From an optimization exercise on the open Yosys and OpenROAD flow, aimed at small area; shortcuts taken in it are not production practice. RTL that was checked went through simulation tests only; none was proved equivalent to the original. Not every run is shown, and edits may drop behaviour that the tests do not exercise. The RTL of runs 2, 9 and 10 was laid out without a check of its function.

==> flow/design.v <==
module fft_compute #(
  parameter DATA_WIDTH = 16
) (
  input  logic [15:0] x_N,
  input  logic [15:0] x_M,
  input  logic [15:0] w_N,
  output logic [15:0] y_N,
  output logic [15:0] y_M
);
  wire [255:0] npp;
  wire [15:0] na;
  genvar gi, gj;
  generate
    for (gi = 0; gi < 16; gi++) begin : g_pp
      for (gj = 0; gj < 16; gj++) begin : g_b
        bf_nand2 u_pp (.a(w_N[gi]), .b(x_M[gj]), .y(npp[16*gi+gj]));
      end
      bf_inv u_na (.a(x_N[gi]), .y(na[gi]));
    end
  endgenerate
  wire n1;
  bf_inv u1_1 (.a(na[11]), .y(n1));
  wire n2;
  bf_xnor2 u2_3 (.a(na[12]), .b(npp[12]), .y(n2));
  wire n3;
  bf_or2 u3_5 (.a(na[12]), .b(npp[12]), .y(n3));
  wire n4, n5;
  bf_ha u5_7 (.a(npp[27]), .b(npp[42]), .s(n4), .co(n5));
  wire n6;
  bf_xnor2 u6_9 (.a(na[13]), .b(npp[13]), .y(n6));
  wire n7;
  bf_or2 u7_11 (.a(na[13]), .b(npp[13]), .y(n7));
  wire n8, n9;
  bf_fa u9_13 (.a(npp[28]), .b(npp[43]), .c(npp[58]), .s(n8), .co(n9));
  wire n10, n11;
  bf_ha u11_15 (.a(npp[73]), .b(npp[88]), .s(n10), .co(n11));
  wire n12;
  bf_xnor2 u12_17 (.a(na[14]), .b(npp[14]), .y(n12));
  wire n13;
  bf_or2 u13_19 (.a(na[14]), .b(npp[14]), .y(n13));
  wire n14, n15;
  bf_fa u15_21 (.a(npp[29]), .b(npp[44]), .c(npp[59]), .s(n14), .co(n15));
  wire n16, n17;
  bf_fa u17_23 (.a(npp[74]), .b(npp[89]), .c(npp[104]), .s(n16), .co(n17));
  wire n18, n19;
  bf_ha u19_25 (.a(npp[119]), .b(npp[134]), .s(n18), .co(n19));
  wire n20, n21;
  bf_fa u21_27 (.a(x_N[15]), .b(npp[15]), .c(npp[30]), .s(n20), .co(n21));
  wire n22, n23;
  bf_fa u23_29 (.a(npp[45]), .b(npp[60]), .c(npp[75]), .s(n22), .co(n23));
  wire n24, n25;
  bf_fa u25_31 (.a(npp[90]), .b(npp[105]), .c(npp[120]), .s(n24), .co(n25));
  wire n26, n27;
  bf_fa u27_33 (.a(npp[135]), .b(npp[150]), .c(npp[165]), .s(n26), .co(n27));
  wire n28;
  bf_xnor2 u28_35 (.a(npp[31]), .b(npp[46]), .y(n28));
  wire n29;
  bf_or2 u29_37 (.a(npp[31]), .b(npp[46]), .y(n29));
  wire n30, n31;
  bf_fa u31_39 (.a(npp[61]), .b(npp[76]), .c(npp[91]), .s(n30), .co(n31));
  wire n32, n33;
  bf_fa u33_41 (.a(npp[106]), .b(npp[121]), .c(npp[136]), .s(n32), .co(n33));
  wire n34, n35;
  bf_ha u35_43 (.a(npp[151]), .b(npp[166]), .s(n34), .co(n35));
  wire n36, n37;
  bf_fa u37_45 (.a(npp[47]), .b(npp[62]), .c(npp[77]), .s(n36), .co(n37));
  wire n38, n39;
  bf_fa u39_47 (.a(npp[92]), .b(npp[107]), .c(npp[122]), .s(n38), .co(n39));
  wire n40, n41;
  bf_ha u41_49 (.a(npp[137]), .b(npp[152]), .s(n40), .co(n41));
  wire n42, n43;
  bf_fa u43_51 (.a(npp[63]), .b(npp[78]), .c(npp[93]), .s(n42), .co(n43));
  wire n44, n45;
  bf_ha u45_53 (.a(npp[108]), .b(npp[123]), .s(n44), .co(n45));
  wire n46, n47;
  bf_ha u47_55 (.a(npp[79]), .b(npp[94]), .s(n46), .co(n47));
  wire n48;
  bf_inv u48_57 (.a(na[7]), .y(n48));
  wire n49;
  bf_xnor2 u49_59 (.a(na[8]), .b(npp[8]), .y(n49));
  wire n50;
  bf_or2 u50_61 (.a(na[8]), .b(npp[8]), .y(n50));
  wire n51, n52;
  bf_ha u52_63 (.a(npp[23]), .b(npp[38]), .s(n51), .co(n52));
  wire n53;
  bf_xnor2 u53_65 (.a(na[9]), .b(npp[9]), .y(n53));
  wire n54;
  bf_or2 u54_67 (.a(na[9]), .b(npp[9]), .y(n54));
  wire n55, n56;
  bf_fa u56_69 (.a(npp[24]), .b(npp[39]), .c(npp[54]), .s(n55), .co(n56));
  wire n57, n58;
  bf_ha u58_71 (.a(npp[69]), .b(npp[84]), .s(n57), .co(n58));
  wire n59;
  bf_xnor2 u59_73 (.a(na[10]), .b(npp[10]), .y(n59));
  wire n60;
  bf_or2 u60_75 (.a(na[10]), .b(npp[10]), .y(n60));
  wire n61, n62;
  bf_fa u62_77 (.a(npp[25]), .b(npp[40]), .c(npp[55]), .s(n61), .co(n62));
  wire n63, n64;
  bf_fa u64_79 (.a(npp[70]), .b(npp[85]), .c(npp[100]), .s(n63), .co(n64));
  wire n65, n66;
  bf_ha u66_81 (.a(npp[115]), .b(npp[130]), .s(n65), .co(n66));
  wire n67, n68;
  bf_fa u68_83 (.a(n1), .b(npp[11]), .c(npp[26]), .s(n67), .co(n68));
  wire n69, n70;
  bf_fa u70_85 (.a(npp[41]), .b(npp[56]), .c(npp[71]), .s(n69), .co(n70));
  wire n71, n72;
  bf_fa u72_87 (.a(npp[86]), .b(npp[101]), .c(npp[116]), .s(n71), .co(n72));
  wire n73, n74;
  bf_fa u74_89 (.a(npp[131]), .b(npp[146]), .c(npp[161]), .s(n73), .co(n74));
  wire n75, n76;
  bf_fa u76_91 (.a(na[11]), .b(npp[57]), .c(npp[72]), .s(n75), .co(n76));
  wire n77, n78;
  bf_fa u78_93 (.a(npp[87]), .b(npp[102]), .c(npp[117]), .s(n77), .co(n78));
  wire n79, n80;
  bf_fa u80_95 (.a(npp[132]), .b(npp[147]), .c(npp[162]), .s(n79), .co(n80));
  wire n81, n82;
  bf_fa u82_97 (.a(npp[177]), .b(npp[192]), .c(n2), .s(n81), .co(n82));
  wire n83, n84;
  bf_fa u84_99 (.a(npp[103]), .b(npp[118]), .c(npp[133]), .s(n83), .co(n84));
  wire n85, n86;
  bf_fa u86_101 (.a(npp[148]), .b(npp[163]), .c(npp[178]), .s(n85), .co(n86));
  wire n87, n88;
  bf_fa u88_103 (.a(npp[193]), .b(npp[208]), .c(n3), .s(n87), .co(n88));
  wire n89, n90;
  bf_fa u90_105 (.a(n5), .b(n6), .c(n10), .s(n89), .co(n90));
  wire n91, n92;
  bf_fa u92_107 (.a(npp[149]), .b(npp[164]), .c(npp[179]), .s(n91), .co(n92));
  wire n93, n94;
  bf_fa u94_109 (.a(npp[194]), .b(npp[209]), .c(npp[224]), .s(n93), .co(n94));
  wire n95, n96;
  bf_fa u96_111 (.a(n7), .b(n11), .c(n12), .s(n95), .co(n96));
  wire n97, n98;
  bf_fa u98_113 (.a(n18), .b(n9), .c(n14), .s(n97), .co(n98));
  wire n99, n100;
  bf_fa u100_115 (.a(npp[180]), .b(npp[195]), .c(npp[210]), .s(n99), .co(n100));
  wire n101, n102;
  bf_fa u102_117 (.a(npp[225]), .b(npp[240]), .c(n13), .s(n101), .co(n102));
  wire n103, n104;
  bf_fa u104_119 (.a(n19), .b(n15), .c(n17), .s(n103), .co(n104));
  wire n105, n106;
  bf_fa u106_121 (.a(n20), .b(n22), .c(n24), .s(n105), .co(n106));
  wire n107, n108;
  bf_fa u108_123 (.a(npp[181]), .b(npp[196]), .c(npp[211]), .s(n107), .co(n108));
  wire n109, n110;
  bf_fa u110_125 (.a(npp[226]), .b(npp[241]), .c(n28), .s(n109), .co(n110));
  wire n111, n112;
  bf_fa u112_127 (.a(n34), .b(n21), .c(n23), .s(n111), .co(n112));
  wire n113, n114;
  bf_fa u114_129 (.a(n25), .b(n27), .c(n30), .s(n113), .co(n114));
  wire n115, n116;
  bf_fa u116_131 (.a(npp[167]), .b(npp[182]), .c(npp[197]), .s(n115), .co(n116));
  wire n117, n118;
  bf_fa u118_133 (.a(npp[212]), .b(npp[227]), .c(npp[242]), .s(n117), .co(n118));
  wire n119, n120;
  bf_fa u120_135 (.a(n29), .b(n35), .c(n40), .s(n119), .co(n120));
  wire n121, n122;
  bf_fa u122_137 (.a(n31), .b(n33), .c(n36), .s(n121), .co(n122));
  wire n123, n124;
  bf_fa u124_139 (.a(npp[138]), .b(npp[153]), .c(npp[168]), .s(n123), .co(n124));
  wire n125, n126;
  bf_fa u126_141 (.a(npp[183]), .b(npp[198]), .c(npp[213]), .s(n125), .co(n126));
  wire n127, n128;
  bf_fa u128_143 (.a(npp[228]), .b(npp[243]), .c(n41), .s(n127), .co(n128));
  wire n129, n130;
  bf_fa u130_145 (.a(n44), .b(n37), .c(n39), .s(n129), .co(n130));
  wire n131, n132;
  bf_fa u132_147 (.a(npp[109]), .b(npp[124]), .c(npp[139]), .s(n131), .co(n132));
  wire n133, n134;
  bf_fa u134_149 (.a(npp[154]), .b(npp[169]), .c(npp[184]), .s(n133), .co(n134));
  wire n135, n136;
  bf_fa u136_151 (.a(npp[199]), .b(npp[214]), .c(npp[229]), .s(n135), .co(n136));
  wire n137, n138;
  bf_fa u138_153 (.a(npp[244]), .b(n45), .c(n46), .s(n137), .co(n138));
  wire n139, n140;
  bf_fa u140_155 (.a(npp[95]), .b(npp[110]), .c(npp[125]), .s(n139), .co(n140));
  wire n141, n142;
  bf_fa u142_157 (.a(npp[140]), .b(npp[155]), .c(npp[170]), .s(n141), .co(n142));
  wire n143, n144;
  bf_fa u144_159 (.a(npp[185]), .b(npp[200]), .c(npp[215]), .s(n143), .co(n144));
  wire n145, n146;
  bf_ha u146_161 (.a(npp[230]), .b(npp[245]), .s(n145), .co(n146));
  wire n147, n148;
  bf_fa u148_163 (.a(npp[111]), .b(npp[126]), .c(npp[141]), .s(n147), .co(n148));
  wire n149, n150;
  bf_fa u150_165 (.a(npp[156]), .b(npp[171]), .c(npp[186]), .s(n149), .co(n150));
  wire n151, n152;
  bf_ha u152_167 (.a(npp[201]), .b(npp[216]), .s(n151), .co(n152));
  wire n153, n154;
  bf_fa u154_169 (.a(npp[127]), .b(npp[142]), .c(npp[157]), .s(n153), .co(n154));
  wire n155, n156;
  bf_ha u156_171 (.a(npp[172]), .b(npp[187]), .s(n155), .co(n156));
  wire n157, n158;
  bf_ha u158_173 (.a(npp[143]), .b(npp[158]), .s(n157), .co(n158));
  wire n159;
  bf_inv u159_175 (.a(na[4]), .y(n159));
  wire n160;
  bf_xnor2 u160_177 (.a(na[5]), .b(npp[5]), .y(n160));
  wire n161;
  bf_or2 u161_179 (.a(na[5]), .b(npp[5]), .y(n161));
  wire n162, n163;
  bf_ha u163_181 (.a(npp[20]), .b(npp[35]), .s(n162), .co(n163));
  wire n164;
  bf_xnor2 u164_183 (.a(na[6]), .b(npp[6]), .y(n164));
  wire n165;
  bf_or2 u165_185 (.a(na[6]), .b(npp[6]), .y(n165));
  wire n166, n167;
  bf_fa u167_187 (.a(npp[21]), .b(npp[36]), .c(npp[51]), .s(n166), .co(n167));
  wire n168, n169;
  bf_ha u169_189 (.a(npp[66]), .b(npp[81]), .s(n168), .co(n169));
  wire n170, n171;
  bf_fa u171_191 (.a(n48), .b(npp[7]), .c(npp[22]), .s(n170), .co(n171));
  wire n172, n173;
  bf_fa u173_193 (.a(npp[37]), .b(npp[52]), .c(npp[67]), .s(n172), .co(n173));
  wire n174, n175;
  bf_fa u175_195 (.a(npp[82]), .b(npp[97]), .c(npp[112]), .s(n174), .co(n175));
  wire n176, n177;
  bf_fa u177_197 (.a(na[7]), .b(npp[53]), .c(npp[68]), .s(n176), .co(n177));
  wire n178, n179;
  bf_fa u179_199 (.a(npp[83]), .b(npp[98]), .c(npp[113]), .s(n178), .co(n179));
  wire n180, n181;
  bf_fa u181_201 (.a(npp[128]), .b(n49), .c(n51), .s(n180), .co(n181));
  wire n182, n183;
  bf_fa u183_203 (.a(npp[99]), .b(npp[114]), .c(npp[129]), .s(n182), .co(n183));
  wire n184, n185;
  bf_fa u185_205 (.a(npp[144]), .b(n50), .c(n52), .s(n184), .co(n185));
  wire n186, n187;
  bf_fa u187_207 (.a(n53), .b(n57), .c(n55), .s(n186), .co(n187));
  wire n188, n189;
  bf_fa u189_209 (.a(npp[145]), .b(npp[160]), .c(n54), .s(n188), .co(n189));
  wire n190, n191;
  bf_fa u191_211 (.a(n58), .b(n59), .c(n65), .s(n190), .co(n191));
  wire n192, n193;
  bf_fa u193_213 (.a(n56), .b(n61), .c(n63), .s(n192), .co(n193));
  wire n194, n195;
  bf_fa u195_215 (.a(npp[176]), .b(n60), .c(n66), .s(n194), .co(n195));
  wire n196, n197;
  bf_fa u197_217 (.a(n62), .b(n64), .c(n67), .s(n196), .co(n197));
  wire n198, n199;
  bf_fa u199_219 (.a(n69), .b(n71), .c(n73), .s(n198), .co(n199));
  wire n200, n201;
  bf_fa u201_221 (.a(n4), .b(n68), .c(n70), .s(n200), .co(n201));
  wire n202, n203;
  bf_fa u203_223 (.a(n72), .b(n74), .c(n75), .s(n202), .co(n203));
  wire n204, n205;
  bf_fa u205_225 (.a(n77), .b(n79), .c(n81), .s(n204), .co(n205));
  wire n206, n207;
  bf_fa u207_227 (.a(n76), .b(n78), .c(n80), .s(n206), .co(n207));
  wire n208, n209;
  bf_fa u209_229 (.a(n83), .b(n85), .c(n8), .s(n208), .co(n209));
  wire n210, n211;
  bf_fa u211_231 (.a(n82), .b(n87), .c(n89), .s(n210), .co(n211));
  wire n212, n213;
  bf_fa u213_233 (.a(n84), .b(n86), .c(n91), .s(n212), .co(n213));
  wire n214, n215;
  bf_fa u215_235 (.a(n93), .b(n16), .c(n88), .s(n214), .co(n215));
  wire n216, n217;
  bf_fa u217_237 (.a(n90), .b(n95), .c(n97), .s(n216), .co(n217));
  wire n218, n219;
  bf_fa u219_239 (.a(n92), .b(n94), .c(n99), .s(n218), .co(n219));
  wire n220, n221;
  bf_fa u221_241 (.a(n26), .b(n96), .c(n101), .s(n220), .co(n221));
  wire n222, n223;
  bf_fa u223_243 (.a(n98), .b(n103), .c(n105), .s(n222), .co(n223));
  wire n224, n225;
  bf_fa u225_245 (.a(n100), .b(n107), .c(n32), .s(n224), .co(n225));
  wire n226, n227;
  bf_fa u227_247 (.a(n102), .b(n109), .c(n104), .s(n226), .co(n227));
  wire n228, n229;
  bf_fa u229_249 (.a(n106), .b(n111), .c(n113), .s(n228), .co(n229));
  wire n230, n231;
  bf_fa u231_251 (.a(n108), .b(n115), .c(n117), .s(n230), .co(n231));
  wire n232, n233;
  bf_fa u233_253 (.a(n38), .b(n110), .c(n119), .s(n232), .co(n233));
  wire n234, n235;
  bf_fa u235_255 (.a(n112), .b(n114), .c(n121), .s(n234), .co(n235));
  wire n236, n237;
  bf_fa u237_257 (.a(n116), .b(n118), .c(n123), .s(n236), .co(n237));
  wire n238, n239;
  bf_fa u239_259 (.a(n125), .b(n42), .c(n120), .s(n238), .co(n239));
  wire n240, n241;
  bf_fa u241_261 (.a(n127), .b(n122), .c(n129), .s(n240), .co(n241));
  wire n242, n243;
  bf_fa u243_263 (.a(n124), .b(n126), .c(n43), .s(n242), .co(n243));
  wire n244, n245;
  bf_fa u245_265 (.a(n131), .b(n133), .c(n135), .s(n244), .co(n245));
  wire n246, n247;
  bf_fa u247_267 (.a(n128), .b(n137), .c(n130), .s(n246), .co(n247));
  wire n248, n249;
  bf_fa u249_269 (.a(n47), .b(n145), .c(n132), .s(n248), .co(n249));
  wire n250, n251;
  bf_fa u251_271 (.a(n134), .b(n136), .c(n139), .s(n250), .co(n251));
  wire n252, n253;
  bf_fa u253_273 (.a(n141), .b(n143), .c(n138), .s(n252), .co(n253));
  wire n254, n255;
  bf_fa u255_275 (.a(npp[231]), .b(npp[246]), .c(n146), .s(n254), .co(n255));
  wire n256, n257;
  bf_fa u257_277 (.a(n151), .b(n140), .c(n142), .s(n256), .co(n257));
  wire n258, n259;
  bf_fa u259_279 (.a(n144), .b(n147), .c(n149), .s(n258), .co(n259));
  wire n260, n261;
  bf_fa u261_281 (.a(npp[202]), .b(npp[217]), .c(npp[232]), .s(n260), .co(n261));
  wire n262, n263;
  bf_fa u263_283 (.a(npp[247]), .b(n152), .c(n155), .s(n262), .co(n263));
  wire n264, n265;
  bf_fa u265_285 (.a(n148), .b(n150), .c(n153), .s(n264), .co(n265));
  wire n266, n267;
  bf_fa u267_287 (.a(npp[173]), .b(npp[188]), .c(npp[203]), .s(n266), .co(n267));
  wire n268, n269;
  bf_fa u269_289 (.a(npp[218]), .b(npp[233]), .c(npp[248]), .s(n268), .co(n269));
  wire n270, n271;
  bf_fa u271_291 (.a(n156), .b(n157), .c(n154), .s(n270), .co(n271));
  wire n272, n273;
  bf_fa u273_293 (.a(npp[159]), .b(npp[174]), .c(npp[189]), .s(n272), .co(n273));
  wire n274, n275;
  bf_fa u275_295 (.a(npp[204]), .b(npp[219]), .c(npp[234]), .s(n274), .co(n275));
  wire n276, n277;
  bf_ha u277_297 (.a(npp[249]), .b(n158), .s(n276), .co(n277));
  wire n278, n279;
  bf_fa u279_299 (.a(npp[175]), .b(npp[190]), .c(npp[205]), .s(n278), .co(n279));
  wire n280, n281;
  bf_ha u281_301 (.a(npp[220]), .b(npp[235]), .s(n280), .co(n281));
  wire n282, n283;
  bf_ha u283_303 (.a(npp[191]), .b(npp[206]), .s(n282), .co(n283));
  wire n284;
  bf_inv u284_305 (.a(na[2]), .y(n284));
  wire n285;
  bf_xnor2 u285_307 (.a(na[3]), .b(npp[3]), .y(n285));
  wire n286;
  bf_or2 u286_309 (.a(na[3]), .b(npp[3]), .y(n286));
  wire n287, n288;
  bf_ha u288_311 (.a(npp[18]), .b(npp[33]), .s(n287), .co(n288));
  wire n289, n290;
  bf_fa u290_313 (.a(n159), .b(npp[4]), .c(npp[19]), .s(n289), .co(n290));
  wire n291, n292;
  bf_fa u292_315 (.a(npp[34]), .b(npp[49]), .c(npp[64]), .s(n291), .co(n292));
  wire n293, n294;
  bf_fa u294_317 (.a(na[4]), .b(npp[50]), .c(npp[65]), .s(n293), .co(n294));
  wire n295, n296;
  bf_fa u296_319 (.a(npp[80]), .b(n160), .c(n162), .s(n295), .co(n296));
  wire n297, n298;
  bf_fa u298_321 (.a(npp[96]), .b(n161), .c(n163), .s(n297), .co(n298));
  wire n299, n300;
  bf_fa u300_323 (.a(n164), .b(n168), .c(n166), .s(n299), .co(n300));
  wire n301, n302;
  bf_fa u302_325 (.a(n165), .b(n169), .c(n167), .s(n301), .co(n302));
  wire n303, n304;
  bf_fa u304_327 (.a(n170), .b(n172), .c(n174), .s(n303), .co(n304));
  wire n305, n306;
  bf_fa u306_329 (.a(n171), .b(n173), .c(n175), .s(n305), .co(n306));
  wire n307, n308;
  bf_fa u308_331 (.a(n176), .b(n178), .c(n180), .s(n307), .co(n308));
  wire n309, n310;
  bf_fa u310_333 (.a(n177), .b(n179), .c(n182), .s(n309), .co(n310));
  wire n311, n312;
  bf_fa u312_335 (.a(n181), .b(n184), .c(n186), .s(n311), .co(n312));
  wire n313, n314;
  bf_fa u314_337 (.a(n183), .b(n185), .c(n188), .s(n313), .co(n314));
  wire n315, n316;
  bf_fa u316_339 (.a(n190), .b(n187), .c(n192), .s(n315), .co(n316));
  wire n317, n318;
  bf_fa u318_341 (.a(n189), .b(n191), .c(n194), .s(n317), .co(n318));
  wire n319, n320;
  bf_fa u320_343 (.a(n193), .b(n196), .c(n198), .s(n319), .co(n320));
  wire n321, n322;
  bf_fa u322_345 (.a(n195), .b(n197), .c(n199), .s(n321), .co(n322));
  wire n323, n324;
  bf_fa u324_347 (.a(n200), .b(n202), .c(n204), .s(n323), .co(n324));
  wire n325, n326;
  bf_fa u326_349 (.a(n201), .b(n203), .c(n206), .s(n325), .co(n326));
  wire n327, n328;
  bf_fa u328_351 (.a(n208), .b(n205), .c(n210), .s(n327), .co(n328));
  wire n329, n330;
  bf_fa u330_353 (.a(n207), .b(n209), .c(n212), .s(n329), .co(n330));
  wire n331, n332;
  bf_fa u332_355 (.a(n214), .b(n211), .c(n216), .s(n331), .co(n332));
  wire n333, n334;
  bf_fa u334_357 (.a(n213), .b(n215), .c(n218), .s(n333), .co(n334));
  wire n335, n336;
  bf_fa u336_359 (.a(n220), .b(n217), .c(n222), .s(n335), .co(n336));
  wire n337, n338;
  bf_fa u338_361 (.a(n219), .b(n224), .c(n221), .s(n337), .co(n338));
  wire n339, n340;
  bf_fa u340_363 (.a(n226), .b(n223), .c(n228), .s(n339), .co(n340));
  wire n341, n342;
  bf_fa u342_365 (.a(n225), .b(n230), .c(n227), .s(n341), .co(n342));
  wire n343, n344;
  bf_fa u344_367 (.a(n232), .b(n229), .c(n234), .s(n343), .co(n344));
  wire n345, n346;
  bf_fa u346_369 (.a(n231), .b(n236), .c(n233), .s(n345), .co(n346));
  wire n347, n348;
  bf_fa u348_371 (.a(n238), .b(n235), .c(n240), .s(n347), .co(n348));
  wire n349, n350;
  bf_fa u350_373 (.a(n237), .b(n242), .c(n244), .s(n349), .co(n350));
  wire n351, n352;
  bf_fa u352_375 (.a(n239), .b(n241), .c(n246), .s(n351), .co(n352));
  wire n353, n354;
  bf_fa u354_377 (.a(n243), .b(n245), .c(n248), .s(n353), .co(n354));
  wire n355, n356;
  bf_fa u356_379 (.a(n250), .b(n252), .c(n247), .s(n355), .co(n356));
  wire n357, n358;
  bf_fa u358_381 (.a(n254), .b(n249), .c(n251), .s(n357), .co(n358));
  wire n359, n360;
  bf_fa u360_383 (.a(n256), .b(n258), .c(n253), .s(n359), .co(n360));
  wire n361, n362;
  bf_fa u362_385 (.a(n260), .b(n255), .c(n262), .s(n361), .co(n362));
  wire n363, n364;
  bf_fa u364_387 (.a(n257), .b(n259), .c(n264), .s(n363), .co(n364));
  wire n365, n366;
  bf_fa u366_389 (.a(n261), .b(n266), .c(n268), .s(n365), .co(n366));
  wire n367, n368;
  bf_fa u368_391 (.a(n263), .b(n265), .c(n270), .s(n367), .co(n368));
  wire n369, n370;
  bf_fa u370_393 (.a(n267), .b(n269), .c(n276), .s(n369), .co(n370));
  wire n371, n372;
  bf_fa u372_395 (.a(n272), .b(n274), .c(n271), .s(n371), .co(n372));
  wire n373, n374;
  bf_fa u374_397 (.a(npp[250]), .b(n280), .c(n273), .s(n373), .co(n374));
  wire n375, n376;
  bf_fa u376_399 (.a(n275), .b(n277), .c(n278), .s(n375), .co(n376));
  wire n377, n378;
  bf_fa u378_401 (.a(npp[221]), .b(npp[236]), .c(npp[251]), .s(n377), .co(n378));
  wire n379, n380;
  bf_fa u380_403 (.a(n281), .b(n282), .c(n279), .s(n379), .co(n380));
  wire n381, n382;
  bf_fa u382_405 (.a(npp[207]), .b(npp[222]), .c(npp[237]), .s(n381), .co(n382));
  wire n383, n384;
  bf_ha u384_407 (.a(npp[252]), .b(n283), .s(n383), .co(n384));
  wire n385, n386;
  bf_ha u386_409 (.a(npp[223]), .b(npp[238]), .s(n385), .co(n386));
  wire n387;
  bf_inv u387_411 (.a(na[1]), .y(n387));
  wire n388, n389;
  bf_fa u389_413 (.a(n284), .b(npp[2]), .c(npp[17]), .s(n388), .co(n389));
  wire n390, n391;
  bf_fa u391_415 (.a(na[2]), .b(npp[48]), .c(n285), .s(n390), .co(n391));
  wire n392, n393;
  bf_fa u393_417 (.a(n286), .b(n288), .c(n289), .s(n392), .co(n393));
  wire n394, n395;
  bf_fa u395_419 (.a(n290), .b(n292), .c(n293), .s(n394), .co(n395));
  wire n396, n397;
  bf_fa u397_421 (.a(n294), .b(n296), .c(n297), .s(n396), .co(n397));
  wire n398, n399;
  bf_fa u399_423 (.a(n298), .b(n300), .c(n301), .s(n398), .co(n399));
  wire n400, n401;
  bf_fa u401_425 (.a(n302), .b(n304), .c(n305), .s(n400), .co(n401));
  wire n402, n403;
  bf_fa u403_427 (.a(n306), .b(n309), .c(n308), .s(n402), .co(n403));
  wire n404, n405;
  bf_fa u405_429 (.a(n310), .b(n313), .c(n312), .s(n404), .co(n405));
  wire n406, n407;
  bf_fa u407_431 (.a(n314), .b(n317), .c(n316), .s(n406), .co(n407));
  wire n408, n409;
  bf_fa u409_433 (.a(n318), .b(n320), .c(n321), .s(n408), .co(n409));
  wire n410, n411;
  bf_fa u411_435 (.a(n322), .b(n325), .c(n324), .s(n410), .co(n411));
  wire n412, n413;
  bf_fa u413_437 (.a(n326), .b(n329), .c(n328), .s(n412), .co(n413));
  wire n414, n415;
  bf_fa u415_439 (.a(n330), .b(n333), .c(n332), .s(n414), .co(n415));
  wire n416, n417;
  bf_fa u417_441 (.a(n334), .b(n337), .c(n336), .s(n416), .co(n417));
  wire n418, n419;
  bf_fa u419_443 (.a(n338), .b(n341), .c(n340), .s(n418), .co(n419));
  wire n420, n421;
  bf_fa u421_445 (.a(n342), .b(n345), .c(n344), .s(n420), .co(n421));
  wire n422, n423;
  bf_fa u423_447 (.a(n349), .b(n346), .c(n348), .s(n422), .co(n423));
  wire n424, n425;
  bf_fa u425_449 (.a(n350), .b(n353), .c(n352), .s(n424), .co(n425));
  wire n426, n427;
  bf_fa u427_451 (.a(n354), .b(n357), .c(n359), .s(n426), .co(n427));
  wire n428, n429;
  bf_fa u429_453 (.a(n361), .b(n358), .c(n360), .s(n428), .co(n429));
  wire n430, n431;
  bf_fa u431_455 (.a(n365), .b(n362), .c(n364), .s(n430), .co(n431));
  wire n432, n433;
  bf_fa u433_457 (.a(n366), .b(n369), .c(n368), .s(n432), .co(n433));
  wire n434, n435;
  bf_fa u435_459 (.a(n370), .b(n373), .c(n375), .s(n434), .co(n435));
  wire n436, n437;
  bf_fa u437_461 (.a(n377), .b(n374), .c(n376), .s(n436), .co(n437));
  wire n438, n439;
  bf_fa u439_463 (.a(n378), .b(n383), .c(n381), .s(n438), .co(n439));
  wire n440, n441;
  bf_fa u441_465 (.a(npp[253]), .b(n385), .c(n382), .s(n440), .co(n441));
  wire n442, n443;
  bf_ha u443_467 (.a(npp[239]), .b(npp[254]), .s(n442), .co(n443));
  wire n444;
  bf_inv u444_469 (.a(na[0]), .y(n444));
  wire n445, n446;
  bf_fa u446_471 (.a(n387), .b(npp[1]), .c(npp[16]), .s(n445), .co(n446));
  wire n447, n448;
  bf_fa u448_473 (.a(na[1]), .b(npp[32]), .c(n388), .s(n447), .co(n448));
  wire n449, n450;
  bf_fa u450_475 (.a(n287), .b(n389), .c(n390), .s(n449), .co(n450));
  wire n451, n452;
  bf_fa u452_477 (.a(n291), .b(n391), .c(n392), .s(n451), .co(n452));
  wire n453, n454;
  bf_fa u454_479 (.a(n295), .b(n393), .c(n394), .s(n453), .co(n454));
  wire n455, n456;
  bf_fa u456_481 (.a(n395), .b(n299), .c(n396), .s(n455), .co(n456));
  wire n457, n458;
  bf_fa u458_483 (.a(n303), .b(n397), .c(n398), .s(n457), .co(n458));
  wire n459, n460;
  bf_fa u460_485 (.a(n307), .b(n399), .c(n400), .s(n459), .co(n460));
  wire n461, n462;
  bf_fa u462_487 (.a(n401), .b(n311), .c(n402), .s(n461), .co(n462));
  wire n463, n464;
  bf_fa u464_489 (.a(n315), .b(n403), .c(n404), .s(n463), .co(n464));
  wire n465, n466;
  bf_fa u466_491 (.a(n319), .b(n405), .c(n406), .s(n465), .co(n466));
  wire n467, n468;
  bf_fa u468_493 (.a(n323), .b(n407), .c(n408), .s(n467), .co(n468));
  wire n469, n470;
  bf_fa u470_495 (.a(n327), .b(n409), .c(n410), .s(n469), .co(n470));
  wire n471, n472;
  bf_fa u472_497 (.a(n331), .b(n411), .c(n412), .s(n471), .co(n472));
  wire n473, n474;
  bf_fa u474_499 (.a(n335), .b(n413), .c(n414), .s(n473), .co(n474));
  wire n475, n476;
  bf_fa u476_501 (.a(n339), .b(n415), .c(n416), .s(n475), .co(n476));
  wire n477, n478;
  bf_fa u478_503 (.a(n343), .b(n417), .c(n418), .s(n477), .co(n478));
  wire n479, n480;
  bf_fa u480_505 (.a(n347), .b(n419), .c(n420), .s(n479), .co(n480));
  wire n481, n482;
  bf_fa u482_507 (.a(n351), .b(n421), .c(n422), .s(n481), .co(n482));
  wire n483, n484;
  bf_fa u484_509 (.a(n355), .b(n423), .c(n424), .s(n483), .co(n484));
  wire n485, n486;
  bf_fa u486_511 (.a(n356), .b(n426), .c(n425), .s(n485), .co(n486));
  wire n487, n488;
  bf_fa u488_513 (.a(n363), .b(n427), .c(n428), .s(n487), .co(n488));
  wire n489, n490;
  bf_fa u490_515 (.a(n367), .b(n429), .c(n430), .s(n489), .co(n490));
  wire n491, n492;
  bf_fa u492_517 (.a(n371), .b(n431), .c(n432), .s(n491), .co(n492));
  wire n493, n494;
  bf_fa u494_519 (.a(n372), .b(n434), .c(n433), .s(n493), .co(n494));
  wire n495, n496;
  bf_fa u496_521 (.a(n379), .b(n435), .c(n436), .s(n495), .co(n496));
  wire n497, n498;
  bf_fa u498_523 (.a(n380), .b(n438), .c(n437), .s(n497), .co(n498));
  wire n499, n500;
  bf_fa u500_525 (.a(n384), .b(n439), .c(n440), .s(n499), .co(n500));
  wire n501, n502;
  bf_fa u502_527 (.a(n386), .b(n442), .c(n441), .s(n501), .co(n502));
  wire n503, n504;
  bf_ha u504_529 (.a(npp[255]), .b(n443), .s(n503), .co(n504));
  wire n505;
  bf_inv u505_531 (.a(na[15]), .y(n505));
  wire n506;
  bf_inv u506_533 (.a(n476), .y(n506));
  wire n507;
  bf_inv u507_535 (.a(n478), .y(n507));
  wire n508;
  bf_inv u508_537 (.a(n480), .y(n508));
  wire n509;
  bf_inv u509_539 (.a(n482), .y(n509));
  wire n510;
  bf_inv u510_541 (.a(n484), .y(n510));
  wire n511;
  bf_inv u511_543 (.a(n487), .y(n511));
  wire n512;
  bf_inv u512_545 (.a(n488), .y(n512));
  wire n513;
  bf_inv u513_547 (.a(n490), .y(n513));
  wire n514;
  bf_inv u514_549 (.a(n492), .y(n514));
  wire n515;
  bf_inv u515_551 (.a(n495), .y(n515));
  wire n516;
  bf_inv u516_553 (.a(n496), .y(n516));
  wire n517;
  bf_inv u517_555 (.a(n499), .y(n517));
  wire n518;
  bf_inv u518_557 (.a(n500), .y(n518));
  wire n519;
  bf_inv u519_559 (.a(n503), .y(n519));
  wire n520;
  bf_inv u520_561 (.a(n444), .y(n520));
  wire n521, n522;
  bf_fa u522_563 (.a(x_N[0]), .b(na[0]), .c(n445), .s(n521), .co(n522));
  wire n523, n524;
  bf_fa u524_565 (.a(x_N[1]), .b(n446), .c(n447), .s(n523), .co(n524));
  wire n525, n526;
  bf_fa u526_567 (.a(x_N[2]), .b(n448), .c(n449), .s(n525), .co(n526));
  wire n527, n528;
  bf_fa u528_569 (.a(x_N[3]), .b(n450), .c(n451), .s(n527), .co(n528));
  wire n529, n530;
  bf_fa u530_571 (.a(x_N[4]), .b(n452), .c(n453), .s(n529), .co(n530));
  wire n531, n532;
  bf_fa u532_573 (.a(x_N[5]), .b(n454), .c(n455), .s(n531), .co(n532));
  wire n533, n534;
  bf_fa u534_575 (.a(x_N[6]), .b(n456), .c(n457), .s(n533), .co(n534));
  wire n535, n536;
  bf_fa u536_577 (.a(x_N[7]), .b(n458), .c(n459), .s(n535), .co(n536));
  wire n537, n538;
  bf_fa u538_579 (.a(x_N[8]), .b(n460), .c(n461), .s(n537), .co(n538));
  wire n539, n540;
  bf_fa u540_581 (.a(x_N[9]), .b(n462), .c(n463), .s(n539), .co(n540));
  wire n541, n542;
  bf_fa u542_583 (.a(x_N[10]), .b(n464), .c(n465), .s(n541), .co(n542));
  wire n543, n544;
  bf_fa u544_585 (.a(x_N[11]), .b(n466), .c(n467), .s(n543), .co(n544));
  wire n545, n546;
  bf_fa u546_587 (.a(x_N[12]), .b(n468), .c(n469), .s(n545), .co(n546));
  wire n547, n548;
  bf_fa u548_589 (.a(x_N[13]), .b(n470), .c(n471), .s(n547), .co(n548));
  wire n549, n550;
  bf_fa u550_591 (.a(x_N[14]), .b(n472), .c(n473), .s(n549), .co(n550));
  wire n551, n552;
  bf_fa u552_593 (.a(n505), .b(n474), .c(n475), .s(n551), .co(n552));
  wire n553, n554;
  bf_fa u554_595 (.a(na[15]), .b(n506), .c(n477), .s(n553), .co(n554));
  wire n555, n556;
  bf_fa u556_597 (.a(n476), .b(n507), .c(n479), .s(n555), .co(n556));
  wire n557, n558;
  bf_fa u558_599 (.a(n478), .b(n481), .c(n508), .s(n557), .co(n558));
  wire n559, n560;
  bf_fa u560_601 (.a(n483), .b(n509), .c(n480), .s(n559), .co(n560));
  wire n561, n562;
  bf_fa u562_603 (.a(n485), .b(n510), .c(n482), .s(n561), .co(n562));
  wire n563, n564;
  bf_fa u564_605 (.a(n511), .b(n486), .c(n484), .s(n563), .co(n564));
  wire n565, n566;
  bf_fa u566_607 (.a(n512), .b(n489), .c(n487), .s(n565), .co(n566));
  wire n567, n568;
  bf_fa u568_609 (.a(n491), .b(n488), .c(n513), .s(n567), .co(n568));
  wire n569, n570;
  bf_fa u570_611 (.a(n493), .b(n514), .c(n490), .s(n569), .co(n570));
  wire n571, n572;
  bf_fa u572_613 (.a(n515), .b(n494), .c(n492), .s(n571), .co(n572));
  wire n573, n574;
  bf_fa u574_615 (.a(n497), .b(n516), .c(n495), .s(n573), .co(n574));
  wire n575, n576;
  bf_fa u576_617 (.a(n517), .b(n498), .c(n496), .s(n575), .co(n576));
  wire n577, n578;
  bf_fa u578_619 (.a(n501), .b(n518), .c(n499), .s(n577), .co(n578));
  wire n579, n580;
  bf_fa u580_621 (.a(n519), .b(n502), .c(n500), .s(n579), .co(n580));
  wire n581;
  bf_xnor2 u581_623 (.a(n504), .b(n503), .y(n581));
  wire n582;
  bf_or2 u582_625 (.a(n504), .b(n503), .y(n582));
  wire n583, n584;
  bf_ha u584_627 (.a(n444), .b(npp[0]), .s(n583), .co(n584));
  wire n585, n586;
  bf_fa u586_629 (.a(na[0]), .b(n445), .c(n584), .s(n585), .co(n586));
  wire n587, n588;
  bf_fa u588_631 (.a(n446), .b(n447), .c(n586), .s(n587), .co(n588));
  wire n589, n590;
  bf_fa u590_633 (.a(n448), .b(n449), .c(n588), .s(n589), .co(n590));
  wire n591, n592;
  bf_fa u592_635 (.a(n450), .b(n451), .c(n590), .s(n591), .co(n592));
  wire n593, n594;
  bf_fa u594_637 (.a(n452), .b(n453), .c(n592), .s(n593), .co(n594));
  wire n595, n596;
  bf_fa u596_639 (.a(n454), .b(n455), .c(n594), .s(n595), .co(n596));
  wire n597, n598;
  bf_fa u598_641 (.a(n456), .b(n457), .c(n596), .s(n597), .co(n598));
  wire n599, n600;
  bf_fa u600_643 (.a(n458), .b(n459), .c(n598), .s(n599), .co(n600));
  wire n601, n602;
  bf_ha u602_645 (.a(n460), .b(n461), .s(n601), .co(n602));
  wire n603, n604;
  bf_ha u604_647 (.a(n462), .b(n463), .s(n603), .co(n604));
  wire n605, n606;
  bf_ha u606_649 (.a(n464), .b(n465), .s(n605), .co(n606));
  wire n607, n608;
  bf_ha u608_651 (.a(n466), .b(n467), .s(n607), .co(n608));
  wire n609, n610;
  bf_ha u610_653 (.a(n468), .b(n469), .s(n609), .co(n610));
  wire n611, n612;
  bf_ha u612_655 (.a(n470), .b(n471), .s(n611), .co(n612));
  wire n613, n614;
  bf_ha u614_657 (.a(n472), .b(n473), .s(n613), .co(n614));
  wire n615, n616;
  bf_ha u616_659 (.a(n474), .b(n475), .s(n615), .co(n616));
  wire n617, n618;
  bf_ha u618_661 (.a(n476), .b(n477), .s(n617), .co(n618));
  wire n619, n620;
  bf_ha u620_663 (.a(n478), .b(n479), .s(n619), .co(n620));
  wire n621, n622;
  bf_ha u622_665 (.a(n480), .b(n481), .s(n621), .co(n622));
  wire n623, n624;
  bf_ha u624_667 (.a(n482), .b(n483), .s(n623), .co(n624));
  wire n625, n626;
  bf_ha u626_669 (.a(n484), .b(n485), .s(n625), .co(n626));
  wire n627, n628;
  bf_ha u628_671 (.a(n486), .b(n487), .s(n627), .co(n628));
  wire n629, n630;
  bf_ha u630_673 (.a(n488), .b(n489), .s(n629), .co(n630));
  wire n631, n632;
  bf_ha u632_675 (.a(n490), .b(n491), .s(n631), .co(n632));
  wire n633, n634;
  bf_ha u634_677 (.a(n492), .b(n493), .s(n633), .co(n634));
  wire n635, n636;
  bf_ha u636_679 (.a(n494), .b(n495), .s(n635), .co(n636));
  wire n637, n638;
  bf_ha u638_681 (.a(n496), .b(n497), .s(n637), .co(n638));
  wire n639, n640;
  bf_ha u640_683 (.a(n498), .b(n499), .s(n639), .co(n640));
  wire n641, n642;
  bf_ha u642_685 (.a(n500), .b(n501), .s(n641), .co(n642));
  wire n643, n644;
  bf_ha u644_687 (.a(n502), .b(n503), .s(n643), .co(n644));
  wire n645;
  bf_a21oi u645_689 (.a1(n601), .a2(n600), .b1(n602), .y(n645));
  wire n646;
  bf_inv u646_691 (.a(n645), .y(n646));
  wire n647;
  bf_a21oi u647_693 (.a1(n603), .a2(n646), .b1(n604), .y(n647));
  wire n648;
  bf_nand2 u648_695 (.a(n603), .b(n601), .y(n648));
  wire n649;
  bf_a21oi u649_697 (.a1(n607), .a2(n606), .b1(n608), .y(n649));
  wire n650;
  bf_nand2 u650_699 (.a(n607), .b(n605), .y(n650));
  wire n651;
  bf_a21oi u651_701 (.a1(n611), .a2(n610), .b1(n612), .y(n651));
  wire n652;
  bf_nand2 u652_703 (.a(n611), .b(n609), .y(n652));
  wire n653;
  bf_a21oi u653_705 (.a1(n615), .a2(n614), .b1(n616), .y(n653));
  wire n654;
  bf_nand2 u654_707 (.a(n615), .b(n613), .y(n654));
  wire n655;
  bf_a21oi u655_709 (.a1(n619), .a2(n618), .b1(n620), .y(n655));
  wire n656;
  bf_nand2 u656_711 (.a(n619), .b(n617), .y(n656));
  wire n657;
  bf_a21oi u657_713 (.a1(n623), .a2(n622), .b1(n624), .y(n657));
  wire n658;
  bf_nand2 u658_715 (.a(n623), .b(n621), .y(n658));
  wire n659;
  bf_a21oi u659_717 (.a1(n627), .a2(n626), .b1(n628), .y(n659));
  wire n660;
  bf_nand2 u660_719 (.a(n627), .b(n625), .y(n660));
  wire n661;
  bf_a21oi u661_721 (.a1(n631), .a2(n630), .b1(n632), .y(n661));
  wire n662;
  bf_nand2 u662_723 (.a(n631), .b(n629), .y(n662));
  wire n663;
  bf_a21oi u663_725 (.a1(n635), .a2(n634), .b1(n636), .y(n663));
  wire n664;
  bf_nand2 u664_727 (.a(n635), .b(n633), .y(n664));
  wire n665;
  bf_a21oi u665_729 (.a1(n639), .a2(n638), .b1(n640), .y(n665));
  wire n666;
  bf_nand2 u666_731 (.a(n639), .b(n637), .y(n666));
  wire n667;
  bf_a21oi u667_733 (.a1(n643), .a2(n642), .b1(n644), .y(n667));
  wire n668;
  bf_nand2 u668_735 (.a(n643), .b(n641), .y(n668));
  wire n669;
  bf_o21ai u669_737 (.a1(n650), .a2(n647), .b1(n649), .y(n669));
  wire n670;
  bf_nor2 u670_739 (.a(n650), .b(n648), .y(n670));
  wire n671;
  bf_o21ai u671_741 (.a1(n654), .a2(n651), .b1(n653), .y(n671));
  wire n672;
  bf_nor2 u672_743 (.a(n654), .b(n652), .y(n672));
  wire n673;
  bf_o21ai u673_745 (.a1(n658), .a2(n655), .b1(n657), .y(n673));
  wire n674;
  bf_nor2 u674_747 (.a(n658), .b(n656), .y(n674));
  wire n675;
  bf_o21ai u675_749 (.a1(n662), .a2(n659), .b1(n661), .y(n675));
  wire n676;
  bf_nor2 u676_751 (.a(n662), .b(n660), .y(n676));
  wire n677;
  bf_o21ai u677_753 (.a1(n666), .a2(n663), .b1(n665), .y(n677));
  wire n678;
  bf_nor2 u678_755 (.a(n666), .b(n664), .y(n678));
  wire n679;
  bf_a21oi u679_757 (.a1(n672), .a2(n669), .b1(n671), .y(n679));
  wire n680;
  bf_nand2 u680_759 (.a(n672), .b(n670), .y(n680));
  wire n681;
  bf_a21oi u681_761 (.a1(n676), .a2(n673), .b1(n675), .y(n681));
  wire n682;
  bf_nand2 u682_763 (.a(n676), .b(n674), .y(n682));
  wire n683;
  bf_o21ai u683_765 (.a1(n682), .a2(n679), .b1(n681), .y(n683));
  wire n684;
  bf_nor2 u684_767 (.a(n682), .b(n680), .y(n684));
  wire n685;
  bf_inv u685_769 (.a(n679), .y(n685));
  wire n686;
  bf_a21oi u686_771 (.a1(n674), .a2(n685), .b1(n673), .y(n686));
  wire n687;
  bf_inv u687_773 (.a(n680), .y(n687));
  wire n688;
  bf_nand2 u688_775 (.a(n674), .b(n687), .y(n688));
  wire n689;
  bf_a21oi u689_777 (.a1(n678), .a2(n683), .b1(n677), .y(n689));
  wire n690;
  bf_nand2 u690_779 (.a(n678), .b(n684), .y(n690));
  wire n691;
  bf_inv u691_781 (.a(n669), .y(n691));
  wire n692;
  bf_o21ai u692_783 (.a1(n652), .a2(n691), .b1(n651), .y(n692));
  wire n693;
  bf_inv u693_785 (.a(n652), .y(n693));
  wire n694;
  bf_nand2 u694_787 (.a(n693), .b(n670), .y(n694));
  wire n695;
  bf_o21ai u695_789 (.a1(n656), .a2(n679), .b1(n655), .y(n695));
  wire n696;
  bf_nor2 u696_791 (.a(n656), .b(n680), .y(n696));
  wire n697;
  bf_o21ai u697_793 (.a1(n660), .a2(n686), .b1(n659), .y(n697));
  wire n698;
  bf_nor2 u698_795 (.a(n660), .b(n688), .y(n698));
  wire n699;
  bf_inv u699_797 (.a(n683), .y(n699));
  wire n700;
  bf_o21ai u700_799 (.a1(n664), .a2(n699), .b1(n663), .y(n700));
  wire n701;
  bf_inv u701_801 (.a(n664), .y(n701));
  wire n702;
  bf_nand2 u702_803 (.a(n701), .b(n684), .y(n702));
  wire n703;
  bf_o21ai u703_805 (.a1(n668), .a2(n689), .b1(n667), .y(n703));
  wire n704;
  bf_nor2 u704_807 (.a(n668), .b(n690), .y(n704));
  wire n705;
  bf_inv u705_809 (.a(n647), .y(n705));
  wire n706;
  bf_a21oi u706_811 (.a1(n605), .a2(n705), .b1(n606), .y(n706));
  wire n707;
  bf_inv u707_813 (.a(n648), .y(n707));
  wire n708;
  bf_nand2 u708_815 (.a(n605), .b(n707), .y(n708));
  wire n709;
  bf_a21oi u709_817 (.a1(n609), .a2(n669), .b1(n610), .y(n709));
  wire n710;
  bf_nand2 u710_819 (.a(n609), .b(n670), .y(n710));
  wire n711;
  bf_a21oi u711_821 (.a1(n613), .a2(n692), .b1(n614), .y(n711));
  wire n712;
  bf_inv u712_823 (.a(n694), .y(n712));
  wire n713;
  bf_nand2 u713_825 (.a(n613), .b(n712), .y(n713));
  wire n714;
  bf_inv u714_827 (.a(n679), .y(n714));
  wire n715;
  bf_a21oi u715_829 (.a1(n617), .a2(n714), .b1(n618), .y(n715));
  wire n716;
  bf_inv u716_831 (.a(n680), .y(n716));
  wire n717;
  bf_nand2 u717_833 (.a(n617), .b(n716), .y(n717));
  wire n718;
  bf_a21oi u718_835 (.a1(n621), .a2(n695), .b1(n622), .y(n718));
  wire n719;
  bf_nand2 u719_837 (.a(n621), .b(n696), .y(n719));
  wire n720;
  bf_inv u720_839 (.a(n686), .y(n720));
  wire n721;
  bf_a21oi u721_841 (.a1(n625), .a2(n720), .b1(n626), .y(n721));
  wire n722;
  bf_inv u722_843 (.a(n688), .y(n722));
  wire n723;
  bf_nand2 u723_845 (.a(n625), .b(n722), .y(n723));
  wire n724;
  bf_a21oi u724_847 (.a1(n629), .a2(n697), .b1(n630), .y(n724));
  wire n725;
  bf_nand2 u725_849 (.a(n629), .b(n698), .y(n725));
  wire n726;
  bf_a21oi u726_851 (.a1(n633), .a2(n683), .b1(n634), .y(n726));
  wire n727;
  bf_nand2 u727_853 (.a(n633), .b(n684), .y(n727));
  wire n728;
  bf_a21oi u728_855 (.a1(n637), .a2(n700), .b1(n638), .y(n728));
  wire n729;
  bf_inv u729_857 (.a(n702), .y(n729));
  wire n730;
  bf_nand2 u730_859 (.a(n637), .b(n729), .y(n730));
  wire n731;
  bf_inv u731_861 (.a(n689), .y(n731));
  wire n732;
  bf_a21oi u732_863 (.a1(n641), .a2(n731), .b1(n642), .y(n732));
  wire n733;
  bf_inv u733_865 (.a(n690), .y(n733));
  wire n734;
  bf_nand2 u734_867 (.a(n641), .b(n733), .y(n734));
  wire n735;
  bf_nand2 u735_869 (.a(n504), .b(n703), .y(n735));
  wire n736;
  bf_nand2 u736_871 (.a(n504), .b(n704), .y(n736));
  wire n737;
  bf_xor2 u737_873 (.a(n601), .b(n600), .y(n737));
  wire n738;
  bf_xnor2 u738_875 (.a(n603), .b(n645), .y(n738));
  wire n739;
  bf_xnor2 u739_877 (.a(n605), .b(n647), .y(n739));
  wire n740;
  bf_xnor2 u740_879 (.a(n607), .b(n706), .y(n740));
  wire n741;
  bf_xor2 u741_881 (.a(n609), .b(n669), .y(n741));
  wire n742;
  bf_xnor2 u742_883 (.a(n611), .b(n709), .y(n742));
  wire n743;
  bf_xor2 u743_885 (.a(n613), .b(n692), .y(n743));
  wire n744;
  bf_xnor2 u744_887 (.a(n615), .b(n711), .y(n744));
  wire n745;
  bf_xnor2 u745_889 (.a(n617), .b(n679), .y(n745));
  wire n746;
  bf_xnor2 u746_891 (.a(n619), .b(n715), .y(n746));
  wire n747;
  bf_xor2 u747_893 (.a(n621), .b(n695), .y(n747));
  wire n748;
  bf_xnor2 u748_895 (.a(n623), .b(n718), .y(n748));
  wire n749;
  bf_xnor2 u749_897 (.a(n625), .b(n686), .y(n749));
  wire n750;
  bf_xnor2 u750_899 (.a(n627), .b(n721), .y(n750));
  wire n751;
  bf_xor2 u751_901 (.a(n629), .b(n697), .y(n751));
  wire n752;
  bf_xnor2 u752_903 (.a(n631), .b(n724), .y(n752));
  wire n753;
  bf_xor2 u753_905 (.a(n633), .b(n683), .y(n753));
  wire n754;
  bf_xnor2 u754_907 (.a(n635), .b(n726), .y(n754));
  wire n755;
  bf_xor2 u755_909 (.a(n637), .b(n700), .y(n755));
  wire n756;
  bf_xnor2 u756_911 (.a(n639), .b(n728), .y(n756));
  wire n757;
  bf_xnor2 u757_913 (.a(n641), .b(n689), .y(n757));
  wire n758;
  bf_xnor2 u758_915 (.a(n643), .b(n732), .y(n758));
  wire n759;
  bf_xor2 u759_917 (.a(n504), .b(n703), .y(n759));
  wire n760, n761;
  bf_ha u761_919 (.a(n520), .b(npp[0]), .s(n760), .co(n761));
  wire n762, n763;
  bf_fa u763_921 (.a(n444), .b(n521), .c(n761), .s(n762), .co(n763));
  wire n764, n765;
  bf_fa u765_923 (.a(n522), .b(n523), .c(n763), .s(n764), .co(n765));
  wire n766, n767;
  bf_fa u767_925 (.a(n524), .b(n525), .c(n765), .s(n766), .co(n767));
  wire n768, n769;
  bf_fa u769_927 (.a(n526), .b(n527), .c(n767), .s(n768), .co(n769));
  wire n770, n771;
  bf_fa u771_929 (.a(n528), .b(n529), .c(n769), .s(n770), .co(n771));
  wire n772, n773;
  bf_fa u773_931 (.a(n530), .b(n531), .c(n771), .s(n772), .co(n773));
  wire n774, n775;
  bf_fa u775_933 (.a(n532), .b(n533), .c(n773), .s(n774), .co(n775));
  wire n776, n777;
  bf_fa u777_935 (.a(n534), .b(n535), .c(n775), .s(n776), .co(n777));
  wire n778, n779;
  bf_ha u779_937 (.a(n536), .b(n537), .s(n778), .co(n779));
  wire n780, n781;
  bf_ha u781_939 (.a(n538), .b(n539), .s(n780), .co(n781));
  wire n782, n783;
  bf_ha u783_941 (.a(n540), .b(n541), .s(n782), .co(n783));
  wire n784, n785;
  bf_ha u785_943 (.a(n542), .b(n543), .s(n784), .co(n785));
  wire n786, n787;
  bf_ha u787_945 (.a(n544), .b(n545), .s(n786), .co(n787));
  wire n788, n789;
  bf_ha u789_947 (.a(n546), .b(n547), .s(n788), .co(n789));
  wire n790, n791;
  bf_ha u791_949 (.a(n548), .b(n549), .s(n790), .co(n791));
  wire n792, n793;
  bf_ha u793_951 (.a(n550), .b(n551), .s(n792), .co(n793));
  wire n794, n795;
  bf_ha u795_953 (.a(n552), .b(n553), .s(n794), .co(n795));
  wire n796, n797;
  bf_ha u797_955 (.a(n554), .b(n555), .s(n796), .co(n797));
  wire n798, n799;
  bf_ha u799_957 (.a(n556), .b(n557), .s(n798), .co(n799));
  wire n800, n801;
  bf_ha u801_959 (.a(n558), .b(n559), .s(n800), .co(n801));
  wire n802, n803;
  bf_ha u803_961 (.a(n560), .b(n561), .s(n802), .co(n803));
  wire n804, n805;
  bf_ha u805_963 (.a(n562), .b(n563), .s(n804), .co(n805));
  wire n806, n807;
  bf_ha u807_965 (.a(n564), .b(n565), .s(n806), .co(n807));
  wire n808, n809;
  bf_ha u809_967 (.a(n566), .b(n567), .s(n808), .co(n809));
  wire n810, n811;
  bf_ha u811_969 (.a(n568), .b(n569), .s(n810), .co(n811));
  wire n812, n813;
  bf_ha u813_971 (.a(n570), .b(n571), .s(n812), .co(n813));
  wire n814, n815;
  bf_ha u815_973 (.a(n572), .b(n573), .s(n814), .co(n815));
  wire n816, n817;
  bf_ha u817_975 (.a(n574), .b(n575), .s(n816), .co(n817));
  wire n818, n819;
  bf_ha u819_977 (.a(n576), .b(n577), .s(n818), .co(n819));
  wire n820, n821;
  bf_ha u821_979 (.a(n578), .b(n579), .s(n820), .co(n821));
  wire n822, n823;
  bf_ha u823_981 (.a(n580), .b(n581), .s(n822), .co(n823));
  wire n824;
  bf_a21oi u824_983 (.a1(n778), .a2(n777), .b1(n779), .y(n824));
  wire n825;
  bf_inv u825_985 (.a(n824), .y(n825));
  wire n826;
  bf_a21oi u826_987 (.a1(n780), .a2(n825), .b1(n781), .y(n826));
  wire n827;
  bf_nand2 u827_989 (.a(n780), .b(n778), .y(n827));
  wire n828;
  bf_a21oi u828_991 (.a1(n784), .a2(n783), .b1(n785), .y(n828));
  wire n829;
  bf_nand2 u829_993 (.a(n784), .b(n782), .y(n829));
  wire n830;
  bf_a21oi u830_995 (.a1(n788), .a2(n787), .b1(n789), .y(n830));
  wire n831;
  bf_nand2 u831_997 (.a(n788), .b(n786), .y(n831));
  wire n832;
  bf_a21oi u832_999 (.a1(n792), .a2(n791), .b1(n793), .y(n832));
  wire n833;
  bf_nand2 u833_1001 (.a(n792), .b(n790), .y(n833));
  wire n834;
  bf_a21oi u834_1003 (.a1(n796), .a2(n795), .b1(n797), .y(n834));
  wire n835;
  bf_nand2 u835_1005 (.a(n796), .b(n794), .y(n835));
  wire n836;
  bf_a21oi u836_1007 (.a1(n800), .a2(n799), .b1(n801), .y(n836));
  wire n837;
  bf_nand2 u837_1009 (.a(n800), .b(n798), .y(n837));
  wire n838;
  bf_a21oi u838_1011 (.a1(n804), .a2(n803), .b1(n805), .y(n838));
  wire n839;
  bf_nand2 u839_1013 (.a(n804), .b(n802), .y(n839));
  wire n840;
  bf_a21oi u840_1015 (.a1(n808), .a2(n807), .b1(n809), .y(n840));
  wire n841;
  bf_nand2 u841_1017 (.a(n808), .b(n806), .y(n841));
  wire n842;
  bf_a21oi u842_1019 (.a1(n812), .a2(n811), .b1(n813), .y(n842));
  wire n843;
  bf_nand2 u843_1021 (.a(n812), .b(n810), .y(n843));
  wire n844;
  bf_a21oi u844_1023 (.a1(n816), .a2(n815), .b1(n817), .y(n844));
  wire n845;
  bf_nand2 u845_1025 (.a(n816), .b(n814), .y(n845));
  wire n846;
  bf_a21oi u846_1027 (.a1(n820), .a2(n819), .b1(n821), .y(n846));
  wire n847;
  bf_nand2 u847_1029 (.a(n820), .b(n818), .y(n847));
  wire n848;
  bf_o21ai u848_1031 (.a1(n829), .a2(n826), .b1(n828), .y(n848));
  wire n849;
  bf_nor2 u849_1033 (.a(n829), .b(n827), .y(n849));
  wire n850;
  bf_o21ai u850_1035 (.a1(n833), .a2(n830), .b1(n832), .y(n850));
  wire n851;
  bf_nor2 u851_1037 (.a(n833), .b(n831), .y(n851));
  wire n852;
  bf_o21ai u852_1039 (.a1(n837), .a2(n834), .b1(n836), .y(n852));
  wire n853;
  bf_nor2 u853_1041 (.a(n837), .b(n835), .y(n853));
  wire n854;
  bf_o21ai u854_1043 (.a1(n841), .a2(n838), .b1(n840), .y(n854));
  wire n855;
  bf_nor2 u855_1045 (.a(n841), .b(n839), .y(n855));
  wire n856;
  bf_o21ai u856_1047 (.a1(n845), .a2(n842), .b1(n844), .y(n856));
  wire n857;
  bf_nor2 u857_1049 (.a(n845), .b(n843), .y(n857));
  wire n858;
  bf_a21oi u858_1051 (.a1(n851), .a2(n848), .b1(n850), .y(n858));
  wire n859;
  bf_nand2 u859_1053 (.a(n851), .b(n849), .y(n859));
  wire n860;
  bf_a21oi u860_1055 (.a1(n855), .a2(n852), .b1(n854), .y(n860));
  wire n861;
  bf_nand2 u861_1057 (.a(n855), .b(n853), .y(n861));
  wire n862;
  bf_o21ai u862_1059 (.a1(n861), .a2(n858), .b1(n860), .y(n862));
  wire n863;
  bf_nor2 u863_1061 (.a(n861), .b(n859), .y(n863));
  wire n864;
  bf_inv u864_1063 (.a(n858), .y(n864));
  wire n865;
  bf_a21oi u865_1065 (.a1(n853), .a2(n864), .b1(n852), .y(n865));
  wire n866;
  bf_inv u866_1067 (.a(n859), .y(n866));
  wire n867;
  bf_nand2 u867_1069 (.a(n853), .b(n866), .y(n867));
  wire n868;
  bf_a21oi u868_1071 (.a1(n857), .a2(n862), .b1(n856), .y(n868));
  wire n869;
  bf_nand2 u869_1073 (.a(n857), .b(n863), .y(n869));
  wire n870;
  bf_inv u870_1075 (.a(n848), .y(n870));
  wire n871;
  bf_o21ai u871_1077 (.a1(n831), .a2(n870), .b1(n830), .y(n871));
  wire n872;
  bf_inv u872_1079 (.a(n831), .y(n872));
  wire n873;
  bf_nand2 u873_1081 (.a(n872), .b(n849), .y(n873));
  wire n874;
  bf_o21ai u874_1083 (.a1(n835), .a2(n858), .b1(n834), .y(n874));
  wire n875;
  bf_nor2 u875_1085 (.a(n835), .b(n859), .y(n875));
  wire n876;
  bf_o21ai u876_1087 (.a1(n839), .a2(n865), .b1(n838), .y(n876));
  wire n877;
  bf_nor2 u877_1089 (.a(n839), .b(n867), .y(n877));
  wire n878;
  bf_inv u878_1091 (.a(n862), .y(n878));
  wire n879;
  bf_o21ai u879_1093 (.a1(n843), .a2(n878), .b1(n842), .y(n879));
  wire n880;
  bf_inv u880_1095 (.a(n843), .y(n880));
  wire n881;
  bf_nand2 u881_1097 (.a(n880), .b(n863), .y(n881));
  wire n882;
  bf_o21ai u882_1099 (.a1(n847), .a2(n868), .b1(n846), .y(n882));
  wire n883;
  bf_nor2 u883_1101 (.a(n847), .b(n869), .y(n883));
  wire n884;
  bf_inv u884_1103 (.a(n826), .y(n884));
  wire n885;
  bf_a21oi u885_1105 (.a1(n782), .a2(n884), .b1(n783), .y(n885));
  wire n886;
  bf_inv u886_1107 (.a(n827), .y(n886));
  wire n887;
  bf_nand2 u887_1109 (.a(n782), .b(n886), .y(n887));
  wire n888;
  bf_a21oi u888_1111 (.a1(n786), .a2(n848), .b1(n787), .y(n888));
  wire n889;
  bf_nand2 u889_1113 (.a(n786), .b(n849), .y(n889));
  wire n890;
  bf_a21oi u890_1115 (.a1(n790), .a2(n871), .b1(n791), .y(n890));
  wire n891;
  bf_inv u891_1117 (.a(n873), .y(n891));
  wire n892;
  bf_nand2 u892_1119 (.a(n790), .b(n891), .y(n892));
  wire n893;
  bf_inv u893_1121 (.a(n858), .y(n893));
  wire n894;
  bf_a21oi u894_1123 (.a1(n794), .a2(n893), .b1(n795), .y(n894));
  wire n895;
  bf_inv u895_1125 (.a(n859), .y(n895));
  wire n896;
  bf_nand2 u896_1127 (.a(n794), .b(n895), .y(n896));
  wire n897;
  bf_a21oi u897_1129 (.a1(n798), .a2(n874), .b1(n799), .y(n897));
  wire n898;
  bf_nand2 u898_1131 (.a(n798), .b(n875), .y(n898));
  wire n899;
  bf_inv u899_1133 (.a(n865), .y(n899));
  wire n900;
  bf_a21oi u900_1135 (.a1(n802), .a2(n899), .b1(n803), .y(n900));
  wire n901;
  bf_inv u901_1137 (.a(n867), .y(n901));
  wire n902;
  bf_nand2 u902_1139 (.a(n802), .b(n901), .y(n902));
  wire n903;
  bf_a21oi u903_1141 (.a1(n806), .a2(n876), .b1(n807), .y(n903));
  wire n904;
  bf_nand2 u904_1143 (.a(n806), .b(n877), .y(n904));
  wire n905;
  bf_a21oi u905_1145 (.a1(n810), .a2(n862), .b1(n811), .y(n905));
  wire n906;
  bf_nand2 u906_1147 (.a(n810), .b(n863), .y(n906));
  wire n907;
  bf_a21oi u907_1149 (.a1(n814), .a2(n879), .b1(n815), .y(n907));
  wire n908;
  bf_inv u908_1151 (.a(n881), .y(n908));
  wire n909;
  bf_nand2 u909_1153 (.a(n814), .b(n908), .y(n909));
  wire n910;
  bf_inv u910_1155 (.a(n868), .y(n910));
  wire n911;
  bf_a21oi u911_1157 (.a1(n818), .a2(n910), .b1(n819), .y(n911));
  wire n912;
  bf_inv u912_1159 (.a(n869), .y(n912));
  wire n913;
  bf_nand2 u913_1161 (.a(n818), .b(n912), .y(n913));
  wire n914;
  bf_a21oi u914_1163 (.a1(n822), .a2(n882), .b1(n823), .y(n914));
  wire n915;
  bf_nand2 u915_1165 (.a(n822), .b(n883), .y(n915));
  wire n916;
  bf_xor2 u916_1167 (.a(n778), .b(n777), .y(n916));
  wire n917;
  bf_xnor2 u917_1169 (.a(n780), .b(n824), .y(n917));
  wire n918;
  bf_xnor2 u918_1171 (.a(n782), .b(n826), .y(n918));
  wire n919;
  bf_xnor2 u919_1173 (.a(n784), .b(n885), .y(n919));
  wire n920;
  bf_xor2 u920_1175 (.a(n786), .b(n848), .y(n920));
  wire n921;
  bf_xnor2 u921_1177 (.a(n788), .b(n888), .y(n921));
  wire n922;
  bf_xor2 u922_1179 (.a(n790), .b(n871), .y(n922));
  wire n923;
  bf_xnor2 u923_1181 (.a(n792), .b(n890), .y(n923));
  wire n924;
  bf_xnor2 u924_1183 (.a(n794), .b(n858), .y(n924));
  wire n925;
  bf_xnor2 u925_1185 (.a(n796), .b(n894), .y(n925));
  wire n926;
  bf_xor2 u926_1187 (.a(n798), .b(n874), .y(n926));
  wire n927;
  bf_xnor2 u927_1189 (.a(n800), .b(n897), .y(n927));
  wire n928;
  bf_xnor2 u928_1191 (.a(n802), .b(n865), .y(n928));
  wire n929;
  bf_xnor2 u929_1193 (.a(n804), .b(n900), .y(n929));
  wire n930;
  bf_xor2 u930_1195 (.a(n806), .b(n876), .y(n930));
  wire n931;
  bf_xnor2 u931_1197 (.a(n808), .b(n903), .y(n931));
  wire n932;
  bf_xor2 u932_1199 (.a(n810), .b(n862), .y(n932));
  wire n933;
  bf_xnor2 u933_1201 (.a(n812), .b(n905), .y(n933));
  wire n934;
  bf_xor2 u934_1203 (.a(n814), .b(n879), .y(n934));
  wire n935;
  bf_xnor2 u935_1205 (.a(n816), .b(n907), .y(n935));
  wire n936;
  bf_xnor2 u936_1207 (.a(n818), .b(n868), .y(n936));
  wire n937;
  bf_xnor2 u937_1209 (.a(n820), .b(n911), .y(n937));
  wire n938;
  bf_xor2 u938_1211 (.a(n822), .b(n882), .y(n938));
  wire n939;
  bf_xor2 u939_1213 (.a(n744), .b(n583), .y(n939));
  wire n940;
  bf_xor2 u940_1215 (.a(n745), .b(n585), .y(n940));
  wire n941;
  bf_xor2 u941_1217 (.a(n746), .b(n587), .y(n941));
  wire n942;
  bf_xor2 u942_1219 (.a(n747), .b(n589), .y(n942));
  wire n943;
  bf_xor2 u943_1221 (.a(n748), .b(n591), .y(n943));
  wire n944;
  bf_xor2 u944_1223 (.a(n749), .b(n593), .y(n944));
  wire n945;
  bf_xor2 u945_1225 (.a(n750), .b(n595), .y(n945));
  wire n946;
  bf_xor2 u946_1227 (.a(n751), .b(n597), .y(n946));
  wire n947;
  bf_xor2 u947_1229 (.a(n752), .b(n599), .y(n947));
  wire n948;
  bf_xor2 u948_1231 (.a(n753), .b(n737), .y(n948));
  wire n949;
  bf_xor2 u949_1233 (.a(n754), .b(n738), .y(n949));
  wire n950;
  bf_xor2 u950_1235 (.a(n755), .b(n739), .y(n950));
  wire n951;
  bf_xor2 u951_1237 (.a(n756), .b(n740), .y(n951));
  wire n952;
  bf_xor2 u952_1239 (.a(n757), .b(n741), .y(n952));
  wire n953;
  bf_xor2 u953_1241 (.a(n758), .b(n742), .y(n953));
  wire n954;
  bf_xor2 u954_1243 (.a(n759), .b(n743), .y(n954));
  wire n955;
  bf_xor2 u955_1245 (.a(n923), .b(n760), .y(n955));
  wire n956;
  bf_xor2 u956_1247 (.a(n924), .b(n762), .y(n956));
  wire n957;
  bf_xor2 u957_1249 (.a(n925), .b(n764), .y(n957));
  wire n958;
  bf_xor2 u958_1251 (.a(n926), .b(n766), .y(n958));
  wire n959;
  bf_xor2 u959_1253 (.a(n927), .b(n768), .y(n959));
  wire n960;
  bf_xor2 u960_1255 (.a(n928), .b(n770), .y(n960));
  wire n961;
  bf_xor2 u961_1257 (.a(n929), .b(n772), .y(n961));
  wire n962;
  bf_xor2 u962_1259 (.a(n930), .b(n774), .y(n962));
  wire n963;
  bf_xor2 u963_1261 (.a(n931), .b(n776), .y(n963));
  wire n964;
  bf_xor2 u964_1263 (.a(n932), .b(n916), .y(n964));
  wire n965;
  bf_xor2 u965_1265 (.a(n933), .b(n917), .y(n965));
  wire n966;
  bf_xor2 u966_1267 (.a(n934), .b(n918), .y(n966));
  wire n967;
  bf_xor2 u967_1269 (.a(n935), .b(n919), .y(n967));
  wire n968;
  bf_xor2 u968_1271 (.a(n936), .b(n920), .y(n968));
  wire n969;
  bf_xor2 u969_1273 (.a(n937), .b(n921), .y(n969));
  wire n970;
  bf_xor2 u970_1275 (.a(n938), .b(n922), .y(n970));
  assign y_N = {n954, n953, n952, n951, n950, n949, n948, n947, n946, n945, n944, n943, n942, n941, n940, n939};
  assign y_M = {n970, n969, n968, n967, n966, n965, n964, n963, n962, n961, n960, n959, n958, n957, n956, n955};
endmodule
module bf_a21oi (
  input  logic a1,
  input  logic a2,
  input  logic b1,
  output logic y
);
  assign y = ~((a1 & a2) | b1);
endmodule
module bf_fa (
  input  logic a,
  input  logic b,
  input  logic c,
  output logic s,
  output logic co
);
  assign s  = a ^ b ^ c;
  assign co = (a & b) | (a & c) | (b & c);
endmodule
module bf_ha (
  input  logic a,
  input  logic b,
  output logic s,
  output logic co
);
  assign s  = a ^ b;
  assign co = a & b;
endmodule
module bf_inv (
  input  logic a,
  output logic y
);
  assign y = ~a;
endmodule
module bf_nand2 (
  input  logic a,
  input  logic b,
  output logic y
);
  assign y = ~(a & b);
endmodule
module bf_nor2 (
  input  logic a,
  input  logic b,
  output logic y
);
  assign y = ~(a | b);
endmodule
module bf_o21ai (
  input  logic a1,
  input  logic a2,
  input  logic b1,
  output logic y
);
  assign y = ~((a1 | a2) & b1);
endmodule
module bf_or2 (
  input  logic a,
  input  logic b,
  output logic y
);
  assign y = a | b;
endmodule
module bf_xnor2 (
  input  logic a,
  input  logic b,
  output logic y
);
  assign y = ~(a ^ b);
endmodule
module bf_xor2 (
  input  logic a,
  input  logic b,
  output logic y
);
  assign y = a ^ b;
endmodule
module fft_n_point_stage #(
  parameter STAGE = 1,
  parameter DATA_WIDTH = 16,
  parameter N_POINT_FFT = 8
) (
  input  logic [N_POINT_FFT*DATA_WIDTH-1:0]   x_N,
  input  logic [N_POINT_FFT/2*DATA_WIDTH-1:0] w_N,
  output logic [N_POINT_FFT*DATA_WIDTH-1:0]   y_N
);
  localparam N_POINT_DFT = 2**STAGE;
  localparam H = N_POINT_DFT/2;
  genvar g, i;
  generate
    for (g = 0; g < N_POINT_FFT/N_POINT_DFT; g++) begin : grp
      for (i = 0; i < H; i++) begin : bf
        fft_compute #(DATA_WIDTH) u (
          .x_N (x_N[(N_POINT_DFT*g+i)*DATA_WIDTH   +: DATA_WIDTH]),
          .x_M (x_N[(N_POINT_DFT*g+i+H)*DATA_WIDTH +: DATA_WIDTH]),
          .w_N (w_N[(H*g+i)*DATA_WIDTH             +: DATA_WIDTH]),
          .y_N (y_N[(N_POINT_DFT*g+i)*DATA_WIDTH   +: DATA_WIDTH]),
          .y_M (y_N[(N_POINT_DFT*g+i+H)*DATA_WIDTH +: DATA_WIDTH])
        );
      end
    end
  endgenerate
endmodule
module fft8_top (
  input  logic         clk,
  input  logic [127:0] x_flat,
  input  logic [191:0] w_flat,
  output logic [127:0] y_flat
);
  logic [127:0] s0, s1, s2;
  logic [127:0] r1, r2, r3, r4, r5, r6;
  fft_n_point_stage #(1,16,8) st0 (.x_N(x_flat), .w_N(w_flat[  0 +: 64]), .y_N(s0));
  fft_n_point_stage #(2,16,8) st1 (.x_N(r2),     .w_N(w_flat[ 64 +: 64]), .y_N(s1));
  fft_n_point_stage #(3,16,8) st2 (.x_N(r4),     .w_N(w_flat[128 +: 64]), .y_N(s2));
  always_ff @(posedge clk) begin
    r1 <= s0;
    r2 <= r1;
    r3 <= s1;
    r4 <= r3;
    r5 <= s2;
    r6 <= r5;
  end
  assign y_flat = r6;
endmodule
==> flow/run.sh <==
#!/bin/bash
# synth_recipe.tcl (not shown) runs the flow's synth.tcl, then flattens the netlist and writes it again
# the make line also repeats each setting of config.mk as NAME=value (left out here)
make -C /OpenROAD-flow-scripts/flow DESIGN_CONFIG=/design/flow/config.mk WORK_HOME=/design/flow/orfs CLKGATE_MAP_FILE= SYNTH_SCRIPT=/design/flow/synth_recipe.tcl finish
==> flow/config.mk <==
export PLATFORM = sky130hd
export DESIGN_NAME = fft8_top
export DESIGN_NICKNAME = fft8_top
export VERILOG_FILES = /design/flow/design.v
export SDC_FILE = /design/flow/constraint.sdc
export NUM_CORES = 4
export LEC_CHECK = 0
export ABC_AREA = 0
export CAP_MARGIN = 20
export CORE_MARGIN = 2
export CORE_UTILIZATION = 40
export SLEW_MARGIN = 20
export SYNTH_HIERARCHICAL = 1
export SYNTH_MINIMUM_KEEP_SIZE = 0
==> flow/constraint.sdc <==
create_clock -name core_clock -period 10.0 [get_ports {clk}]
set_input_delay 2.0000 -clock core_clock [delete_from_list [all_inputs] [get_ports {clk}]]
set_output_delay 2.0000 -clock core_clock [all_outputs]
set_load 0.01 [all_outputs]
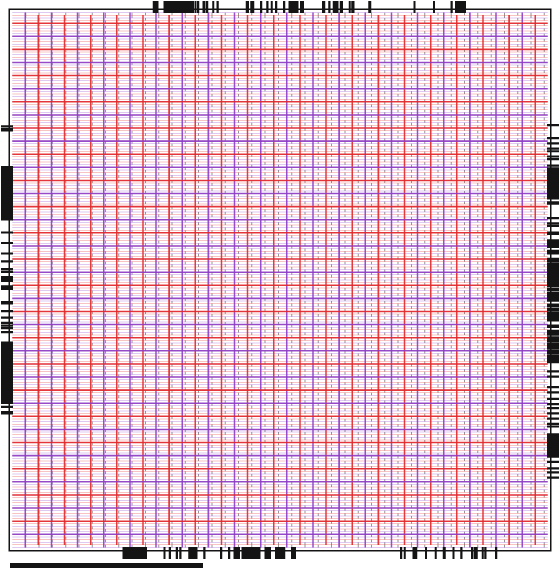
(run_1/floorplan.png)
The bar under the picture is 200 microns long. Pins as bars on the die edge. Tap cells in grey.
VSS -> purple
VDD -> red
tap cells = 4120
rows = 204
met1 rails = 205
met4 straps = 40
Die X: 560 microns
core area: 308000 sq um
die height: 560 microns

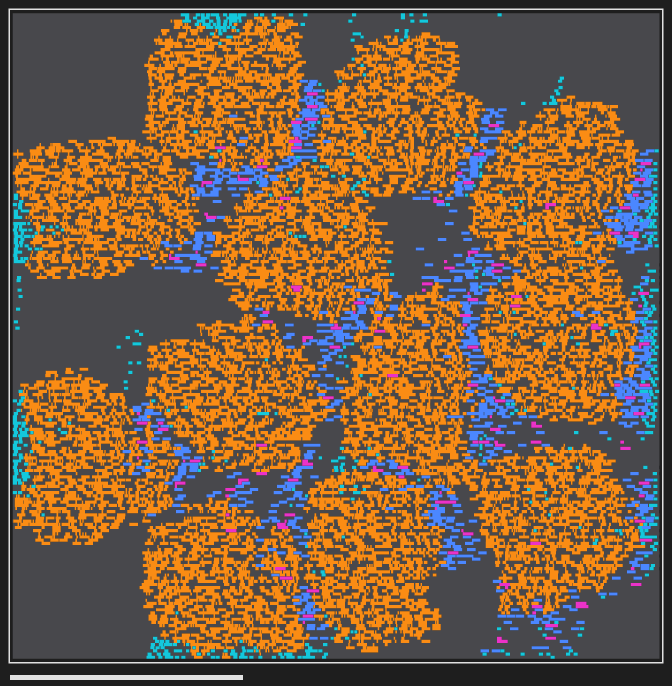
(run_1/class_map.png)
The bar under the picture is 200 microns long. Fill, decap, tap and diode cells in grey.
remaining logic cells -> orange  # cells 10140
registers -> blue  # cells 768
remaining buffers and delay cells -> cyan  # cells 624
clock drivers and dummy loads -> magenta  # cells 152
final core utilization: 43.7%
design area: 135000 sq um

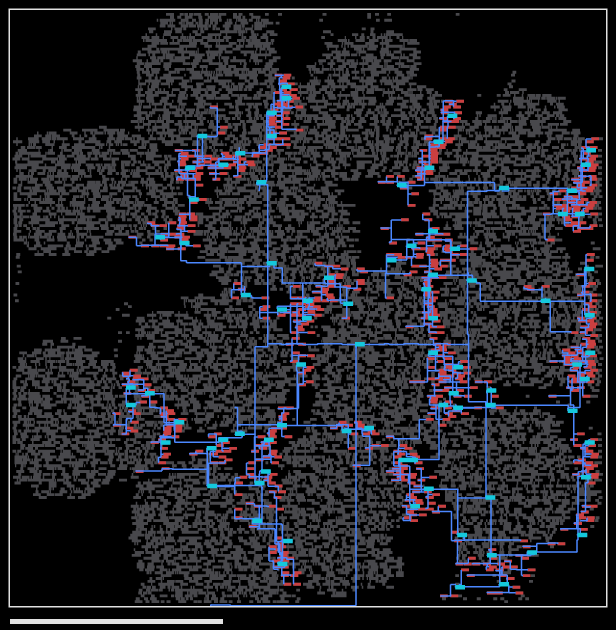
(run_1/clock_wires.png)
The bar under the picture is 200 microns long.
clock wires -> blue  # length 10600 microns
flip-flops -> red  # count 768
clock-net drivers -> cyan  # count 84
routed clock nets = 85
Clock Latency Late Sink: 0.71 ns

==> impl_metrics.yaml, run 1 <==
synthesis:
  synth_compound_area_share_pct: 5.48
  synthCells: 11300
  synth_area_per_cell_sq_um: 11.0
  synth.area.mux_share_pct: 0
  synth_fa_ha_area_share_pct: 59.2
  yosysUniqueCellTypes: 12
  synth_top_family_by_area: "adder cells"
  synth_area_sq_um: 124000
  yosysWarnings: 7
  synth_xor_area_share_pct: 7.55
  ys_seq_area_share_pct: 12.4
  ys_ff_latch: 768
  yosys.area_share.simple_pct: 11.0
global_route:
  grt_first_pass_wirelength_microns: 550000
  grt_pass1_vias: 90300
  grt_use_total_pct: 23.0
  antenna_found_initial: 70
  grt_max_degree: 17
  grt_overflow: 0
cts:
  clock-sinks: 768
  path_clk_slew_ns: 0.06
  numCtsBuffers: 84
  cts_buffer_depth: 3
  clockRootBuffer: "clkbuf_16"
  htree_num_levels: 3
  post_cts_resized: 0
  cts_tree: "built"
  post_cts.repair.setup_buffers: 0
  hold_buffers: 0
sta:
  hold_ws_ns: 0.317
  fin_ws_ns: 1.39
  slew_headroom_pct: 27.5
  rsz0062_at_grt: "false"
  fin_crit_ns: 8.61
  fmax_mhz: 116
  slew_violations: 0
  hold_viol: 0
  worstMarginPinSlew_ns: 1.08
  skew_ns: 0.0435
  fin_crit_sh_pct: 86.1
  setup_violations: 0
  fin_tns_setup_ns: 0
worst_setup_path:
  regToRegStartpoint: "r2[98]"
  timing.rr.end: "r3[110]"
  worstPathRequired_ns: 10.63
  crit_arrival_ns: 9.24
  end_kind: "flip-flop"
  worstRegToRegCells: 22
  startpoint_type: "primary input"
  worst_path_most_repeated_cell: "fa_1"
  reg2reg_setup_slack_ns: 2.61
  worstSetupPathType: "in -> reg"
  crit_slowest_cell: "clkdlybuf4s50_1"
  cp_max_fo: 10
  crit_start: "w_flat[16]"
  endpoint: "r1[62]"
  slowest_delay_ns: 0.71
  path_cells: "clkdlybuf4s50_1 > nand2_1 > fa_1 > fa_1 > fa_1 > fa_1 > fa_1 > fa_1 > fa_1 > fa_1 > fa_1 > fa_1 > a21oi_2 > inv_1 > a21oi_2 > o21ai_1 > a21oi_2 > o21ai_1 > a21oi_2 > inv_1 > a21oi_2 > xnor2_1 > xor2_1"
hold_path:
  hold_class: "reg -> reg"
  whs_path_depth: 0
run:
  maxCapViolCount: 0
place:
  post-place-ws_ns: 0.762
  dp.cells: 15700
  dpl_cell_area_sq_um: 132000
  port_buffers: 448
  place_hpwl_microns: 297000
  place_congestion: 0.934
floorplan:
  initial_core_util_pct: 40.2
  rows: 204
  die_area_sq_um: 314000
  num_io_pins: 449
detailed_routing:
  vias: 82100
  wl_per_cell_microns: 22.6
  wl_microns: 358000
  drt-initial-drc-count: 5848
  viasPerCell: 5.18
  drt.antenna.violating_nets: 0
  drc_errors: 0
  dr.pass1.iters: 6
cells_and_area:
  nets: 15900
  drive_gt1_share_pct: 8.06
  final_cell_mix: "nand2_1 (3336), fa_1 (3132), ha_1 (852)"
  area_delta_synth_final_pct: 8.91
  final_common_cell: "nand2_1"
  fin_cells: 15800
run_status:
  status: "timing/DRC/antenna clean"
==> run 1: routing by layer <==
layer,global-route usage [%],up-vias,routed length (microns)
met5,0,-,188
met4,6.42,30,9190
met3,4.86,479,30300
met2,35.9,3377,163000
met1,32.2,42700,155000
li1,-,35500,-
==> run 1: how the worst min path moves through the flow <==
stage / start / endpoint / slack (ns)
global route: r3[89] / r4[89] / 0.32
detailed placement: r1[119] / r2[119] / 0.31
global placement: r3[73] / r4[73] / 0.31
finish: r5[51] / r6[51] / 0.32
floorplan: r1[0] / r2[0] / 0.31
CTS: r1[6] / r2[6] / 0.32
==> run 1: worst max-delay path: cells and delay by family <==
kind                       cells  cell delay (ns)
and+or+nand+nor                1             0.13
buffers and inverters          3             0.85
adders and majority gates     10             4.40
xor gates and xnor gates       2             0.30
AOI/OAI and AO/OA              7             1.56
==> run 1: area by class of cell <==
cell class	instances	area (sq um)
Timing Repair Buffer	624	5810
Inverter	648	2430
Clock buffer	105	2310
Multi-Input combinational cell	9492	103000
Clock inverter	47	557
Fill cell	29400	173000
Sequential cell	768	15400
Tap cell	4120	5150
Antenna cell	32	80.1
==> run 1: registers in the layout, summed over array words and instances, names as in the netlist <==
| register | flops |
|---|---|
| r3 | 128 |
| r2 | 128 |
| r5 | 128 |
| r1 | 128 |
| r4 | 128 |
| r6 | 128 |
==> run 1: Yosys stat by module (local to each module, per instance), a selection <==
module / cells inside / times used
bf_nor2: 1 / 96
fft8_top: 768 / 1
bf_xnor2: 1 / 492
bf_inv: 1 / 648
bf_a21oi: 1 / 624
bf_nand2: 1 / 3336
bf_ha: 1 / 852
bf_o21ai: 1 / 264
bf_xor2: 1 / 576
bf_fa: 1 / 3132
bf_or2: 1 / 120
==> run 1: synthesized netlist by cell type <==
library cell,n,area [sq um]
xnor2_1,492,4310
or2_1,120,751
nor2_1,96,360
a21oi_2,624,5470
ha_1,852,10700
fa_1,3132,62700
o21ai_1,264,1320
nand2_1,3336,12500
inv_1,648,2430
xor2_1,576,5040
dfxtp_1,768,15400
buf_4,384,2880
--- run 2 (changed files replaced; the others as in run 1) ---
==> flow/design.v <==
module fft_compute #(
  parameter DATA_WIDTH = 16
) (
  input  logic clk,
  input  logic [DATA_WIDTH-1:0] x_N,
  input  logic [DATA_WIDTH-1:0] x_M,
  input  logic [DATA_WIDTH-1:0] w_N,
  output logic [DATA_WIDTH-1:0] y_N,
  output logic [DATA_WIDTH-1:0] y_M
);
  logic [1*DATA_WIDTH-1:0] reg_x_N;
  logic [1*DATA_WIDTH-1:0] reg_x_M;
  logic [1*DATA_WIDTH-1:0] reg_w_N;
  logic [2*DATA_WIDTH-1:0] mul_y_N;
  logic [2*DATA_WIDTH-1:0] mul_y_M;
  always_ff @(posedge clk) begin
    reg_x_N <= x_N;
    reg_x_M <= x_M;
    reg_w_N <= w_N;
  end
  always_ff @(posedge clk) begin
    mul_y_N <= {{DATA_WIDTH{reg_x_N[DATA_WIDTH-1]}},reg_x_N} + reg_w_N*reg_x_M;
    mul_y_M <= {{DATA_WIDTH{reg_x_N[DATA_WIDTH-1]}},reg_x_N} - reg_w_N*reg_x_M;
  end
  assign y_N = mul_y_N[2*DATA_WIDTH-1:DATA_WIDTH] ^ mul_y_N[DATA_WIDTH-1:0];
  assign y_M = mul_y_M[2*DATA_WIDTH-1:DATA_WIDTH] ^ mul_y_M[DATA_WIDTH-1:0];
endmodule
module fft_n_point_core #(
  parameter NO_STAGES = 4,
  parameter DATA_WIDTH = 16,
  parameter N_POINT_FFT = 2**NO_STAGES
) (
  input  logic clk,
  input  logic [N_POINT_FFT*DATA_WIDTH-1:0] x_N,
  input  logic [NO_STAGES*N_POINT_FFT/2*DATA_WIDTH-1:0] w_N,
  output logic [N_POINT_FFT*DATA_WIDTH-1:0] y_N
);
  logic [N_POINT_FFT*DATA_WIDTH-1:0] x_i[NO_STAGES+1];
  assign x_i[0] = x_N;
  genvar i;
  generate for (i=1; i<=NO_STAGES; i++) begin : gen
    fft_n_point_stage #(i,DATA_WIDTH,N_POINT_FFT) fft_stage_inst (
      .clk (clk),
      .x_N (x_i[i-1]),
      .w_N (w_N[(i-1)*N_POINT_FFT/2*DATA_WIDTH +: N_POINT_FFT/2*DATA_WIDTH]),
      .y_N (x_i[i])
    );
  end endgenerate
  assign y_N = x_i[NO_STAGES];
endmodule
module fft_n_point_stage #(
  parameter STAGE = 1,
  parameter DATA_WIDTH = 16,
  parameter N_POINT_FFT = 16
) (
  input  logic clk,
  input  logic [N_POINT_FFT*DATA_WIDTH-1:0] x_N,
  input  logic [N_POINT_FFT/2*DATA_WIDTH-1:0] w_N,
  output logic [N_POINT_FFT*DATA_WIDTH-1:0] y_N
);
  localparam N_POINT_DFT = 2**STAGE;
  genvar i;
  generate for (i=0; i<N_POINT_FFT/N_POINT_DFT; i++) begin : gen
    fft_n_point_compute #(DATA_WIDTH,N_POINT_DFT) dft_n_point_inst (
      .clk (clk),
      .x_N (x_N[N_POINT_DFT*i*DATA_WIDTH   +: N_POINT_DFT*DATA_WIDTH]),
      .w_N (w_N[N_POINT_DFT/2*i*DATA_WIDTH +: N_POINT_DFT/2*DATA_WIDTH]),
      .y_N (y_N[N_POINT_DFT*i*DATA_WIDTH   +: N_POINT_DFT*DATA_WIDTH])
    );
  end endgenerate
endmodule
module fft_n_point_compute #(
  parameter DATA_WIDTH = 16,
  parameter N_POINT_FFT = 16
) (
  input  logic clk,
  input  logic [N_POINT_FFT*DATA_WIDTH-1:0] x_N,
  input  logic [N_POINT_FFT/2*DATA_WIDTH-1:0] w_N,
  output logic [N_POINT_FFT*DATA_WIDTH-1:0] y_N
);
  genvar i;
  generate for (i=0; i<N_POINT_FFT/2; i++) begin : gen
    fft_compute #(DATA_WIDTH) fft_compute_inst (
      .clk (clk),
      .x_N (x_N[i*DATA_WIDTH +: DATA_WIDTH]),
      .x_M (x_N[(i+N_POINT_FFT/2)*DATA_WIDTH +: DATA_WIDTH]),
      .w_N (w_N[i*DATA_WIDTH +: DATA_WIDTH]),
      .y_N (y_N[i*DATA_WIDTH +: DATA_WIDTH]),
      .y_M (y_N[(i+N_POINT_FFT/2)*DATA_WIDTH +: DATA_WIDTH])
    );
  end endgenerate
endmodule
module fft8_top (
  input  logic         clk,
  input  logic [127:0] x_flat,   
  input  logic [191:0] w_flat,   
  output logic [127:0] y_flat    
);
  fft_n_point_core #(3,16) fft_core_inst (
    .clk (clk),
    .x_N (x_flat),
    .w_N (w_flat),
    .y_N (y_flat)
  );
endmodule
==> flow/config.mk <==
export PLATFORM = sky130hd
export DESIGN_NAME = fft8_top
export DESIGN_NICKNAME = fft8_top
export VERILOG_FILES = /design/flow/design.v
export SDC_FILE = /design/flow/constraint.sdc
export NUM_CORES = 4
export LEC_CHECK = 0
export CAP_MARGIN = 20
export CORE_MARGIN = 2
export CORE_UTILIZATION = 40
export SLEW_MARGIN = 20
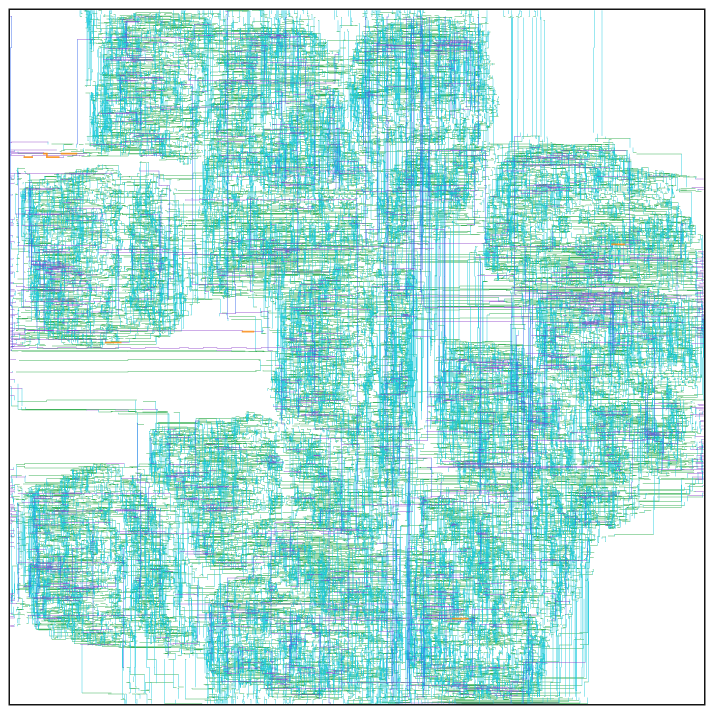
(run_2/layers.png)
M1 -> green  # wire length 209 mm
M2 -> cyan  # wire length 206 mm
M3 -> purple  # wire length 23.9 mm
M5 -> orange  # wire length 87.1 microns
M4 -> blue  # wire length 15400 microns
total number of vias: 122000
GRT Total Usage: 21.5%

==> run 2 against run 1 <==
Sequential cell count is 564 higher. Register-to-register slack worse by 1.5 ns. Global-route usage is 1.5 points lower. Non-clock buffer count is 94 lower. Sequential share of layout area is 3.2 points higher.
==> impl_metrics.yaml, run 2 <==
cts:
  hold_buffers: 0
  cts_tree: "built"
  clockRootBuffer: "clkbuf_16"
  worstSkewPairLatency_ns: 0.93
  htree_num_levels: 4
  path_clk_slew_ns: 0.07
  clock-sinks: 1332
  cts_buffer_depth: 4
  numCtsBuffers: 169
  post_cts_resized: 0
cells_and_area:
  fillers: 40800
  area_delta_synth_final_pct: 9.36
  final_cell_mix: "inv_1 (3456), fa_1 (2352), ha_1 (2034)"
  nets: 23400
  utilization_pct: 43.8
  final_common_cell: "inv_1"
  drive_gt1_share_pct: 2.39
  design_area_sq_um: 182000
synthesis:
  yosysUniqueCellTypes: 86
  yosys-top-cells-count: "inv_1 (3456), fa_1 (2352), ha_1 (2034), nand2_1 (1931), and2_1 (1430)"
  ys_seq_area_share_pct: 16.0
  synth_top_area_share_pct: 28.3
  synthMostInstantiatedCell: "inv_1"
  ys_ff_latch: 1332
  synth_edf_count: 0
  synth_top_area_cell: "fa_1"
  yosysWarnings: 4
  synth_area_sq_um: 167000
  yosys-top-cells-area: "fa_1 (28%), dfxtp_1 (16%), ha_1 (15%)"
  synth_area_per_cell_sq_um: 8.95
  synthCells: 18600
  synthFlopType: "dfxtp_1"
floorplan:
  die_w_microns: 649
  core_area_sq_um: 416000
  initial_core_util_pct: 40.1
  rows: 237
detailed_routing:
  dr.pass1.iters: 6
  viasPerCell: 4.99
  wl_per_cell_microns: 18.6
  drc_errors: 0
  drt.antenna.violating_nets: 0
  drt-initial-drc-count: 7369
run_status:
  status: "timing/DRC/antenna clean"
sta:
  worstMarginPinSlew_ns: 1.08
  hold_viol: 0
  slew_violations: 0
  setup_violations: 0
  skew_ns: 0.0780
  fin_crit_ns: 8.87
  hold_ws_ns: 0.391
  fin_tns_setup_ns: 0
  fmax_mhz: 113
  fin_ws_ns: 1.13
  fin_crit_sh_pct: 88.7
  slew_headroom_pct: 27.5
place:
  dpl_cell_area_sq_um: 176000
  place_hpwl_microns: 374000
  dp.cells: 24000
  port_buffers: 448
  post-place-ws_ns: 1.28
  place_congestion: 0.908
global_route:
  grt_max_degree: 42
  antenna_found_initial: 47
  grt_overflow: 0
  grt_pass1_vias: 125000
  grt_first_pass_wirelength_microns: 716000
worst_setup_path:
  startpoint_type: "flip-flop"
  cp_max_fo: 16
  cp.buffers_inverters: 3
  worst_path_most_repeated_cell: "fa_1"
  slowest_delay_ns: 0.82
  worstSetupPathType: "reg -> reg"
  end_kind: "flip-flop"
  critical-path-top-delay-family: "adder cells"
  crit_arrival_ns: 9.68
  worstPathRequired_ns: 10.81
  crit_slowest_cell: "dfxtp_1"
run:
  maxCapViolCount: 0
hold_path:
  hold_class: "reg -> reg"
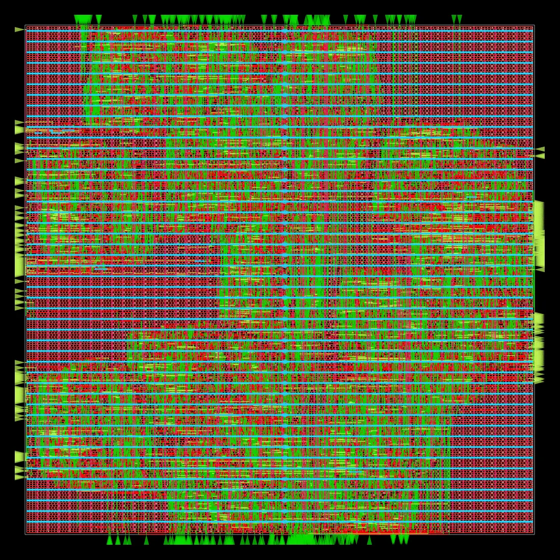
(run_2/top_view.png)
die height: 649 microns
final WL: 454000 microns
die area: 422000 sq um
IO Pins: 449
final non-filler cell total: 24400

==> run 2: changes by cell type in the layout (fill, tap and decap cells not counted), sizes merged, moves of 129 or more <==
cell	change
a21o	+300
a21oi	+238
and2	+1430
dfxtp	+564
fa	-780
ha	+1182
inv	+2857
nand2	-1405
nand2b	+129
nor2	+651
nor3	+156
o21bai	+229
xnor2	+283
==> run 2: kinds of logic (layout without fill, tap and decap cells) <==
family,Yosys count,count (layout),synth area share (%)
XOR/XNOR,1444,1444,7.59
AO/OA/AOI/OAI,2421,2421,9.29
multiplexers,2,2,0.0128
buffers and inverters,4100,4317,9.24
adder cells (fa/ha/maj),4386,4386,43.5
AND/OR/NAND/NOR,4926,4926,14.3
other,0,41,0
flip-flops,1332,1332,16.0
==> run 2: cell type report <==
class	count	area, sq um	share of cell area [%]
Antenna cell	41	103	0.0563
Clock buffer	203	4570	2.51
Inverter	3480	13100	7.17
Tap cell	5497	6880	3.77
Sequential cell	1332	26700	14.6
Multi-Input combinational cell	13200	125000	68.4
Clock inverter	104	1300	0.711
Timing Repair Buffer	530	5100	2.80
==> run 2: worst paths after layout <==
check | slack (ns) | startpoint | cells past startpoint | endpoint
min reg2reg | 0.39 | flip-flop | 1 | flip-flop
min | 0.39 | flip-flop | 1 | flip-flop
max | 1.13 | flip-flop | 29 | flip-flop
max reg2reg | 1.13 | flip-flop | 29 | flip-flop
==> run 2: metal layers <==
layer	global-route usage [%]	wire (microns)	vias up
met5	0	87	-
met4	6.67	15400	14
met3	2.86	23900	583
met2	34.9	206000	3024
met1	29.7	209000	60000
li1	-	-	57900
==> run 3: a larger rewrite; changed files in full <==
==> flow/design.v <==
module fft_compute_front (
  input  logic [15:0] x_N,
  input  logic [15:0] x_M,
  input  logic [15:0] w_N,
  output logic [31:0] xs
);
  wire [15:0] na, nb, nw;
  wire [7:0] none, ntwo, t2;
  wire [135:0] nbe;
  wire [135:0] sel;
  wire [15:0] npp8;
  genvar gi, gj;
  generate
    for (gi = 0; gi < 16; gi++) begin : g_inv
      bf_inv u_na (.a(x_N[gi]), .y(na[gi]));
      bf_inv u_nb (.a(x_M[gi]), .y(nb[gi]));
      bf_inv u_nw (.a(w_N[gi]), .y(nw[gi]));
      bf_nand2 u_pp8 (.a(x_M[15]), .b(w_N[gi]), .y(npp8[gi]));
    end
    for (gj = 0; gj < 8; gj++) begin : g_row
      if (gj == 0) begin : g_e0
        assign none[0] = nb[0];
        bf_xor2  u_t2 (.a(x_M[1]), .b(x_M[0]), .y(t2[0]));
        bf_nand2 u_n2 (.a(nb[0]), .b(t2[0]), .y(ntwo[0]));
      end else begin : g_enc
        bf_xnor2 u_n1 (.a(x_M[2*gj]), .b(x_M[2*gj-1]), .y(none[gj]));
        bf_xor2  u_t2 (.a(x_M[2*gj+1]), .b(x_M[2*gj]), .y(t2[gj]));
        bf_nand2 u_n2 (.a(none[gj]), .b(t2[gj]), .y(ntwo[gj]));
      end
      bf_nor2 u_s0 (.a(none[gj]), .b(nw[0]), .y(sel[17*gj]));
      for (gi = 1; gi < 16; gi++) begin : g_sel
        bf_o22ai u_s (.a1(none[gj]), .a2(nw[gi]), .b1(ntwo[gj]), .b2(nw[gi-1]), .y(sel[17*gj+gi]));
      end
      bf_nor2 u_s16 (.a(ntwo[gj]), .b(nw[15]), .y(sel[17*gj+16]));
      for (gi = 0; gi < 17; gi++) begin : g_e
        bf_xnor2 u_e (.a(sel[17*gj+gi]), .b(x_M[2*gj+1]), .y(nbe[17*gj+gi]));
      end
    end
  endgenerate
  wire n1, n2;
  bf_ha u2_1 (.a(na[14]), .b(nb[15]), .s(n1), .co(n2));
  wire n3;
  bf_xnor2 u3_3 (.a(x_N[15]), .b(nbe[15]), .y(n3));
  wire n4;
  bf_or2 u4_5 (.a(x_N[15]), .b(nbe[15]), .y(n4));
  wire n5, n6;
  bf_ha u6_7 (.a(npp8[0]), .b(nbe[16]), .s(n5), .co(n6));
  wire n7;
  bf_xnor2 u7_9 (.a(x_M[1]), .b(npp8[1]), .y(n7));
  wire n8;
  bf_or2 u8_11 (.a(x_M[1]), .b(npp8[1]), .y(n8));
  wire n9;
  bf_inv u9_13 (.a(npp8[2]), .y(n9));
  wire n10, n11;
  bf_ha u11_15 (.a(na[8]), .b(nb[9]), .s(n10), .co(n11));
  wire n12, n13;
  bf_ha u13_17 (.a(na[9]), .b(nbe[9]), .s(n12), .co(n13));
  wire n14, n15;
  bf_fa u15_19 (.a(na[10]), .b(nb[11]), .c(nbe[10]), .s(n14), .co(n15));
  wire n16, n17;
  bf_ha u17_21 (.a(nbe[25]), .b(nbe[40]), .s(n16), .co(n17));
  wire n18, n19;
  bf_fa u19_23 (.a(na[11]), .b(nbe[11]), .c(nbe[26]), .s(n18), .co(n19));
  wire n20, n21;
  bf_ha u21_25 (.a(nbe[41]), .b(nbe[56]), .s(n20), .co(n21));
  wire n22, n23;
  bf_fa u23_27 (.a(na[12]), .b(nb[13]), .c(nbe[12]), .s(n22), .co(n23));
  wire n24, n25;
  bf_fa u25_29 (.a(nbe[27]), .b(nbe[42]), .c(nbe[57]), .s(n24), .co(n25));
  wire n26, n27;
  bf_ha u27_31 (.a(nbe[72]), .b(nbe[87]), .s(n26), .co(n27));
  wire n28, n29;
  bf_fa u29_33 (.a(na[13]), .b(nbe[13]), .c(nbe[28]), .s(n28), .co(n29));
  wire n30, n31;
  bf_fa u31_35 (.a(nbe[43]), .b(nbe[58]), .c(nbe[73]), .s(n30), .co(n31));
  wire n32, n33;
  bf_ha u33_37 (.a(nbe[88]), .b(nbe[103]), .s(n32), .co(n33));
  wire n34, n35;
  bf_fa u35_39 (.a(n1), .b(nbe[14]), .c(nbe[29]), .s(n34), .co(n35));
  wire n36, n37;
  bf_fa u37_41 (.a(nbe[44]), .b(nbe[59]), .c(nbe[74]), .s(n36), .co(n37));
  wire n38, n39;
  bf_fa u39_43 (.a(nbe[89]), .b(nbe[104]), .c(nbe[119]), .s(n38), .co(n39));
  wire n40, n41;
  bf_fa u41_45 (.a(n2), .b(nbe[30]), .c(nbe[45]), .s(n40), .co(n41));
  wire n42, n43;
  bf_fa u43_47 (.a(nbe[60]), .b(nbe[75]), .c(nbe[90]), .s(n42), .co(n43));
  wire n44, n45;
  bf_fa u45_49 (.a(nbe[105]), .b(nbe[120]), .c(n3), .s(n44), .co(n45));
  wire n46, n47;
  bf_fa u47_51 (.a(nbe[31]), .b(nbe[46]), .c(nbe[61]), .s(n46), .co(n47));
  wire n48, n49;
  bf_fa u49_53 (.a(nbe[76]), .b(nbe[91]), .c(nbe[106]), .s(n48), .co(n49));
  wire n50, n51;
  bf_fa u51_55 (.a(nbe[121]), .b(n4), .c(n5), .s(n50), .co(n51));
  wire n52, n53;
  bf_fa u53_57 (.a(n7), .b(nbe[32]), .c(nbe[47]), .s(n52), .co(n53));
  wire n54, n55;
  bf_fa u55_59 (.a(nbe[62]), .b(nbe[77]), .c(nbe[92]), .s(n54), .co(n55));
  wire n56, n57;
  bf_fa u57_61 (.a(nbe[107]), .b(nbe[122]), .c(n6), .s(n56), .co(n57));
  wire n58, n59;
  bf_fa u59_63 (.a(n9), .b(n8), .c(nbe[33]), .s(n58), .co(n59));
  wire n60, n61;
  bf_fa u61_65 (.a(nbe[48]), .b(nbe[63]), .c(nbe[78]), .s(n60), .co(n61));
  wire n62, n63;
  bf_fa u63_67 (.a(nbe[93]), .b(nbe[108]), .c(nbe[123]), .s(n62), .co(n63));
  wire n64, n65;
  bf_fa u65_69 (.a(npp8[2]), .b(x_M[3]), .c(npp8[3]), .s(n64), .co(n65));
  wire n66, n67;
  bf_fa u67_71 (.a(nbe[49]), .b(nbe[64]), .c(nbe[79]), .s(n66), .co(n67));
  wire n68, n69;
  bf_fa u69_73 (.a(nbe[94]), .b(nbe[109]), .c(nbe[124]), .s(n68), .co(n69));
  wire n70;
  bf_xnor2 u70_75 (.a(npp8[4]), .b(nbe[50]), .y(n70));
  wire n71;
  bf_or2 u71_77 (.a(npp8[4]), .b(nbe[50]), .y(n71));
  wire n72, n73;
  bf_fa u73_79 (.a(nbe[65]), .b(nbe[80]), .c(nbe[95]), .s(n72), .co(n73));
  wire n74, n75;
  bf_ha u75_81 (.a(nbe[110]), .b(nbe[125]), .s(n74), .co(n75));
  wire n76, n77;
  bf_fa u77_83 (.a(x_M[5]), .b(npp8[5]), .c(nbe[66]), .s(n76), .co(n77));
  wire n78, n79;
  bf_fa u79_85 (.a(nbe[81]), .b(nbe[96]), .c(nbe[111]), .s(n78), .co(n79));
  wire n80;
  bf_xnor2 u80_87 (.a(npp8[6]), .b(nbe[67]), .y(n80));
  wire n81;
  bf_or2 u81_89 (.a(npp8[6]), .b(nbe[67]), .y(n81));
  wire n82, n83;
  bf_ha u83_91 (.a(nbe[82]), .b(nbe[97]), .s(n82), .co(n83));
  wire n84, n85;
  bf_fa u85_93 (.a(x_M[7]), .b(npp8[7]), .c(nbe[83]), .s(n84), .co(n85));
  wire n86;
  bf_inv u86_95 (.a(npp8[8]), .y(n86));
  wire n87, n88;
  bf_ha u88_97 (.a(na[4]), .b(nb[5]), .s(n87), .co(n88));
  wire n89, n90;
  bf_ha u90_99 (.a(na[5]), .b(nbe[5]), .s(n89), .co(n90));
  wire n91, n92;
  bf_fa u92_101 (.a(na[6]), .b(nb[7]), .c(nbe[6]), .s(n91), .co(n92));
  wire n93, n94;
  bf_ha u94_103 (.a(nbe[21]), .b(nbe[36]), .s(n93), .co(n94));
  wire n95, n96;
  bf_fa u96_105 (.a(na[7]), .b(nbe[7]), .c(nbe[22]), .s(n95), .co(n96));
  wire n97, n98;
  bf_ha u98_107 (.a(nbe[37]), .b(nbe[52]), .s(n97), .co(n98));
  wire n99, n100;
  bf_fa u100_109 (.a(n10), .b(nbe[8]), .c(nbe[23]), .s(n99), .co(n100));
  wire n101, n102;
  bf_fa u102_111 (.a(nbe[38]), .b(nbe[53]), .c(nbe[68]), .s(n101), .co(n102));
  wire n103, n104;
  bf_fa u104_113 (.a(n11), .b(nbe[24]), .c(nbe[39]), .s(n103), .co(n104));
  wire n105, n106;
  bf_fa u106_115 (.a(nbe[54]), .b(nbe[69]), .c(n12), .s(n105), .co(n106));
  wire n107, n108;
  bf_fa u108_117 (.a(nbe[55]), .b(nbe[70]), .c(nbe[85]), .s(n107), .co(n108));
  wire n109, n110;
  bf_fa u110_119 (.a(n13), .b(n16), .c(n14), .s(n109), .co(n110));
  wire n111, n112;
  bf_fa u112_121 (.a(nbe[71]), .b(nbe[86]), .c(n17), .s(n111), .co(n112));
  wire n113, n114;
  bf_fa u114_123 (.a(n20), .b(n15), .c(n18), .s(n113), .co(n114));
  wire n115, n116;
  bf_fa u116_125 (.a(nbe[102]), .b(n21), .c(n26), .s(n115), .co(n116));
  wire n117, n118;
  bf_fa u118_127 (.a(n19), .b(n22), .c(n24), .s(n117), .co(n118));
  wire n119, n120;
  bf_fa u120_129 (.a(n27), .b(n32), .c(n23), .s(n119), .co(n120));
  wire n121, n122;
  bf_fa u122_131 (.a(n25), .b(n28), .c(n30), .s(n121), .co(n122));
  wire n123, n124;
  bf_fa u124_133 (.a(n33), .b(n29), .c(n31), .s(n123), .co(n124));
  wire n125, n126;
  bf_fa u126_135 (.a(n34), .b(n36), .c(n38), .s(n125), .co(n126));
  wire n127, n128;
  bf_fa u128_137 (.a(n35), .b(n37), .c(n39), .s(n127), .co(n128));
  wire n129, n130;
  bf_fa u130_139 (.a(n40), .b(n42), .c(n44), .s(n129), .co(n130));
  wire n131, n132;
  bf_fa u132_141 (.a(n41), .b(n43), .c(n46), .s(n131), .co(n132));
  wire n133, n134;
  bf_fa u134_143 (.a(n48), .b(n45), .c(n50), .s(n133), .co(n134));
  wire n135, n136;
  bf_fa u136_145 (.a(n47), .b(n49), .c(n52), .s(n135), .co(n136));
  wire n137, n138;
  bf_fa u138_147 (.a(n54), .b(n51), .c(n56), .s(n137), .co(n138));
  wire n139, n140;
  bf_fa u140_149 (.a(n53), .b(n55), .c(n58), .s(n139), .co(n140));
  wire n141, n142;
  bf_fa u142_151 (.a(n60), .b(n62), .c(n57), .s(n141), .co(n142));
  wire n143, n144;
  bf_fa u144_153 (.a(n64), .b(n59), .c(n61), .s(n143), .co(n144));
  wire n145, n146;
  bf_fa u146_155 (.a(n63), .b(n66), .c(n68), .s(n145), .co(n146));
  wire n147, n148;
  bf_fa u148_157 (.a(n65), .b(n70), .c(n74), .s(n147), .co(n148));
  wire n149, n150;
  bf_fa u150_159 (.a(n67), .b(n69), .c(n72), .s(n149), .co(n150));
  wire n151, n152;
  bf_fa u152_161 (.a(nbe[126]), .b(n71), .c(n75), .s(n151), .co(n152));
  wire n153, n154;
  bf_fa u154_163 (.a(n73), .b(n76), .c(n78), .s(n153), .co(n154));
  wire n155, n156;
  bf_fa u156_165 (.a(nbe[112]), .b(nbe[127]), .c(n80), .s(n155), .co(n156));
  wire n157, n158;
  bf_fa u158_167 (.a(n82), .b(n77), .c(n79), .s(n157), .co(n158));
  wire n159, n160;
  bf_fa u160_169 (.a(nbe[98]), .b(nbe[113]), .c(nbe[128]), .s(n159), .co(n160));
  wire n161, n162;
  bf_fa u162_171 (.a(n81), .b(n83), .c(n84), .s(n161), .co(n162));
  wire n163, n164;
  bf_fa u164_173 (.a(n86), .b(nbe[84]), .c(nbe[99]), .s(n163), .co(n164));
  wire n165, n166;
  bf_fa u166_175 (.a(nbe[114]), .b(nbe[129]), .c(n85), .s(n165), .co(n166));
  wire n167, n168;
  bf_fa u168_177 (.a(npp8[8]), .b(x_M[9]), .c(npp8[9]), .s(n167), .co(n168));
  wire n169, n170;
  bf_fa u170_179 (.a(nbe[100]), .b(nbe[115]), .c(nbe[130]), .s(n169), .co(n170));
  wire n171;
  bf_xnor2 u171_181 (.a(npp8[10]), .b(nbe[101]), .y(n171));
  wire n172;
  bf_or2 u172_183 (.a(npp8[10]), .b(nbe[101]), .y(n172));
  wire n173, n174;
  bf_ha u174_185 (.a(nbe[116]), .b(nbe[131]), .s(n173), .co(n174));
  wire n175, n176;
  bf_fa u176_187 (.a(x_M[11]), .b(npp8[11]), .c(nbe[117]), .s(n175), .co(n176));
  wire n177;
  bf_inv u177_189 (.a(npp8[12]), .y(n177));
  wire n178, n179;
  bf_ha u179_191 (.a(na[2]), .b(nb[3]), .s(n178), .co(n179));
  wire n180, n181;
  bf_ha u181_193 (.a(na[3]), .b(nbe[3]), .s(n180), .co(n181));
  wire n182, n183;
  bf_fa u183_195 (.a(n87), .b(nbe[4]), .c(nbe[19]), .s(n182), .co(n183));
  wire n184, n185;
  bf_fa u185_197 (.a(n88), .b(nbe[20]), .c(nbe[35]), .s(n184), .co(n185));
  wire n186, n187;
  bf_fa u187_199 (.a(nbe[51]), .b(n90), .c(n93), .s(n186), .co(n187));
  wire n188, n189;
  bf_fa u189_201 (.a(n94), .b(n97), .c(n92), .s(n188), .co(n189));
  wire n190, n191;
  bf_fa u191_203 (.a(n98), .b(n96), .c(n99), .s(n190), .co(n191));
  wire n192, n193;
  bf_fa u193_205 (.a(n100), .b(n102), .c(n103), .s(n192), .co(n193));
  wire n194, n195;
  bf_fa u195_207 (.a(n104), .b(n107), .c(n106), .s(n194), .co(n195));
  wire n196, n197;
  bf_fa u197_209 (.a(n108), .b(n111), .c(n110), .s(n196), .co(n197));
  wire n198, n199;
  bf_fa u199_211 (.a(n112), .b(n115), .c(n114), .s(n198), .co(n199));
  wire n200, n201;
  bf_fa u201_213 (.a(n116), .b(n118), .c(n119), .s(n200), .co(n201));
  wire n202, n203;
  bf_fa u203_215 (.a(n120), .b(n122), .c(n123), .s(n202), .co(n203));
  wire n204, n205;
  bf_fa u205_217 (.a(n124), .b(n126), .c(n127), .s(n204), .co(n205));
  wire n206, n207;
  bf_fa u207_219 (.a(n128), .b(n131), .c(n130), .s(n206), .co(n207));
  wire n208, n209;
  bf_fa u209_221 (.a(n132), .b(n135), .c(n134), .s(n208), .co(n209));
  wire n210, n211;
  bf_fa u211_223 (.a(n136), .b(n139), .c(n138), .s(n210), .co(n211));
  wire n212, n213;
  bf_fa u213_225 (.a(n140), .b(n143), .c(n142), .s(n212), .co(n213));
  wire n214, n215;
  bf_fa u215_227 (.a(n147), .b(n144), .c(n146), .s(n214), .co(n215));
  wire n216, n217;
  bf_fa u217_229 (.a(n148), .b(n151), .c(n150), .s(n216), .co(n217));
  wire n218, n219;
  bf_fa u219_231 (.a(n152), .b(n155), .c(n154), .s(n218), .co(n219));
  wire n220, n221;
  bf_fa u221_233 (.a(n159), .b(n156), .c(n158), .s(n220), .co(n221));
  wire n222, n223;
  bf_fa u223_235 (.a(n160), .b(n163), .c(n162), .s(n222), .co(n223));
  wire n224, n225;
  bf_fa u225_237 (.a(n167), .b(n164), .c(n169), .s(n224), .co(n225));
  wire n226, n227;
  bf_fa u227_239 (.a(n168), .b(n171), .c(n173), .s(n226), .co(n227));
  wire n228, n229;
  bf_fa u229_241 (.a(nbe[132]), .b(n172), .c(n174), .s(n228), .co(n229));
  wire n230, n231;
  bf_fa u231_243 (.a(n177), .b(nbe[118]), .c(nbe[133]), .s(n230), .co(n231));
  wire n232, n233;
  bf_fa u233_245 (.a(npp8[12]), .b(x_M[13]), .c(npp8[13]), .s(n232), .co(n233));
  wire n234;
  bf_inv u234_247 (.a(npp8[14]), .y(n234));
  wire n235, n236;
  bf_ha u236_249 (.a(na[0]), .b(nb[1]), .s(n235), .co(n236));
  wire n237, n238;
  bf_ha u238_251 (.a(na[1]), .b(nbe[1]), .s(n237), .co(n238));
  wire n239, n240;
  bf_fa u240_253 (.a(n178), .b(nbe[2]), .c(nbe[17]), .s(n239), .co(n240));
  wire n241, n242;
  bf_fa u242_255 (.a(n179), .b(nbe[18]), .c(n180), .s(n241), .co(n242));
  wire n243, n244;
  bf_fa u244_257 (.a(nbe[34]), .b(n181), .c(n182), .s(n243), .co(n244));
  wire n245, n246;
  bf_fa u246_259 (.a(n89), .b(n183), .c(n184), .s(n245), .co(n246));
  wire n247, n248;
  bf_fa u248_261 (.a(n185), .b(n91), .c(n186), .s(n247), .co(n248));
  wire n249, n250;
  bf_fa u250_263 (.a(n95), .b(n187), .c(n188), .s(n249), .co(n250));
  wire n251, n252;
  bf_fa u252_265 (.a(n101), .b(n189), .c(n190), .s(n251), .co(n252));
  wire n253, n254;
  bf_fa u254_267 (.a(n105), .b(n191), .c(n192), .s(n253), .co(n254));
  wire n255, n256;
  bf_fa u256_269 (.a(n193), .b(n109), .c(n194), .s(n255), .co(n256));
  wire n257, n258;
  bf_fa u258_271 (.a(n113), .b(n195), .c(n196), .s(n257), .co(n258));
  wire n259, n260;
  bf_fa u260_273 (.a(n117), .b(n197), .c(n198), .s(n259), .co(n260));
  wire n261, n262;
  bf_fa u262_275 (.a(n121), .b(n199), .c(n200), .s(n261), .co(n262));
  wire n263, n264;
  bf_fa u264_277 (.a(n125), .b(n201), .c(n202), .s(n263), .co(n264));
  wire n265, n266;
  bf_fa u266_279 (.a(n129), .b(n203), .c(n204), .s(n265), .co(n266));
  wire n267, n268;
  bf_fa u268_281 (.a(n133), .b(n205), .c(n206), .s(n267), .co(n268));
  wire n269, n270;
  bf_fa u270_283 (.a(n137), .b(n207), .c(n208), .s(n269), .co(n270));
  wire n271, n272;
  bf_fa u272_285 (.a(n141), .b(n209), .c(n210), .s(n271), .co(n272));
  wire n273, n274;
  bf_fa u274_287 (.a(n145), .b(n211), .c(n212), .s(n273), .co(n274));
  wire n275, n276;
  bf_fa u276_289 (.a(n149), .b(n213), .c(n214), .s(n275), .co(n276));
  wire n277, n278;
  bf_fa u278_291 (.a(n153), .b(n215), .c(n216), .s(n277), .co(n278));
  wire n279, n280;
  bf_fa u280_293 (.a(n157), .b(n217), .c(n218), .s(n279), .co(n280));
  wire n281, n282;
  bf_fa u282_295 (.a(n161), .b(n219), .c(n220), .s(n281), .co(n282));
  wire n283, n284;
  bf_fa u284_297 (.a(n165), .b(n221), .c(n222), .s(n283), .co(n284));
  wire n285, n286;
  bf_fa u286_299 (.a(n166), .b(n224), .c(n223), .s(n285), .co(n286));
  wire n287, n288;
  bf_fa u288_301 (.a(n170), .b(n226), .c(n225), .s(n287), .co(n288));
  wire n289, n290;
  bf_fa u290_303 (.a(n175), .b(n227), .c(n228), .s(n289), .co(n290));
  wire n291, n292;
  bf_fa u292_305 (.a(n176), .b(n230), .c(n229), .s(n291), .co(n292));
  wire n293, n294;
  bf_fa u294_307 (.a(nbe[134]), .b(n232), .c(n231), .s(n293), .co(n294));
  wire n295, n296;
  bf_fa u296_309 (.a(n234), .b(n233), .c(nbe[135]), .s(n295), .co(n296));
  wire n297, n298;
  bf_fa u298_311 (.a(npp8[14]), .b(x_M[15]), .c(npp8[15]), .s(n297), .co(n298));
  wire n299, n300;
  bf_ha u300_313 (.a(n235), .b(nbe[0]), .s(n299), .co(n300));
  wire n301, n302;
  bf_fa u302_315 (.a(n236), .b(n300), .c(n237), .s(n301), .co(n302));
  wire n303, n304;
  bf_fa u304_317 (.a(n238), .b(n239), .c(n302), .s(n303), .co(n304));
  wire n305, n306;
  bf_fa u306_319 (.a(n240), .b(n241), .c(n304), .s(n305), .co(n306));
  wire n307, n308;
  bf_fa u308_321 (.a(n242), .b(n243), .c(n306), .s(n307), .co(n308));
  wire n309, n310;
  bf_fa u310_323 (.a(n244), .b(n245), .c(n308), .s(n309), .co(n310));
  wire n311, n312;
  bf_fa u312_325 (.a(n246), .b(n247), .c(n310), .s(n311), .co(n312));
  wire n313, n314;
  bf_fa u314_327 (.a(n248), .b(n249), .c(n312), .s(n313), .co(n314));
  wire n315, n316;
  bf_fa u316_329 (.a(n250), .b(n251), .c(n314), .s(n315), .co(n316));
  wire n317, n318;
  bf_fa u318_331 (.a(n252), .b(n253), .c(n316), .s(n317), .co(n318));
  wire n319, n320;
  bf_fa u320_333 (.a(n254), .b(n255), .c(n318), .s(n319), .co(n320));
  wire n321, n322;
  bf_fa u322_335 (.a(n256), .b(n257), .c(n320), .s(n321), .co(n322));
  wire n323, n324;
  bf_ha u324_337 (.a(n258), .b(n259), .s(n323), .co(n324));
  wire n325, n326;
  bf_ha u326_339 (.a(n260), .b(n261), .s(n325), .co(n326));
  wire n327, n328;
  bf_ha u328_341 (.a(n262), .b(n263), .s(n327), .co(n328));
  wire n329, n330;
  bf_ha u330_343 (.a(n264), .b(n265), .s(n329), .co(n330));
  wire n331, n332;
  bf_ha u332_345 (.a(n266), .b(n267), .s(n331), .co(n332));
  wire n333, n334;
  bf_ha u334_347 (.a(n268), .b(n269), .s(n333), .co(n334));
  wire n335, n336;
  bf_ha u336_349 (.a(n270), .b(n271), .s(n335), .co(n336));
  wire n337, n338;
  bf_ha u338_351 (.a(n272), .b(n273), .s(n337), .co(n338));
  wire n339, n340;
  bf_ha u340_353 (.a(n274), .b(n275), .s(n339), .co(n340));
  wire n341, n342;
  bf_ha u342_355 (.a(n276), .b(n277), .s(n341), .co(n342));
  wire n343, n344;
  bf_ha u344_357 (.a(n278), .b(n279), .s(n343), .co(n344));
  wire n345, n346;
  bf_ha u346_359 (.a(n280), .b(n281), .s(n345), .co(n346));
  wire n347, n348;
  bf_ha u348_361 (.a(n282), .b(n283), .s(n347), .co(n348));
  wire n349, n350;
  bf_ha u350_363 (.a(n284), .b(n285), .s(n349), .co(n350));
  wire n351, n352;
  bf_ha u352_365 (.a(n286), .b(n287), .s(n351), .co(n352));
  wire n353, n354;
  bf_ha u354_367 (.a(n288), .b(n289), .s(n353), .co(n354));
  wire n355, n356;
  bf_ha u356_369 (.a(n290), .b(n291), .s(n355), .co(n356));
  wire n357, n358;
  bf_ha u358_371 (.a(n292), .b(n293), .s(n357), .co(n358));
  wire n359, n360;
  bf_ha u360_373 (.a(n294), .b(n295), .s(n359), .co(n360));
  wire n361, n362;
  bf_ha u362_375 (.a(n296), .b(n297), .s(n361), .co(n362));
  wire n363;
  bf_a21oi u363_377 (.a1(n323), .a2(n322), .b1(n324), .y(n363));
  wire n364;
  bf_inv u364_379 (.a(n363), .y(n364));
  wire n365;
  bf_a21oi u365_381 (.a1(n325), .a2(n364), .b1(n326), .y(n365));
  wire n366;
  bf_nand2 u366_383 (.a(n325), .b(n323), .y(n366));
  wire n367;
  bf_a21oi u367_385 (.a1(n329), .a2(n328), .b1(n330), .y(n367));
  wire n368;
  bf_nand2 u368_387 (.a(n329), .b(n327), .y(n368));
  wire n369;
  bf_a21oi u369_389 (.a1(n333), .a2(n332), .b1(n334), .y(n369));
  wire n370;
  bf_nand2 u370_391 (.a(n333), .b(n331), .y(n370));
  wire n371;
  bf_a21oi u371_393 (.a1(n337), .a2(n336), .b1(n338), .y(n371));
  wire n372;
  bf_nand2 u372_395 (.a(n337), .b(n335), .y(n372));
  wire n373;
  bf_a21oi u373_397 (.a1(n341), .a2(n340), .b1(n342), .y(n373));
  wire n374;
  bf_nand2 u374_399 (.a(n341), .b(n339), .y(n374));
  wire n375;
  bf_a21oi u375_401 (.a1(n345), .a2(n344), .b1(n346), .y(n375));
  wire n376;
  bf_nand2 u376_403 (.a(n345), .b(n343), .y(n376));
  wire n377;
  bf_a21oi u377_405 (.a1(n349), .a2(n348), .b1(n350), .y(n377));
  wire n378;
  bf_nand2 u378_407 (.a(n349), .b(n347), .y(n378));
  wire n379;
  bf_a21oi u379_409 (.a1(n353), .a2(n352), .b1(n354), .y(n379));
  wire n380;
  bf_nand2 u380_411 (.a(n353), .b(n351), .y(n380));
  wire n381;
  bf_a21oi u381_413 (.a1(n357), .a2(n356), .b1(n358), .y(n381));
  wire n382;
  bf_nand2 u382_415 (.a(n357), .b(n355), .y(n382));
  wire n383;
  bf_a21oi u383_417 (.a1(n361), .a2(n360), .b1(n362), .y(n383));
  wire n384;
  bf_nand2 u384_419 (.a(n361), .b(n359), .y(n384));
  wire n385;
  bf_o21ai u385_421 (.a1(n368), .a2(n365), .b1(n367), .y(n385));
  wire n386;
  bf_nor2 u386_423 (.a(n368), .b(n366), .y(n386));
  wire n387;
  bf_o21ai u387_425 (.a1(n372), .a2(n369), .b1(n371), .y(n387));
  wire n388;
  bf_nor2 u388_427 (.a(n372), .b(n370), .y(n388));
  wire n389;
  bf_o21ai u389_429 (.a1(n376), .a2(n373), .b1(n375), .y(n389));
  wire n390;
  bf_nor2 u390_431 (.a(n376), .b(n374), .y(n390));
  wire n391;
  bf_o21ai u391_433 (.a1(n380), .a2(n377), .b1(n379), .y(n391));
  wire n392;
  bf_nor2 u392_435 (.a(n380), .b(n378), .y(n392));
  wire n393;
  bf_o21ai u393_437 (.a1(n384), .a2(n381), .b1(n383), .y(n393));
  wire n394;
  bf_nor2 u394_439 (.a(n384), .b(n382), .y(n394));
  wire n395;
  bf_a21oi u395_441 (.a1(n388), .a2(n385), .b1(n387), .y(n395));
  wire n396;
  bf_nand2 u396_443 (.a(n388), .b(n386), .y(n396));
  wire n397;
  bf_a21oi u397_445 (.a1(n392), .a2(n389), .b1(n391), .y(n397));
  wire n398;
  bf_nand2 u398_447 (.a(n392), .b(n390), .y(n398));
  wire n399;
  bf_o21ai u399_449 (.a1(n398), .a2(n395), .b1(n397), .y(n399));
  wire n400;
  bf_nor2 u400_451 (.a(n398), .b(n396), .y(n400));
  wire n401;
  bf_inv u401_453 (.a(n395), .y(n401));
  wire n402;
  bf_a21oi u402_455 (.a1(n390), .a2(n401), .b1(n389), .y(n402));
  wire n403;
  bf_inv u403_457 (.a(n396), .y(n403));
  wire n404;
  bf_nand2 u404_459 (.a(n390), .b(n403), .y(n404));
  wire n405;
  bf_a21oi u405_461 (.a1(n394), .a2(n399), .b1(n393), .y(n405));
  wire n406;
  bf_nand2 u406_463 (.a(n394), .b(n400), .y(n406));
  wire n407;
  bf_inv u407_465 (.a(n385), .y(n407));
  wire n408;
  bf_o21ai u408_467 (.a1(n370), .a2(n407), .b1(n369), .y(n408));
  wire n409;
  bf_inv u409_469 (.a(n370), .y(n409));
  wire n410;
  bf_nand2 u410_471 (.a(n409), .b(n386), .y(n410));
  wire n411;
  bf_o21ai u411_473 (.a1(n374), .a2(n395), .b1(n373), .y(n411));
  wire n412;
  bf_nor2 u412_475 (.a(n374), .b(n396), .y(n412));
  wire n413;
  bf_o21ai u413_477 (.a1(n378), .a2(n402), .b1(n377), .y(n413));
  wire n414;
  bf_nor2 u414_479 (.a(n378), .b(n404), .y(n414));
  wire n415;
  bf_inv u415_481 (.a(n399), .y(n415));
  wire n416;
  bf_o21ai u416_483 (.a1(n382), .a2(n415), .b1(n381), .y(n416));
  wire n417;
  bf_inv u417_485 (.a(n382), .y(n417));
  wire n418;
  bf_nand2 u418_487 (.a(n417), .b(n400), .y(n418));
  wire n419;
  bf_inv u419_489 (.a(n365), .y(n419));
  wire n420;
  bf_a21oi u420_491 (.a1(n327), .a2(n419), .b1(n328), .y(n420));
  wire n421;
  bf_inv u421_493 (.a(n366), .y(n421));
  wire n422;
  bf_nand2 u422_495 (.a(n327), .b(n421), .y(n422));
  wire n423;
  bf_a21oi u423_497 (.a1(n331), .a2(n385), .b1(n332), .y(n423));
  wire n424;
  bf_nand2 u424_499 (.a(n331), .b(n386), .y(n424));
  wire n425;
  bf_a21oi u425_501 (.a1(n335), .a2(n408), .b1(n336), .y(n425));
  wire n426;
  bf_inv u426_503 (.a(n410), .y(n426));
  wire n427;
  bf_nand2 u427_505 (.a(n335), .b(n426), .y(n427));
  wire n428;
  bf_inv u428_507 (.a(n395), .y(n428));
  wire n429;
  bf_a21oi u429_509 (.a1(n339), .a2(n428), .b1(n340), .y(n429));
  wire n430;
  bf_inv u430_511 (.a(n396), .y(n430));
  wire n431;
  bf_nand2 u431_513 (.a(n339), .b(n430), .y(n431));
  wire n432;
  bf_a21oi u432_515 (.a1(n343), .a2(n411), .b1(n344), .y(n432));
  wire n433;
  bf_nand2 u433_517 (.a(n343), .b(n412), .y(n433));
  wire n434;
  bf_inv u434_519 (.a(n402), .y(n434));
  wire n435;
  bf_a21oi u435_521 (.a1(n347), .a2(n434), .b1(n348), .y(n435));
  wire n436;
  bf_inv u436_523 (.a(n404), .y(n436));
  wire n437;
  bf_nand2 u437_525 (.a(n347), .b(n436), .y(n437));
  wire n438;
  bf_a21oi u438_527 (.a1(n351), .a2(n413), .b1(n352), .y(n438));
  wire n439;
  bf_nand2 u439_529 (.a(n351), .b(n414), .y(n439));
  wire n440;
  bf_a21oi u440_531 (.a1(n355), .a2(n399), .b1(n356), .y(n440));
  wire n441;
  bf_nand2 u441_533 (.a(n355), .b(n400), .y(n441));
  wire n442;
  bf_a21oi u442_535 (.a1(n359), .a2(n416), .b1(n360), .y(n442));
  wire n443;
  bf_inv u443_537 (.a(n418), .y(n443));
  wire n444;
  bf_nand2 u444_539 (.a(n359), .b(n443), .y(n444));
  wire n445;
  bf_xor2 u445_541 (.a(n323), .b(n322), .y(n445));
  wire n446;
  bf_xnor2 u446_543 (.a(n325), .b(n363), .y(n446));
  wire n447;
  bf_xnor2 u447_545 (.a(n327), .b(n365), .y(n447));
  wire n448;
  bf_xnor2 u448_547 (.a(n329), .b(n420), .y(n448));
  wire n449;
  bf_xor2 u449_549 (.a(n331), .b(n385), .y(n449));
  wire n450;
  bf_xnor2 u450_551 (.a(n333), .b(n423), .y(n450));
  wire n451;
  bf_xor2 u451_553 (.a(n335), .b(n408), .y(n451));
  wire n452;
  bf_xnor2 u452_555 (.a(n337), .b(n425), .y(n452));
  wire n453;
  bf_xnor2 u453_557 (.a(n339), .b(n395), .y(n453));
  wire n454;
  bf_xnor2 u454_559 (.a(n341), .b(n429), .y(n454));
  wire n455;
  bf_xor2 u455_561 (.a(n343), .b(n411), .y(n455));
  wire n456;
  bf_xnor2 u456_563 (.a(n345), .b(n432), .y(n456));
  wire n457;
  bf_xnor2 u457_565 (.a(n347), .b(n402), .y(n457));
  wire n458;
  bf_xnor2 u458_567 (.a(n349), .b(n435), .y(n458));
  wire n459;
  bf_xor2 u459_569 (.a(n351), .b(n413), .y(n459));
  wire n460;
  bf_xnor2 u460_571 (.a(n353), .b(n438), .y(n460));
  wire n461;
  bf_xor2 u461_573 (.a(n355), .b(n399), .y(n461));
  wire n462;
  bf_xnor2 u462_575 (.a(n357), .b(n440), .y(n462));
  wire n463;
  bf_xor2 u463_577 (.a(n359), .b(n416), .y(n463));
  wire n464;
  bf_xnor2 u464_579 (.a(n361), .b(n442), .y(n464));
  assign xs = {n464, n463, n462, n461, n460, n459, n458, n457, n456, n455, n454, n453, n452, n451, n450, n449, n448, n447, n446, n445, n321, n319, n317, n315, n313, n311, n309, n307, n305, n303, n301, n299};
endmodule
module fft_compute_back (
  input  logic [31:0] xs,
  input  logic [15:0] x_N,
  output logic [15:0] y_N,
  output logic [15:0] y_M
);
  wire [16:0] c;
  wire [31:0] d;
  assign c[1] = xs[0];
  bf_inv u_d0 (.a(xs[0]), .y(d[0]));
  genvar k;
  generate
    for (k = 1; k < 16; k++) begin : g_lo
      bf_fa u_fa (.a(x_N[k-1]), .b(xs[k]), .c(c[k]), .s(d[k]), .co(c[k+1]));
    end
  endgenerate
  bf_incdec u_hi (.x(xs[31:16]), .c16(c[16]), .a15(x_N[15]), .y(d[31:16]));
  assign y_N = xs[31:16] ^ xs[15:0];
  assign y_M = d[31:16] ^ d[15:0];
endmodule
module bf_incdec (
  input  logic [15:0] x,
  input  logic        c16,
  input  logic        a15,
  output logic [15:0] y
);
  wire inc = c16 & ~a15;
  wire dec = a15 & ~c16;
  wire [15:0] p1, p0;
  assign p1[0] = 1'b1;
  assign p0[0] = 1'b1;
  genvar k;
  generate
    for (k = 1; k < 16; k++) begin : g_p
      assign p1[k] = p1[k-1] & x[k-1];
      assign p0[k] = p0[k-1] & ~x[k-1];
    end
  endgenerate
  assign y = x ^ (({16{inc}} & p1) | ({16{dec}} & p0));
endmodule
module bf_a21oi (
  input  logic a1,
  input  logic a2,
  input  logic b1,
  output logic y
);
  assign y = ~((a1 & a2) | b1);
endmodule
module bf_fa (
  input  logic a,
  input  logic b,
  input  logic c,
  output logic s,
  output logic co
);
  assign s  = a ^ b ^ c;
  assign co = (a & b) | (a & c) | (b & c);
endmodule
module bf_ha (
  input  logic a,
  input  logic b,
  output logic s,
  output logic co
);
  assign s  = a ^ b;
  assign co = a & b;
endmodule
module bf_inv (
  input  logic a,
  output logic y
);
  assign y = ~a;
endmodule
module bf_nand2 (
  input  logic a,
  input  logic b,
  output logic y
);
  assign y = ~(a & b);
endmodule
module bf_nor2 (
  input  logic a,
  input  logic b,
  output logic y
);
  assign y = ~(a | b);
endmodule
module bf_o21ai (
  input  logic a1,
  input  logic a2,
  input  logic b1,
  output logic y
);
  assign y = ~((a1 | a2) & b1);
endmodule
module bf_o22ai (
  input  logic a1,
  input  logic a2,
  input  logic b1,
  input  logic b2,
  output logic y
);
  assign y = ~((a1 | a2) & (b1 | b2));
endmodule
module bf_or2 (
  input  logic a,
  input  logic b,
  output logic y
);
  assign y = a | b;
endmodule
module bf_xnor2 (
  input  logic a,
  input  logic b,
  output logic y
);
  assign y = ~(a ^ b);
endmodule
module bf_xor2 (
  input  logic a,
  input  logic b,
  output logic y
);
  assign y = a ^ b;
endmodule
module fft_stage_front #(
  parameter STAGE = 1
) (
  input  logic [127:0] x_N,
  input  logic [63:0]  w_N,
  output logic [127:0] xs_N,    
  output logic [63:0]  a_N      
);
  localparam H = 2**(STAGE-1);
  genvar g, i;
  generate
    for (g = 0; g < 4/H; g++) begin : grp
      for (i = 0; i < H; i++) begin : bf
        localparam N = H*g + i;
        localparam A = 2*H*g + i;
        assign a_N[16*N +: 16] = x_N[16*A +: 16];
        fft_compute_front u (
          .x_N (x_N[16*A +: 16]),
          .x_M (x_N[16*(A+H) +: 16]),
          .w_N (w_N[16*N +: 16]),
          .xs  (xs_N[32*N +: 32])
        );
      end
    end
  endgenerate
endmodule
module fft_stage_back #(
  parameter STAGE = 1
) (
  input  logic [127:0] xs_N,
  input  logic [63:0]  a_N,
  output logic [127:0] y_N
);
  localparam H = 2**(STAGE-1);
  genvar g, i;
  generate
    for (g = 0; g < 4/H; g++) begin : grp
      for (i = 0; i < H; i++) begin : bf
        localparam N = H*g + i;
        localparam A = 2*H*g + i;
        fft_compute_back u (
          .xs  (xs_N[32*N +: 32]),
          .x_N (a_N[16*N +: 16]),
          .y_N (y_N[16*A +: 16]),
          .y_M (y_N[16*(A+H) +: 16])
        );
      end
    end
  endgenerate
endmodule
module fft8_top (
  input  logic         clk,
  input  logic [127:0] x_flat,
  input  logic [191:0] w_flat,
  output logic [127:0] y_flat
);
  logic [127:0] f0_x, f1_x, f2_x;    
  logic [63:0]  f0_a, f1_a, f2_a;    
  logic [127:0] b0_y, b1_y, b2_y;    
  logic [127:0] r1x, r3x, r5x;
  logic [63:0]  r1a, r3a, r5a;
  logic [127:0] r2, r4, r6;
  fft_stage_front #(1) sf0 (.x_N(x_flat), .w_N(w_flat[  0 +: 64]), .xs_N(f0_x), .a_N(f0_a));
  fft_stage_back  #(1) sb0 (.xs_N(r1x), .a_N(r1a), .y_N(b0_y));
  fft_stage_front #(2) sf1 (.x_N(r2),     .w_N(w_flat[ 64 +: 64]), .xs_N(f1_x), .a_N(f1_a));
  fft_stage_back  #(2) sb1 (.xs_N(r3x), .a_N(r3a), .y_N(b1_y));
  fft_stage_front #(3) sf2 (.x_N(r4),     .w_N(w_flat[128 +: 64]), .xs_N(f2_x), .a_N(f2_a));
  fft_stage_back  #(3) sb2 (.xs_N(r5x), .a_N(r5a), .y_N(b2_y));
  always_ff @(posedge clk) begin
    r1x <= f0_x;
    r1a <= f0_a;
    r2  <= b0_y;
    r3x <= f1_x;
    r3a <= f1_a;
    r4  <= b1_y;
    r5x <= f2_x;
    r5a <= f2_a;
    r6  <= b2_y;
  end
  assign y_flat = r6;
endmodule
==> flow/config.mk <==
export PLATFORM = sky130hd
export DESIGN_NAME = fft8_top
export DESIGN_NICKNAME = fft8_top
export VERILOG_FILES = /design/flow/design.v
export SDC_FILE = /design/flow/constraint.sdc
export NUM_CORES = 4
export LEC_CHECK = 0
export ABC_AREA = 0
export CAP_MARGIN = 20
export CORE_MARGIN = 2
export CORE_UTILIZATION = 60
export CTS_BUF_LIST = sky130_fd_sc_hd__clkbuf_4 sky130_fd_sc_hd__clkbuf_8
export PLACE_DENSITY = 0.7
export SLEW_MARGIN = 20
export SYNTH_HIERARCHICAL = 1
export SYNTH_MINIMUM_KEEP_SIZE = 0
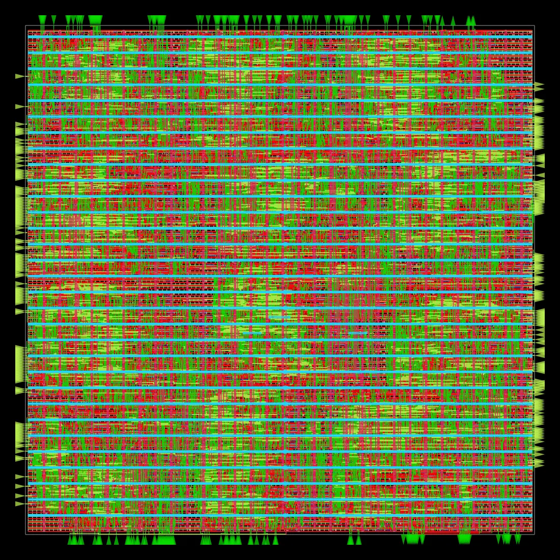
(run_3/top_view.png)
die area: 188000 sq um
final non-filler cell total: 13200
number of cell rows: 157
design area: 120000 sq um

==> run 3 against run 2 <==
Still clean. Area after synthesis is 33% lower. Register-to-register slack better by 0.48 ns. Sequential share of layout area is 1.4 points higher. Maximum frequency is 0.79% lower. Non-clock buffer count is 207 higher. Worst hold slack worse by 0.055 ns. Highest routed layer unchanged.
==> impl_metrics.yaml, run 3 <==
run_status:
  status: "timing/DRC/antenna clean"
synthesis:
  synth_area_sq_um: 111000
  synthFlopType: "dfxtp_1"
  synth_area_per_cell_sq_um: 10.8
  yosys.area_share.simple_pct: 5.14
  synth_top_area_share_pct: 32.3
  ys_seq_area_share_pct: 17.3
  synthMostInstantiatedCell: "xnor2_1"
  synth.area.mux_share_pct: 0.217
  ys_ff_latch: 960
  synth_fa_ha_area_share_pct: 37.9
  yosys-top-cells-area: "fa_1 (32%), dfxtp_1 (17%), xnor2_1 (16%)"
  yosys-top-cells-count: "xnor2_1 (2028), fa_1 (1788), o22ai_1 (1452), dfxtp_1 (960)"
  synth_compound_area_share_pct: 11.6
  synth_edf_count: 0
  yosysUniqueCellTypes: 35
  synthCells: 10300
  yosysWarnings: 7
  synth_xor_area_share_pct: 21.2
  async_reset_ff_share_pct: 0
  synth_top_area_cell: "fa_1"
  synth_top_family_by_area: "adder cells"
sta:
  setup_violations: 0
  fin_crit_sh_pct: 89.4
  fin_ws_ns: 1.06
  worstMarginPinSlew_ns: 1.14
  hold_viol: 0
  slew_headroom_pct: 23.7
  fin_crit_ns: 8.94
  fmax_mhz: 112
  rsz0062_at_grt: "false"
  skew_ns: 0.0686
  fin_tns_setup_ns: 0
  slew_violations: 0
cells_and_area:
  final_common_cell: "xnor2_1"
  final_cell_mix: "xnor2_1 (2005), fa_1 (1788), o22ai_1 (1452)"
  area_delta_synth_final_pct: 7.98
  fillers: 14800
  nets: 13200
  drive_gt1_share_pct: 9.17
  utilization_pct: 65.3
worst_setup_path:
  cp_max_fo: 21
  worstPathRequired_ns: 10.89
  worst_path_most_repeated_cell: "fa_1"
  worstSetupPathType: "in -> reg"
  crit_arrival_ns: 9.83
  end_kind: "flip-flop"
  startpoint_type: "primary input"
  slowest_delay_ns: 0.53
  crit_slowest_cell: "clkdlybuf4s50_1"
global_route:
  grt_max_degree: 37
  grt_overflow: 0
  grt_first_pass_wirelength_microns: 491000
  grt_pass1_vias: 82700
  antenna_found_initial: 32
floorplan:
  core_area_sq_um: 183000
  die_h_microns: 434
  initial_core_util_pct: 60.5
  die_w_microns: 434
  num_io_pins: 449
cts:
  hold_buffers: 0
  cts_tree: "built"
  cts_buffer_depth: 3
  clockRootBuffer: "clkbuf_8"
  htree_num_levels: 4
  worstSkewPairLatency_ns: 0.98
  numCtsBuffers: 166
  clock-sinks: 960
  post_cts.repair.setup_buffers: 0
  path_clk_slew_ns: 0.07
  post_cts_resized: 0
run:
  maxCapViolCount: 0
detailed_routing:
  viasPerCell: 6.10
  drt.antenna.violating_nets: 0
  drt-initial-drc-count: 8558
  drc_errors: 0
  dr.pass1.iters: 6
  vias: 80300
hold_path:
  hold_class: "reg -> reg"
place:
  place_hpwl_microns: 247000
  dpl_cell_area_sq_um: 116000
  place_congestion: 0.980
  post-place-ws_ns: 0.178
  port_buffers: 448
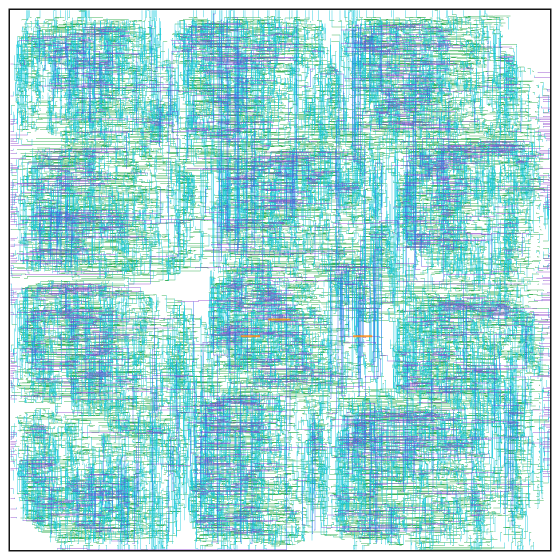
(run_3/layers.png)
M2 -> cyan  # wire length 144 mm
M3 -> purple  # wire length 32.1 mm
M5 -> orange  # wire length 44.2 microns
M1 -> green  # wire length 132 mm
M4 -> blue  # wire length 12900 microns
GRT Total Usage: 33.8%
average wire per standard cell: 24.3 microns
final WL: 320000 microns

## run 3: cell types whose count changed after synthesis, moves of 860 or more
cell and change:
inv_1 -2796, ha_1 -1530, nand2_1 -1439, o22ai_1 +1431, and2_1 -1418, xnor2_1 +1253, a21oi_1 -860
## run 3: through the flow
stage / instances / hold WS (ns)
after global routing: 13200 / 0.344
after CTS: 13100 / 0.333
after floorplan: 10300 / 0.422
final: 13200 / 0.336
after global placement: 12800 / 0.338
after detailed placement: 12800 / 0.341
## run 3: Yosys stat by module (local to each module, per instance), a selection
module / flip-flops and latches / area (sq um) / copies in the design
bf_ha: 0 / 12.5 / 480
bf_or2: 0 / 6.26 / 60
bf_o21ai: 0 / 5.00 / 108
bf_fa: 0 / 20.0 / 1788
bf_incdec: 0 / 568 / 12
bf_xor2: 0 / 8.76 / 180
## run 3: worst paths after layout
path                    from       to  slack [ns]  cells after the start
setup / recovery  x_flat[49]  r1x[59]        1.06                     26
hold reg to reg       r4[39]  r5a[39]        0.34                      0
setup reg to reg      r4[64]  r5x[27]        1.61                     26
hold / removal        r4[39]  r5a[39]        0.34                      0
## run 3: cells by family (layout without fill, tap and decap cells)
family	count (synthesis)	after routing
buf+inv	1308	1696
other cells	0	20
compound gates	1944	1944
mux	24	24
flops	960	960
fa+ha+maj	2292	2292
xor+xnor	2688	2688
simple gates	1080	1080
## run 3: area by class of cell
| class | count | area, sq um | area share [%] |
|---|---|---|---|
| well taps | 2464 | 3080 | 2.57 |
| clock buffers | 230 | 2930 | 2.45 |
| flip-flops and latches | 960 | 19200 | 16.0 |
| inverters | 660 | 2480 | 2.07 |
| multi-input cells | 8028 | 84600 | 70.6 |
| diodes | 20 | 50.0 | 0.0418 |
| clock inverters | 69 | 793 | 0.662 |
| repair buffers | 737 | 6650 | 5.55 |
## run 3: critical path: cells and delay by family
kind	cells	cell delay [ns]
buf+inv	5	1.13
compound gates	7	1.46
fa+ha+maj	13	5.11
xor+xnor	1	0.12
## run 3: per-layer routing
| metal | up-vias | track usage [%] | part of all wire, % |
|---|---|---|---|
| li1 | 34900 | - | - |
| met1 | 39900 | 47.1 | 41 |
| met2 | 4771 | 51.7 | 45 |
| met3 | 701 | 7.20 | 10 |
| met4 | 6 | 13.0 | 4.0 |
| met5 | - | 0 | 0.014 |
==> inputs of run 4 (changes only) <==
--- a/flow/design.v
+++ b/flow/design.v
@@ -646,17 +646,24 @@
   output logic [15:0] y
 );
-  wire inc = c16 & ~a15;
-  wire dec = a15 & ~c16;
-  wire [15:0] p1, p0;
-  assign p1[0] = 1'b1;
-  assign p0[0] = 1'b1;
+  wire nc16, inc, ndec, f0;
+  wire [15:0] p1, np0, flip;
+  bf_inv   u_nc (.a(c16), .y(nc16));
+  bf_nor2  u_inc (.a(nc16), .b(a15), .y(inc));
+  bf_nand2 u_dec (.a(a15), .b(nc16), .y(ndec));
+  bf_xor2  u_f0 (.a(c16), .b(a15), .y(f0));
+  bf_xor2  u_y0 (.a(x[0]), .b(f0), .y(y[0]));
+  assign p1[1] = x[0];
+  assign np0[1] = x[0];
   genvar k;
   generate
-    for (k = 1; k < 16; k++) begin : g_p
-      assign p1[k] = p1[k-1] & x[k-1];
-      assign p0[k] = p0[k-1] & ~x[k-1];
+    for (k = 2; k < 16; k++) begin : g_p
+      bf_and2 u_p1 (.a(p1[k-1]), .b(x[k-1]), .y(p1[k]));
+      bf_or2  u_p0 (.a(np0[k-1]), .b(x[k-1]), .y(np0[k]));
+    end
+    for (k = 1; k < 16; k++) begin : g_y
+      bf_a2bb2o u_f (.a1_n(np0[k]), .a2_n(ndec), .b1(inc), .b2(p1[k]), .x(flip[k]));
+      bf_xor2   u_y (.a(x[k]), .b(flip[k]), .y(y[k]));
     end
   endgenerate
-  assign y = x ^ (({16{inc}} & p1) | ({16{dec}} & p0));
 endmodule
 module bf_a21oi (
@@ -668,4 +675,20 @@
   assign y = ~((a1 & a2) | b1);
 endmodule
+module bf_a2bb2o (
+  input  logic a1_n,
+  input  logic a2_n,
+  input  logic b1,
+  input  logic b2,
+  output logic x
+);
+  assign x = (~a1_n & ~a2_n) | (b1 & b2);
+endmodule
+module bf_and2 (
+  input  logic a,
+  input  logic b,
+  output logic y
+);
+  assign y = a & b;
+endmodule
 module bf_fa (
   input  logic a,
==> flow/flow/run.sh (new file) <==
#!/bin/bash
# Own layout flow: the standard flow (standard.sh, with its synthesis unchanged), with
# the port buffers made of the smallest buffer cell (buf_1) and clock tree synthesis
# without dummy loads, and non-critical gates downsized (RECOVER_POWER) after global routing.  Each tool's output goes to a log file of its own in this folder.
set -euo pipefail
bash standard.sh synth > synth.log 2>&1
export BUFFER_PORTS_ARGS="-buffer_cell sky130_fd_sc_hd__buf_1"
export CTS_ARGS="-sink_clustering_enable -repair_clock_nets -dont_use_dummy_load -buf_list {sky130_fd_sc_hd__clkbuf_4 sky130_fd_sc_hd__clkbuf_8}"
export RECOVER_POWER=100
bash standard.sh finish > layout.log 2>&1
==> flow/standard.sh (new file) <==
#!/bin/bash
# synth_recipe.tcl (not shown) runs the flow's synth.tcl, then flattens the netlist and writes it again
# the make line also repeats each setting of config.mk as NAME=value (left out here)
make -C /OpenROAD-flow-scripts/flow DESIGN_CONFIG=/design/flow/config.mk WORK_HOME=/design/flow/orfs CLKGATE_MAP_FILE= SYNTH_SCRIPT=/design/flow/synth_recipe.tcl "${@:-finish}"
--- a/flow/config.mk
+++ b/flow/config.mk
@@ -10,5 +10,4 @@
 export CORE_MARGIN = 2
 export CORE_UTILIZATION = 60
-export CTS_BUF_LIST = sky130_fd_sc_hd__clkbuf_4 sky130_fd_sc_hd__clkbuf_8
 export PLACE_DENSITY = 0.7
 export SLEW_MARGIN = 20
removed: flow/run.sh
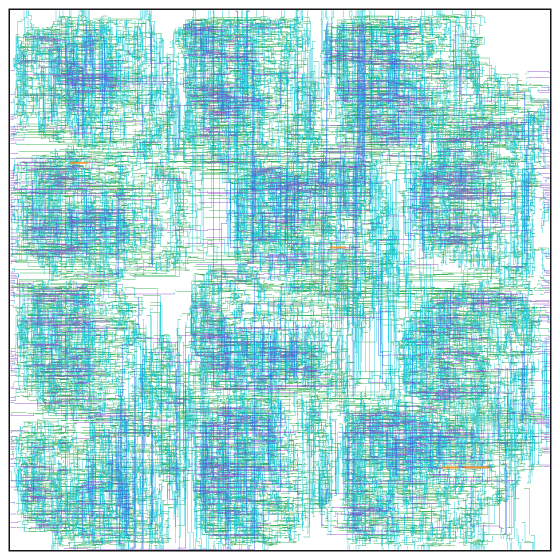
(run_4/layers.png)
M3 -> purple  # wire length 30.3 mm
M2 -> cyan  # wire length 141 mm
M1 -> green  # wire length 126 mm
M4 -> blue  # wire length 13400 microns
M5 -> orange  # wire length 55.2 microns
final WL: 311000 microns
average wire per standard cell: 23.9 microns
GRT Total Usage: 33.0%

==> run 4 against run 3 <==
Now fails the layout checks on antenna violations, max-capacitance violations, max-slew violations. Register-to-register slack got worse by 0.80 ns. Utilization fell by 2.8 points. Count of clock-buffer cells in the layout decreased by 63. Critical path depth unchanged. Critical endpoint is now r1x[127].
==> impl_metrics.yaml, run 4 <==
run_status:
  status: "failed layout checks"
  so_faults: "antenna violations, max-capacitance violations, max-slew violations"
sta:
  slew_violations: 46
  worstMarginPinSlew_ns: 1.66
  fmax_mhz: 107
  skew_ns: 0.0920
  fin_crit_sh_pct: 93.1
  fin_crit_ns: 9.31
  fin_tns_setup_ns: 0
  hold_ws_ns: 0.345
  setup_violations: 0
  slew_headroom_pct: -10.5
  hold_viol: 0
  rsz0062_at_grt: "false"
synthesis:
  synth_area_sq_um: 111000
  async_reset_ff_share_pct: 0
  synth_top_area_cell: "fa_1"
  yosysUniqueCellTypes: 15
  ys_seq_area_share_pct: 17.3
  synth_top_area_share_pct: 32.3
  yosys-top-cells-area: "fa_1 (32%), dfxtp_1 (17%), xnor2_1 (15%)"
  ys_ff_latch: 960
  synthCells: 10200
  synthFlopType: "dfxtp_1"
  yosys-top-cells-count: "xnor2_1 (1932), fa_1 (1788), o22ai_1 (1440), dfxtp_1 (960), xor2_1 (768)"
  synth_area_per_cell_sq_um: 10.9
  synth_edf_count: 0
  synthMostInstantiatedCell: "xnor2_1"
  yosysWarnings: 7
worst_setup_path:
  worstPathRequired_ns: 10.81
  worstSetupPathType: "in -> reg"
  regToRegStartpoint: "r2[33]"
  slowest_delay_ns: 0.87
  crit_start: "x_flat[113]"
  crit_slowest_cell: "clkbuf_1"
  end_kind: "flip-flop"
  worst_path_most_repeated_cell: "fa_1"
  critical-path-top-delay-family: "adder cells"
  cp_max_fo: 18
  startpoint_type: "primary input"
  cp.buffers_inverters: 5
  crit_arrival_ns: 10.12
place:
  place_hpwl_microns: 240000
  port_buffers: 448
  place_congestion: 0.977
cts:
  hold_buffers: 0
  cts_tree: "built"
  numCtsBuffers: 167
  clockRootBuffer: "clkbuf_8"
  htree_num_levels: 4
  post_cts.repair.setup_buffers: 0
  path_clk_slew_ns: 0.06
  post_cts_resized: 0
  worstSkewPairLatency_ns: 0.93
  cts_buffer_depth: 3
  clock-sinks: 960
hold_path:
  hold_class: "reg -> reg"
  worstHoldStart: "r4[20]"
detailed_routing:
  drt.antenna.violating_nets: 1
  vias: 79000
  drc_errors: 0
  dr.pass1.iters: 6
  viasPerCell: 6.08
  drt-initial-drc-count: 7790
floorplan:
  rows: 157
  die_h_microns: 434
  num_io_pins: 449
  die_area_sq_um: 188000
  die_w_microns: 434
  initial_core_util_pct: 60.5
global_route:
  grt_overflow: 0
  grt_pass1_vias: 83000
  grt_first_pass_wirelength_microns: 482000
  antenna_found_initial: 44
  grt_max_degree: 37
run:
  maxCapViolCount: 2
cells_and_area:
  area_delta_synth_final_pct: 3.39
  drive_gt1_share_pct: 6.40
  final_common_cell: "xnor2_1"
  fillers: 15300
  multi_input_area_sq_um: 83700
  nets: 13100
  final_cell_mix: "xnor2_1 (1904), fa_1 (1788), o22ai_1 (1440)"
  register_area_sq_um: 19200
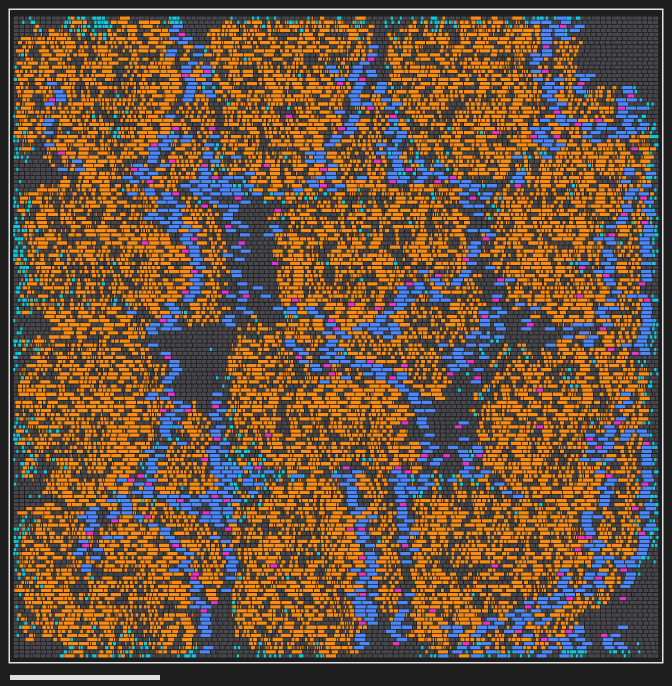
(run_4/class_map.png)
The bar under the picture is 100 microns long. Fill, decap, tap and diode cells in grey.
remaining buffers and delay cells -> cyan  # cells 734
registers -> blue  # cells 960
clock-net drivers -> magenta  # cells 167
remaining logic cells -> orange  # cells 8640
design area: 115000 sq um
Seq/total area: 16.8%
core area: 183000 sq um
final core utilization: 62.5%

-- run 4: cell types whose count changed after synthesis, moves of 48 or more --
cell       before   now
xnor2_1      2028  1932
nand2_1       492   408
or2_1          60   228
o2bb2ai_2       0   180
xor2_1        660   768
and2_1         12   168
nor3_1         48     0
buf_2          48     0
-- run 4: Yosys stat by module, one instance, submodules excluded, a selection --
module            area, sq um  flip-flops and latches  times used
fft8_top                19200                     960           1
bf_nor2                  3.75                       0         240
fft_compute_back          280                       0          12
bf_nand2                 3.75                       0         408
bf_o21ai                 5.00                       0         108
bf_ha                    12.5                       0         480
bf_or2                   6.26                       0         228
bf_a21oi                 8.76                       0         264
bf_fa                    20.0                       0        1788
bf_xnor2                 8.76                       0        1932
-- run 4: layer usage --
metal  global-route usage (%)  vias to the layer above  part of all wire [%]
met5                        0                        -                 0.018
met4                     13.8                        8                   4.3
met3                     6.97                      735                   9.8
met2                     50.9                     4528                    45
met1                     45.3                    39400                    41
li1                         -                    34300                     -
-- run 4: through the flow --
| stage | util [%] | setup WS, ns | cells | area, sq um |
|---|---|---|---|---|
| after floorplan | - | 0.844 | 10200 | 111000 |
| after global placement | 62.0 | 0.340 | 12800 | 114000 |
| after detailed placement | 62.0 | 0.172 | 12800 | 114000 |
| after CTS | 63.3 | 1.19 | 13000 | 116000 |
| after global routing | 62.5 | 0.273 | 13000 | 115000 |
| final | 62.5 | 0.689 | 13000 | 115000 |
-- run 4: worst paths after layout --
kind,slack [ns],cells past startpoint,end
max,0.69,26,r1x[127]
min,0.35,0,r5a[20]
max reg2reg,0.81,27,r3x[31]
min reg2reg,0.35,0,r5a[20]
-- run 4: kinds of logic (layout without fill, tap and decap cells) --
| logic type | Yosys count | after routing | synth area share (%) |
|---|---|---|---|
| xor gates and xnor gates | 2700 | 2700 | 21.3 |
| adders and majority gates | 2268 | 2268 | 37.7 |
| AOI/OAI and AO/OA | 1992 | 1992 | 13.1 |
| buffers and inverters | 1212 | 1537 | 6.05 |
| and+or+nand+nor | 1044 | 1044 | 4.43 |
| DFF | 960 | 960 | 17.3 |
| other | 0 | 35 | 0 |
-- run 4: area by class of cell --
type,count,share of cell area (%)
Antenna cell,35,0.0764
Timing Repair Buffer,734,3.32
Inverter,636,2.08
Tap cell,2464,2.69
Sequential cell,960,16.8
Multi-Input combinational cell,8004,73.0
Clock buffer,167,2.01
==> inputs of run 5 (changes only) <==
==> flow/flow/run.sh (replaced) <==
#!/bin/bash
# Own layout flow: the standard flow (standard.sh, with its synthesis unchanged), with
# the port buffers made of the smallest buffer cell (buf_1) and clock tree synthesis
# without dummy loads.  Each tool's output goes to a log file of its own in this folder.
set -euo pipefail
bash standard.sh synth > synth.log 2>&1
export BUFFER_PORTS_ARGS="-buffer_cell sky130_fd_sc_hd__buf_1"
export CTS_ARGS="-sink_clustering_enable -repair_clock_nets -dont_use_dummy_load -buf_list {sky130_fd_sc_hd__clkbuf_4 sky130_fd_sc_hd__clkbuf_8}"
bash standard.sh finish > layout.log 2>&1
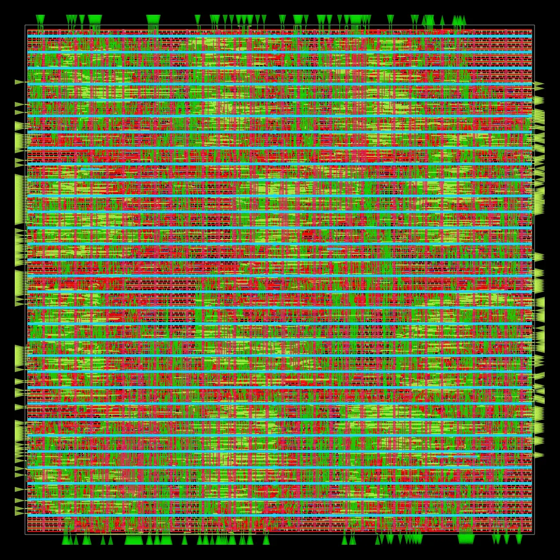
(run_5/top_view.png)
die area: 188000 sq um
final WL: 311000 microns
final non-filler cell total: 13000
Die X: 434 microns
die height: 434 microns

==> run 5 against run 4 <==
The layout fails its checks (antenna violations). Global-route usage did not move. Die area did not move. Via count barely moved. Maximum frequency rose by 3.8%. Critical path depth rose by 1. Count of clock-buffer cells in the layout did not move. Critical path type unchanged.
==> impl_metrics.yaml, run 5 <==
synthesis:
  yosys-top-cells-count: "xnor2_1 (1932), fa_1 (1788), o22ai_1 (1440), dfxtp_1 (960), xor2_1 (768)"
  yosys-top-cells-area: "fa_1 (32%), dfxtp_1 (17%), xnor2_1 (15%)"
  synth_top_area_cell: "fa_1"
  synthMostInstantiatedCell: "xnor2_1"
  synthCells: 10200
  synth_area_sq_um: 111000
  async_reset_ff_share_pct: 0
  yosysWarnings: 7
  synthFlopType: "dfxtp_1"
  synth_top_area_share_pct: 32.3
  ys_ff_latch: 960
  synth_edf_count: 0
  synth_area_per_cell_sq_um: 10.9
  ys_seq_area_share_pct: 17.3
  yosysUniqueCellTypes: 15
floorplan:
  rows: 157
  core_area_sq_um: 183000
  num_io_pins: 449
  initial_core_util_pct: 60.5
cts:
  htree_num_levels: 4
  numCtsBuffers: 167
  cts_buffer_depth: 3
  clockRootBuffer: "clkbuf_8"
  post_cts.repair.setup_buffers: 0
  cts_tree: "built"
  post_cts_resized: 0
  path_clk_slew_ns: 0.06
  clock-sinks: 960
  hold_buffers: 0
global_route:
  grt_pass1_vias: 83000
  grt_first_pass_wirelength_microns: 482000
  grt_overflow: 0
  grt_use_total_pct: 33.0
  grt_max_degree: 37
  antenna_found_initial: 44
worst_setup_path:
  cp_max_fo: 17
  startpoint_type: "primary input"
  critical-path-top-delay-family: "adder cells"
  crit_slowest_cell: "nand2_1"
  worstSetupPathType: "in -> reg"
  worst_path_most_repeated_cell: "fa_1"
  crit_arrival_ns: 9.78
  end_kind: "flip-flop"
  worstPathRequired_ns: 10.81
  slowest_delay_ns: 0.47
  cp.buffers_inverters: 4
run_status:
  status: "failed layout checks"
  so_faults: "antenna violations"
place:
  place_congestion: 0.977
  place_hpwl_microns: 240000
  dp.cells: 12800
  port_buffers: 448
detailed_routing:
  dr.pass1.iters: 7
  drt.antenna.violating_nets: 1
  drt-initial-drc-count: 7843
  viasPerCell: 6.08
  drc_errors: 0
  vias: 79000
  wl_per_cell_microns: 23.9
cells_and_area:
  utilization_pct: 63.3
  nets: 13100
  final_common_cell: "xnor2_1"
  multi_input_area_sq_um: 85100
  register_area_sq_um: 19200
  final_cell_mix: "xnor2_1 (1904), fa_1 (1788), o22ai_1 (1440)"
  area_delta_synth_final_pct: 4.69
  fillers: 15000
  drive_gt1_share_pct: 8.91
sta:
  setup_violations: 0
  fmax_mhz: 111
  hold_ws_ns: 0.347
  hold_viol: 0
  fin_tns_setup_ns: 0
  slew_violations: 0
  rsz0062_at_grt: "false"
  worstMarginPinSlew_ns: 1.15
  slew_headroom_pct: 22.9
  fin_crit_sh_pct: 89.7
  fin_crit_ns: 8.97
run:
  maxCapViolCount: 0
hold_path:
  hold_class: "reg -> reg"
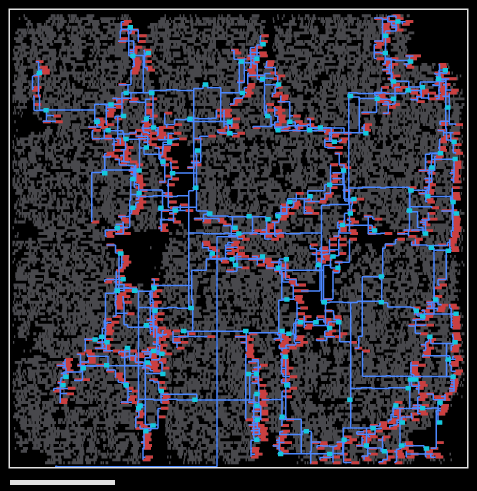
(run_5/clock_wires.png)
The bar under the picture is 100 microns long.
Clock Latency Late Sink: 0.93 ns
Clock Skew: 0.0905 ns

[run 5: cell counts after synthesis]
No cell type changed its count.
[run 5: area by class of cell]
class,count,share of cell area (%)
multi-input cells,8004,73.4
inverters,636,2.06
flip-flops and latches,960,16.6
repair buffers,734,3.30
well taps,2464,2.66
clock buffers,167,1.98
diodes,36,0.0776
[run 5: cells by family after synthesis]
| group | count (synthesis) | synth area share, % |
|---|---|---|
| compound gates | 1992 | 13.1 |
| xor+xnor | 2700 | 21.3 |
| fa+ha+maj | 2268 | 37.7 |
| buf+inv | 1212 | 6.05 |
| flops | 960 | 17.3 |
| simple gates | 1044 | 4.43 |
[run 5: routing by layer]
| layer | vias up | track usage (%) | part of all wire [%] |
|---|---|---|---|
| met2 | 4484 | 50.9 | 45 |
| met1 | 39500 | 45.3 | 41 |
| li1 | 34300 | - | - |
| met4 | 8 | 13.8 | 4.2 |
| met3 | 710 | 6.97 | 9.7 |
| met5 | - | 0 | 0.016 |
[run 5: final timing paths]
path | endpoint | slack, ns | startpoint | cells after the start
setup / recovery | r1x[59] | 1.03 | x_flat[48] | 27
hold / removal | r5a[20] | 0.35 | r4[20] | 0
setup reg to reg | r3x[123] | 1.55 | r2[112] | 26
hold reg to reg | r5a[20] | 0.35 | r4[20] | 0
[run 5: per-stage QoR]
step | cell area [sq um] | setup slack, ns
5_1_grt | 116000 | 0.545
3_3_place_gp | 114000 | 0.340
3_5_place_dp | 114000 | 0.172
2_1_floorplan | 111000 | 0.844
4_1_cts | 116000 | 1.19
6_report | 116000 | 1.03
[run 5: per-module statistics from Yosys, one instance, submodules excluded, a selection]
module | flops+latches | cell area, sq um
fft_compute_back | 0 | 280
bf_nand2 | 0 | 3.75
bf_fa | 0 | 20.0
bf_o21ai | 0 | 5.00
bf_o22ai | 0 | 6.26
bf_and2 | 0 | 6.26
bf_or2 | 0 | 6.26
fft_compute_front | 0 | 240
bf_xnor2 | 0 | 8.76
==> inputs of run 6 (changes only) <==
==> flow/flow/run.sh (replaced) <==
#!/bin/bash
# Own layout flow: the standard flow (standard.sh, with its synthesis unchanged) with
# - the port buffers made of the smallest buffer cell (buf_1),
# - the standard timing-driven placement (it removes the buffers ABC inserted),
# - clock tree synthesis without dummy loads.
# If the routed layout still has an antenna violation, the layout (not the synthesis) is
# made again with a slightly different placement density.
# Each tool's output goes to a log file of its own in this folder.
set -uo pipefail
bash standard.sh synth > synth.log 2>&1 || exit 1
export BUFFER_PORTS_ARGS="-buffer_cell sky130_fd_sc_hd__buf_1"
export CTS_ARGS="-sink_clustering_enable -repair_clock_nets -dont_use_dummy_load -buf_list {sky130_fd_sc_hd__clkbuf_4 sky130_fd_sc_hd__clkbuf_8}"
RES=orfs/results/${FLOW_PLATFORM}/fft8_top/base
for addon in "" 0.12 0.2; do
  tag=${addon:-0}
  if [[ -n "$addon" ]]; then
    export PLACE_DENSITY_LB_ADDON=$addon
    # keep the synthesis, redo everything from the floorplan on
    find "$RES" -maxdepth 1 -type f ! -name '1_*' -delete
    rm -f out/final.def
  fi
  bash standard.sh finish > layout_$tag.log 2>&1 || continue
  printf 'read_db %s\nputs "ANTENNAS [check_antennas]"\n' "$RES/6_final.odb" > ant_$tag.tcl
  openroad -no_init -exit ant_$tag.tcl > antenna_$tag.log 2>&1
  if grep -q "^ANTENNAS 0$" antenna_$tag.log; then exit 0; fi
done
exit 0
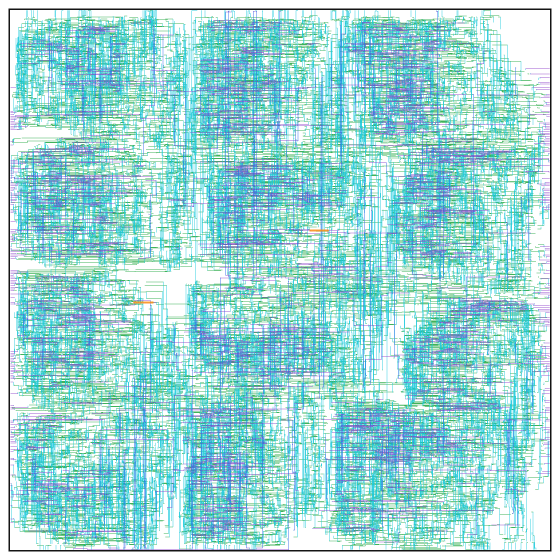
(run_6/layers.png)
M4 -> blue  # wire length 11200 microns
M5 -> orange  # wire length 28.5 microns
M1 -> green  # wire length 128 mm
M3 -> purple  # wire length 30.6 mm
M2 -> cyan  # wire length 142 mm
total number of vias: 78800
average wire per standard cell: 24.0 microns
GRT Total Usage: 33.0%
final WL: 311000 microns

==> run 6 against run 5 <==
The run now finishes clean. First-iteration DRC count fell by 0.82%. Critical path type unchanged. Register-to-register slack worse by 0.02 ns. Critical endpoint is now r1x[91]. Sequential share of layout area about the same. Highest routed layer unchanged.
==> impl_metrics.yaml, run 6 <==
sta:
  hold_viol: 0
  fmax_mhz: 112
  hold_ws_ns: 0.346
  slew_violations: 0
  fin_crit_sh_pct: 89.2
  fin_tns_setup_ns: 0
  fin_ws_ns: 1.08
  rsz0062_at_grt: "false"
  skew_ns: 0.100
  fin_crit_ns: 8.92
  slew_headroom_pct: 23.7
  setup_violations: 0
  worstMarginPinSlew_ns: 1.14
worst_setup_path:
  end_kind: "flip-flop"
  startpoint_type: "primary input"
  regToRegStartpoint: "r2[96]"
  worstSetupPathType: "in -> reg"
  crit_arrival_ns: 9.73
  reg2reg_setup_slack_ns: 1.53
  endpoint: "r1x[91]"
  worstRegToRegCells: 26
  crit_start: "x_flat[81]"
  worstPathRequired_ns: 10.81
  cp_max_fo: 16
  timing.rr.end: "r3x[91]"
global_route:
  grt_overflow: 0
  grt_first_pass_wirelength_microns: 481000
  grt_pass1_vias: 82400
  use_met2_pct: 51.4
  use_met1_pct: 45.7
  top_usage_layer: "met2"
  gr-usage-met3_pct: 6.66
  grt_max_degree: 37
  antenna_found_initial: 42
cts:
  post_cts_resized: 0
  numCtsBuffers: 163
  hold_buffers: 0
  cts_buffer_depth: 3
  clock-sinks: 960
  cts_tree: "built"
  worstSkewPairLatency_ns: 0.97
  path_clk_slew_ns: 0.06
  htree_num_levels: 4
  clockRootBuffer: "clkbuf_8"
  post_cts.repair.setup_buffers: 0
synthesis:
  synth_area_per_cell_sq_um: 10.9
  yosysUniqueCellTypes: 15
  yosysWarnings: 7
  yosys-top-cells-area: "fa_1 (32%), dfxtp_1 (17%), xnor2_1 (15%)"
  yosys-top-cells-count: "xnor2_1 (1932), fa_1 (1788), o22ai_1 (1440), dfxtp_1 (960), xor2_1 (768)"
  synthFlopType: "dfxtp_1"
  synth_area_sq_um: 111000
  synth_edf_count: 0
  synthMostInstantiatedCell: "xnor2_1"
  synth_top_area_share_pct: 32.3
  async_reset_ff_share_pct: 0
  synthCells: 10200
  ys_ff_latch: 960
  synth_top_area_cell: "fa_1"
  ys_seq_area_share_pct: 17.3
cells_and_area:
  final_cell_mix: "xnor2_1 (1905), fa_1 (1788), o22ai_1 (1440)"
  final_common_cell: "xnor2_1"
  nets: 13100
  area_delta_synth_final_pct: 4.60
  drive_gt1_share_pct: 8.83
  fillers: 15100
  multi_input_area_sq_um: 85100
  register_area_sq_um: 19200
floorplan:
  initial_core_util_pct: 60.5
  die_h_microns: 434
  die_w_microns: 434
  rows: 157
  core_area_sq_um: 183000
  num_io_pins: 449
  die_area_sq_um: 188000
run_status:
  status: "timing/DRC/antenna clean"
run:
  maxCapViolCount: 0
detailed_routing:
  drt.antenna.violating_nets: 0
  viasPerCell: 6.07
  drt-initial-drc-count: 7779
  dr.pass1.iters: 8
  drc_errors: 0
place:
  place_hpwl_microns: 240000
  post-place-ws_ns: 0.259
  place_congestion: 0.975
  port_buffers: 448
hold_path:
  whs_path_depth: 0
  hold_class: "reg -> reg"
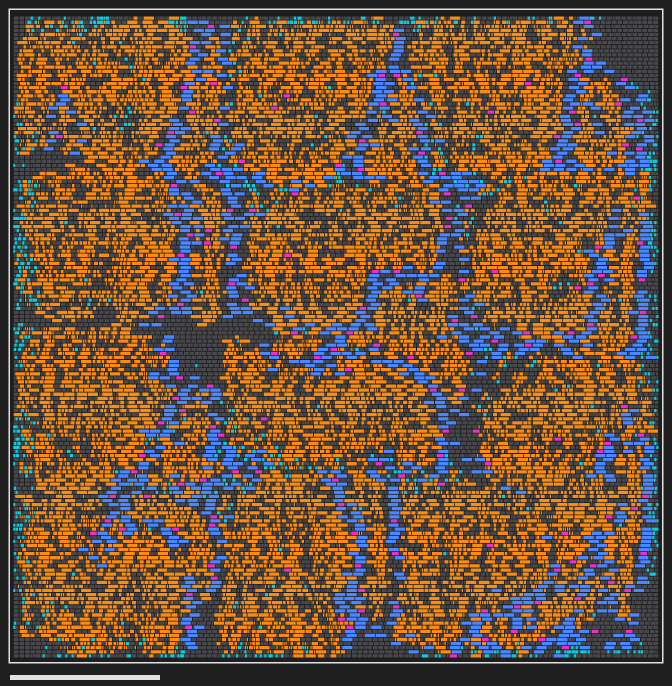
(run_6/class_map.png)
The bar under the picture is 100 microns long. Fill, decap, tap and diode cells in grey.
registers -> blue  # cells 960
clock-net drivers -> magenta  # cells 163
remaining logic cells -> orange  # cells 8640
remaining buffers and delay cells -> cyan  # cells 730
final core utilization: 63.3%
Seq/total area: 16.6%

## run 6: cell counts after synthesis
Identical to the previous run, type by type.
## run 6: critical path, stage by stage
cell and delay (ns):
buf_1 0.12, xnor2_1 0.74, nand2_1 0.55, o22ai_1 0.30, xnor2_1 0.20, fa_1 0.48, fa_1 0.43, fa_1 0.39
fa_1 0.41, fa_1 0.42, fa_1 0.40, fa_1 0.40, fa_1 0.39, fa_1 0.39, fa_1 0.42, a21oi_2 0.19
inv_1 0.07, a21oi_2 0.18, o21ai_1 0.21, a21oi_2 0.31, inv_1 0.09, a21oi_2 0.19, o21ai_1 0.14, a21oi_2 0.16
xnor2_1 0.12
## run 6: worst min path at each step
| stage | endpoint | start |
|---|---|---|
| 2_1_floorplan | r3a[0] | r2[0] |
| 3_3_place_gp | r5a[48] | r4[48] |
| 3_5_place_dp | r5a[48] | r4[48] |
| 4_1_cts | r5a[17] | r4[17] |
| 5_1_grt | r5a[17] | r4[17] |
| 6_report | r5a[48] | r4[48] |
## run 6: cell families (layout without fill, tap and decap cells)
| family | count (synthesis) | after routing | share of synthesized area (%) |
|---|---|---|---|
| flops | 960 | 960 | 17.3 |
| fa+ha+maj | 2268 | 2268 | 37.7 |
| other cells | 0 | 34 | 0 |
| xor+xnor | 2700 | 2700 | 21.3 |
| buf+inv | 1212 | 1529 | 6.05 |
| compound gates | 1992 | 1992 | 13.1 |
| simple gates | 1044 | 1044 | 4.43 |
## run 6: metrics by stage
step                cell area [sq um]  cells  util (%)
floorplan                      111000  10200         -
global placement               114000  12800      62.0
detailed placement             114000  12800      62.0
CTS                            116000  13000      63.2
global route                   116000  13000      63.3
finish                         116000  13000      63.3
## run 6: routing by layer
metal	vias to the layer above	share of wire, %	routed length (microns)
li1	34300	-	-
met1	39400	41	128000
met2	4366	46	142000
met3	696	9.8	30600
met4	4	3.6	11200
met5	-	0.0090	28
## run 6: area by class of cell
type | instances | area share (%)
multi-input cells | 8004 | 73.4
flip-flops and latches | 960 | 16.6
repair buffers | 730 | 3.28
well taps | 2464 | 2.66
inverters | 636 | 2.06
clock buffers | 163 | 1.93
diodes | 34 | 0.0734
==> inputs of run 7 (changes only) <==
--- a/flow/flow/run.sh
+++ b/flow/flow/run.sh
@@ -2,5 +2,4 @@
 # Own layout flow: the standard flow (standard.sh, with its synthesis unchanged) with
 # - the port buffers made of the smallest buffer cell (buf_1),
-# - the standard timing-driven placement (it removes the buffers ABC inserted),
 # - clock tree synthesis without dummy loads.
 # If the routed layout still has an antenna violation, the layout (not the synthesis) is
@@ -10,4 +9,5 @@
 bash standard.sh synth > synth.log 2>&1 || exit 1
 export BUFFER_PORTS_ARGS="-buffer_cell sky130_fd_sc_hd__buf_1"
+export REMOVE_ABC_BUFFERS=1
 export CTS_ARGS="-sink_clustering_enable -repair_clock_nets -dont_use_dummy_load -buf_list {sky130_fd_sc_hd__clkbuf_4 sky130_fd_sc_hd__clkbuf_8}"
 RES=orfs/results/${FLOW_PLATFORM}/fft8_top/base
--- a/flow/config.mk
+++ b/flow/config.mk
@@ -10,4 +10,5 @@
 export CORE_MARGIN = 2
 export CORE_UTILIZATION = 60
+export GPL_TIMING_DRIVEN = 0
 export PLACE_DENSITY = 0.7
 export SLEW_MARGIN = 20
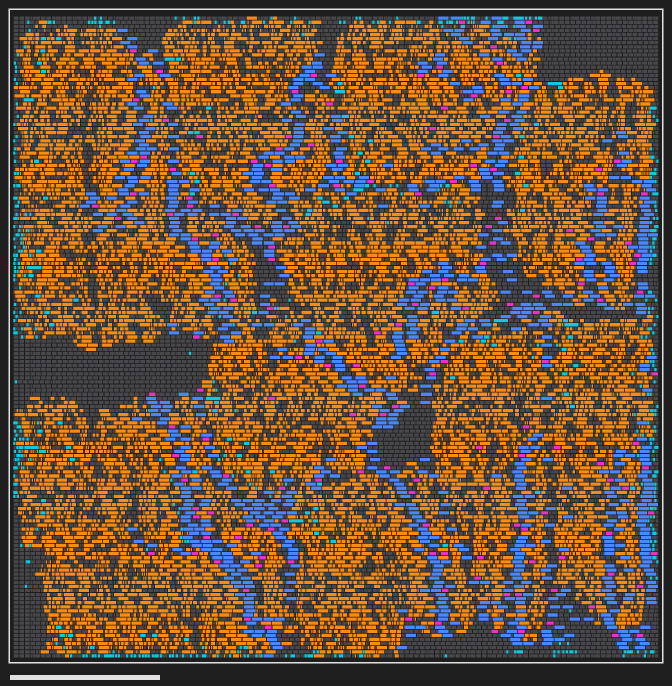
(run_7/class_map.png)
The bar under the picture is 100 microns long. Fill, decap, tap and diode cells in grey.
clock-net drivers -> magenta  # cells 163
registers -> blue  # cells 960
remaining logic cells -> orange  # cells 8640
remaining buffers and delay cells -> cyan  # cells 546
final core utilization: 63.1%
Seq/total area: 16.7%

==> run 7 against run 6 <==
Sequential share of layout area increased by 0.099 points. Synthesized cell count unchanged. Die area is the same. Worst hold slack worse by 0.024 ns. Maximum frequency shrank 8.7%. Global-route usage rose by 0.18 points. Routed wire length rose by 0.52%. Count of clock-buffer cells in the layout stayed put. Area after synthesis is the same. Via count rose by 1.2%.
==> impl_metrics.yaml, run 7 <==
sta:
  fin_crit_sh_pct: 97.7
  fmax_mhz: 102
  hold_viol: 0
  hold_ws_ns: 0.322
  slew_headroom_pct: 33.5
  skew_ns: 0.0823
  slew_violations: 0
  rsz0062_at_grt: "false"
  worstMarginPinSlew_ns: 0.992
  setup_violations: 0
  fin_crit_ns: 9.77
global_route:
  antenna_found_initial: 65
  grt_use_total_pct: 33.2
  grt_first_pass_wirelength_microns: 484000
  grt_overflow: 0
  grt_max_degree: 32
  grt_pass1_vias: 85500
place:
  place_congestion: 0.967
  port_buffers: 448
  place_hpwl_microns: 238000
  dpl_cell_area_sq_um: 113000
synthesis:
  synth_area_per_cell_sq_um: 10.9
  yosysWarnings: 7
  yosys-top-cells-count: "xnor2_1 (1932), fa_1 (1788), o22ai_1 (1440), dfxtp_1 (960), xor2_1 (768)"
  synth_edf_count: 0
  synthMostInstantiatedCell: "xnor2_1"
  synthFlopType: "dfxtp_1"
  yosys-top-cells-area: "fa_1 (32%), dfxtp_1 (17%), xnor2_1 (15%)"
  yosysUniqueCellTypes: 15
  synth_top_area_cell: "fa_1"
  async_reset_ff_share_pct: 0
  synth_area_sq_um: 111000
  ys_ff_latch: 960
  ys_seq_area_share_pct: 17.3
  synth_top_area_share_pct: 32.3
  synthCells: 10200
cts:
  worstSkewPairLatency_ns: 0.94
  post_cts.repair.setup_buffers: 0
  clock-sinks: 960
  cts_buffer_depth: 3
  numCtsBuffers: 163
  post_cts_resized: 0
  clockRootBuffer: "clkbuf_8"
  path_clk_slew_ns: 0.06
  htree_num_levels: 4
  hold_buffers: 0
  cts_tree: "built"
detailed_routing:
  wl_microns: 313000
  drc_errors: 0
  drt-initial-drc-count: 7613
  vias: 79700
  drt.antenna.violating_nets: 0
  viasPerCell: 6.22
  wl_per_cell_microns: 24.4
  dr.pass1.iters: 6
cells_and_area:
  final_cell_mix: "xnor2_1 (1848), fa_1 (1788), o22ai_1 (1440)"
  design_area_sq_um: 116000
  fillers: 14900
  nets: 12900
  drive_gt1_share_pct: 8.70
  area_delta_synth_final_pct: 4.37
  final_common_cell: "xnor2_1"
floorplan:
  rows: 157
  die_h_microns: 434
  initial_core_util_pct: 60.5
  core_area_sq_um: 183000
  die_w_microns: 434
  die_area_sq_um: 188000
  num_io_pins: 449
worst_setup_path:
  slowest_delay_ns: 0.78
  crit_arrival_ns: 10.49
  cp.buffers_inverters: 3
  crit_slowest_cell: "nand2_1"
  critical-path-top-delay-family: "adder cells"
  cp_max_fo: 22
  startpoint_type: "primary input"
  worstPathRequired_ns: 10.72
  worst_path_most_repeated_cell: "fa_1"
  worstSetupPathType: "in -> reg"
  end_kind: "flip-flop"
run_status:
  status: "timing/DRC/antenna clean"
hold_path:
  hold_class: "reg -> reg"
run:
  maxCapViolCount: 0
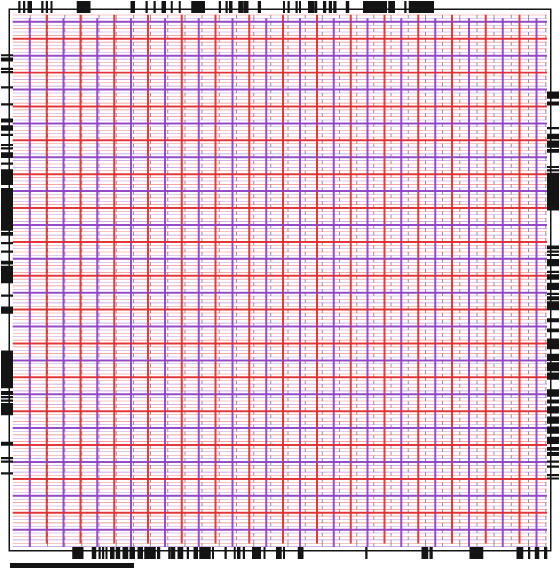
(run_7/floorplan.png)
The bar under the picture is 100 microns long. Pins as bars on the die edge. Tap cells in grey.
VSS -> purple
VDD -> red
met4 straps = 31
rows = 157
met5 straps = 31
tap cells = 2464
met1 rails = 158

[run 7: cell counts after synthesis]
No cell type changed its count.
[run 7: cells by family (layout without fill, tap and decap cells)]
| logic type | Yosys count | count (layout) | synth area share, % |
|---|---|---|---|
| other | 0 | 40 | 0 |
| buffers and inverters | 1212 | 1345 | 6.05 |
| adder cells (fa/ha/maj) | 2268 | 2268 | 37.7 |
| AND/OR/NAND/NOR | 1044 | 1044 | 4.43 |
| AO/OA/AOI/OAI | 1992 | 1992 | 13.1 |
| XOR/XNOR | 2700 | 2700 | 21.3 |
| flip-flops | 960 | 960 | 17.3 |
[run 7: path summary, 6_finish.rpt]
check               from       end  slack (ns)  depth (start not counted)
min               r4[58]   r5a[58]        0.32                          0
min reg2reg       r4[58]   r5a[58]        0.32                          0
max reg2reg      r4[112]  r5x[123]        1.20                         26
max          x_flat[113]  r1x[123]        0.23                         25
[run 7: through the flow]
step	worst slack (ns)	std cells	util, %	setup TNS, ns
2_1_floorplan	0.961	9600	-	0
3_3_place_gp	-1.92	12500	60.7	-85.57
3_5_place_dp	-0.355	12600	61.8	-5.19
4_1_cts	0.607	12800	63.1	0
5_1_grt	0.0241	12800	63.1	0
6_report	0.228	12800	63.1	0
[run 7: routing by layer]
| layer | up-vias | track usage [%] | wire (microns) |
|---|---|---|---|
| met4 | 8 | 15.9 | 15400 |
| met1 | 39700 | 43.0 | 121000 |
| li1 | 34000 | - | - |
| met2 | 4996 | 52.5 | 144000 |
| met5 | - | 0 | 53 |
| met3 | 1008 | 7.82 | 32400 |
[run 7: area by class of cell]
class / count / area, sq um / share of cell area [%]
Antenna cell: 40 / 100 / 0.0865
Clock buffer: 163 / 2240 / 1.94
Inverter: 636 / 2390 / 2.06
Multi-Input combinational cell: 8004 / 85600 / 74.0
Sequential cell: 960 / 19300 / 16.7
Tap cell: 2464 / 3080 / 2.66
Timing Repair Buffer: 546 / 3000 / 2.59
==> inputs of run 8 (changes only) <==
--- a/flow/design.v
+++ b/flow/design.v
@@ -373,5 +373,5 @@
   bf_fa u320_333 (.a(n254), .b(n255), .c(n318), .s(n319), .co(n320));
   wire n321, n322;
-  bf_fa u322_335 (.a(n256), .b(n257), .c(n320), .s(n321), .co(n322));
+  bf_ha u322_335 (.a(n256), .b(n257), .s(n321), .co(n322));
   wire n323, n324;
   bf_ha u324_337 (.a(n258), .b(n259), .s(n323), .co(n324));
@@ -415,47 +415,47 @@
   bf_ha u362_375 (.a(n296), .b(n297), .s(n361), .co(n362));
   wire n363;
-  bf_a21oi u363_377 (.a1(n323), .a2(n322), .b1(n324), .y(n363));
+  bf_a21oi u363_377 (.a1(n321), .a2(n320), .b1(n322), .y(n363));
   wire n364;
   bf_inv u364_379 (.a(n363), .y(n364));
   wire n365;
-  bf_a21oi u365_381 (.a1(n325), .a2(n364), .b1(n326), .y(n365));
+  bf_a21oi u365_381 (.a1(n323), .a2(n364), .b1(n324), .y(n365));
   wire n366;
-  bf_nand2 u366_383 (.a(n325), .b(n323), .y(n366));
+  bf_nand2 u366_383 (.a(n323), .b(n321), .y(n366));
   wire n367;
-  bf_a21oi u367_385 (.a1(n329), .a2(n328), .b1(n330), .y(n367));
+  bf_a21oi u367_385 (.a1(n327), .a2(n326), .b1(n328), .y(n367));
   wire n368;
-  bf_nand2 u368_387 (.a(n329), .b(n327), .y(n368));
+  bf_nand2 u368_387 (.a(n327), .b(n325), .y(n368));
   wire n369;
-  bf_a21oi u369_389 (.a1(n333), .a2(n332), .b1(n334), .y(n369));
+  bf_a21oi u369_389 (.a1(n331), .a2(n330), .b1(n332), .y(n369));
   wire n370;
-  bf_nand2 u370_391 (.a(n333), .b(n331), .y(n370));
+  bf_nand2 u370_391 (.a(n331), .b(n329), .y(n370));
   wire n371;
-  bf_a21oi u371_393 (.a1(n337), .a2(n336), .b1(n338), .y(n371));
+  bf_a21oi u371_393 (.a1(n335), .a2(n334), .b1(n336), .y(n371));
   wire n372;
-  bf_nand2 u372_395 (.a(n337), .b(n335), .y(n372));
+  bf_nand2 u372_395 (.a(n335), .b(n333), .y(n372));
   wire n373;
-  bf_a21oi u373_397 (.a1(n341), .a2(n340), .b1(n342), .y(n373));
+  bf_a21oi u373_397 (.a1(n339), .a2(n338), .b1(n340), .y(n373));
   wire n374;
-  bf_nand2 u374_399 (.a(n341), .b(n339), .y(n374));
+  bf_nand2 u374_399 (.a(n339), .b(n337), .y(n374));
   wire n375;
-  bf_a21oi u375_401 (.a1(n345), .a2(n344), .b1(n346), .y(n375));
+  bf_a21oi u375_401 (.a1(n343), .a2(n342), .b1(n344), .y(n375));
   wire n376;
-  bf_nand2 u376_403 (.a(n345), .b(n343), .y(n376));
+  bf_nand2 u376_403 (.a(n343), .b(n341), .y(n376));
   wire n377;
-  bf_a21oi u377_405 (.a1(n349), .a2(n348), .b1(n350), .y(n377));
+  bf_a21oi u377_405 (.a1(n347), .a2(n346), .b1(n348), .y(n377));
   wire n378;
-  bf_nand2 u378_407 (.a(n349), .b(n347), .y(n378));
+  bf_nand2 u378_407 (.a(n347), .b(n345), .y(n378));
   wire n379;
-  bf_a21oi u379_409 (.a1(n353), .a2(n352), .b1(n354), .y(n379));
+  bf_a21oi u379_409 (.a1(n351), .a2(n350), .b1(n352), .y(n379));
   wire n380;
-  bf_nand2 u380_411 (.a(n353), .b(n351), .y(n380));
+  bf_nand2 u380_411 (.a(n351), .b(n349), .y(n380));
   wire n381;
-  bf_a21oi u381_413 (.a1(n357), .a2(n356), .b1(n358), .y(n381));
+  bf_a21oi u381_413 (.a1(n355), .a2(n354), .b1(n356), .y(n381));
   wire n382;
-  bf_nand2 u382_415 (.a(n357), .b(n355), .y(n382));
+  bf_nand2 u382_415 (.a(n355), .b(n353), .y(n382));
   wire n383;
-  bf_a21oi u383_417 (.a1(n361), .a2(n360), .b1(n362), .y(n383));
+  bf_a21oi u383_417 (.a1(n359), .a2(n358), .b1(n360), .y(n383));
   wire n384;
-  bf_nand2 u384_419 (.a(n361), .b(n359), .y(n384));
+  bf_nand2 u384_419 (.a(n359), .b(n357), .y(n384));
   wire n385;
   bf_o21ai u385_421 (.a1(n368), .a2(n365), .b1(n367), .y(n385));
@@ -529,94 +529,104 @@
   bf_inv u419_489 (.a(n365), .y(n419));
   wire n420;
-  bf_a21oi u420_491 (.a1(n327), .a2(n419), .b1(n328), .y(n420));
+  bf_a21oi u420_491 (.a1(n325), .a2(n419), .b1(n326), .y(n420));
   wire n421;
   bf_inv u421_493 (.a(n366), .y(n421));
   wire n422;
-  bf_nand2 u422_495 (.a(n327), .b(n421), .y(n422));
+  bf_nand2 u422_495 (.a(n325), .b(n421), .y(n422));
   wire n423;
-  bf_a21oi u423_497 (.a1(n331), .a2(n385), .b1(n332), .y(n423));
+  bf_a21oi u423_497 (.a1(n329), .a2(n385), .b1(n330), .y(n423));
   wire n424;
-  bf_nand2 u424_499 (.a(n331), .b(n386), .y(n424));
+  bf_nand2 u424_499 (.a(n329), .b(n386), .y(n424));
   wire n425;
-  bf_a21oi u425_501 (.a1(n335), .a2(n408), .b1(n336), .y(n425));
+  bf_a21oi u425_501 (.a1(n333), .a2(n408), .b1(n334), .y(n425));
   wire n426;
   bf_inv u426_503 (.a(n410), .y(n426));
   wire n427;
-  bf_nand2 u427_505 (.a(n335), .b(n426), .y(n427));
+  bf_nand2 u427_505 (.a(n333), .b(n426), .y(n427));
   wire n428;
   bf_inv u428_507 (.a(n395), .y(n428));
   wire n429;
-  bf_a21oi u429_509 (.a1(n339), .a2(n428), .b1(n340), .y(n429));
+  bf_a21oi u429_509 (.a1(n337), .a2(n428), .b1(n338), .y(n429));
   wire n430;
   bf_inv u430_511 (.a(n396), .y(n430));
   wire n431;
-  bf_nand2 u431_513 (.a(n339), .b(n430), .y(n431));
+  bf_nand2 u431_513 (.a(n337), .b(n430), .y(n431));
   wire n432;
-  bf_a21oi u432_515 (.a1(n343), .a2(n411), .b1(n344), .y(n432));
+  bf_a21oi u432_515 (.a1(n341), .a2(n411), .b1(n342), .y(n432));
   wire n433;
-  bf_nand2 u433_517 (.a(n343), .b(n412), .y(n433));
+  bf_nand2 u433_517 (.a(n341), .b(n412), .y(n433));
   wire n434;
   bf_inv u434_519 (.a(n402), .y(n434));
   wire n435;
-  bf_a21oi u435_521 (.a1(n347), .a2(n434), .b1(n348), .y(n435));
+  bf_a21oi u435_521 (.a1(n345), .a2(n434), .b1(n346), .y(n435));
   wire n436;
   bf_inv u436_523 (.a(n404), .y(n436));
   wire n437;
-  bf_nand2 u437_525 (.a(n347), .b(n436), .y(n437));
+  bf_nand2 u437_525 (.a(n345), .b(n436), .y(n437));
   wire n438;
-  bf_a21oi u438_527 (.a1(n351), .a2(n413), .b1(n352), .y(n438));
+  bf_a21oi u438_527 (.a1(n349), .a2(n413), .b1(n350), .y(n438));
   wire n439;
-  bf_nand2 u439_529 (.a(n351), .b(n414), .y(n439));
+  bf_nand2 u439_529 (.a(n349), .b(n414), .y(n439));
   wire n440;
-  bf_a21oi u440_531 (.a1(n355), .a2(n399), .b1(n356), .y(n440));
+  bf_a21oi u440_531 (.a1(n353), .a2(n399), .b1(n354), .y(n440));
   wire n441;
-  bf_nand2 u441_533 (.a(n355), .b(n400), .y(n441));
+  bf_nand2 u441_533 (.a(n353), .b(n400), .y(n441));
   wire n442;
-  bf_a21oi u442_535 (.a1(n359), .a2(n416), .b1(n360), .y(n442));
+  bf_a21oi u442_535 (.a1(n357), .a2(n416), .b1(n358), .y(n442));
   wire n443;
   bf_inv u443_537 (.a(n418), .y(n443));
   wire n444;
-  bf_nand2 u444_539 (.a(n359), .b(n443), .y(n444));
+  bf_nand2 u444_539 (.a(n357), .b(n443), .y(n444));
   wire n445;
-  bf_xor2 u445_541 (.a(n323), .b(n322), .y(n445));
+  bf_inv u445_541 (.a(n405), .y(n445));
   wire n446;
-  bf_xnor2 u446_543 (.a(n325), .b(n363), .y(n446));
+  bf_a21oi u446_543 (.a1(n361), .a2(n445), .b1(n362), .y(n446));
   wire n447;
-  bf_xnor2 u447_545 (.a(n327), .b(n365), .y(n447));
+  bf_inv u447_545 (.a(n406), .y(n447));
   wire n448;
-  bf_xnor2 u448_547 (.a(n329), .b(n420), .y(n448));
+  bf_nand2 u448_547 (.a(n361), .b(n447), .y(n448));
   wire n449;
-  bf_xor2 u449_549 (.a(n331), .b(n385), .y(n449));
+  bf_xor2 u449_549 (.a(n321), .b(n320), .y(n449));
   wire n450;
-  bf_xnor2 u450_551 (.a(n333), .b(n423), .y(n450));
+  bf_xnor2 u450_551 (.a(n323), .b(n363), .y(n450));
   wire n451;
-  bf_xor2 u451_553 (.a(n335), .b(n408), .y(n451));
+  bf_xnor2 u451_553 (.a(n325), .b(n365), .y(n451));
   wire n452;
-  bf_xnor2 u452_555 (.a(n337), .b(n425), .y(n452));
+  bf_xnor2 u452_555 (.a(n327), .b(n420), .y(n452));
   wire n453;
-  bf_xnor2 u453_557 (.a(n339), .b(n395), .y(n453));
+  bf_xor2 u453_557 (.a(n329), .b(n385), .y(n453));
   wire n454;
-  bf_xnor2 u454_559 (.a(n341), .b(n429), .y(n454));
+  bf_xnor2 u454_559 (.a(n331), .b(n423), .y(n454));
   wire n455;
-  bf_xor2 u455_561 (.a(n343), .b(n411), .y(n455));
+  bf_xor2 u455_561 (.a(n333), .b(n408), .y(n455));
   wire n456;
-  bf_xnor2 u456_563 (.a(n345), .b(n432), .y(n456));
+  bf_xnor2 u456_563 (.a(n335), .b(n425), .y(n456));
   wire n457;
-  bf_xnor2 u457_565 (.a(n347), .b(n402), .y(n457));
+  bf_xnor2 u457_565 (.a(n337), .b(n395), .y(n457));
   wire n458;
-  bf_xnor2 u458_567 (.a(n349), .b(n435), .y(n458));
+  bf_xnor2 u458_567 (.a(n339), .b(n429), .y(n458));
   wire n459;
-  bf_xor2 u459_569 (.a(n351), .b(n413), .y(n459));
+  bf_xor2 u459_569 (.a(n341), .b(n411), .y(n459));
   wire n460;
-  bf_xnor2 u460_571 (.a(n353), .b(n438), .y(n460));
+  bf_xnor2 u460_571 (.a(n343), .b(n432), .y(n460));
   wire n461;
-  bf_xor2 u461_573 (.a(n355), .b(n399), .y(n461));
+  bf_xnor2 u461_573 (.a(n345), .b(n402), .y(n461));
   wire n462;
-  bf_xnor2 u462_575 (.a(n357), .b(n440), .y(n462));
+  bf_xnor2 u462_575 (.a(n347), .b(n435), .y(n462));
   wire n463;
-  bf_xor2 u463_577 (.a(n359), .b(n416), .y(n463));
+  bf_xor2 u463_577 (.a(n349), .b(n413), .y(n463));
   wire n464;
-  bf_xnor2 u464_579 (.a(n361), .b(n442), .y(n464));
-  assign xs = {n464, n463, n462, n461, n460, n459, n458, n457, n456, n455, n454, n453, n452, n451, n450, n449, n448, n447, n446, n445, n321, n319, n317, n315, n313, n311, n309, n307, n305, n303, n301, n299};
+  bf_xnor2 u464_579 (.a(n351), .b(n438), .y(n464));
+  wire n465;
+  bf_xor2 u465_581 (.a(n353), .b(n399), .y(n465));
+  wire n466;
+  bf_xnor2 u466_583 (.a(n355), .b(n440), .y(n466));
+  wire n467;
+  bf_xor2 u467_585 (.a(n357), .b(n416), .y(n467));
+  wire n468;
+  bf_xnor2 u468_587 (.a(n359), .b(n442), .y(n468));
+  wire n469;
+  bf_xnor2 u469_589 (.a(n361), .b(n405), .y(n469));
+  assign xs = {n469, n468, n467, n466, n465, n464, n463, n462, n461, n460, n459, n458, n457, n456, n455, n454, n453, n452, n451, n450, n449, n319, n317, n315, n313, n311, n309, n307, n305, n303, n301, n299};
 endmodule
 module fft_compute_back (
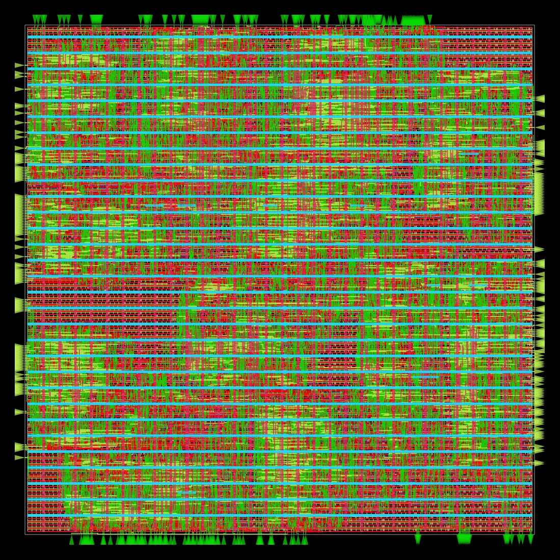
(run_8/top_view.png)
final core utilization: 62.8%
number of cell rows: 158
die height: 435 microns

==> run 8 against run 7 <==
First-iteration DRC count down 2.0%. Sequential share of layout area about the same. Maximum frequency up 4.9%. Still clean. Via count about the same. Highest routed layer unchanged. Largest cell class unchanged.
==> impl_metrics.yaml, run 8 <==
sta:
  fin_ws_ns: 0.688
  rsz0062_at_grt: "false"
  skew_ns: 0.0778
  fin_crit_ns: 9.31
  fmax_mhz: 107
  hold_ws_ns: 0.335
  fin_crit_sh_pct: 93.1
  slew_headroom_pct: 31.9
  worstMarginPinSlew_ns: 1.02
  setup_violations: 0
  hold_viol: 0
  slew_violations: 0
worst_setup_path:
  crit_slowest_cell: "xnor2_2"
  worstPathRequired_ns: 10.72
  reg2reg_setup_slack_ns: 1.59
  slowest_delay_ns: 0.83
  worstRegToRegCells: 25
  cp_max_fo: 22
  worstSetupPathType: "in -> reg"
  crit_start: "x_flat[17]"
  crit_arrival_ns: 10.03
  worst_path_most_repeated_cell: "fa_1"
  regToRegStartpoint: "r4[112]"
  path_cells: "buf_2 > xnor2_2 > nand2_1 > o22ai_1 > xnor2_1 > fa_1 > fa_1 > fa_1 > fa_1 > fa_1 > fa_1 > fa_1 > fa_1 > fa_1 > a21oi_2 > inv_1 > a21oi_2 > o21ai_1 > a21oi_2 > inv_1 > a21oi_2 > o21ai_1 > xor2_1"
  timing.rr.end: "r5x[122]"
  end_kind: "flip-flop"
  startpoint_type: "primary input"
cells_and_area:
  final_common_cell: "xnor2_1"
  drive_gt1_share_pct: 8.85
  area_delta_synth_final_pct: 4.32
  nets: 13000
  final_cell_mix: "xnor2_1 (1860), fa_1 (1776), o22ai_1 (1440)"
cts:
  post_cts_resized: 0
  path_clk_slew_ns: 0.06
  worstSkewPairLatency_ns: 0.91
  clockRootBuffer: "clkbuf_8"
  post_cts.repair.setup_buffers: 0
  htree_num_levels: 4
  clock-sinks: 960
  cts_tree: "built"
  cts_buffer_depth: 3
  hold_buffers: 0
  numCtsBuffers: 158
synthesis:
  synth_xor_area_share_pct: 21.4
  synth_top_family_by_area: "adder cells"
  synthFlopType: "dfxtp_1"
  ys_ff_latch: 960
  ys_seq_area_share_pct: 17.3
  async_reset_ff_share_pct: 0
  yosysWarnings: 7
  synth_fa_ha_area_share_pct: 37.5
  synth_compound_area_share_pct: 13.3
  synthMostInstantiatedCell: "xnor2_1"
  yosys-top-cells-count: "xnor2_1 (1944), fa_1 (1776), o22ai_1 (1440), dfxtp_1 (960), xor2_1 (768)"
  synth_area_sq_um: 111000
  yosysUniqueCellTypes: 15
  yosys-top-cells-area: "fa_1 (32%), dfxtp_1 (17%), xnor2_1 (15%)"
  synth_top_area_share_pct: 32.0
  synth_edf_count: 0
  synth_area_per_cell_sq_um: 10.9
  synth_top_area_cell: "fa_1"
  yosys.area_share.simple_pct: 4.50
  synthCells: 10200
  synth.area.mux_share_pct: 0
detailed_routing:
  drc_errors: 0
  drt-met1-wl_microns: 122000
  dr.pass1.iters: 14
  wl_microns: 315000
  viasPerCell: 6.18
  wl_per_cell_microns: 24.4
  drt.antenna.violating_nets: 0
  drt-initial-drc-count: 7461
  vias: 79700
  route.top_layer_used: "met5"
  wl_met3_microns: 31800
  wl_met2_microns: 145000
hold_path:
  worstHoldStart: "r4[62]"
  hold_class: "reg -> reg"
  whs_path_depth: 0
  hold_end: "r5a[62]"
global_route:
  grt_first_pass_wirelength_microns: 486000
  grt_use_total_pct: 33.2
  grt_overflow: 0
  grt_max_degree: 33
  antenna_found_initial: 72
  grt_pass1_vias: 85800
run_status:
  status: "timing/DRC/antenna clean"
place:
  post-place-ws_ns: 0.0293
  place_hpwl_microns: 240000
  port_buffers: 448
  place_congestion: 0.957
  dp.cells: 12700
run:
  maxCapViolCount: 0
floorplan:
  num_io_pins: 449
  die_w_microns: 435
  die_area_sq_um: 189000
  initial_core_util_pct: 60.2
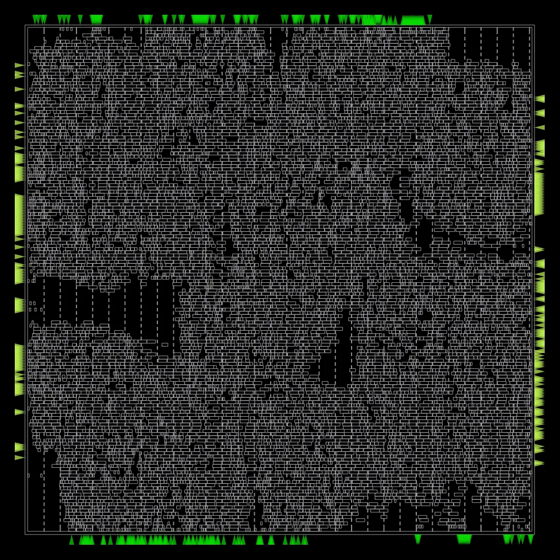
(run_8/placed.png)
FFs & Latches: 960
core area: 185000 sq um
Seq/total area: 16.6%
n_taps: 2480
final non-filler cell total: 12900

## run 8: critical path, delay by kind of cell
kind,cells,cell delay (ns)
buffers and inverters,3,0.49
AO/OA/AOI/OAI,7,1.70
adder cells (fa/ha/maj),9,3.72
XOR/XNOR,3,1.49
AND/OR/NAND/NOR,1,0.62
## run 8: area by class of cell
type	instances	area, sq um
Antenna cell	43	108
Clock buffer	158	2170
Fill cell	15100	68800
Inverter	636	2390
Multi-Input combinational cell	8076	86000
Sequential cell	960	19300
Tap cell	2480	3100
Timing Repair Buffer	548	3010
## run 8: worst max path at each step
stage / end / cells past startpoint
after detailed placement: r1x[25] / 23
after floorplan: r1x[122] / 23
after CTS: r1x[25] / 23
after global placement: r1x[90] / 24
final: r1x[25] / 23
after global routing: r1x[25] / 23
## run 8: modules after synthesis, one instance, submodules excluded, a selection
module	times used	flops+latches	cell area, sq um	cells
bf_a21oi	288	0	8.76	1
bf_a2bb2o	180	0	15.0	1
bf_and2	168	0	6.26	1
bf_fa	1776	0	20.0	1
bf_ha	492	0	12.5	1
bf_nand2	420	0	3.75	1
bf_o21ai	120	0	5.00	1
bf_or2	228	0	6.26	1
bf_xnor2	1944	0	8.76	1
bf_xor2	384	0	8.76	1
fft8_top	1	960	19200	960
fft_compute_back	12	0	280	32
## run 8: through the flow
stage	cell area, sq um	setup TNS [ns]
final	116000	0
after global placement	112000	-48.91
after global routing	116000	0
after floorplan	107000	0
after CTS	116000	0
after detailed placement	114000	0
## run 8: kinds of logic (layout without fill, tap and decap cells)
logic type               count (synthesis)  count (layout)
AO/OA/AOI/OAI                         2028            2028
XOR/XNOR                              2712            2712
adder cells (fa/ha/maj)               2268            2268
buffers and inverters                 1212            1342
flip-flops                             960             960
other                                    0              43
AND/OR/NAND/NOR                       1068            1068
## run 8: layer usage
layer | up-vias | global-route usage [%]
li1 | 34300 | -
met1 | 39600 | 42.8
met2 | 4806 | 53.0
met3 | 987 | 8.05
met4 | 18 | 15.2
met5 | - | 0
## Run 9: large edit since run 8, in outline
flow/design.v: 860 -> 1237 lines; modules unchanged: 11
  fft_compute: new, 1105 lines
  fft_n_point_stage: new, 26 lines
  fft8_top: edited, 31 -> 21 lines
  removed: fft_compute_front, fft_compute_back, bf_incdec, bf_a2bb2o, bf_and2, fft_stage_front, fft_stage_back
==> module fft_n_point_stage as of run 9 <==
module fft_n_point_stage #(
  parameter STAGE = 1,
  parameter DATA_WIDTH = 16,
  parameter N_POINT_FFT = 8
) (
  input  logic [N_POINT_FFT*DATA_WIDTH-1:0]   x_N,
  input  logic [N_POINT_FFT/2*DATA_WIDTH-1:0] w_N,
  output logic [N_POINT_FFT*DATA_WIDTH-1:0]   y_N
);
  localparam N_POINT_DFT = 2**STAGE;
  localparam H = N_POINT_DFT/2;
  genvar g, i;
  generate
    for (g = 0; g < N_POINT_FFT/N_POINT_DFT; g++) begin : grp
      for (i = 0; i < H; i++) begin : bf
        fft_compute #(DATA_WIDTH) u (
          .x_N (x_N[(N_POINT_DFT*g+i)*DATA_WIDTH   +: DATA_WIDTH]),
          .x_M (x_N[(N_POINT_DFT*g+i+H)*DATA_WIDTH +: DATA_WIDTH]),
          .w_N (w_N[(H*g+i)*DATA_WIDTH             +: DATA_WIDTH]),
          .y_N (y_N[(N_POINT_DFT*g+i)*DATA_WIDTH   +: DATA_WIDTH]),
          .y_M (y_N[(N_POINT_DFT*g+i+H)*DATA_WIDTH +: DATA_WIDTH])
        );
      end
    end
  endgenerate
endmodule
==> module fft8_top as of run 9 <==
module fft8_top (
  input  logic         clk,
  input  logic [127:0] x_flat,
  input  logic [191:0] w_flat,
  output logic [127:0] y_flat
);
  logic [127:0] s0, s1, s2;
  logic [127:0] r1, r2, r3, r4, r5, r6;
  fft_n_point_stage #(1,16,8) st0 (.x_N(x_flat), .w_N(w_flat[  0 +: 64]), .y_N(s0));
  fft_n_point_stage #(2,16,8) st1 (.x_N(r2),     .w_N(w_flat[ 64 +: 64]), .y_N(s1));
  fft_n_point_stage #(3,16,8) st2 (.x_N(r4),     .w_N(w_flat[128 +: 64]), .y_N(s2));
  always_ff @(posedge clk) begin
    r1 <= s0;
    r2 <= r1;
    r3 <= s1;
    r4 <= r3;
    r5 <= s2;
    r6 <= r5;
  end
  assign y_flat = r6;
endmodule
==> flow/run.sh (new file) <==
#!/bin/bash
# synth_recipe.tcl (not shown) runs the flow's synth.tcl, then flattens the netlist and writes it again
# the make line also repeats each setting of config.mk as NAME=value (left out here)
make -C /OpenROAD-flow-scripts/flow DESIGN_CONFIG=/design/flow/config.mk WORK_HOME=/design/flow/orfs CLKGATE_MAP_FILE= SYNTH_SCRIPT=/design/flow/synth_recipe.tcl finish
--- a/flow/config.mk
+++ b/flow/config.mk
@@ -10,5 +10,5 @@
 export CORE_MARGIN = 2
 export CORE_UTILIZATION = 60
-export GPL_TIMING_DRIVEN = 0
+export CTS_BUF_LIST = sky130_fd_sc_hd__clkbuf_4 sky130_fd_sc_hd__clkbuf_8
 export PLACE_DENSITY = 0.7
 export SLEW_MARGIN = 20
removed: flow/flow/run.sh
removed: flow/standard.sh
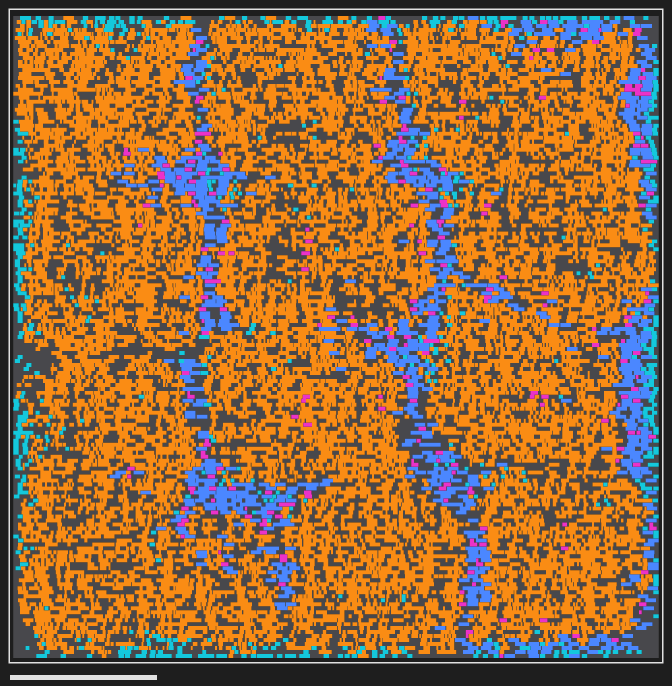
(run_9/class_map.png)
The bar under the picture is 100 microns long. Fill, decap, tap and diode cells in grey.
remaining logic cells -> orange  # cells 9816
clock drivers and dummy loads -> magenta  # cells 231
remaining buffers and delay cells -> cyan  # cells 687
registers -> blue  # cells 768
design area: 126000 sq um
Seq/total area: 12.2%
final core utilization: 65.5%
core area: 193000 sq um
number of cell rows: 161

==> run 9 against run 8 <==
Still clean. Sequential share of layout area decreased by 4.4 points. First-iteration DRC count rose by 13%. Area after synthesis is 4.8% higher. Die area up 4.8%. Routed wire length rose by 11%. Critical path type unchanged. Critical endpoint is now r5[110].
==> impl_metrics.yaml, run 9 <==
floorplan:
  die_w_microns: 445
  num_io_pins: 449
  die_area_sq_um: 198000
  initial_core_util_pct: 60.5
cells_and_area:
  fillers: 15600
  final_common_cell: "xnor2_1"
  drive_gt1_share_pct: 9.79
synthesis:
  yosys-top-cells-area: "fa_1 (35%), xnor2_1 (16%), dfxtp_1 (13%)"
  synthMostInstantiatedCell: "xnor2_1"
  ys_seq_area_share_pct: 13.2
  synth_top_area_share_pct: 35.0
  yosys-top-cells-count: "xnor2_1 (2136), fa_1 (2040), o22ai_1 (1440), inv_1 (936), ha_1 (804)"
  ys_ff_latch: 768
  synth_xor_area_share_pct: 21.1
  synth_compound_area_share_pct: 13.5
  async_reset_ff_share_pct: 0
  synth.area.mux_share_pct: 0
  synth_fa_ha_area_share_pct: 43.7
  synthFlopType: "dfxtp_1"
  synth_edf_count: 0
worst_setup_path:
  slowest_delay_ns: 0.49
  end_kind: "flip-flop"
  worstRegToRegCells: 25
  crit_start: "w_flat[161]"
  timing.rr.end: "r5[78]"
  startpoint_type: "primary input"
  reg2reg_setup_slack_ns: 1.82
  worstSetupPathType: "in -> reg"
  cp_max_fo: 16
  cp.buffers_inverters: 4
run_status:
  status: "timing/DRC/antenna clean"
global_route:
  grt_max_degree: 37
  antenna_found_initial: 26
  grt_first_pass_wirelength_microns: 536000
  grt_overflow: 0
detailed_routing:
  wl_met2_microns: 160000
  dr.pass1.iters: 8
  wl_met3_microns: 31100
  drc_errors: 0
sta:
  hold_ws_ns: 0.280
  fmax_mhz: 115
  fin_tns_setup_ns: 0
  setup_violations: 0
  slew_violations: 0
  slew_headroom_pct: 20.5
  fin_crit_sh_pct: 86.6
cts:
  post_cts_resized: 0
  cts_tree: "built"
  hold_buffers: 0
  htree_num_levels: 4
  worstSkewPairLatency_ns: 0.90
  numCtsBuffers: 131
place:
  dpl_cell_area_sq_um: 123000
  place_hpwl_microns: 280000
  port_buffers: 448
  dp.cells: 13800
  post-place-ws_ns: 0.535
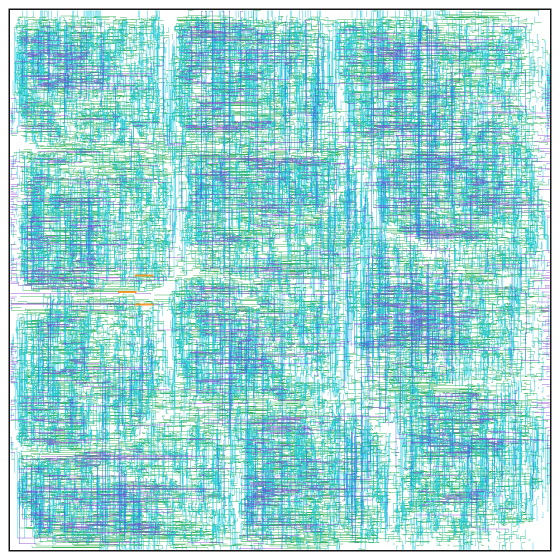
(run_9/layers.png)
final WL: 349000 microns
total number of vias: 85800
average wire per standard cell: 24.9 microns

run 9: cell types whose count changed after synthesis, moves of 132 or more:
cell,previous run,this run
o21ai_1,120,264
fa_1,1776,2040
buf_4,576,384
dfxtp_1,960,768
or2_1,228,60
a21oi_2,288,624
o2bb2ai_2,180,0
and2_1,168,0
nand2_1,420,552
xnor2_1,1944,2136
inv_1,636,936
ha_1,492,804
run 9: metal layers:
layer / global-route usage [%] / up-vias
li1: - / 37300
met1: 48.7 / 43300
met2: 55.2 / 4461
met3: 6.06 / 690
met4: 13.5 / 6
met5: 0 / -
run 9: layout make-up:
cell class	count	area share [%]
diodes	26	0.0516
clock buffers	175	1.78
clock inverters	56	0.464
inverters	936	2.78
multi-input cells	8880	75.3
flip-flops and latches	768	12.2
well taps	2526	2.50
repair buffers	687	4.96
run 9: kinds of logic after synthesis:
logic type | Yosys count
compound gates | 2328
xor+xnor | 2808
fa+ha+maj | 2844
buf+inv | 1320
flops | 768
simple gates | 900
run 9: modules after synthesis, one instance, submodules excluded, a selection:
module    copies in the design  cells inside  cell area, sq um  flip-flops and latches
bf_inv                     936             1              3.75                       0
bf_nand2                   552             1              3.75                       0
bf_a21oi                   624             1              8.76                       0
bf_fa                     2040             1              20.0                       0
bf_o21ai                   264             1              5.00                       0
bf_nor2                    288             1              3.75                       0
fft8_top                     1           768             15400                     768
bf_o22ai                  1440             1              6.26                       0
bf_xor2                    672             1              8.76                       0
run 9: worst reg2reg max path, delay by kind of cell (launching register included):
family / cells / cell delay [ns]
xor gates and xnor gates: 3 / 0.48
DFF: 1 / 0.32
AOI/OAI and AO/OA: 8 / 2.07
and+or+nand+nor: 1 / 0.66
adders and majority gates: 10 / 3.98
buffers and inverters: 3 / 0.67
run 9: worst min-delay path by stage:
stage | from | to | slack, ns
3_3_place_gp | r1[100] | r2[100] | 0.31
5_1_grt | r3[28] | r4[28] | 0.28
3_5_place_dp | r1[80] | r2[80] | 0.31
4_1_cts | r3[28] | r4[28] | 0.27
2_1_floorplan | r1[0] | r2[0] | 0.31
6_report | r3[28] | r4[28] | 0.28
==> run 10: too many edits to list; what changed since run 9 <==
flow/design.v: 1237 -> 1221 lines; modules unchanged: 13
  fft_compute: edited, 1105 -> 1089 lines
==> flow/flow/run.sh (new file) <==
#!/bin/bash
# Own layout flow: the standard flow (standard.sh, with its synthesis unchanged), with
# the port buffers made of the smallest buffer cell (buf_1) and clock tree synthesis
# without dummy loads.  Each tool's output goes to a log file of its own in this folder.
set -euo pipefail
bash standard.sh synth > synth.log 2>&1
export BUFFER_PORTS_ARGS="-buffer_cell sky130_fd_sc_hd__buf_1"
export CTS_ARGS="-sink_clustering_enable -repair_clock_nets -dont_use_dummy_load -buf_list {sky130_fd_sc_hd__clkbuf_4 sky130_fd_sc_hd__clkbuf_8}"
bash standard.sh finish > layout.log 2>&1
==> flow/standard.sh (new file) <==
#!/bin/bash
# synth_recipe.tcl (not shown) runs the flow's synth.tcl, then flattens the netlist and writes it again
# the make line also repeats each setting of config.mk as NAME=value (left out here)
make -C /OpenROAD-flow-scripts/flow DESIGN_CONFIG=/design/flow/config.mk WORK_HOME=/design/flow/orfs CLKGATE_MAP_FILE= SYNTH_SCRIPT=/design/flow/synth_recipe.tcl "${@:-finish}"
--- a/flow/config.mk
+++ b/flow/config.mk
@@ -10,5 +10,4 @@
 export CORE_MARGIN = 2
 export CORE_UTILIZATION = 60
-export CTS_BUF_LIST = sky130_fd_sc_hd__clkbuf_4 sky130_fd_sc_hd__clkbuf_8
 export PLACE_DENSITY = 0.7
 export SLEW_MARGIN = 20
removed: flow/run.sh
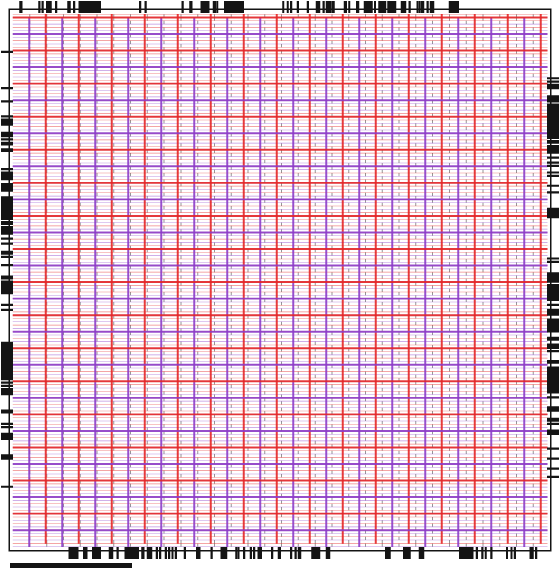
(run_10/floorplan.png)
The bar under the picture is 100 microns long. Pins as bars on the die edge. Tap cells in grey.
die height: 444 microns
Die X: 444 microns

==> run 10 against run 9 <==
Worst hold slack lost 0.080 ns. Highest routed layer unchanged. Cell count shrank 1.4%. Critical path depth is the same. Critical path type unchanged. Largest cell class unchanged. Count of clock-buffer cells in the layout shrank 58. Still clean. Synthesized cell count shrank 0.77%. Routed wire length shrank 3.7%.
==> impl_metrics.yaml, run 10 <==
worst_setup_path:
  startpoint_type: "primary input"
  critical-path-top-delay-family: "adder cells"
  crit_slowest_cell: "xnor2_1"
  worstSetupPathType: "in -> reg"
  cp_max_fo: 16
  cp.buffers_inverters: 3
  slowest_delay_ns: 0.57
  end_kind: "flip-flop"
  crit_arrival_ns: 9.46
  worstPathRequired_ns: 10.77
sta:
  fin_ws_ns: 1.31
  worstMarginPinSlew_ns: 1.14
  setup_violations: 0
  rsz0062_at_grt: "false"
  hold_viol: 0
  skew_ns: 0.126
  fin_tns_setup_ns: 0
  slew_headroom_pct: 23.4
  slew_violations: 0
  fmax_mhz: 115
  fin_crit_sh_pct: 86.9
synthesis:
  synthFlopType: "dfxtp_1"
  synth_top_family_by_area: "adder cells"
  synth_top_area_cell: "fa_1"
  synth_area_sq_um: 116000
  yosysUniqueCellTypes: 13
  synthCells: 10900
  synth_xor_area_share_pct: 21.0
  synth_fa_ha_area_share_pct: 44.0
  synth_area_per_cell_sq_um: 10.7
  synth.area.mux_share_pct: 0
  ys_ff_latch: 768
  yosys.area_share.simple_pct: 3.00
  synth_edf_count: 0
  ys_seq_area_share_pct: 13.2
  synth_compound_area_share_pct: 13.4
  synthMostInstantiatedCell: "xnor2_1"
  yosys-top-cells-count: "xnor2_1 (2124), fa_1 (2064), o22ai_1 (1440), inv_1 (924), ha_1 (780)"
  yosys-top-cells-area: "fa_1 (36%), xnor2_1 (16%), dfxtp_1 (13%)"
  async_reset_ff_share_pct: 0
  yosysWarnings: 7
  synth_top_area_share_pct: 35.6
place:
  dpl_cell_area_sq_um: 120000
  place_hpwl_microns: 269000
  post-place-ws_ns: 0.521
  port_buffers: 448
cts:
  path_clk_slew_ns: 0.06
  numCtsBuffers: 117
  htree_num_levels: 3
  post_cts_resized: 0
  clock-sinks: 768
  worstSkewPairLatency_ns: 0.89
  clockRootBuffer: "clkbuf_8"
  hold_buffers: 0
  cts_tree: "built"
cells_and_area:
  fillers: 15800
  final_common_cell: "xnor2_1"
  drive_gt1_share_pct: 8.79
  register_area_sq_um: 15400
  area_delta_synth_final_pct: 4.86
  multi_input_area_sq_um: 94700
detailed_routing:
  drt-initial-drc-count: 8522
  wl_per_cell_microns: 24.3
  drc_errors: 0
  viasPerCell: 6.13
  vias: 84900
  drt.antenna.violating_nets: 0
  dr.pass1.iters: 6
  wl_microns: 337000
run:
  maxCapViolCount: 0
global_route:
  antenna_found_initial: 30
  grt_use_total_pct: 33.9
  grt_pass1_vias: 88700
  grt_first_pass_wirelength_microns: 521000
  grt_max_degree: 37
  grt_overflow: 0
floorplan:
  rows: 161
  die_area_sq_um: 197000
  num_io_pins: 449
  initial_core_util_pct: 60.3
run_status:
  status: "timing/DRC/antenna clean"
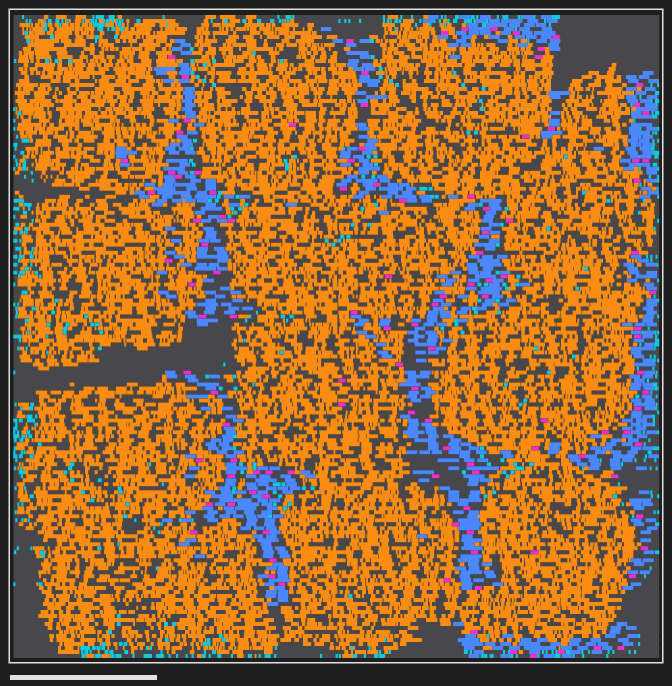
(run_10/class_map.png)
The bar under the picture is 100 microns long. Fill, decap, tap and diode cells in grey.
remaining buffers and delay cells -> cyan  # cells 683
clock-net drivers -> magenta  # cells 117
registers -> blue  # cells 768
remaining logic cells -> orange  # cells 9732
design area: 122000 sq um
Seq/total area: 12.6%
core area: 193000 sq um
final core utilization: 63.3%

[run 10: changes by cell type in the layout (fill, tap and decap cells not counted), moves of 17 or more]
cell and delta:
xnor2_1 -18, clkbuf_8 -32, a21oi_2 -24, fa_1 +24
buf_1 +444, ha_1 -24, clkbuf_4 -26, clkdlybuf4s50_1 -445
clkinv_2 -17
[run 10: worst paths after layout]
path / startpoint / to / slack, ns / cells past startpoint
max: x_flat[113] / r1[110] / 1.31 / 25
min: r3[44] / r4[44] / 0.20 / 0
max reg2reg: r4[112] / r5[126] / 1.53 / 25
min reg2reg: r3[44] / r4[44] / 0.20 / 0
[run 10: logic make-up (layout without fill, tap and decap cells)]
group | after synthesis | in the layout
buffers and inverters | 1308 | 1724
xor gates and xnor gates | 2784 | 2784
AOI/OAI and AO/OA | 2292 | 2292
adders and majority gates | 2844 | 2844
other | 0 | 26
and+or+nand+nor | 888 | 888
DFF | 768 | 768
[run 10: worst reg2reg max path, delay by kind of cell, from the launching register on]
family | cells | cell delay [ns]
flip-flops | 1 | 0.31
buffers and inverters | 3 | 0.68
AO/OA/AOI/OAI | 8 | 2.33
adder cells (fa/ha/maj) | 10 | 3.92
XOR/XNOR | 3 | 0.46
AND/OR/NAND/NOR | 1 | 0.64
[run 10: cell type report]
class	count	share of cell area, %
repair buffers	683	2.83
multi-input cells	8808	77.7
inverters	924	2.85
well taps	2526	2.59
clock buffers	117	1.32
flip-flops and latches	768	12.6
diodes	26	0.0534
[run 10: through the flow]
stage | instances | hold WS [ns] | util [%]
after detailed placement | 13700 | 0.312 | 62.4
final | 13900 | 0.201 | 63.3
after floorplan | 10900 | 0.310 | -
after CTS | 13800 | 0.190 | 63.2
after global placement | 13700 | 0.310 | 62.4
after global routing | 13800 | 0.194 | 63.3
[run 10: metal layers]
metal | part of all wire, % | vias to the layer above | track usage (%)
met5 | 0.0080 | - | 0
met4 | 4.2 | 4 | 12.7
met3 | 9.8 | 683 | 6.08
met2 | 46 | 4835 | 53.8
met1 | 40 | 42400 | 46.6
li1 | - | 36900 | -

==> layout pictures side by side <==
PDN straps and rails.
shot_01.png
The bar under the picture is 100 microns long. Pins as bars on the die edge. Tap cells in grey.
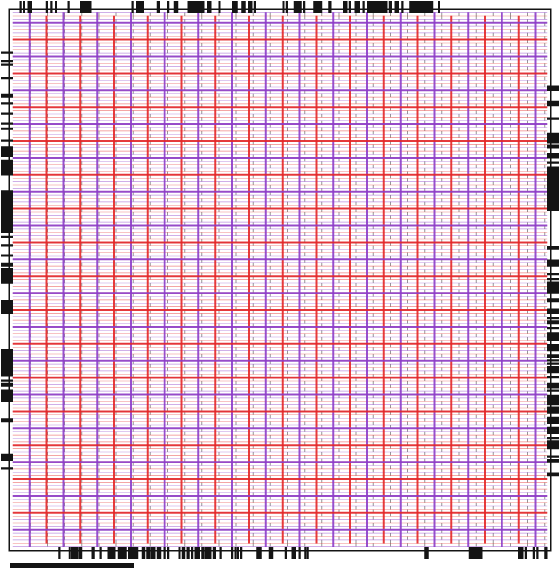
shot_02.png
The bar under the picture is 200 microns long. Pins as bars on the die edge. Tap cells in grey.
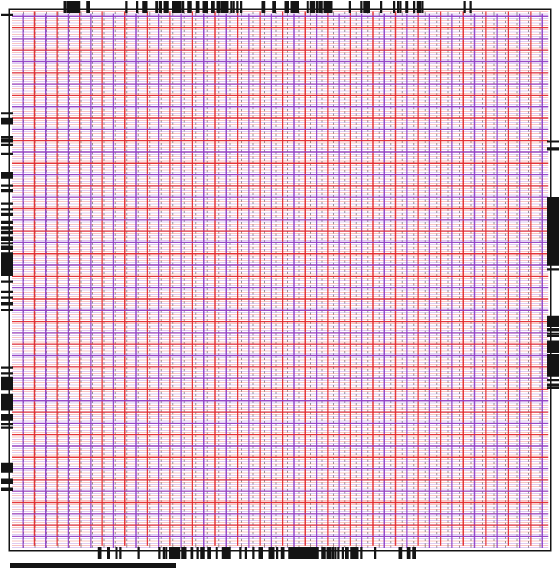
shot_03.png
The bar under the picture is 100 microns long. Pins as bars on the die edge. Tap cells in grey.
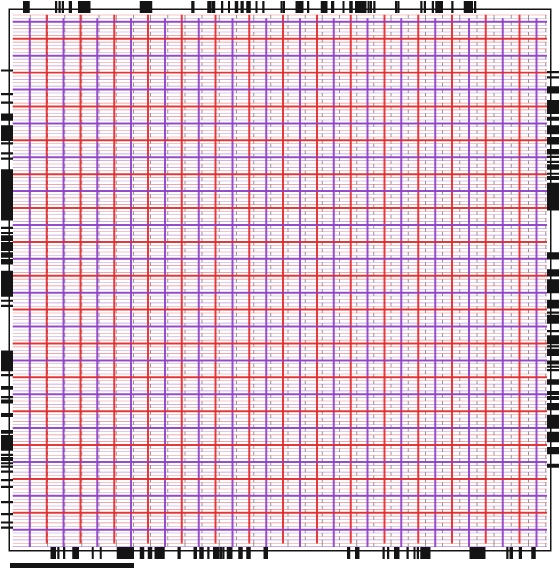
For run 5, see shot_03.png.
For run 2, see shot_02.png.
For run 8, see shot_01.png.
- largest die: shot_02.png


==> screenshots <==
Placed standard cells.
(a)
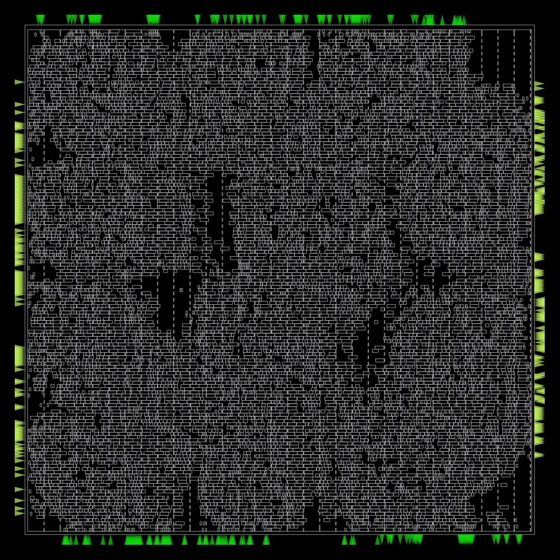
(b)
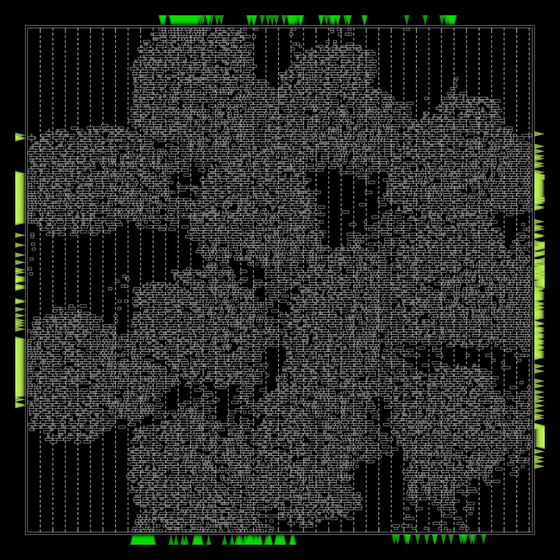
(c)
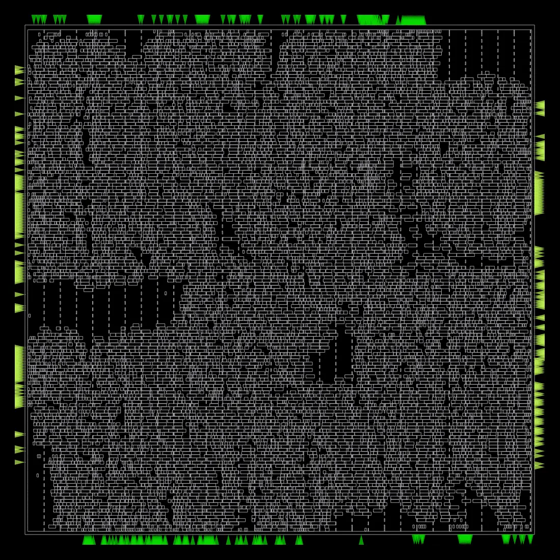
(d)
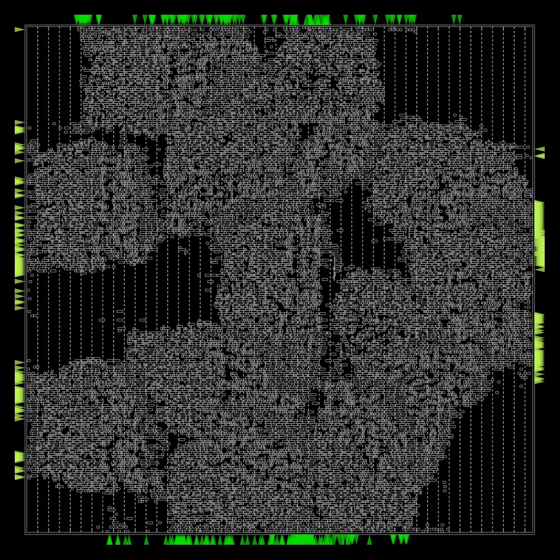
(e)
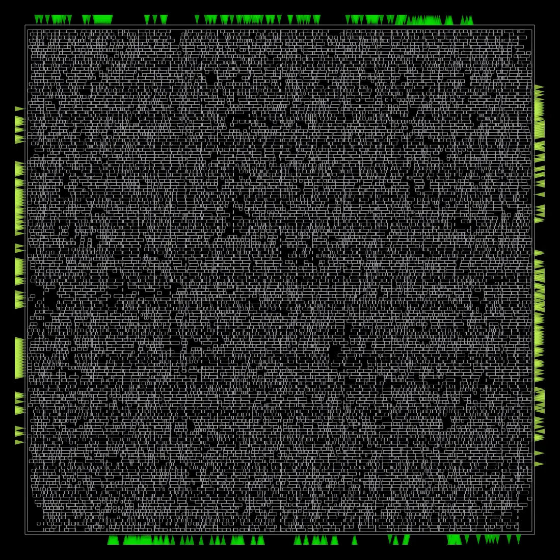
Of these, most cells: (d)
Of these, most sequential cells: (d)
run 2 -> (d)
run 7 -> (c)
run 1 -> (b)
run 9 -> (e)
run 4 -> (a)

[separate check: timing with driven ports]
In the flow no input, the clock included, has a driving cell. The finished layouts below were timed again as built, in two steps.
Step 1, drivers: a clkbuf_16 drives clk and a buf_2 each remaining input, both assumed.
Step 2, shift: input delay + t, output delay - t, t = (earliest + latest rising clock arrival at the registers) / 2. This alone moves slack from input paths to output paths.
Three values: ideal, step 1, step 2; two values: the first two.
run	shift t [ns]	setup WS [ns]	hold WS [ns]	worst setup path at the end	cell pins on the clock port's net
run 1	0.772	1.390 / 1.443 / 0.671	0.317 / 0.317 / 0.317	input to register	1
run 2	0.997	1.134 / 1.134 / 1.134	0.391 / 0.391 / 0.391	register to register	1
run 3	1.023	1.063 / 1.103 / 0.080	0.336 / 0.336 / 0.336	input to register	1
run 4	0.971	0.689 / 0.744 / -0.226	0.345 / 0.345 / 0.345	input to register	1
run 5	0.972	1.029 / 1.092 / 0.121	0.347 / 0.347 / 0.347	input to register	1
run 6	0.988	1.081 / 1.117 / 0.128	0.346 / 0.346 / 0.346	input to register	1
run 7	0.970	0.228 / 0.291 / -0.679	0.322 / 0.322 / 0.322	input to register	1
run 8	0.964	0.688 / 0.753 / -0.211	0.335 / 0.335 / 0.335	input to register	1
run 9	0.948	1.336 / 1.385 / 0.437	0.280 / 0.280 / 0.280	input to register	1
run 10	0.894	1.312 / 1.342 / 0.447	0.201 / 0.201 / 0.201	input to register	1
The setup slack of run 3, which loses most, moves by +0.040 ns with the drivers and by -0.983 ns with both steps.
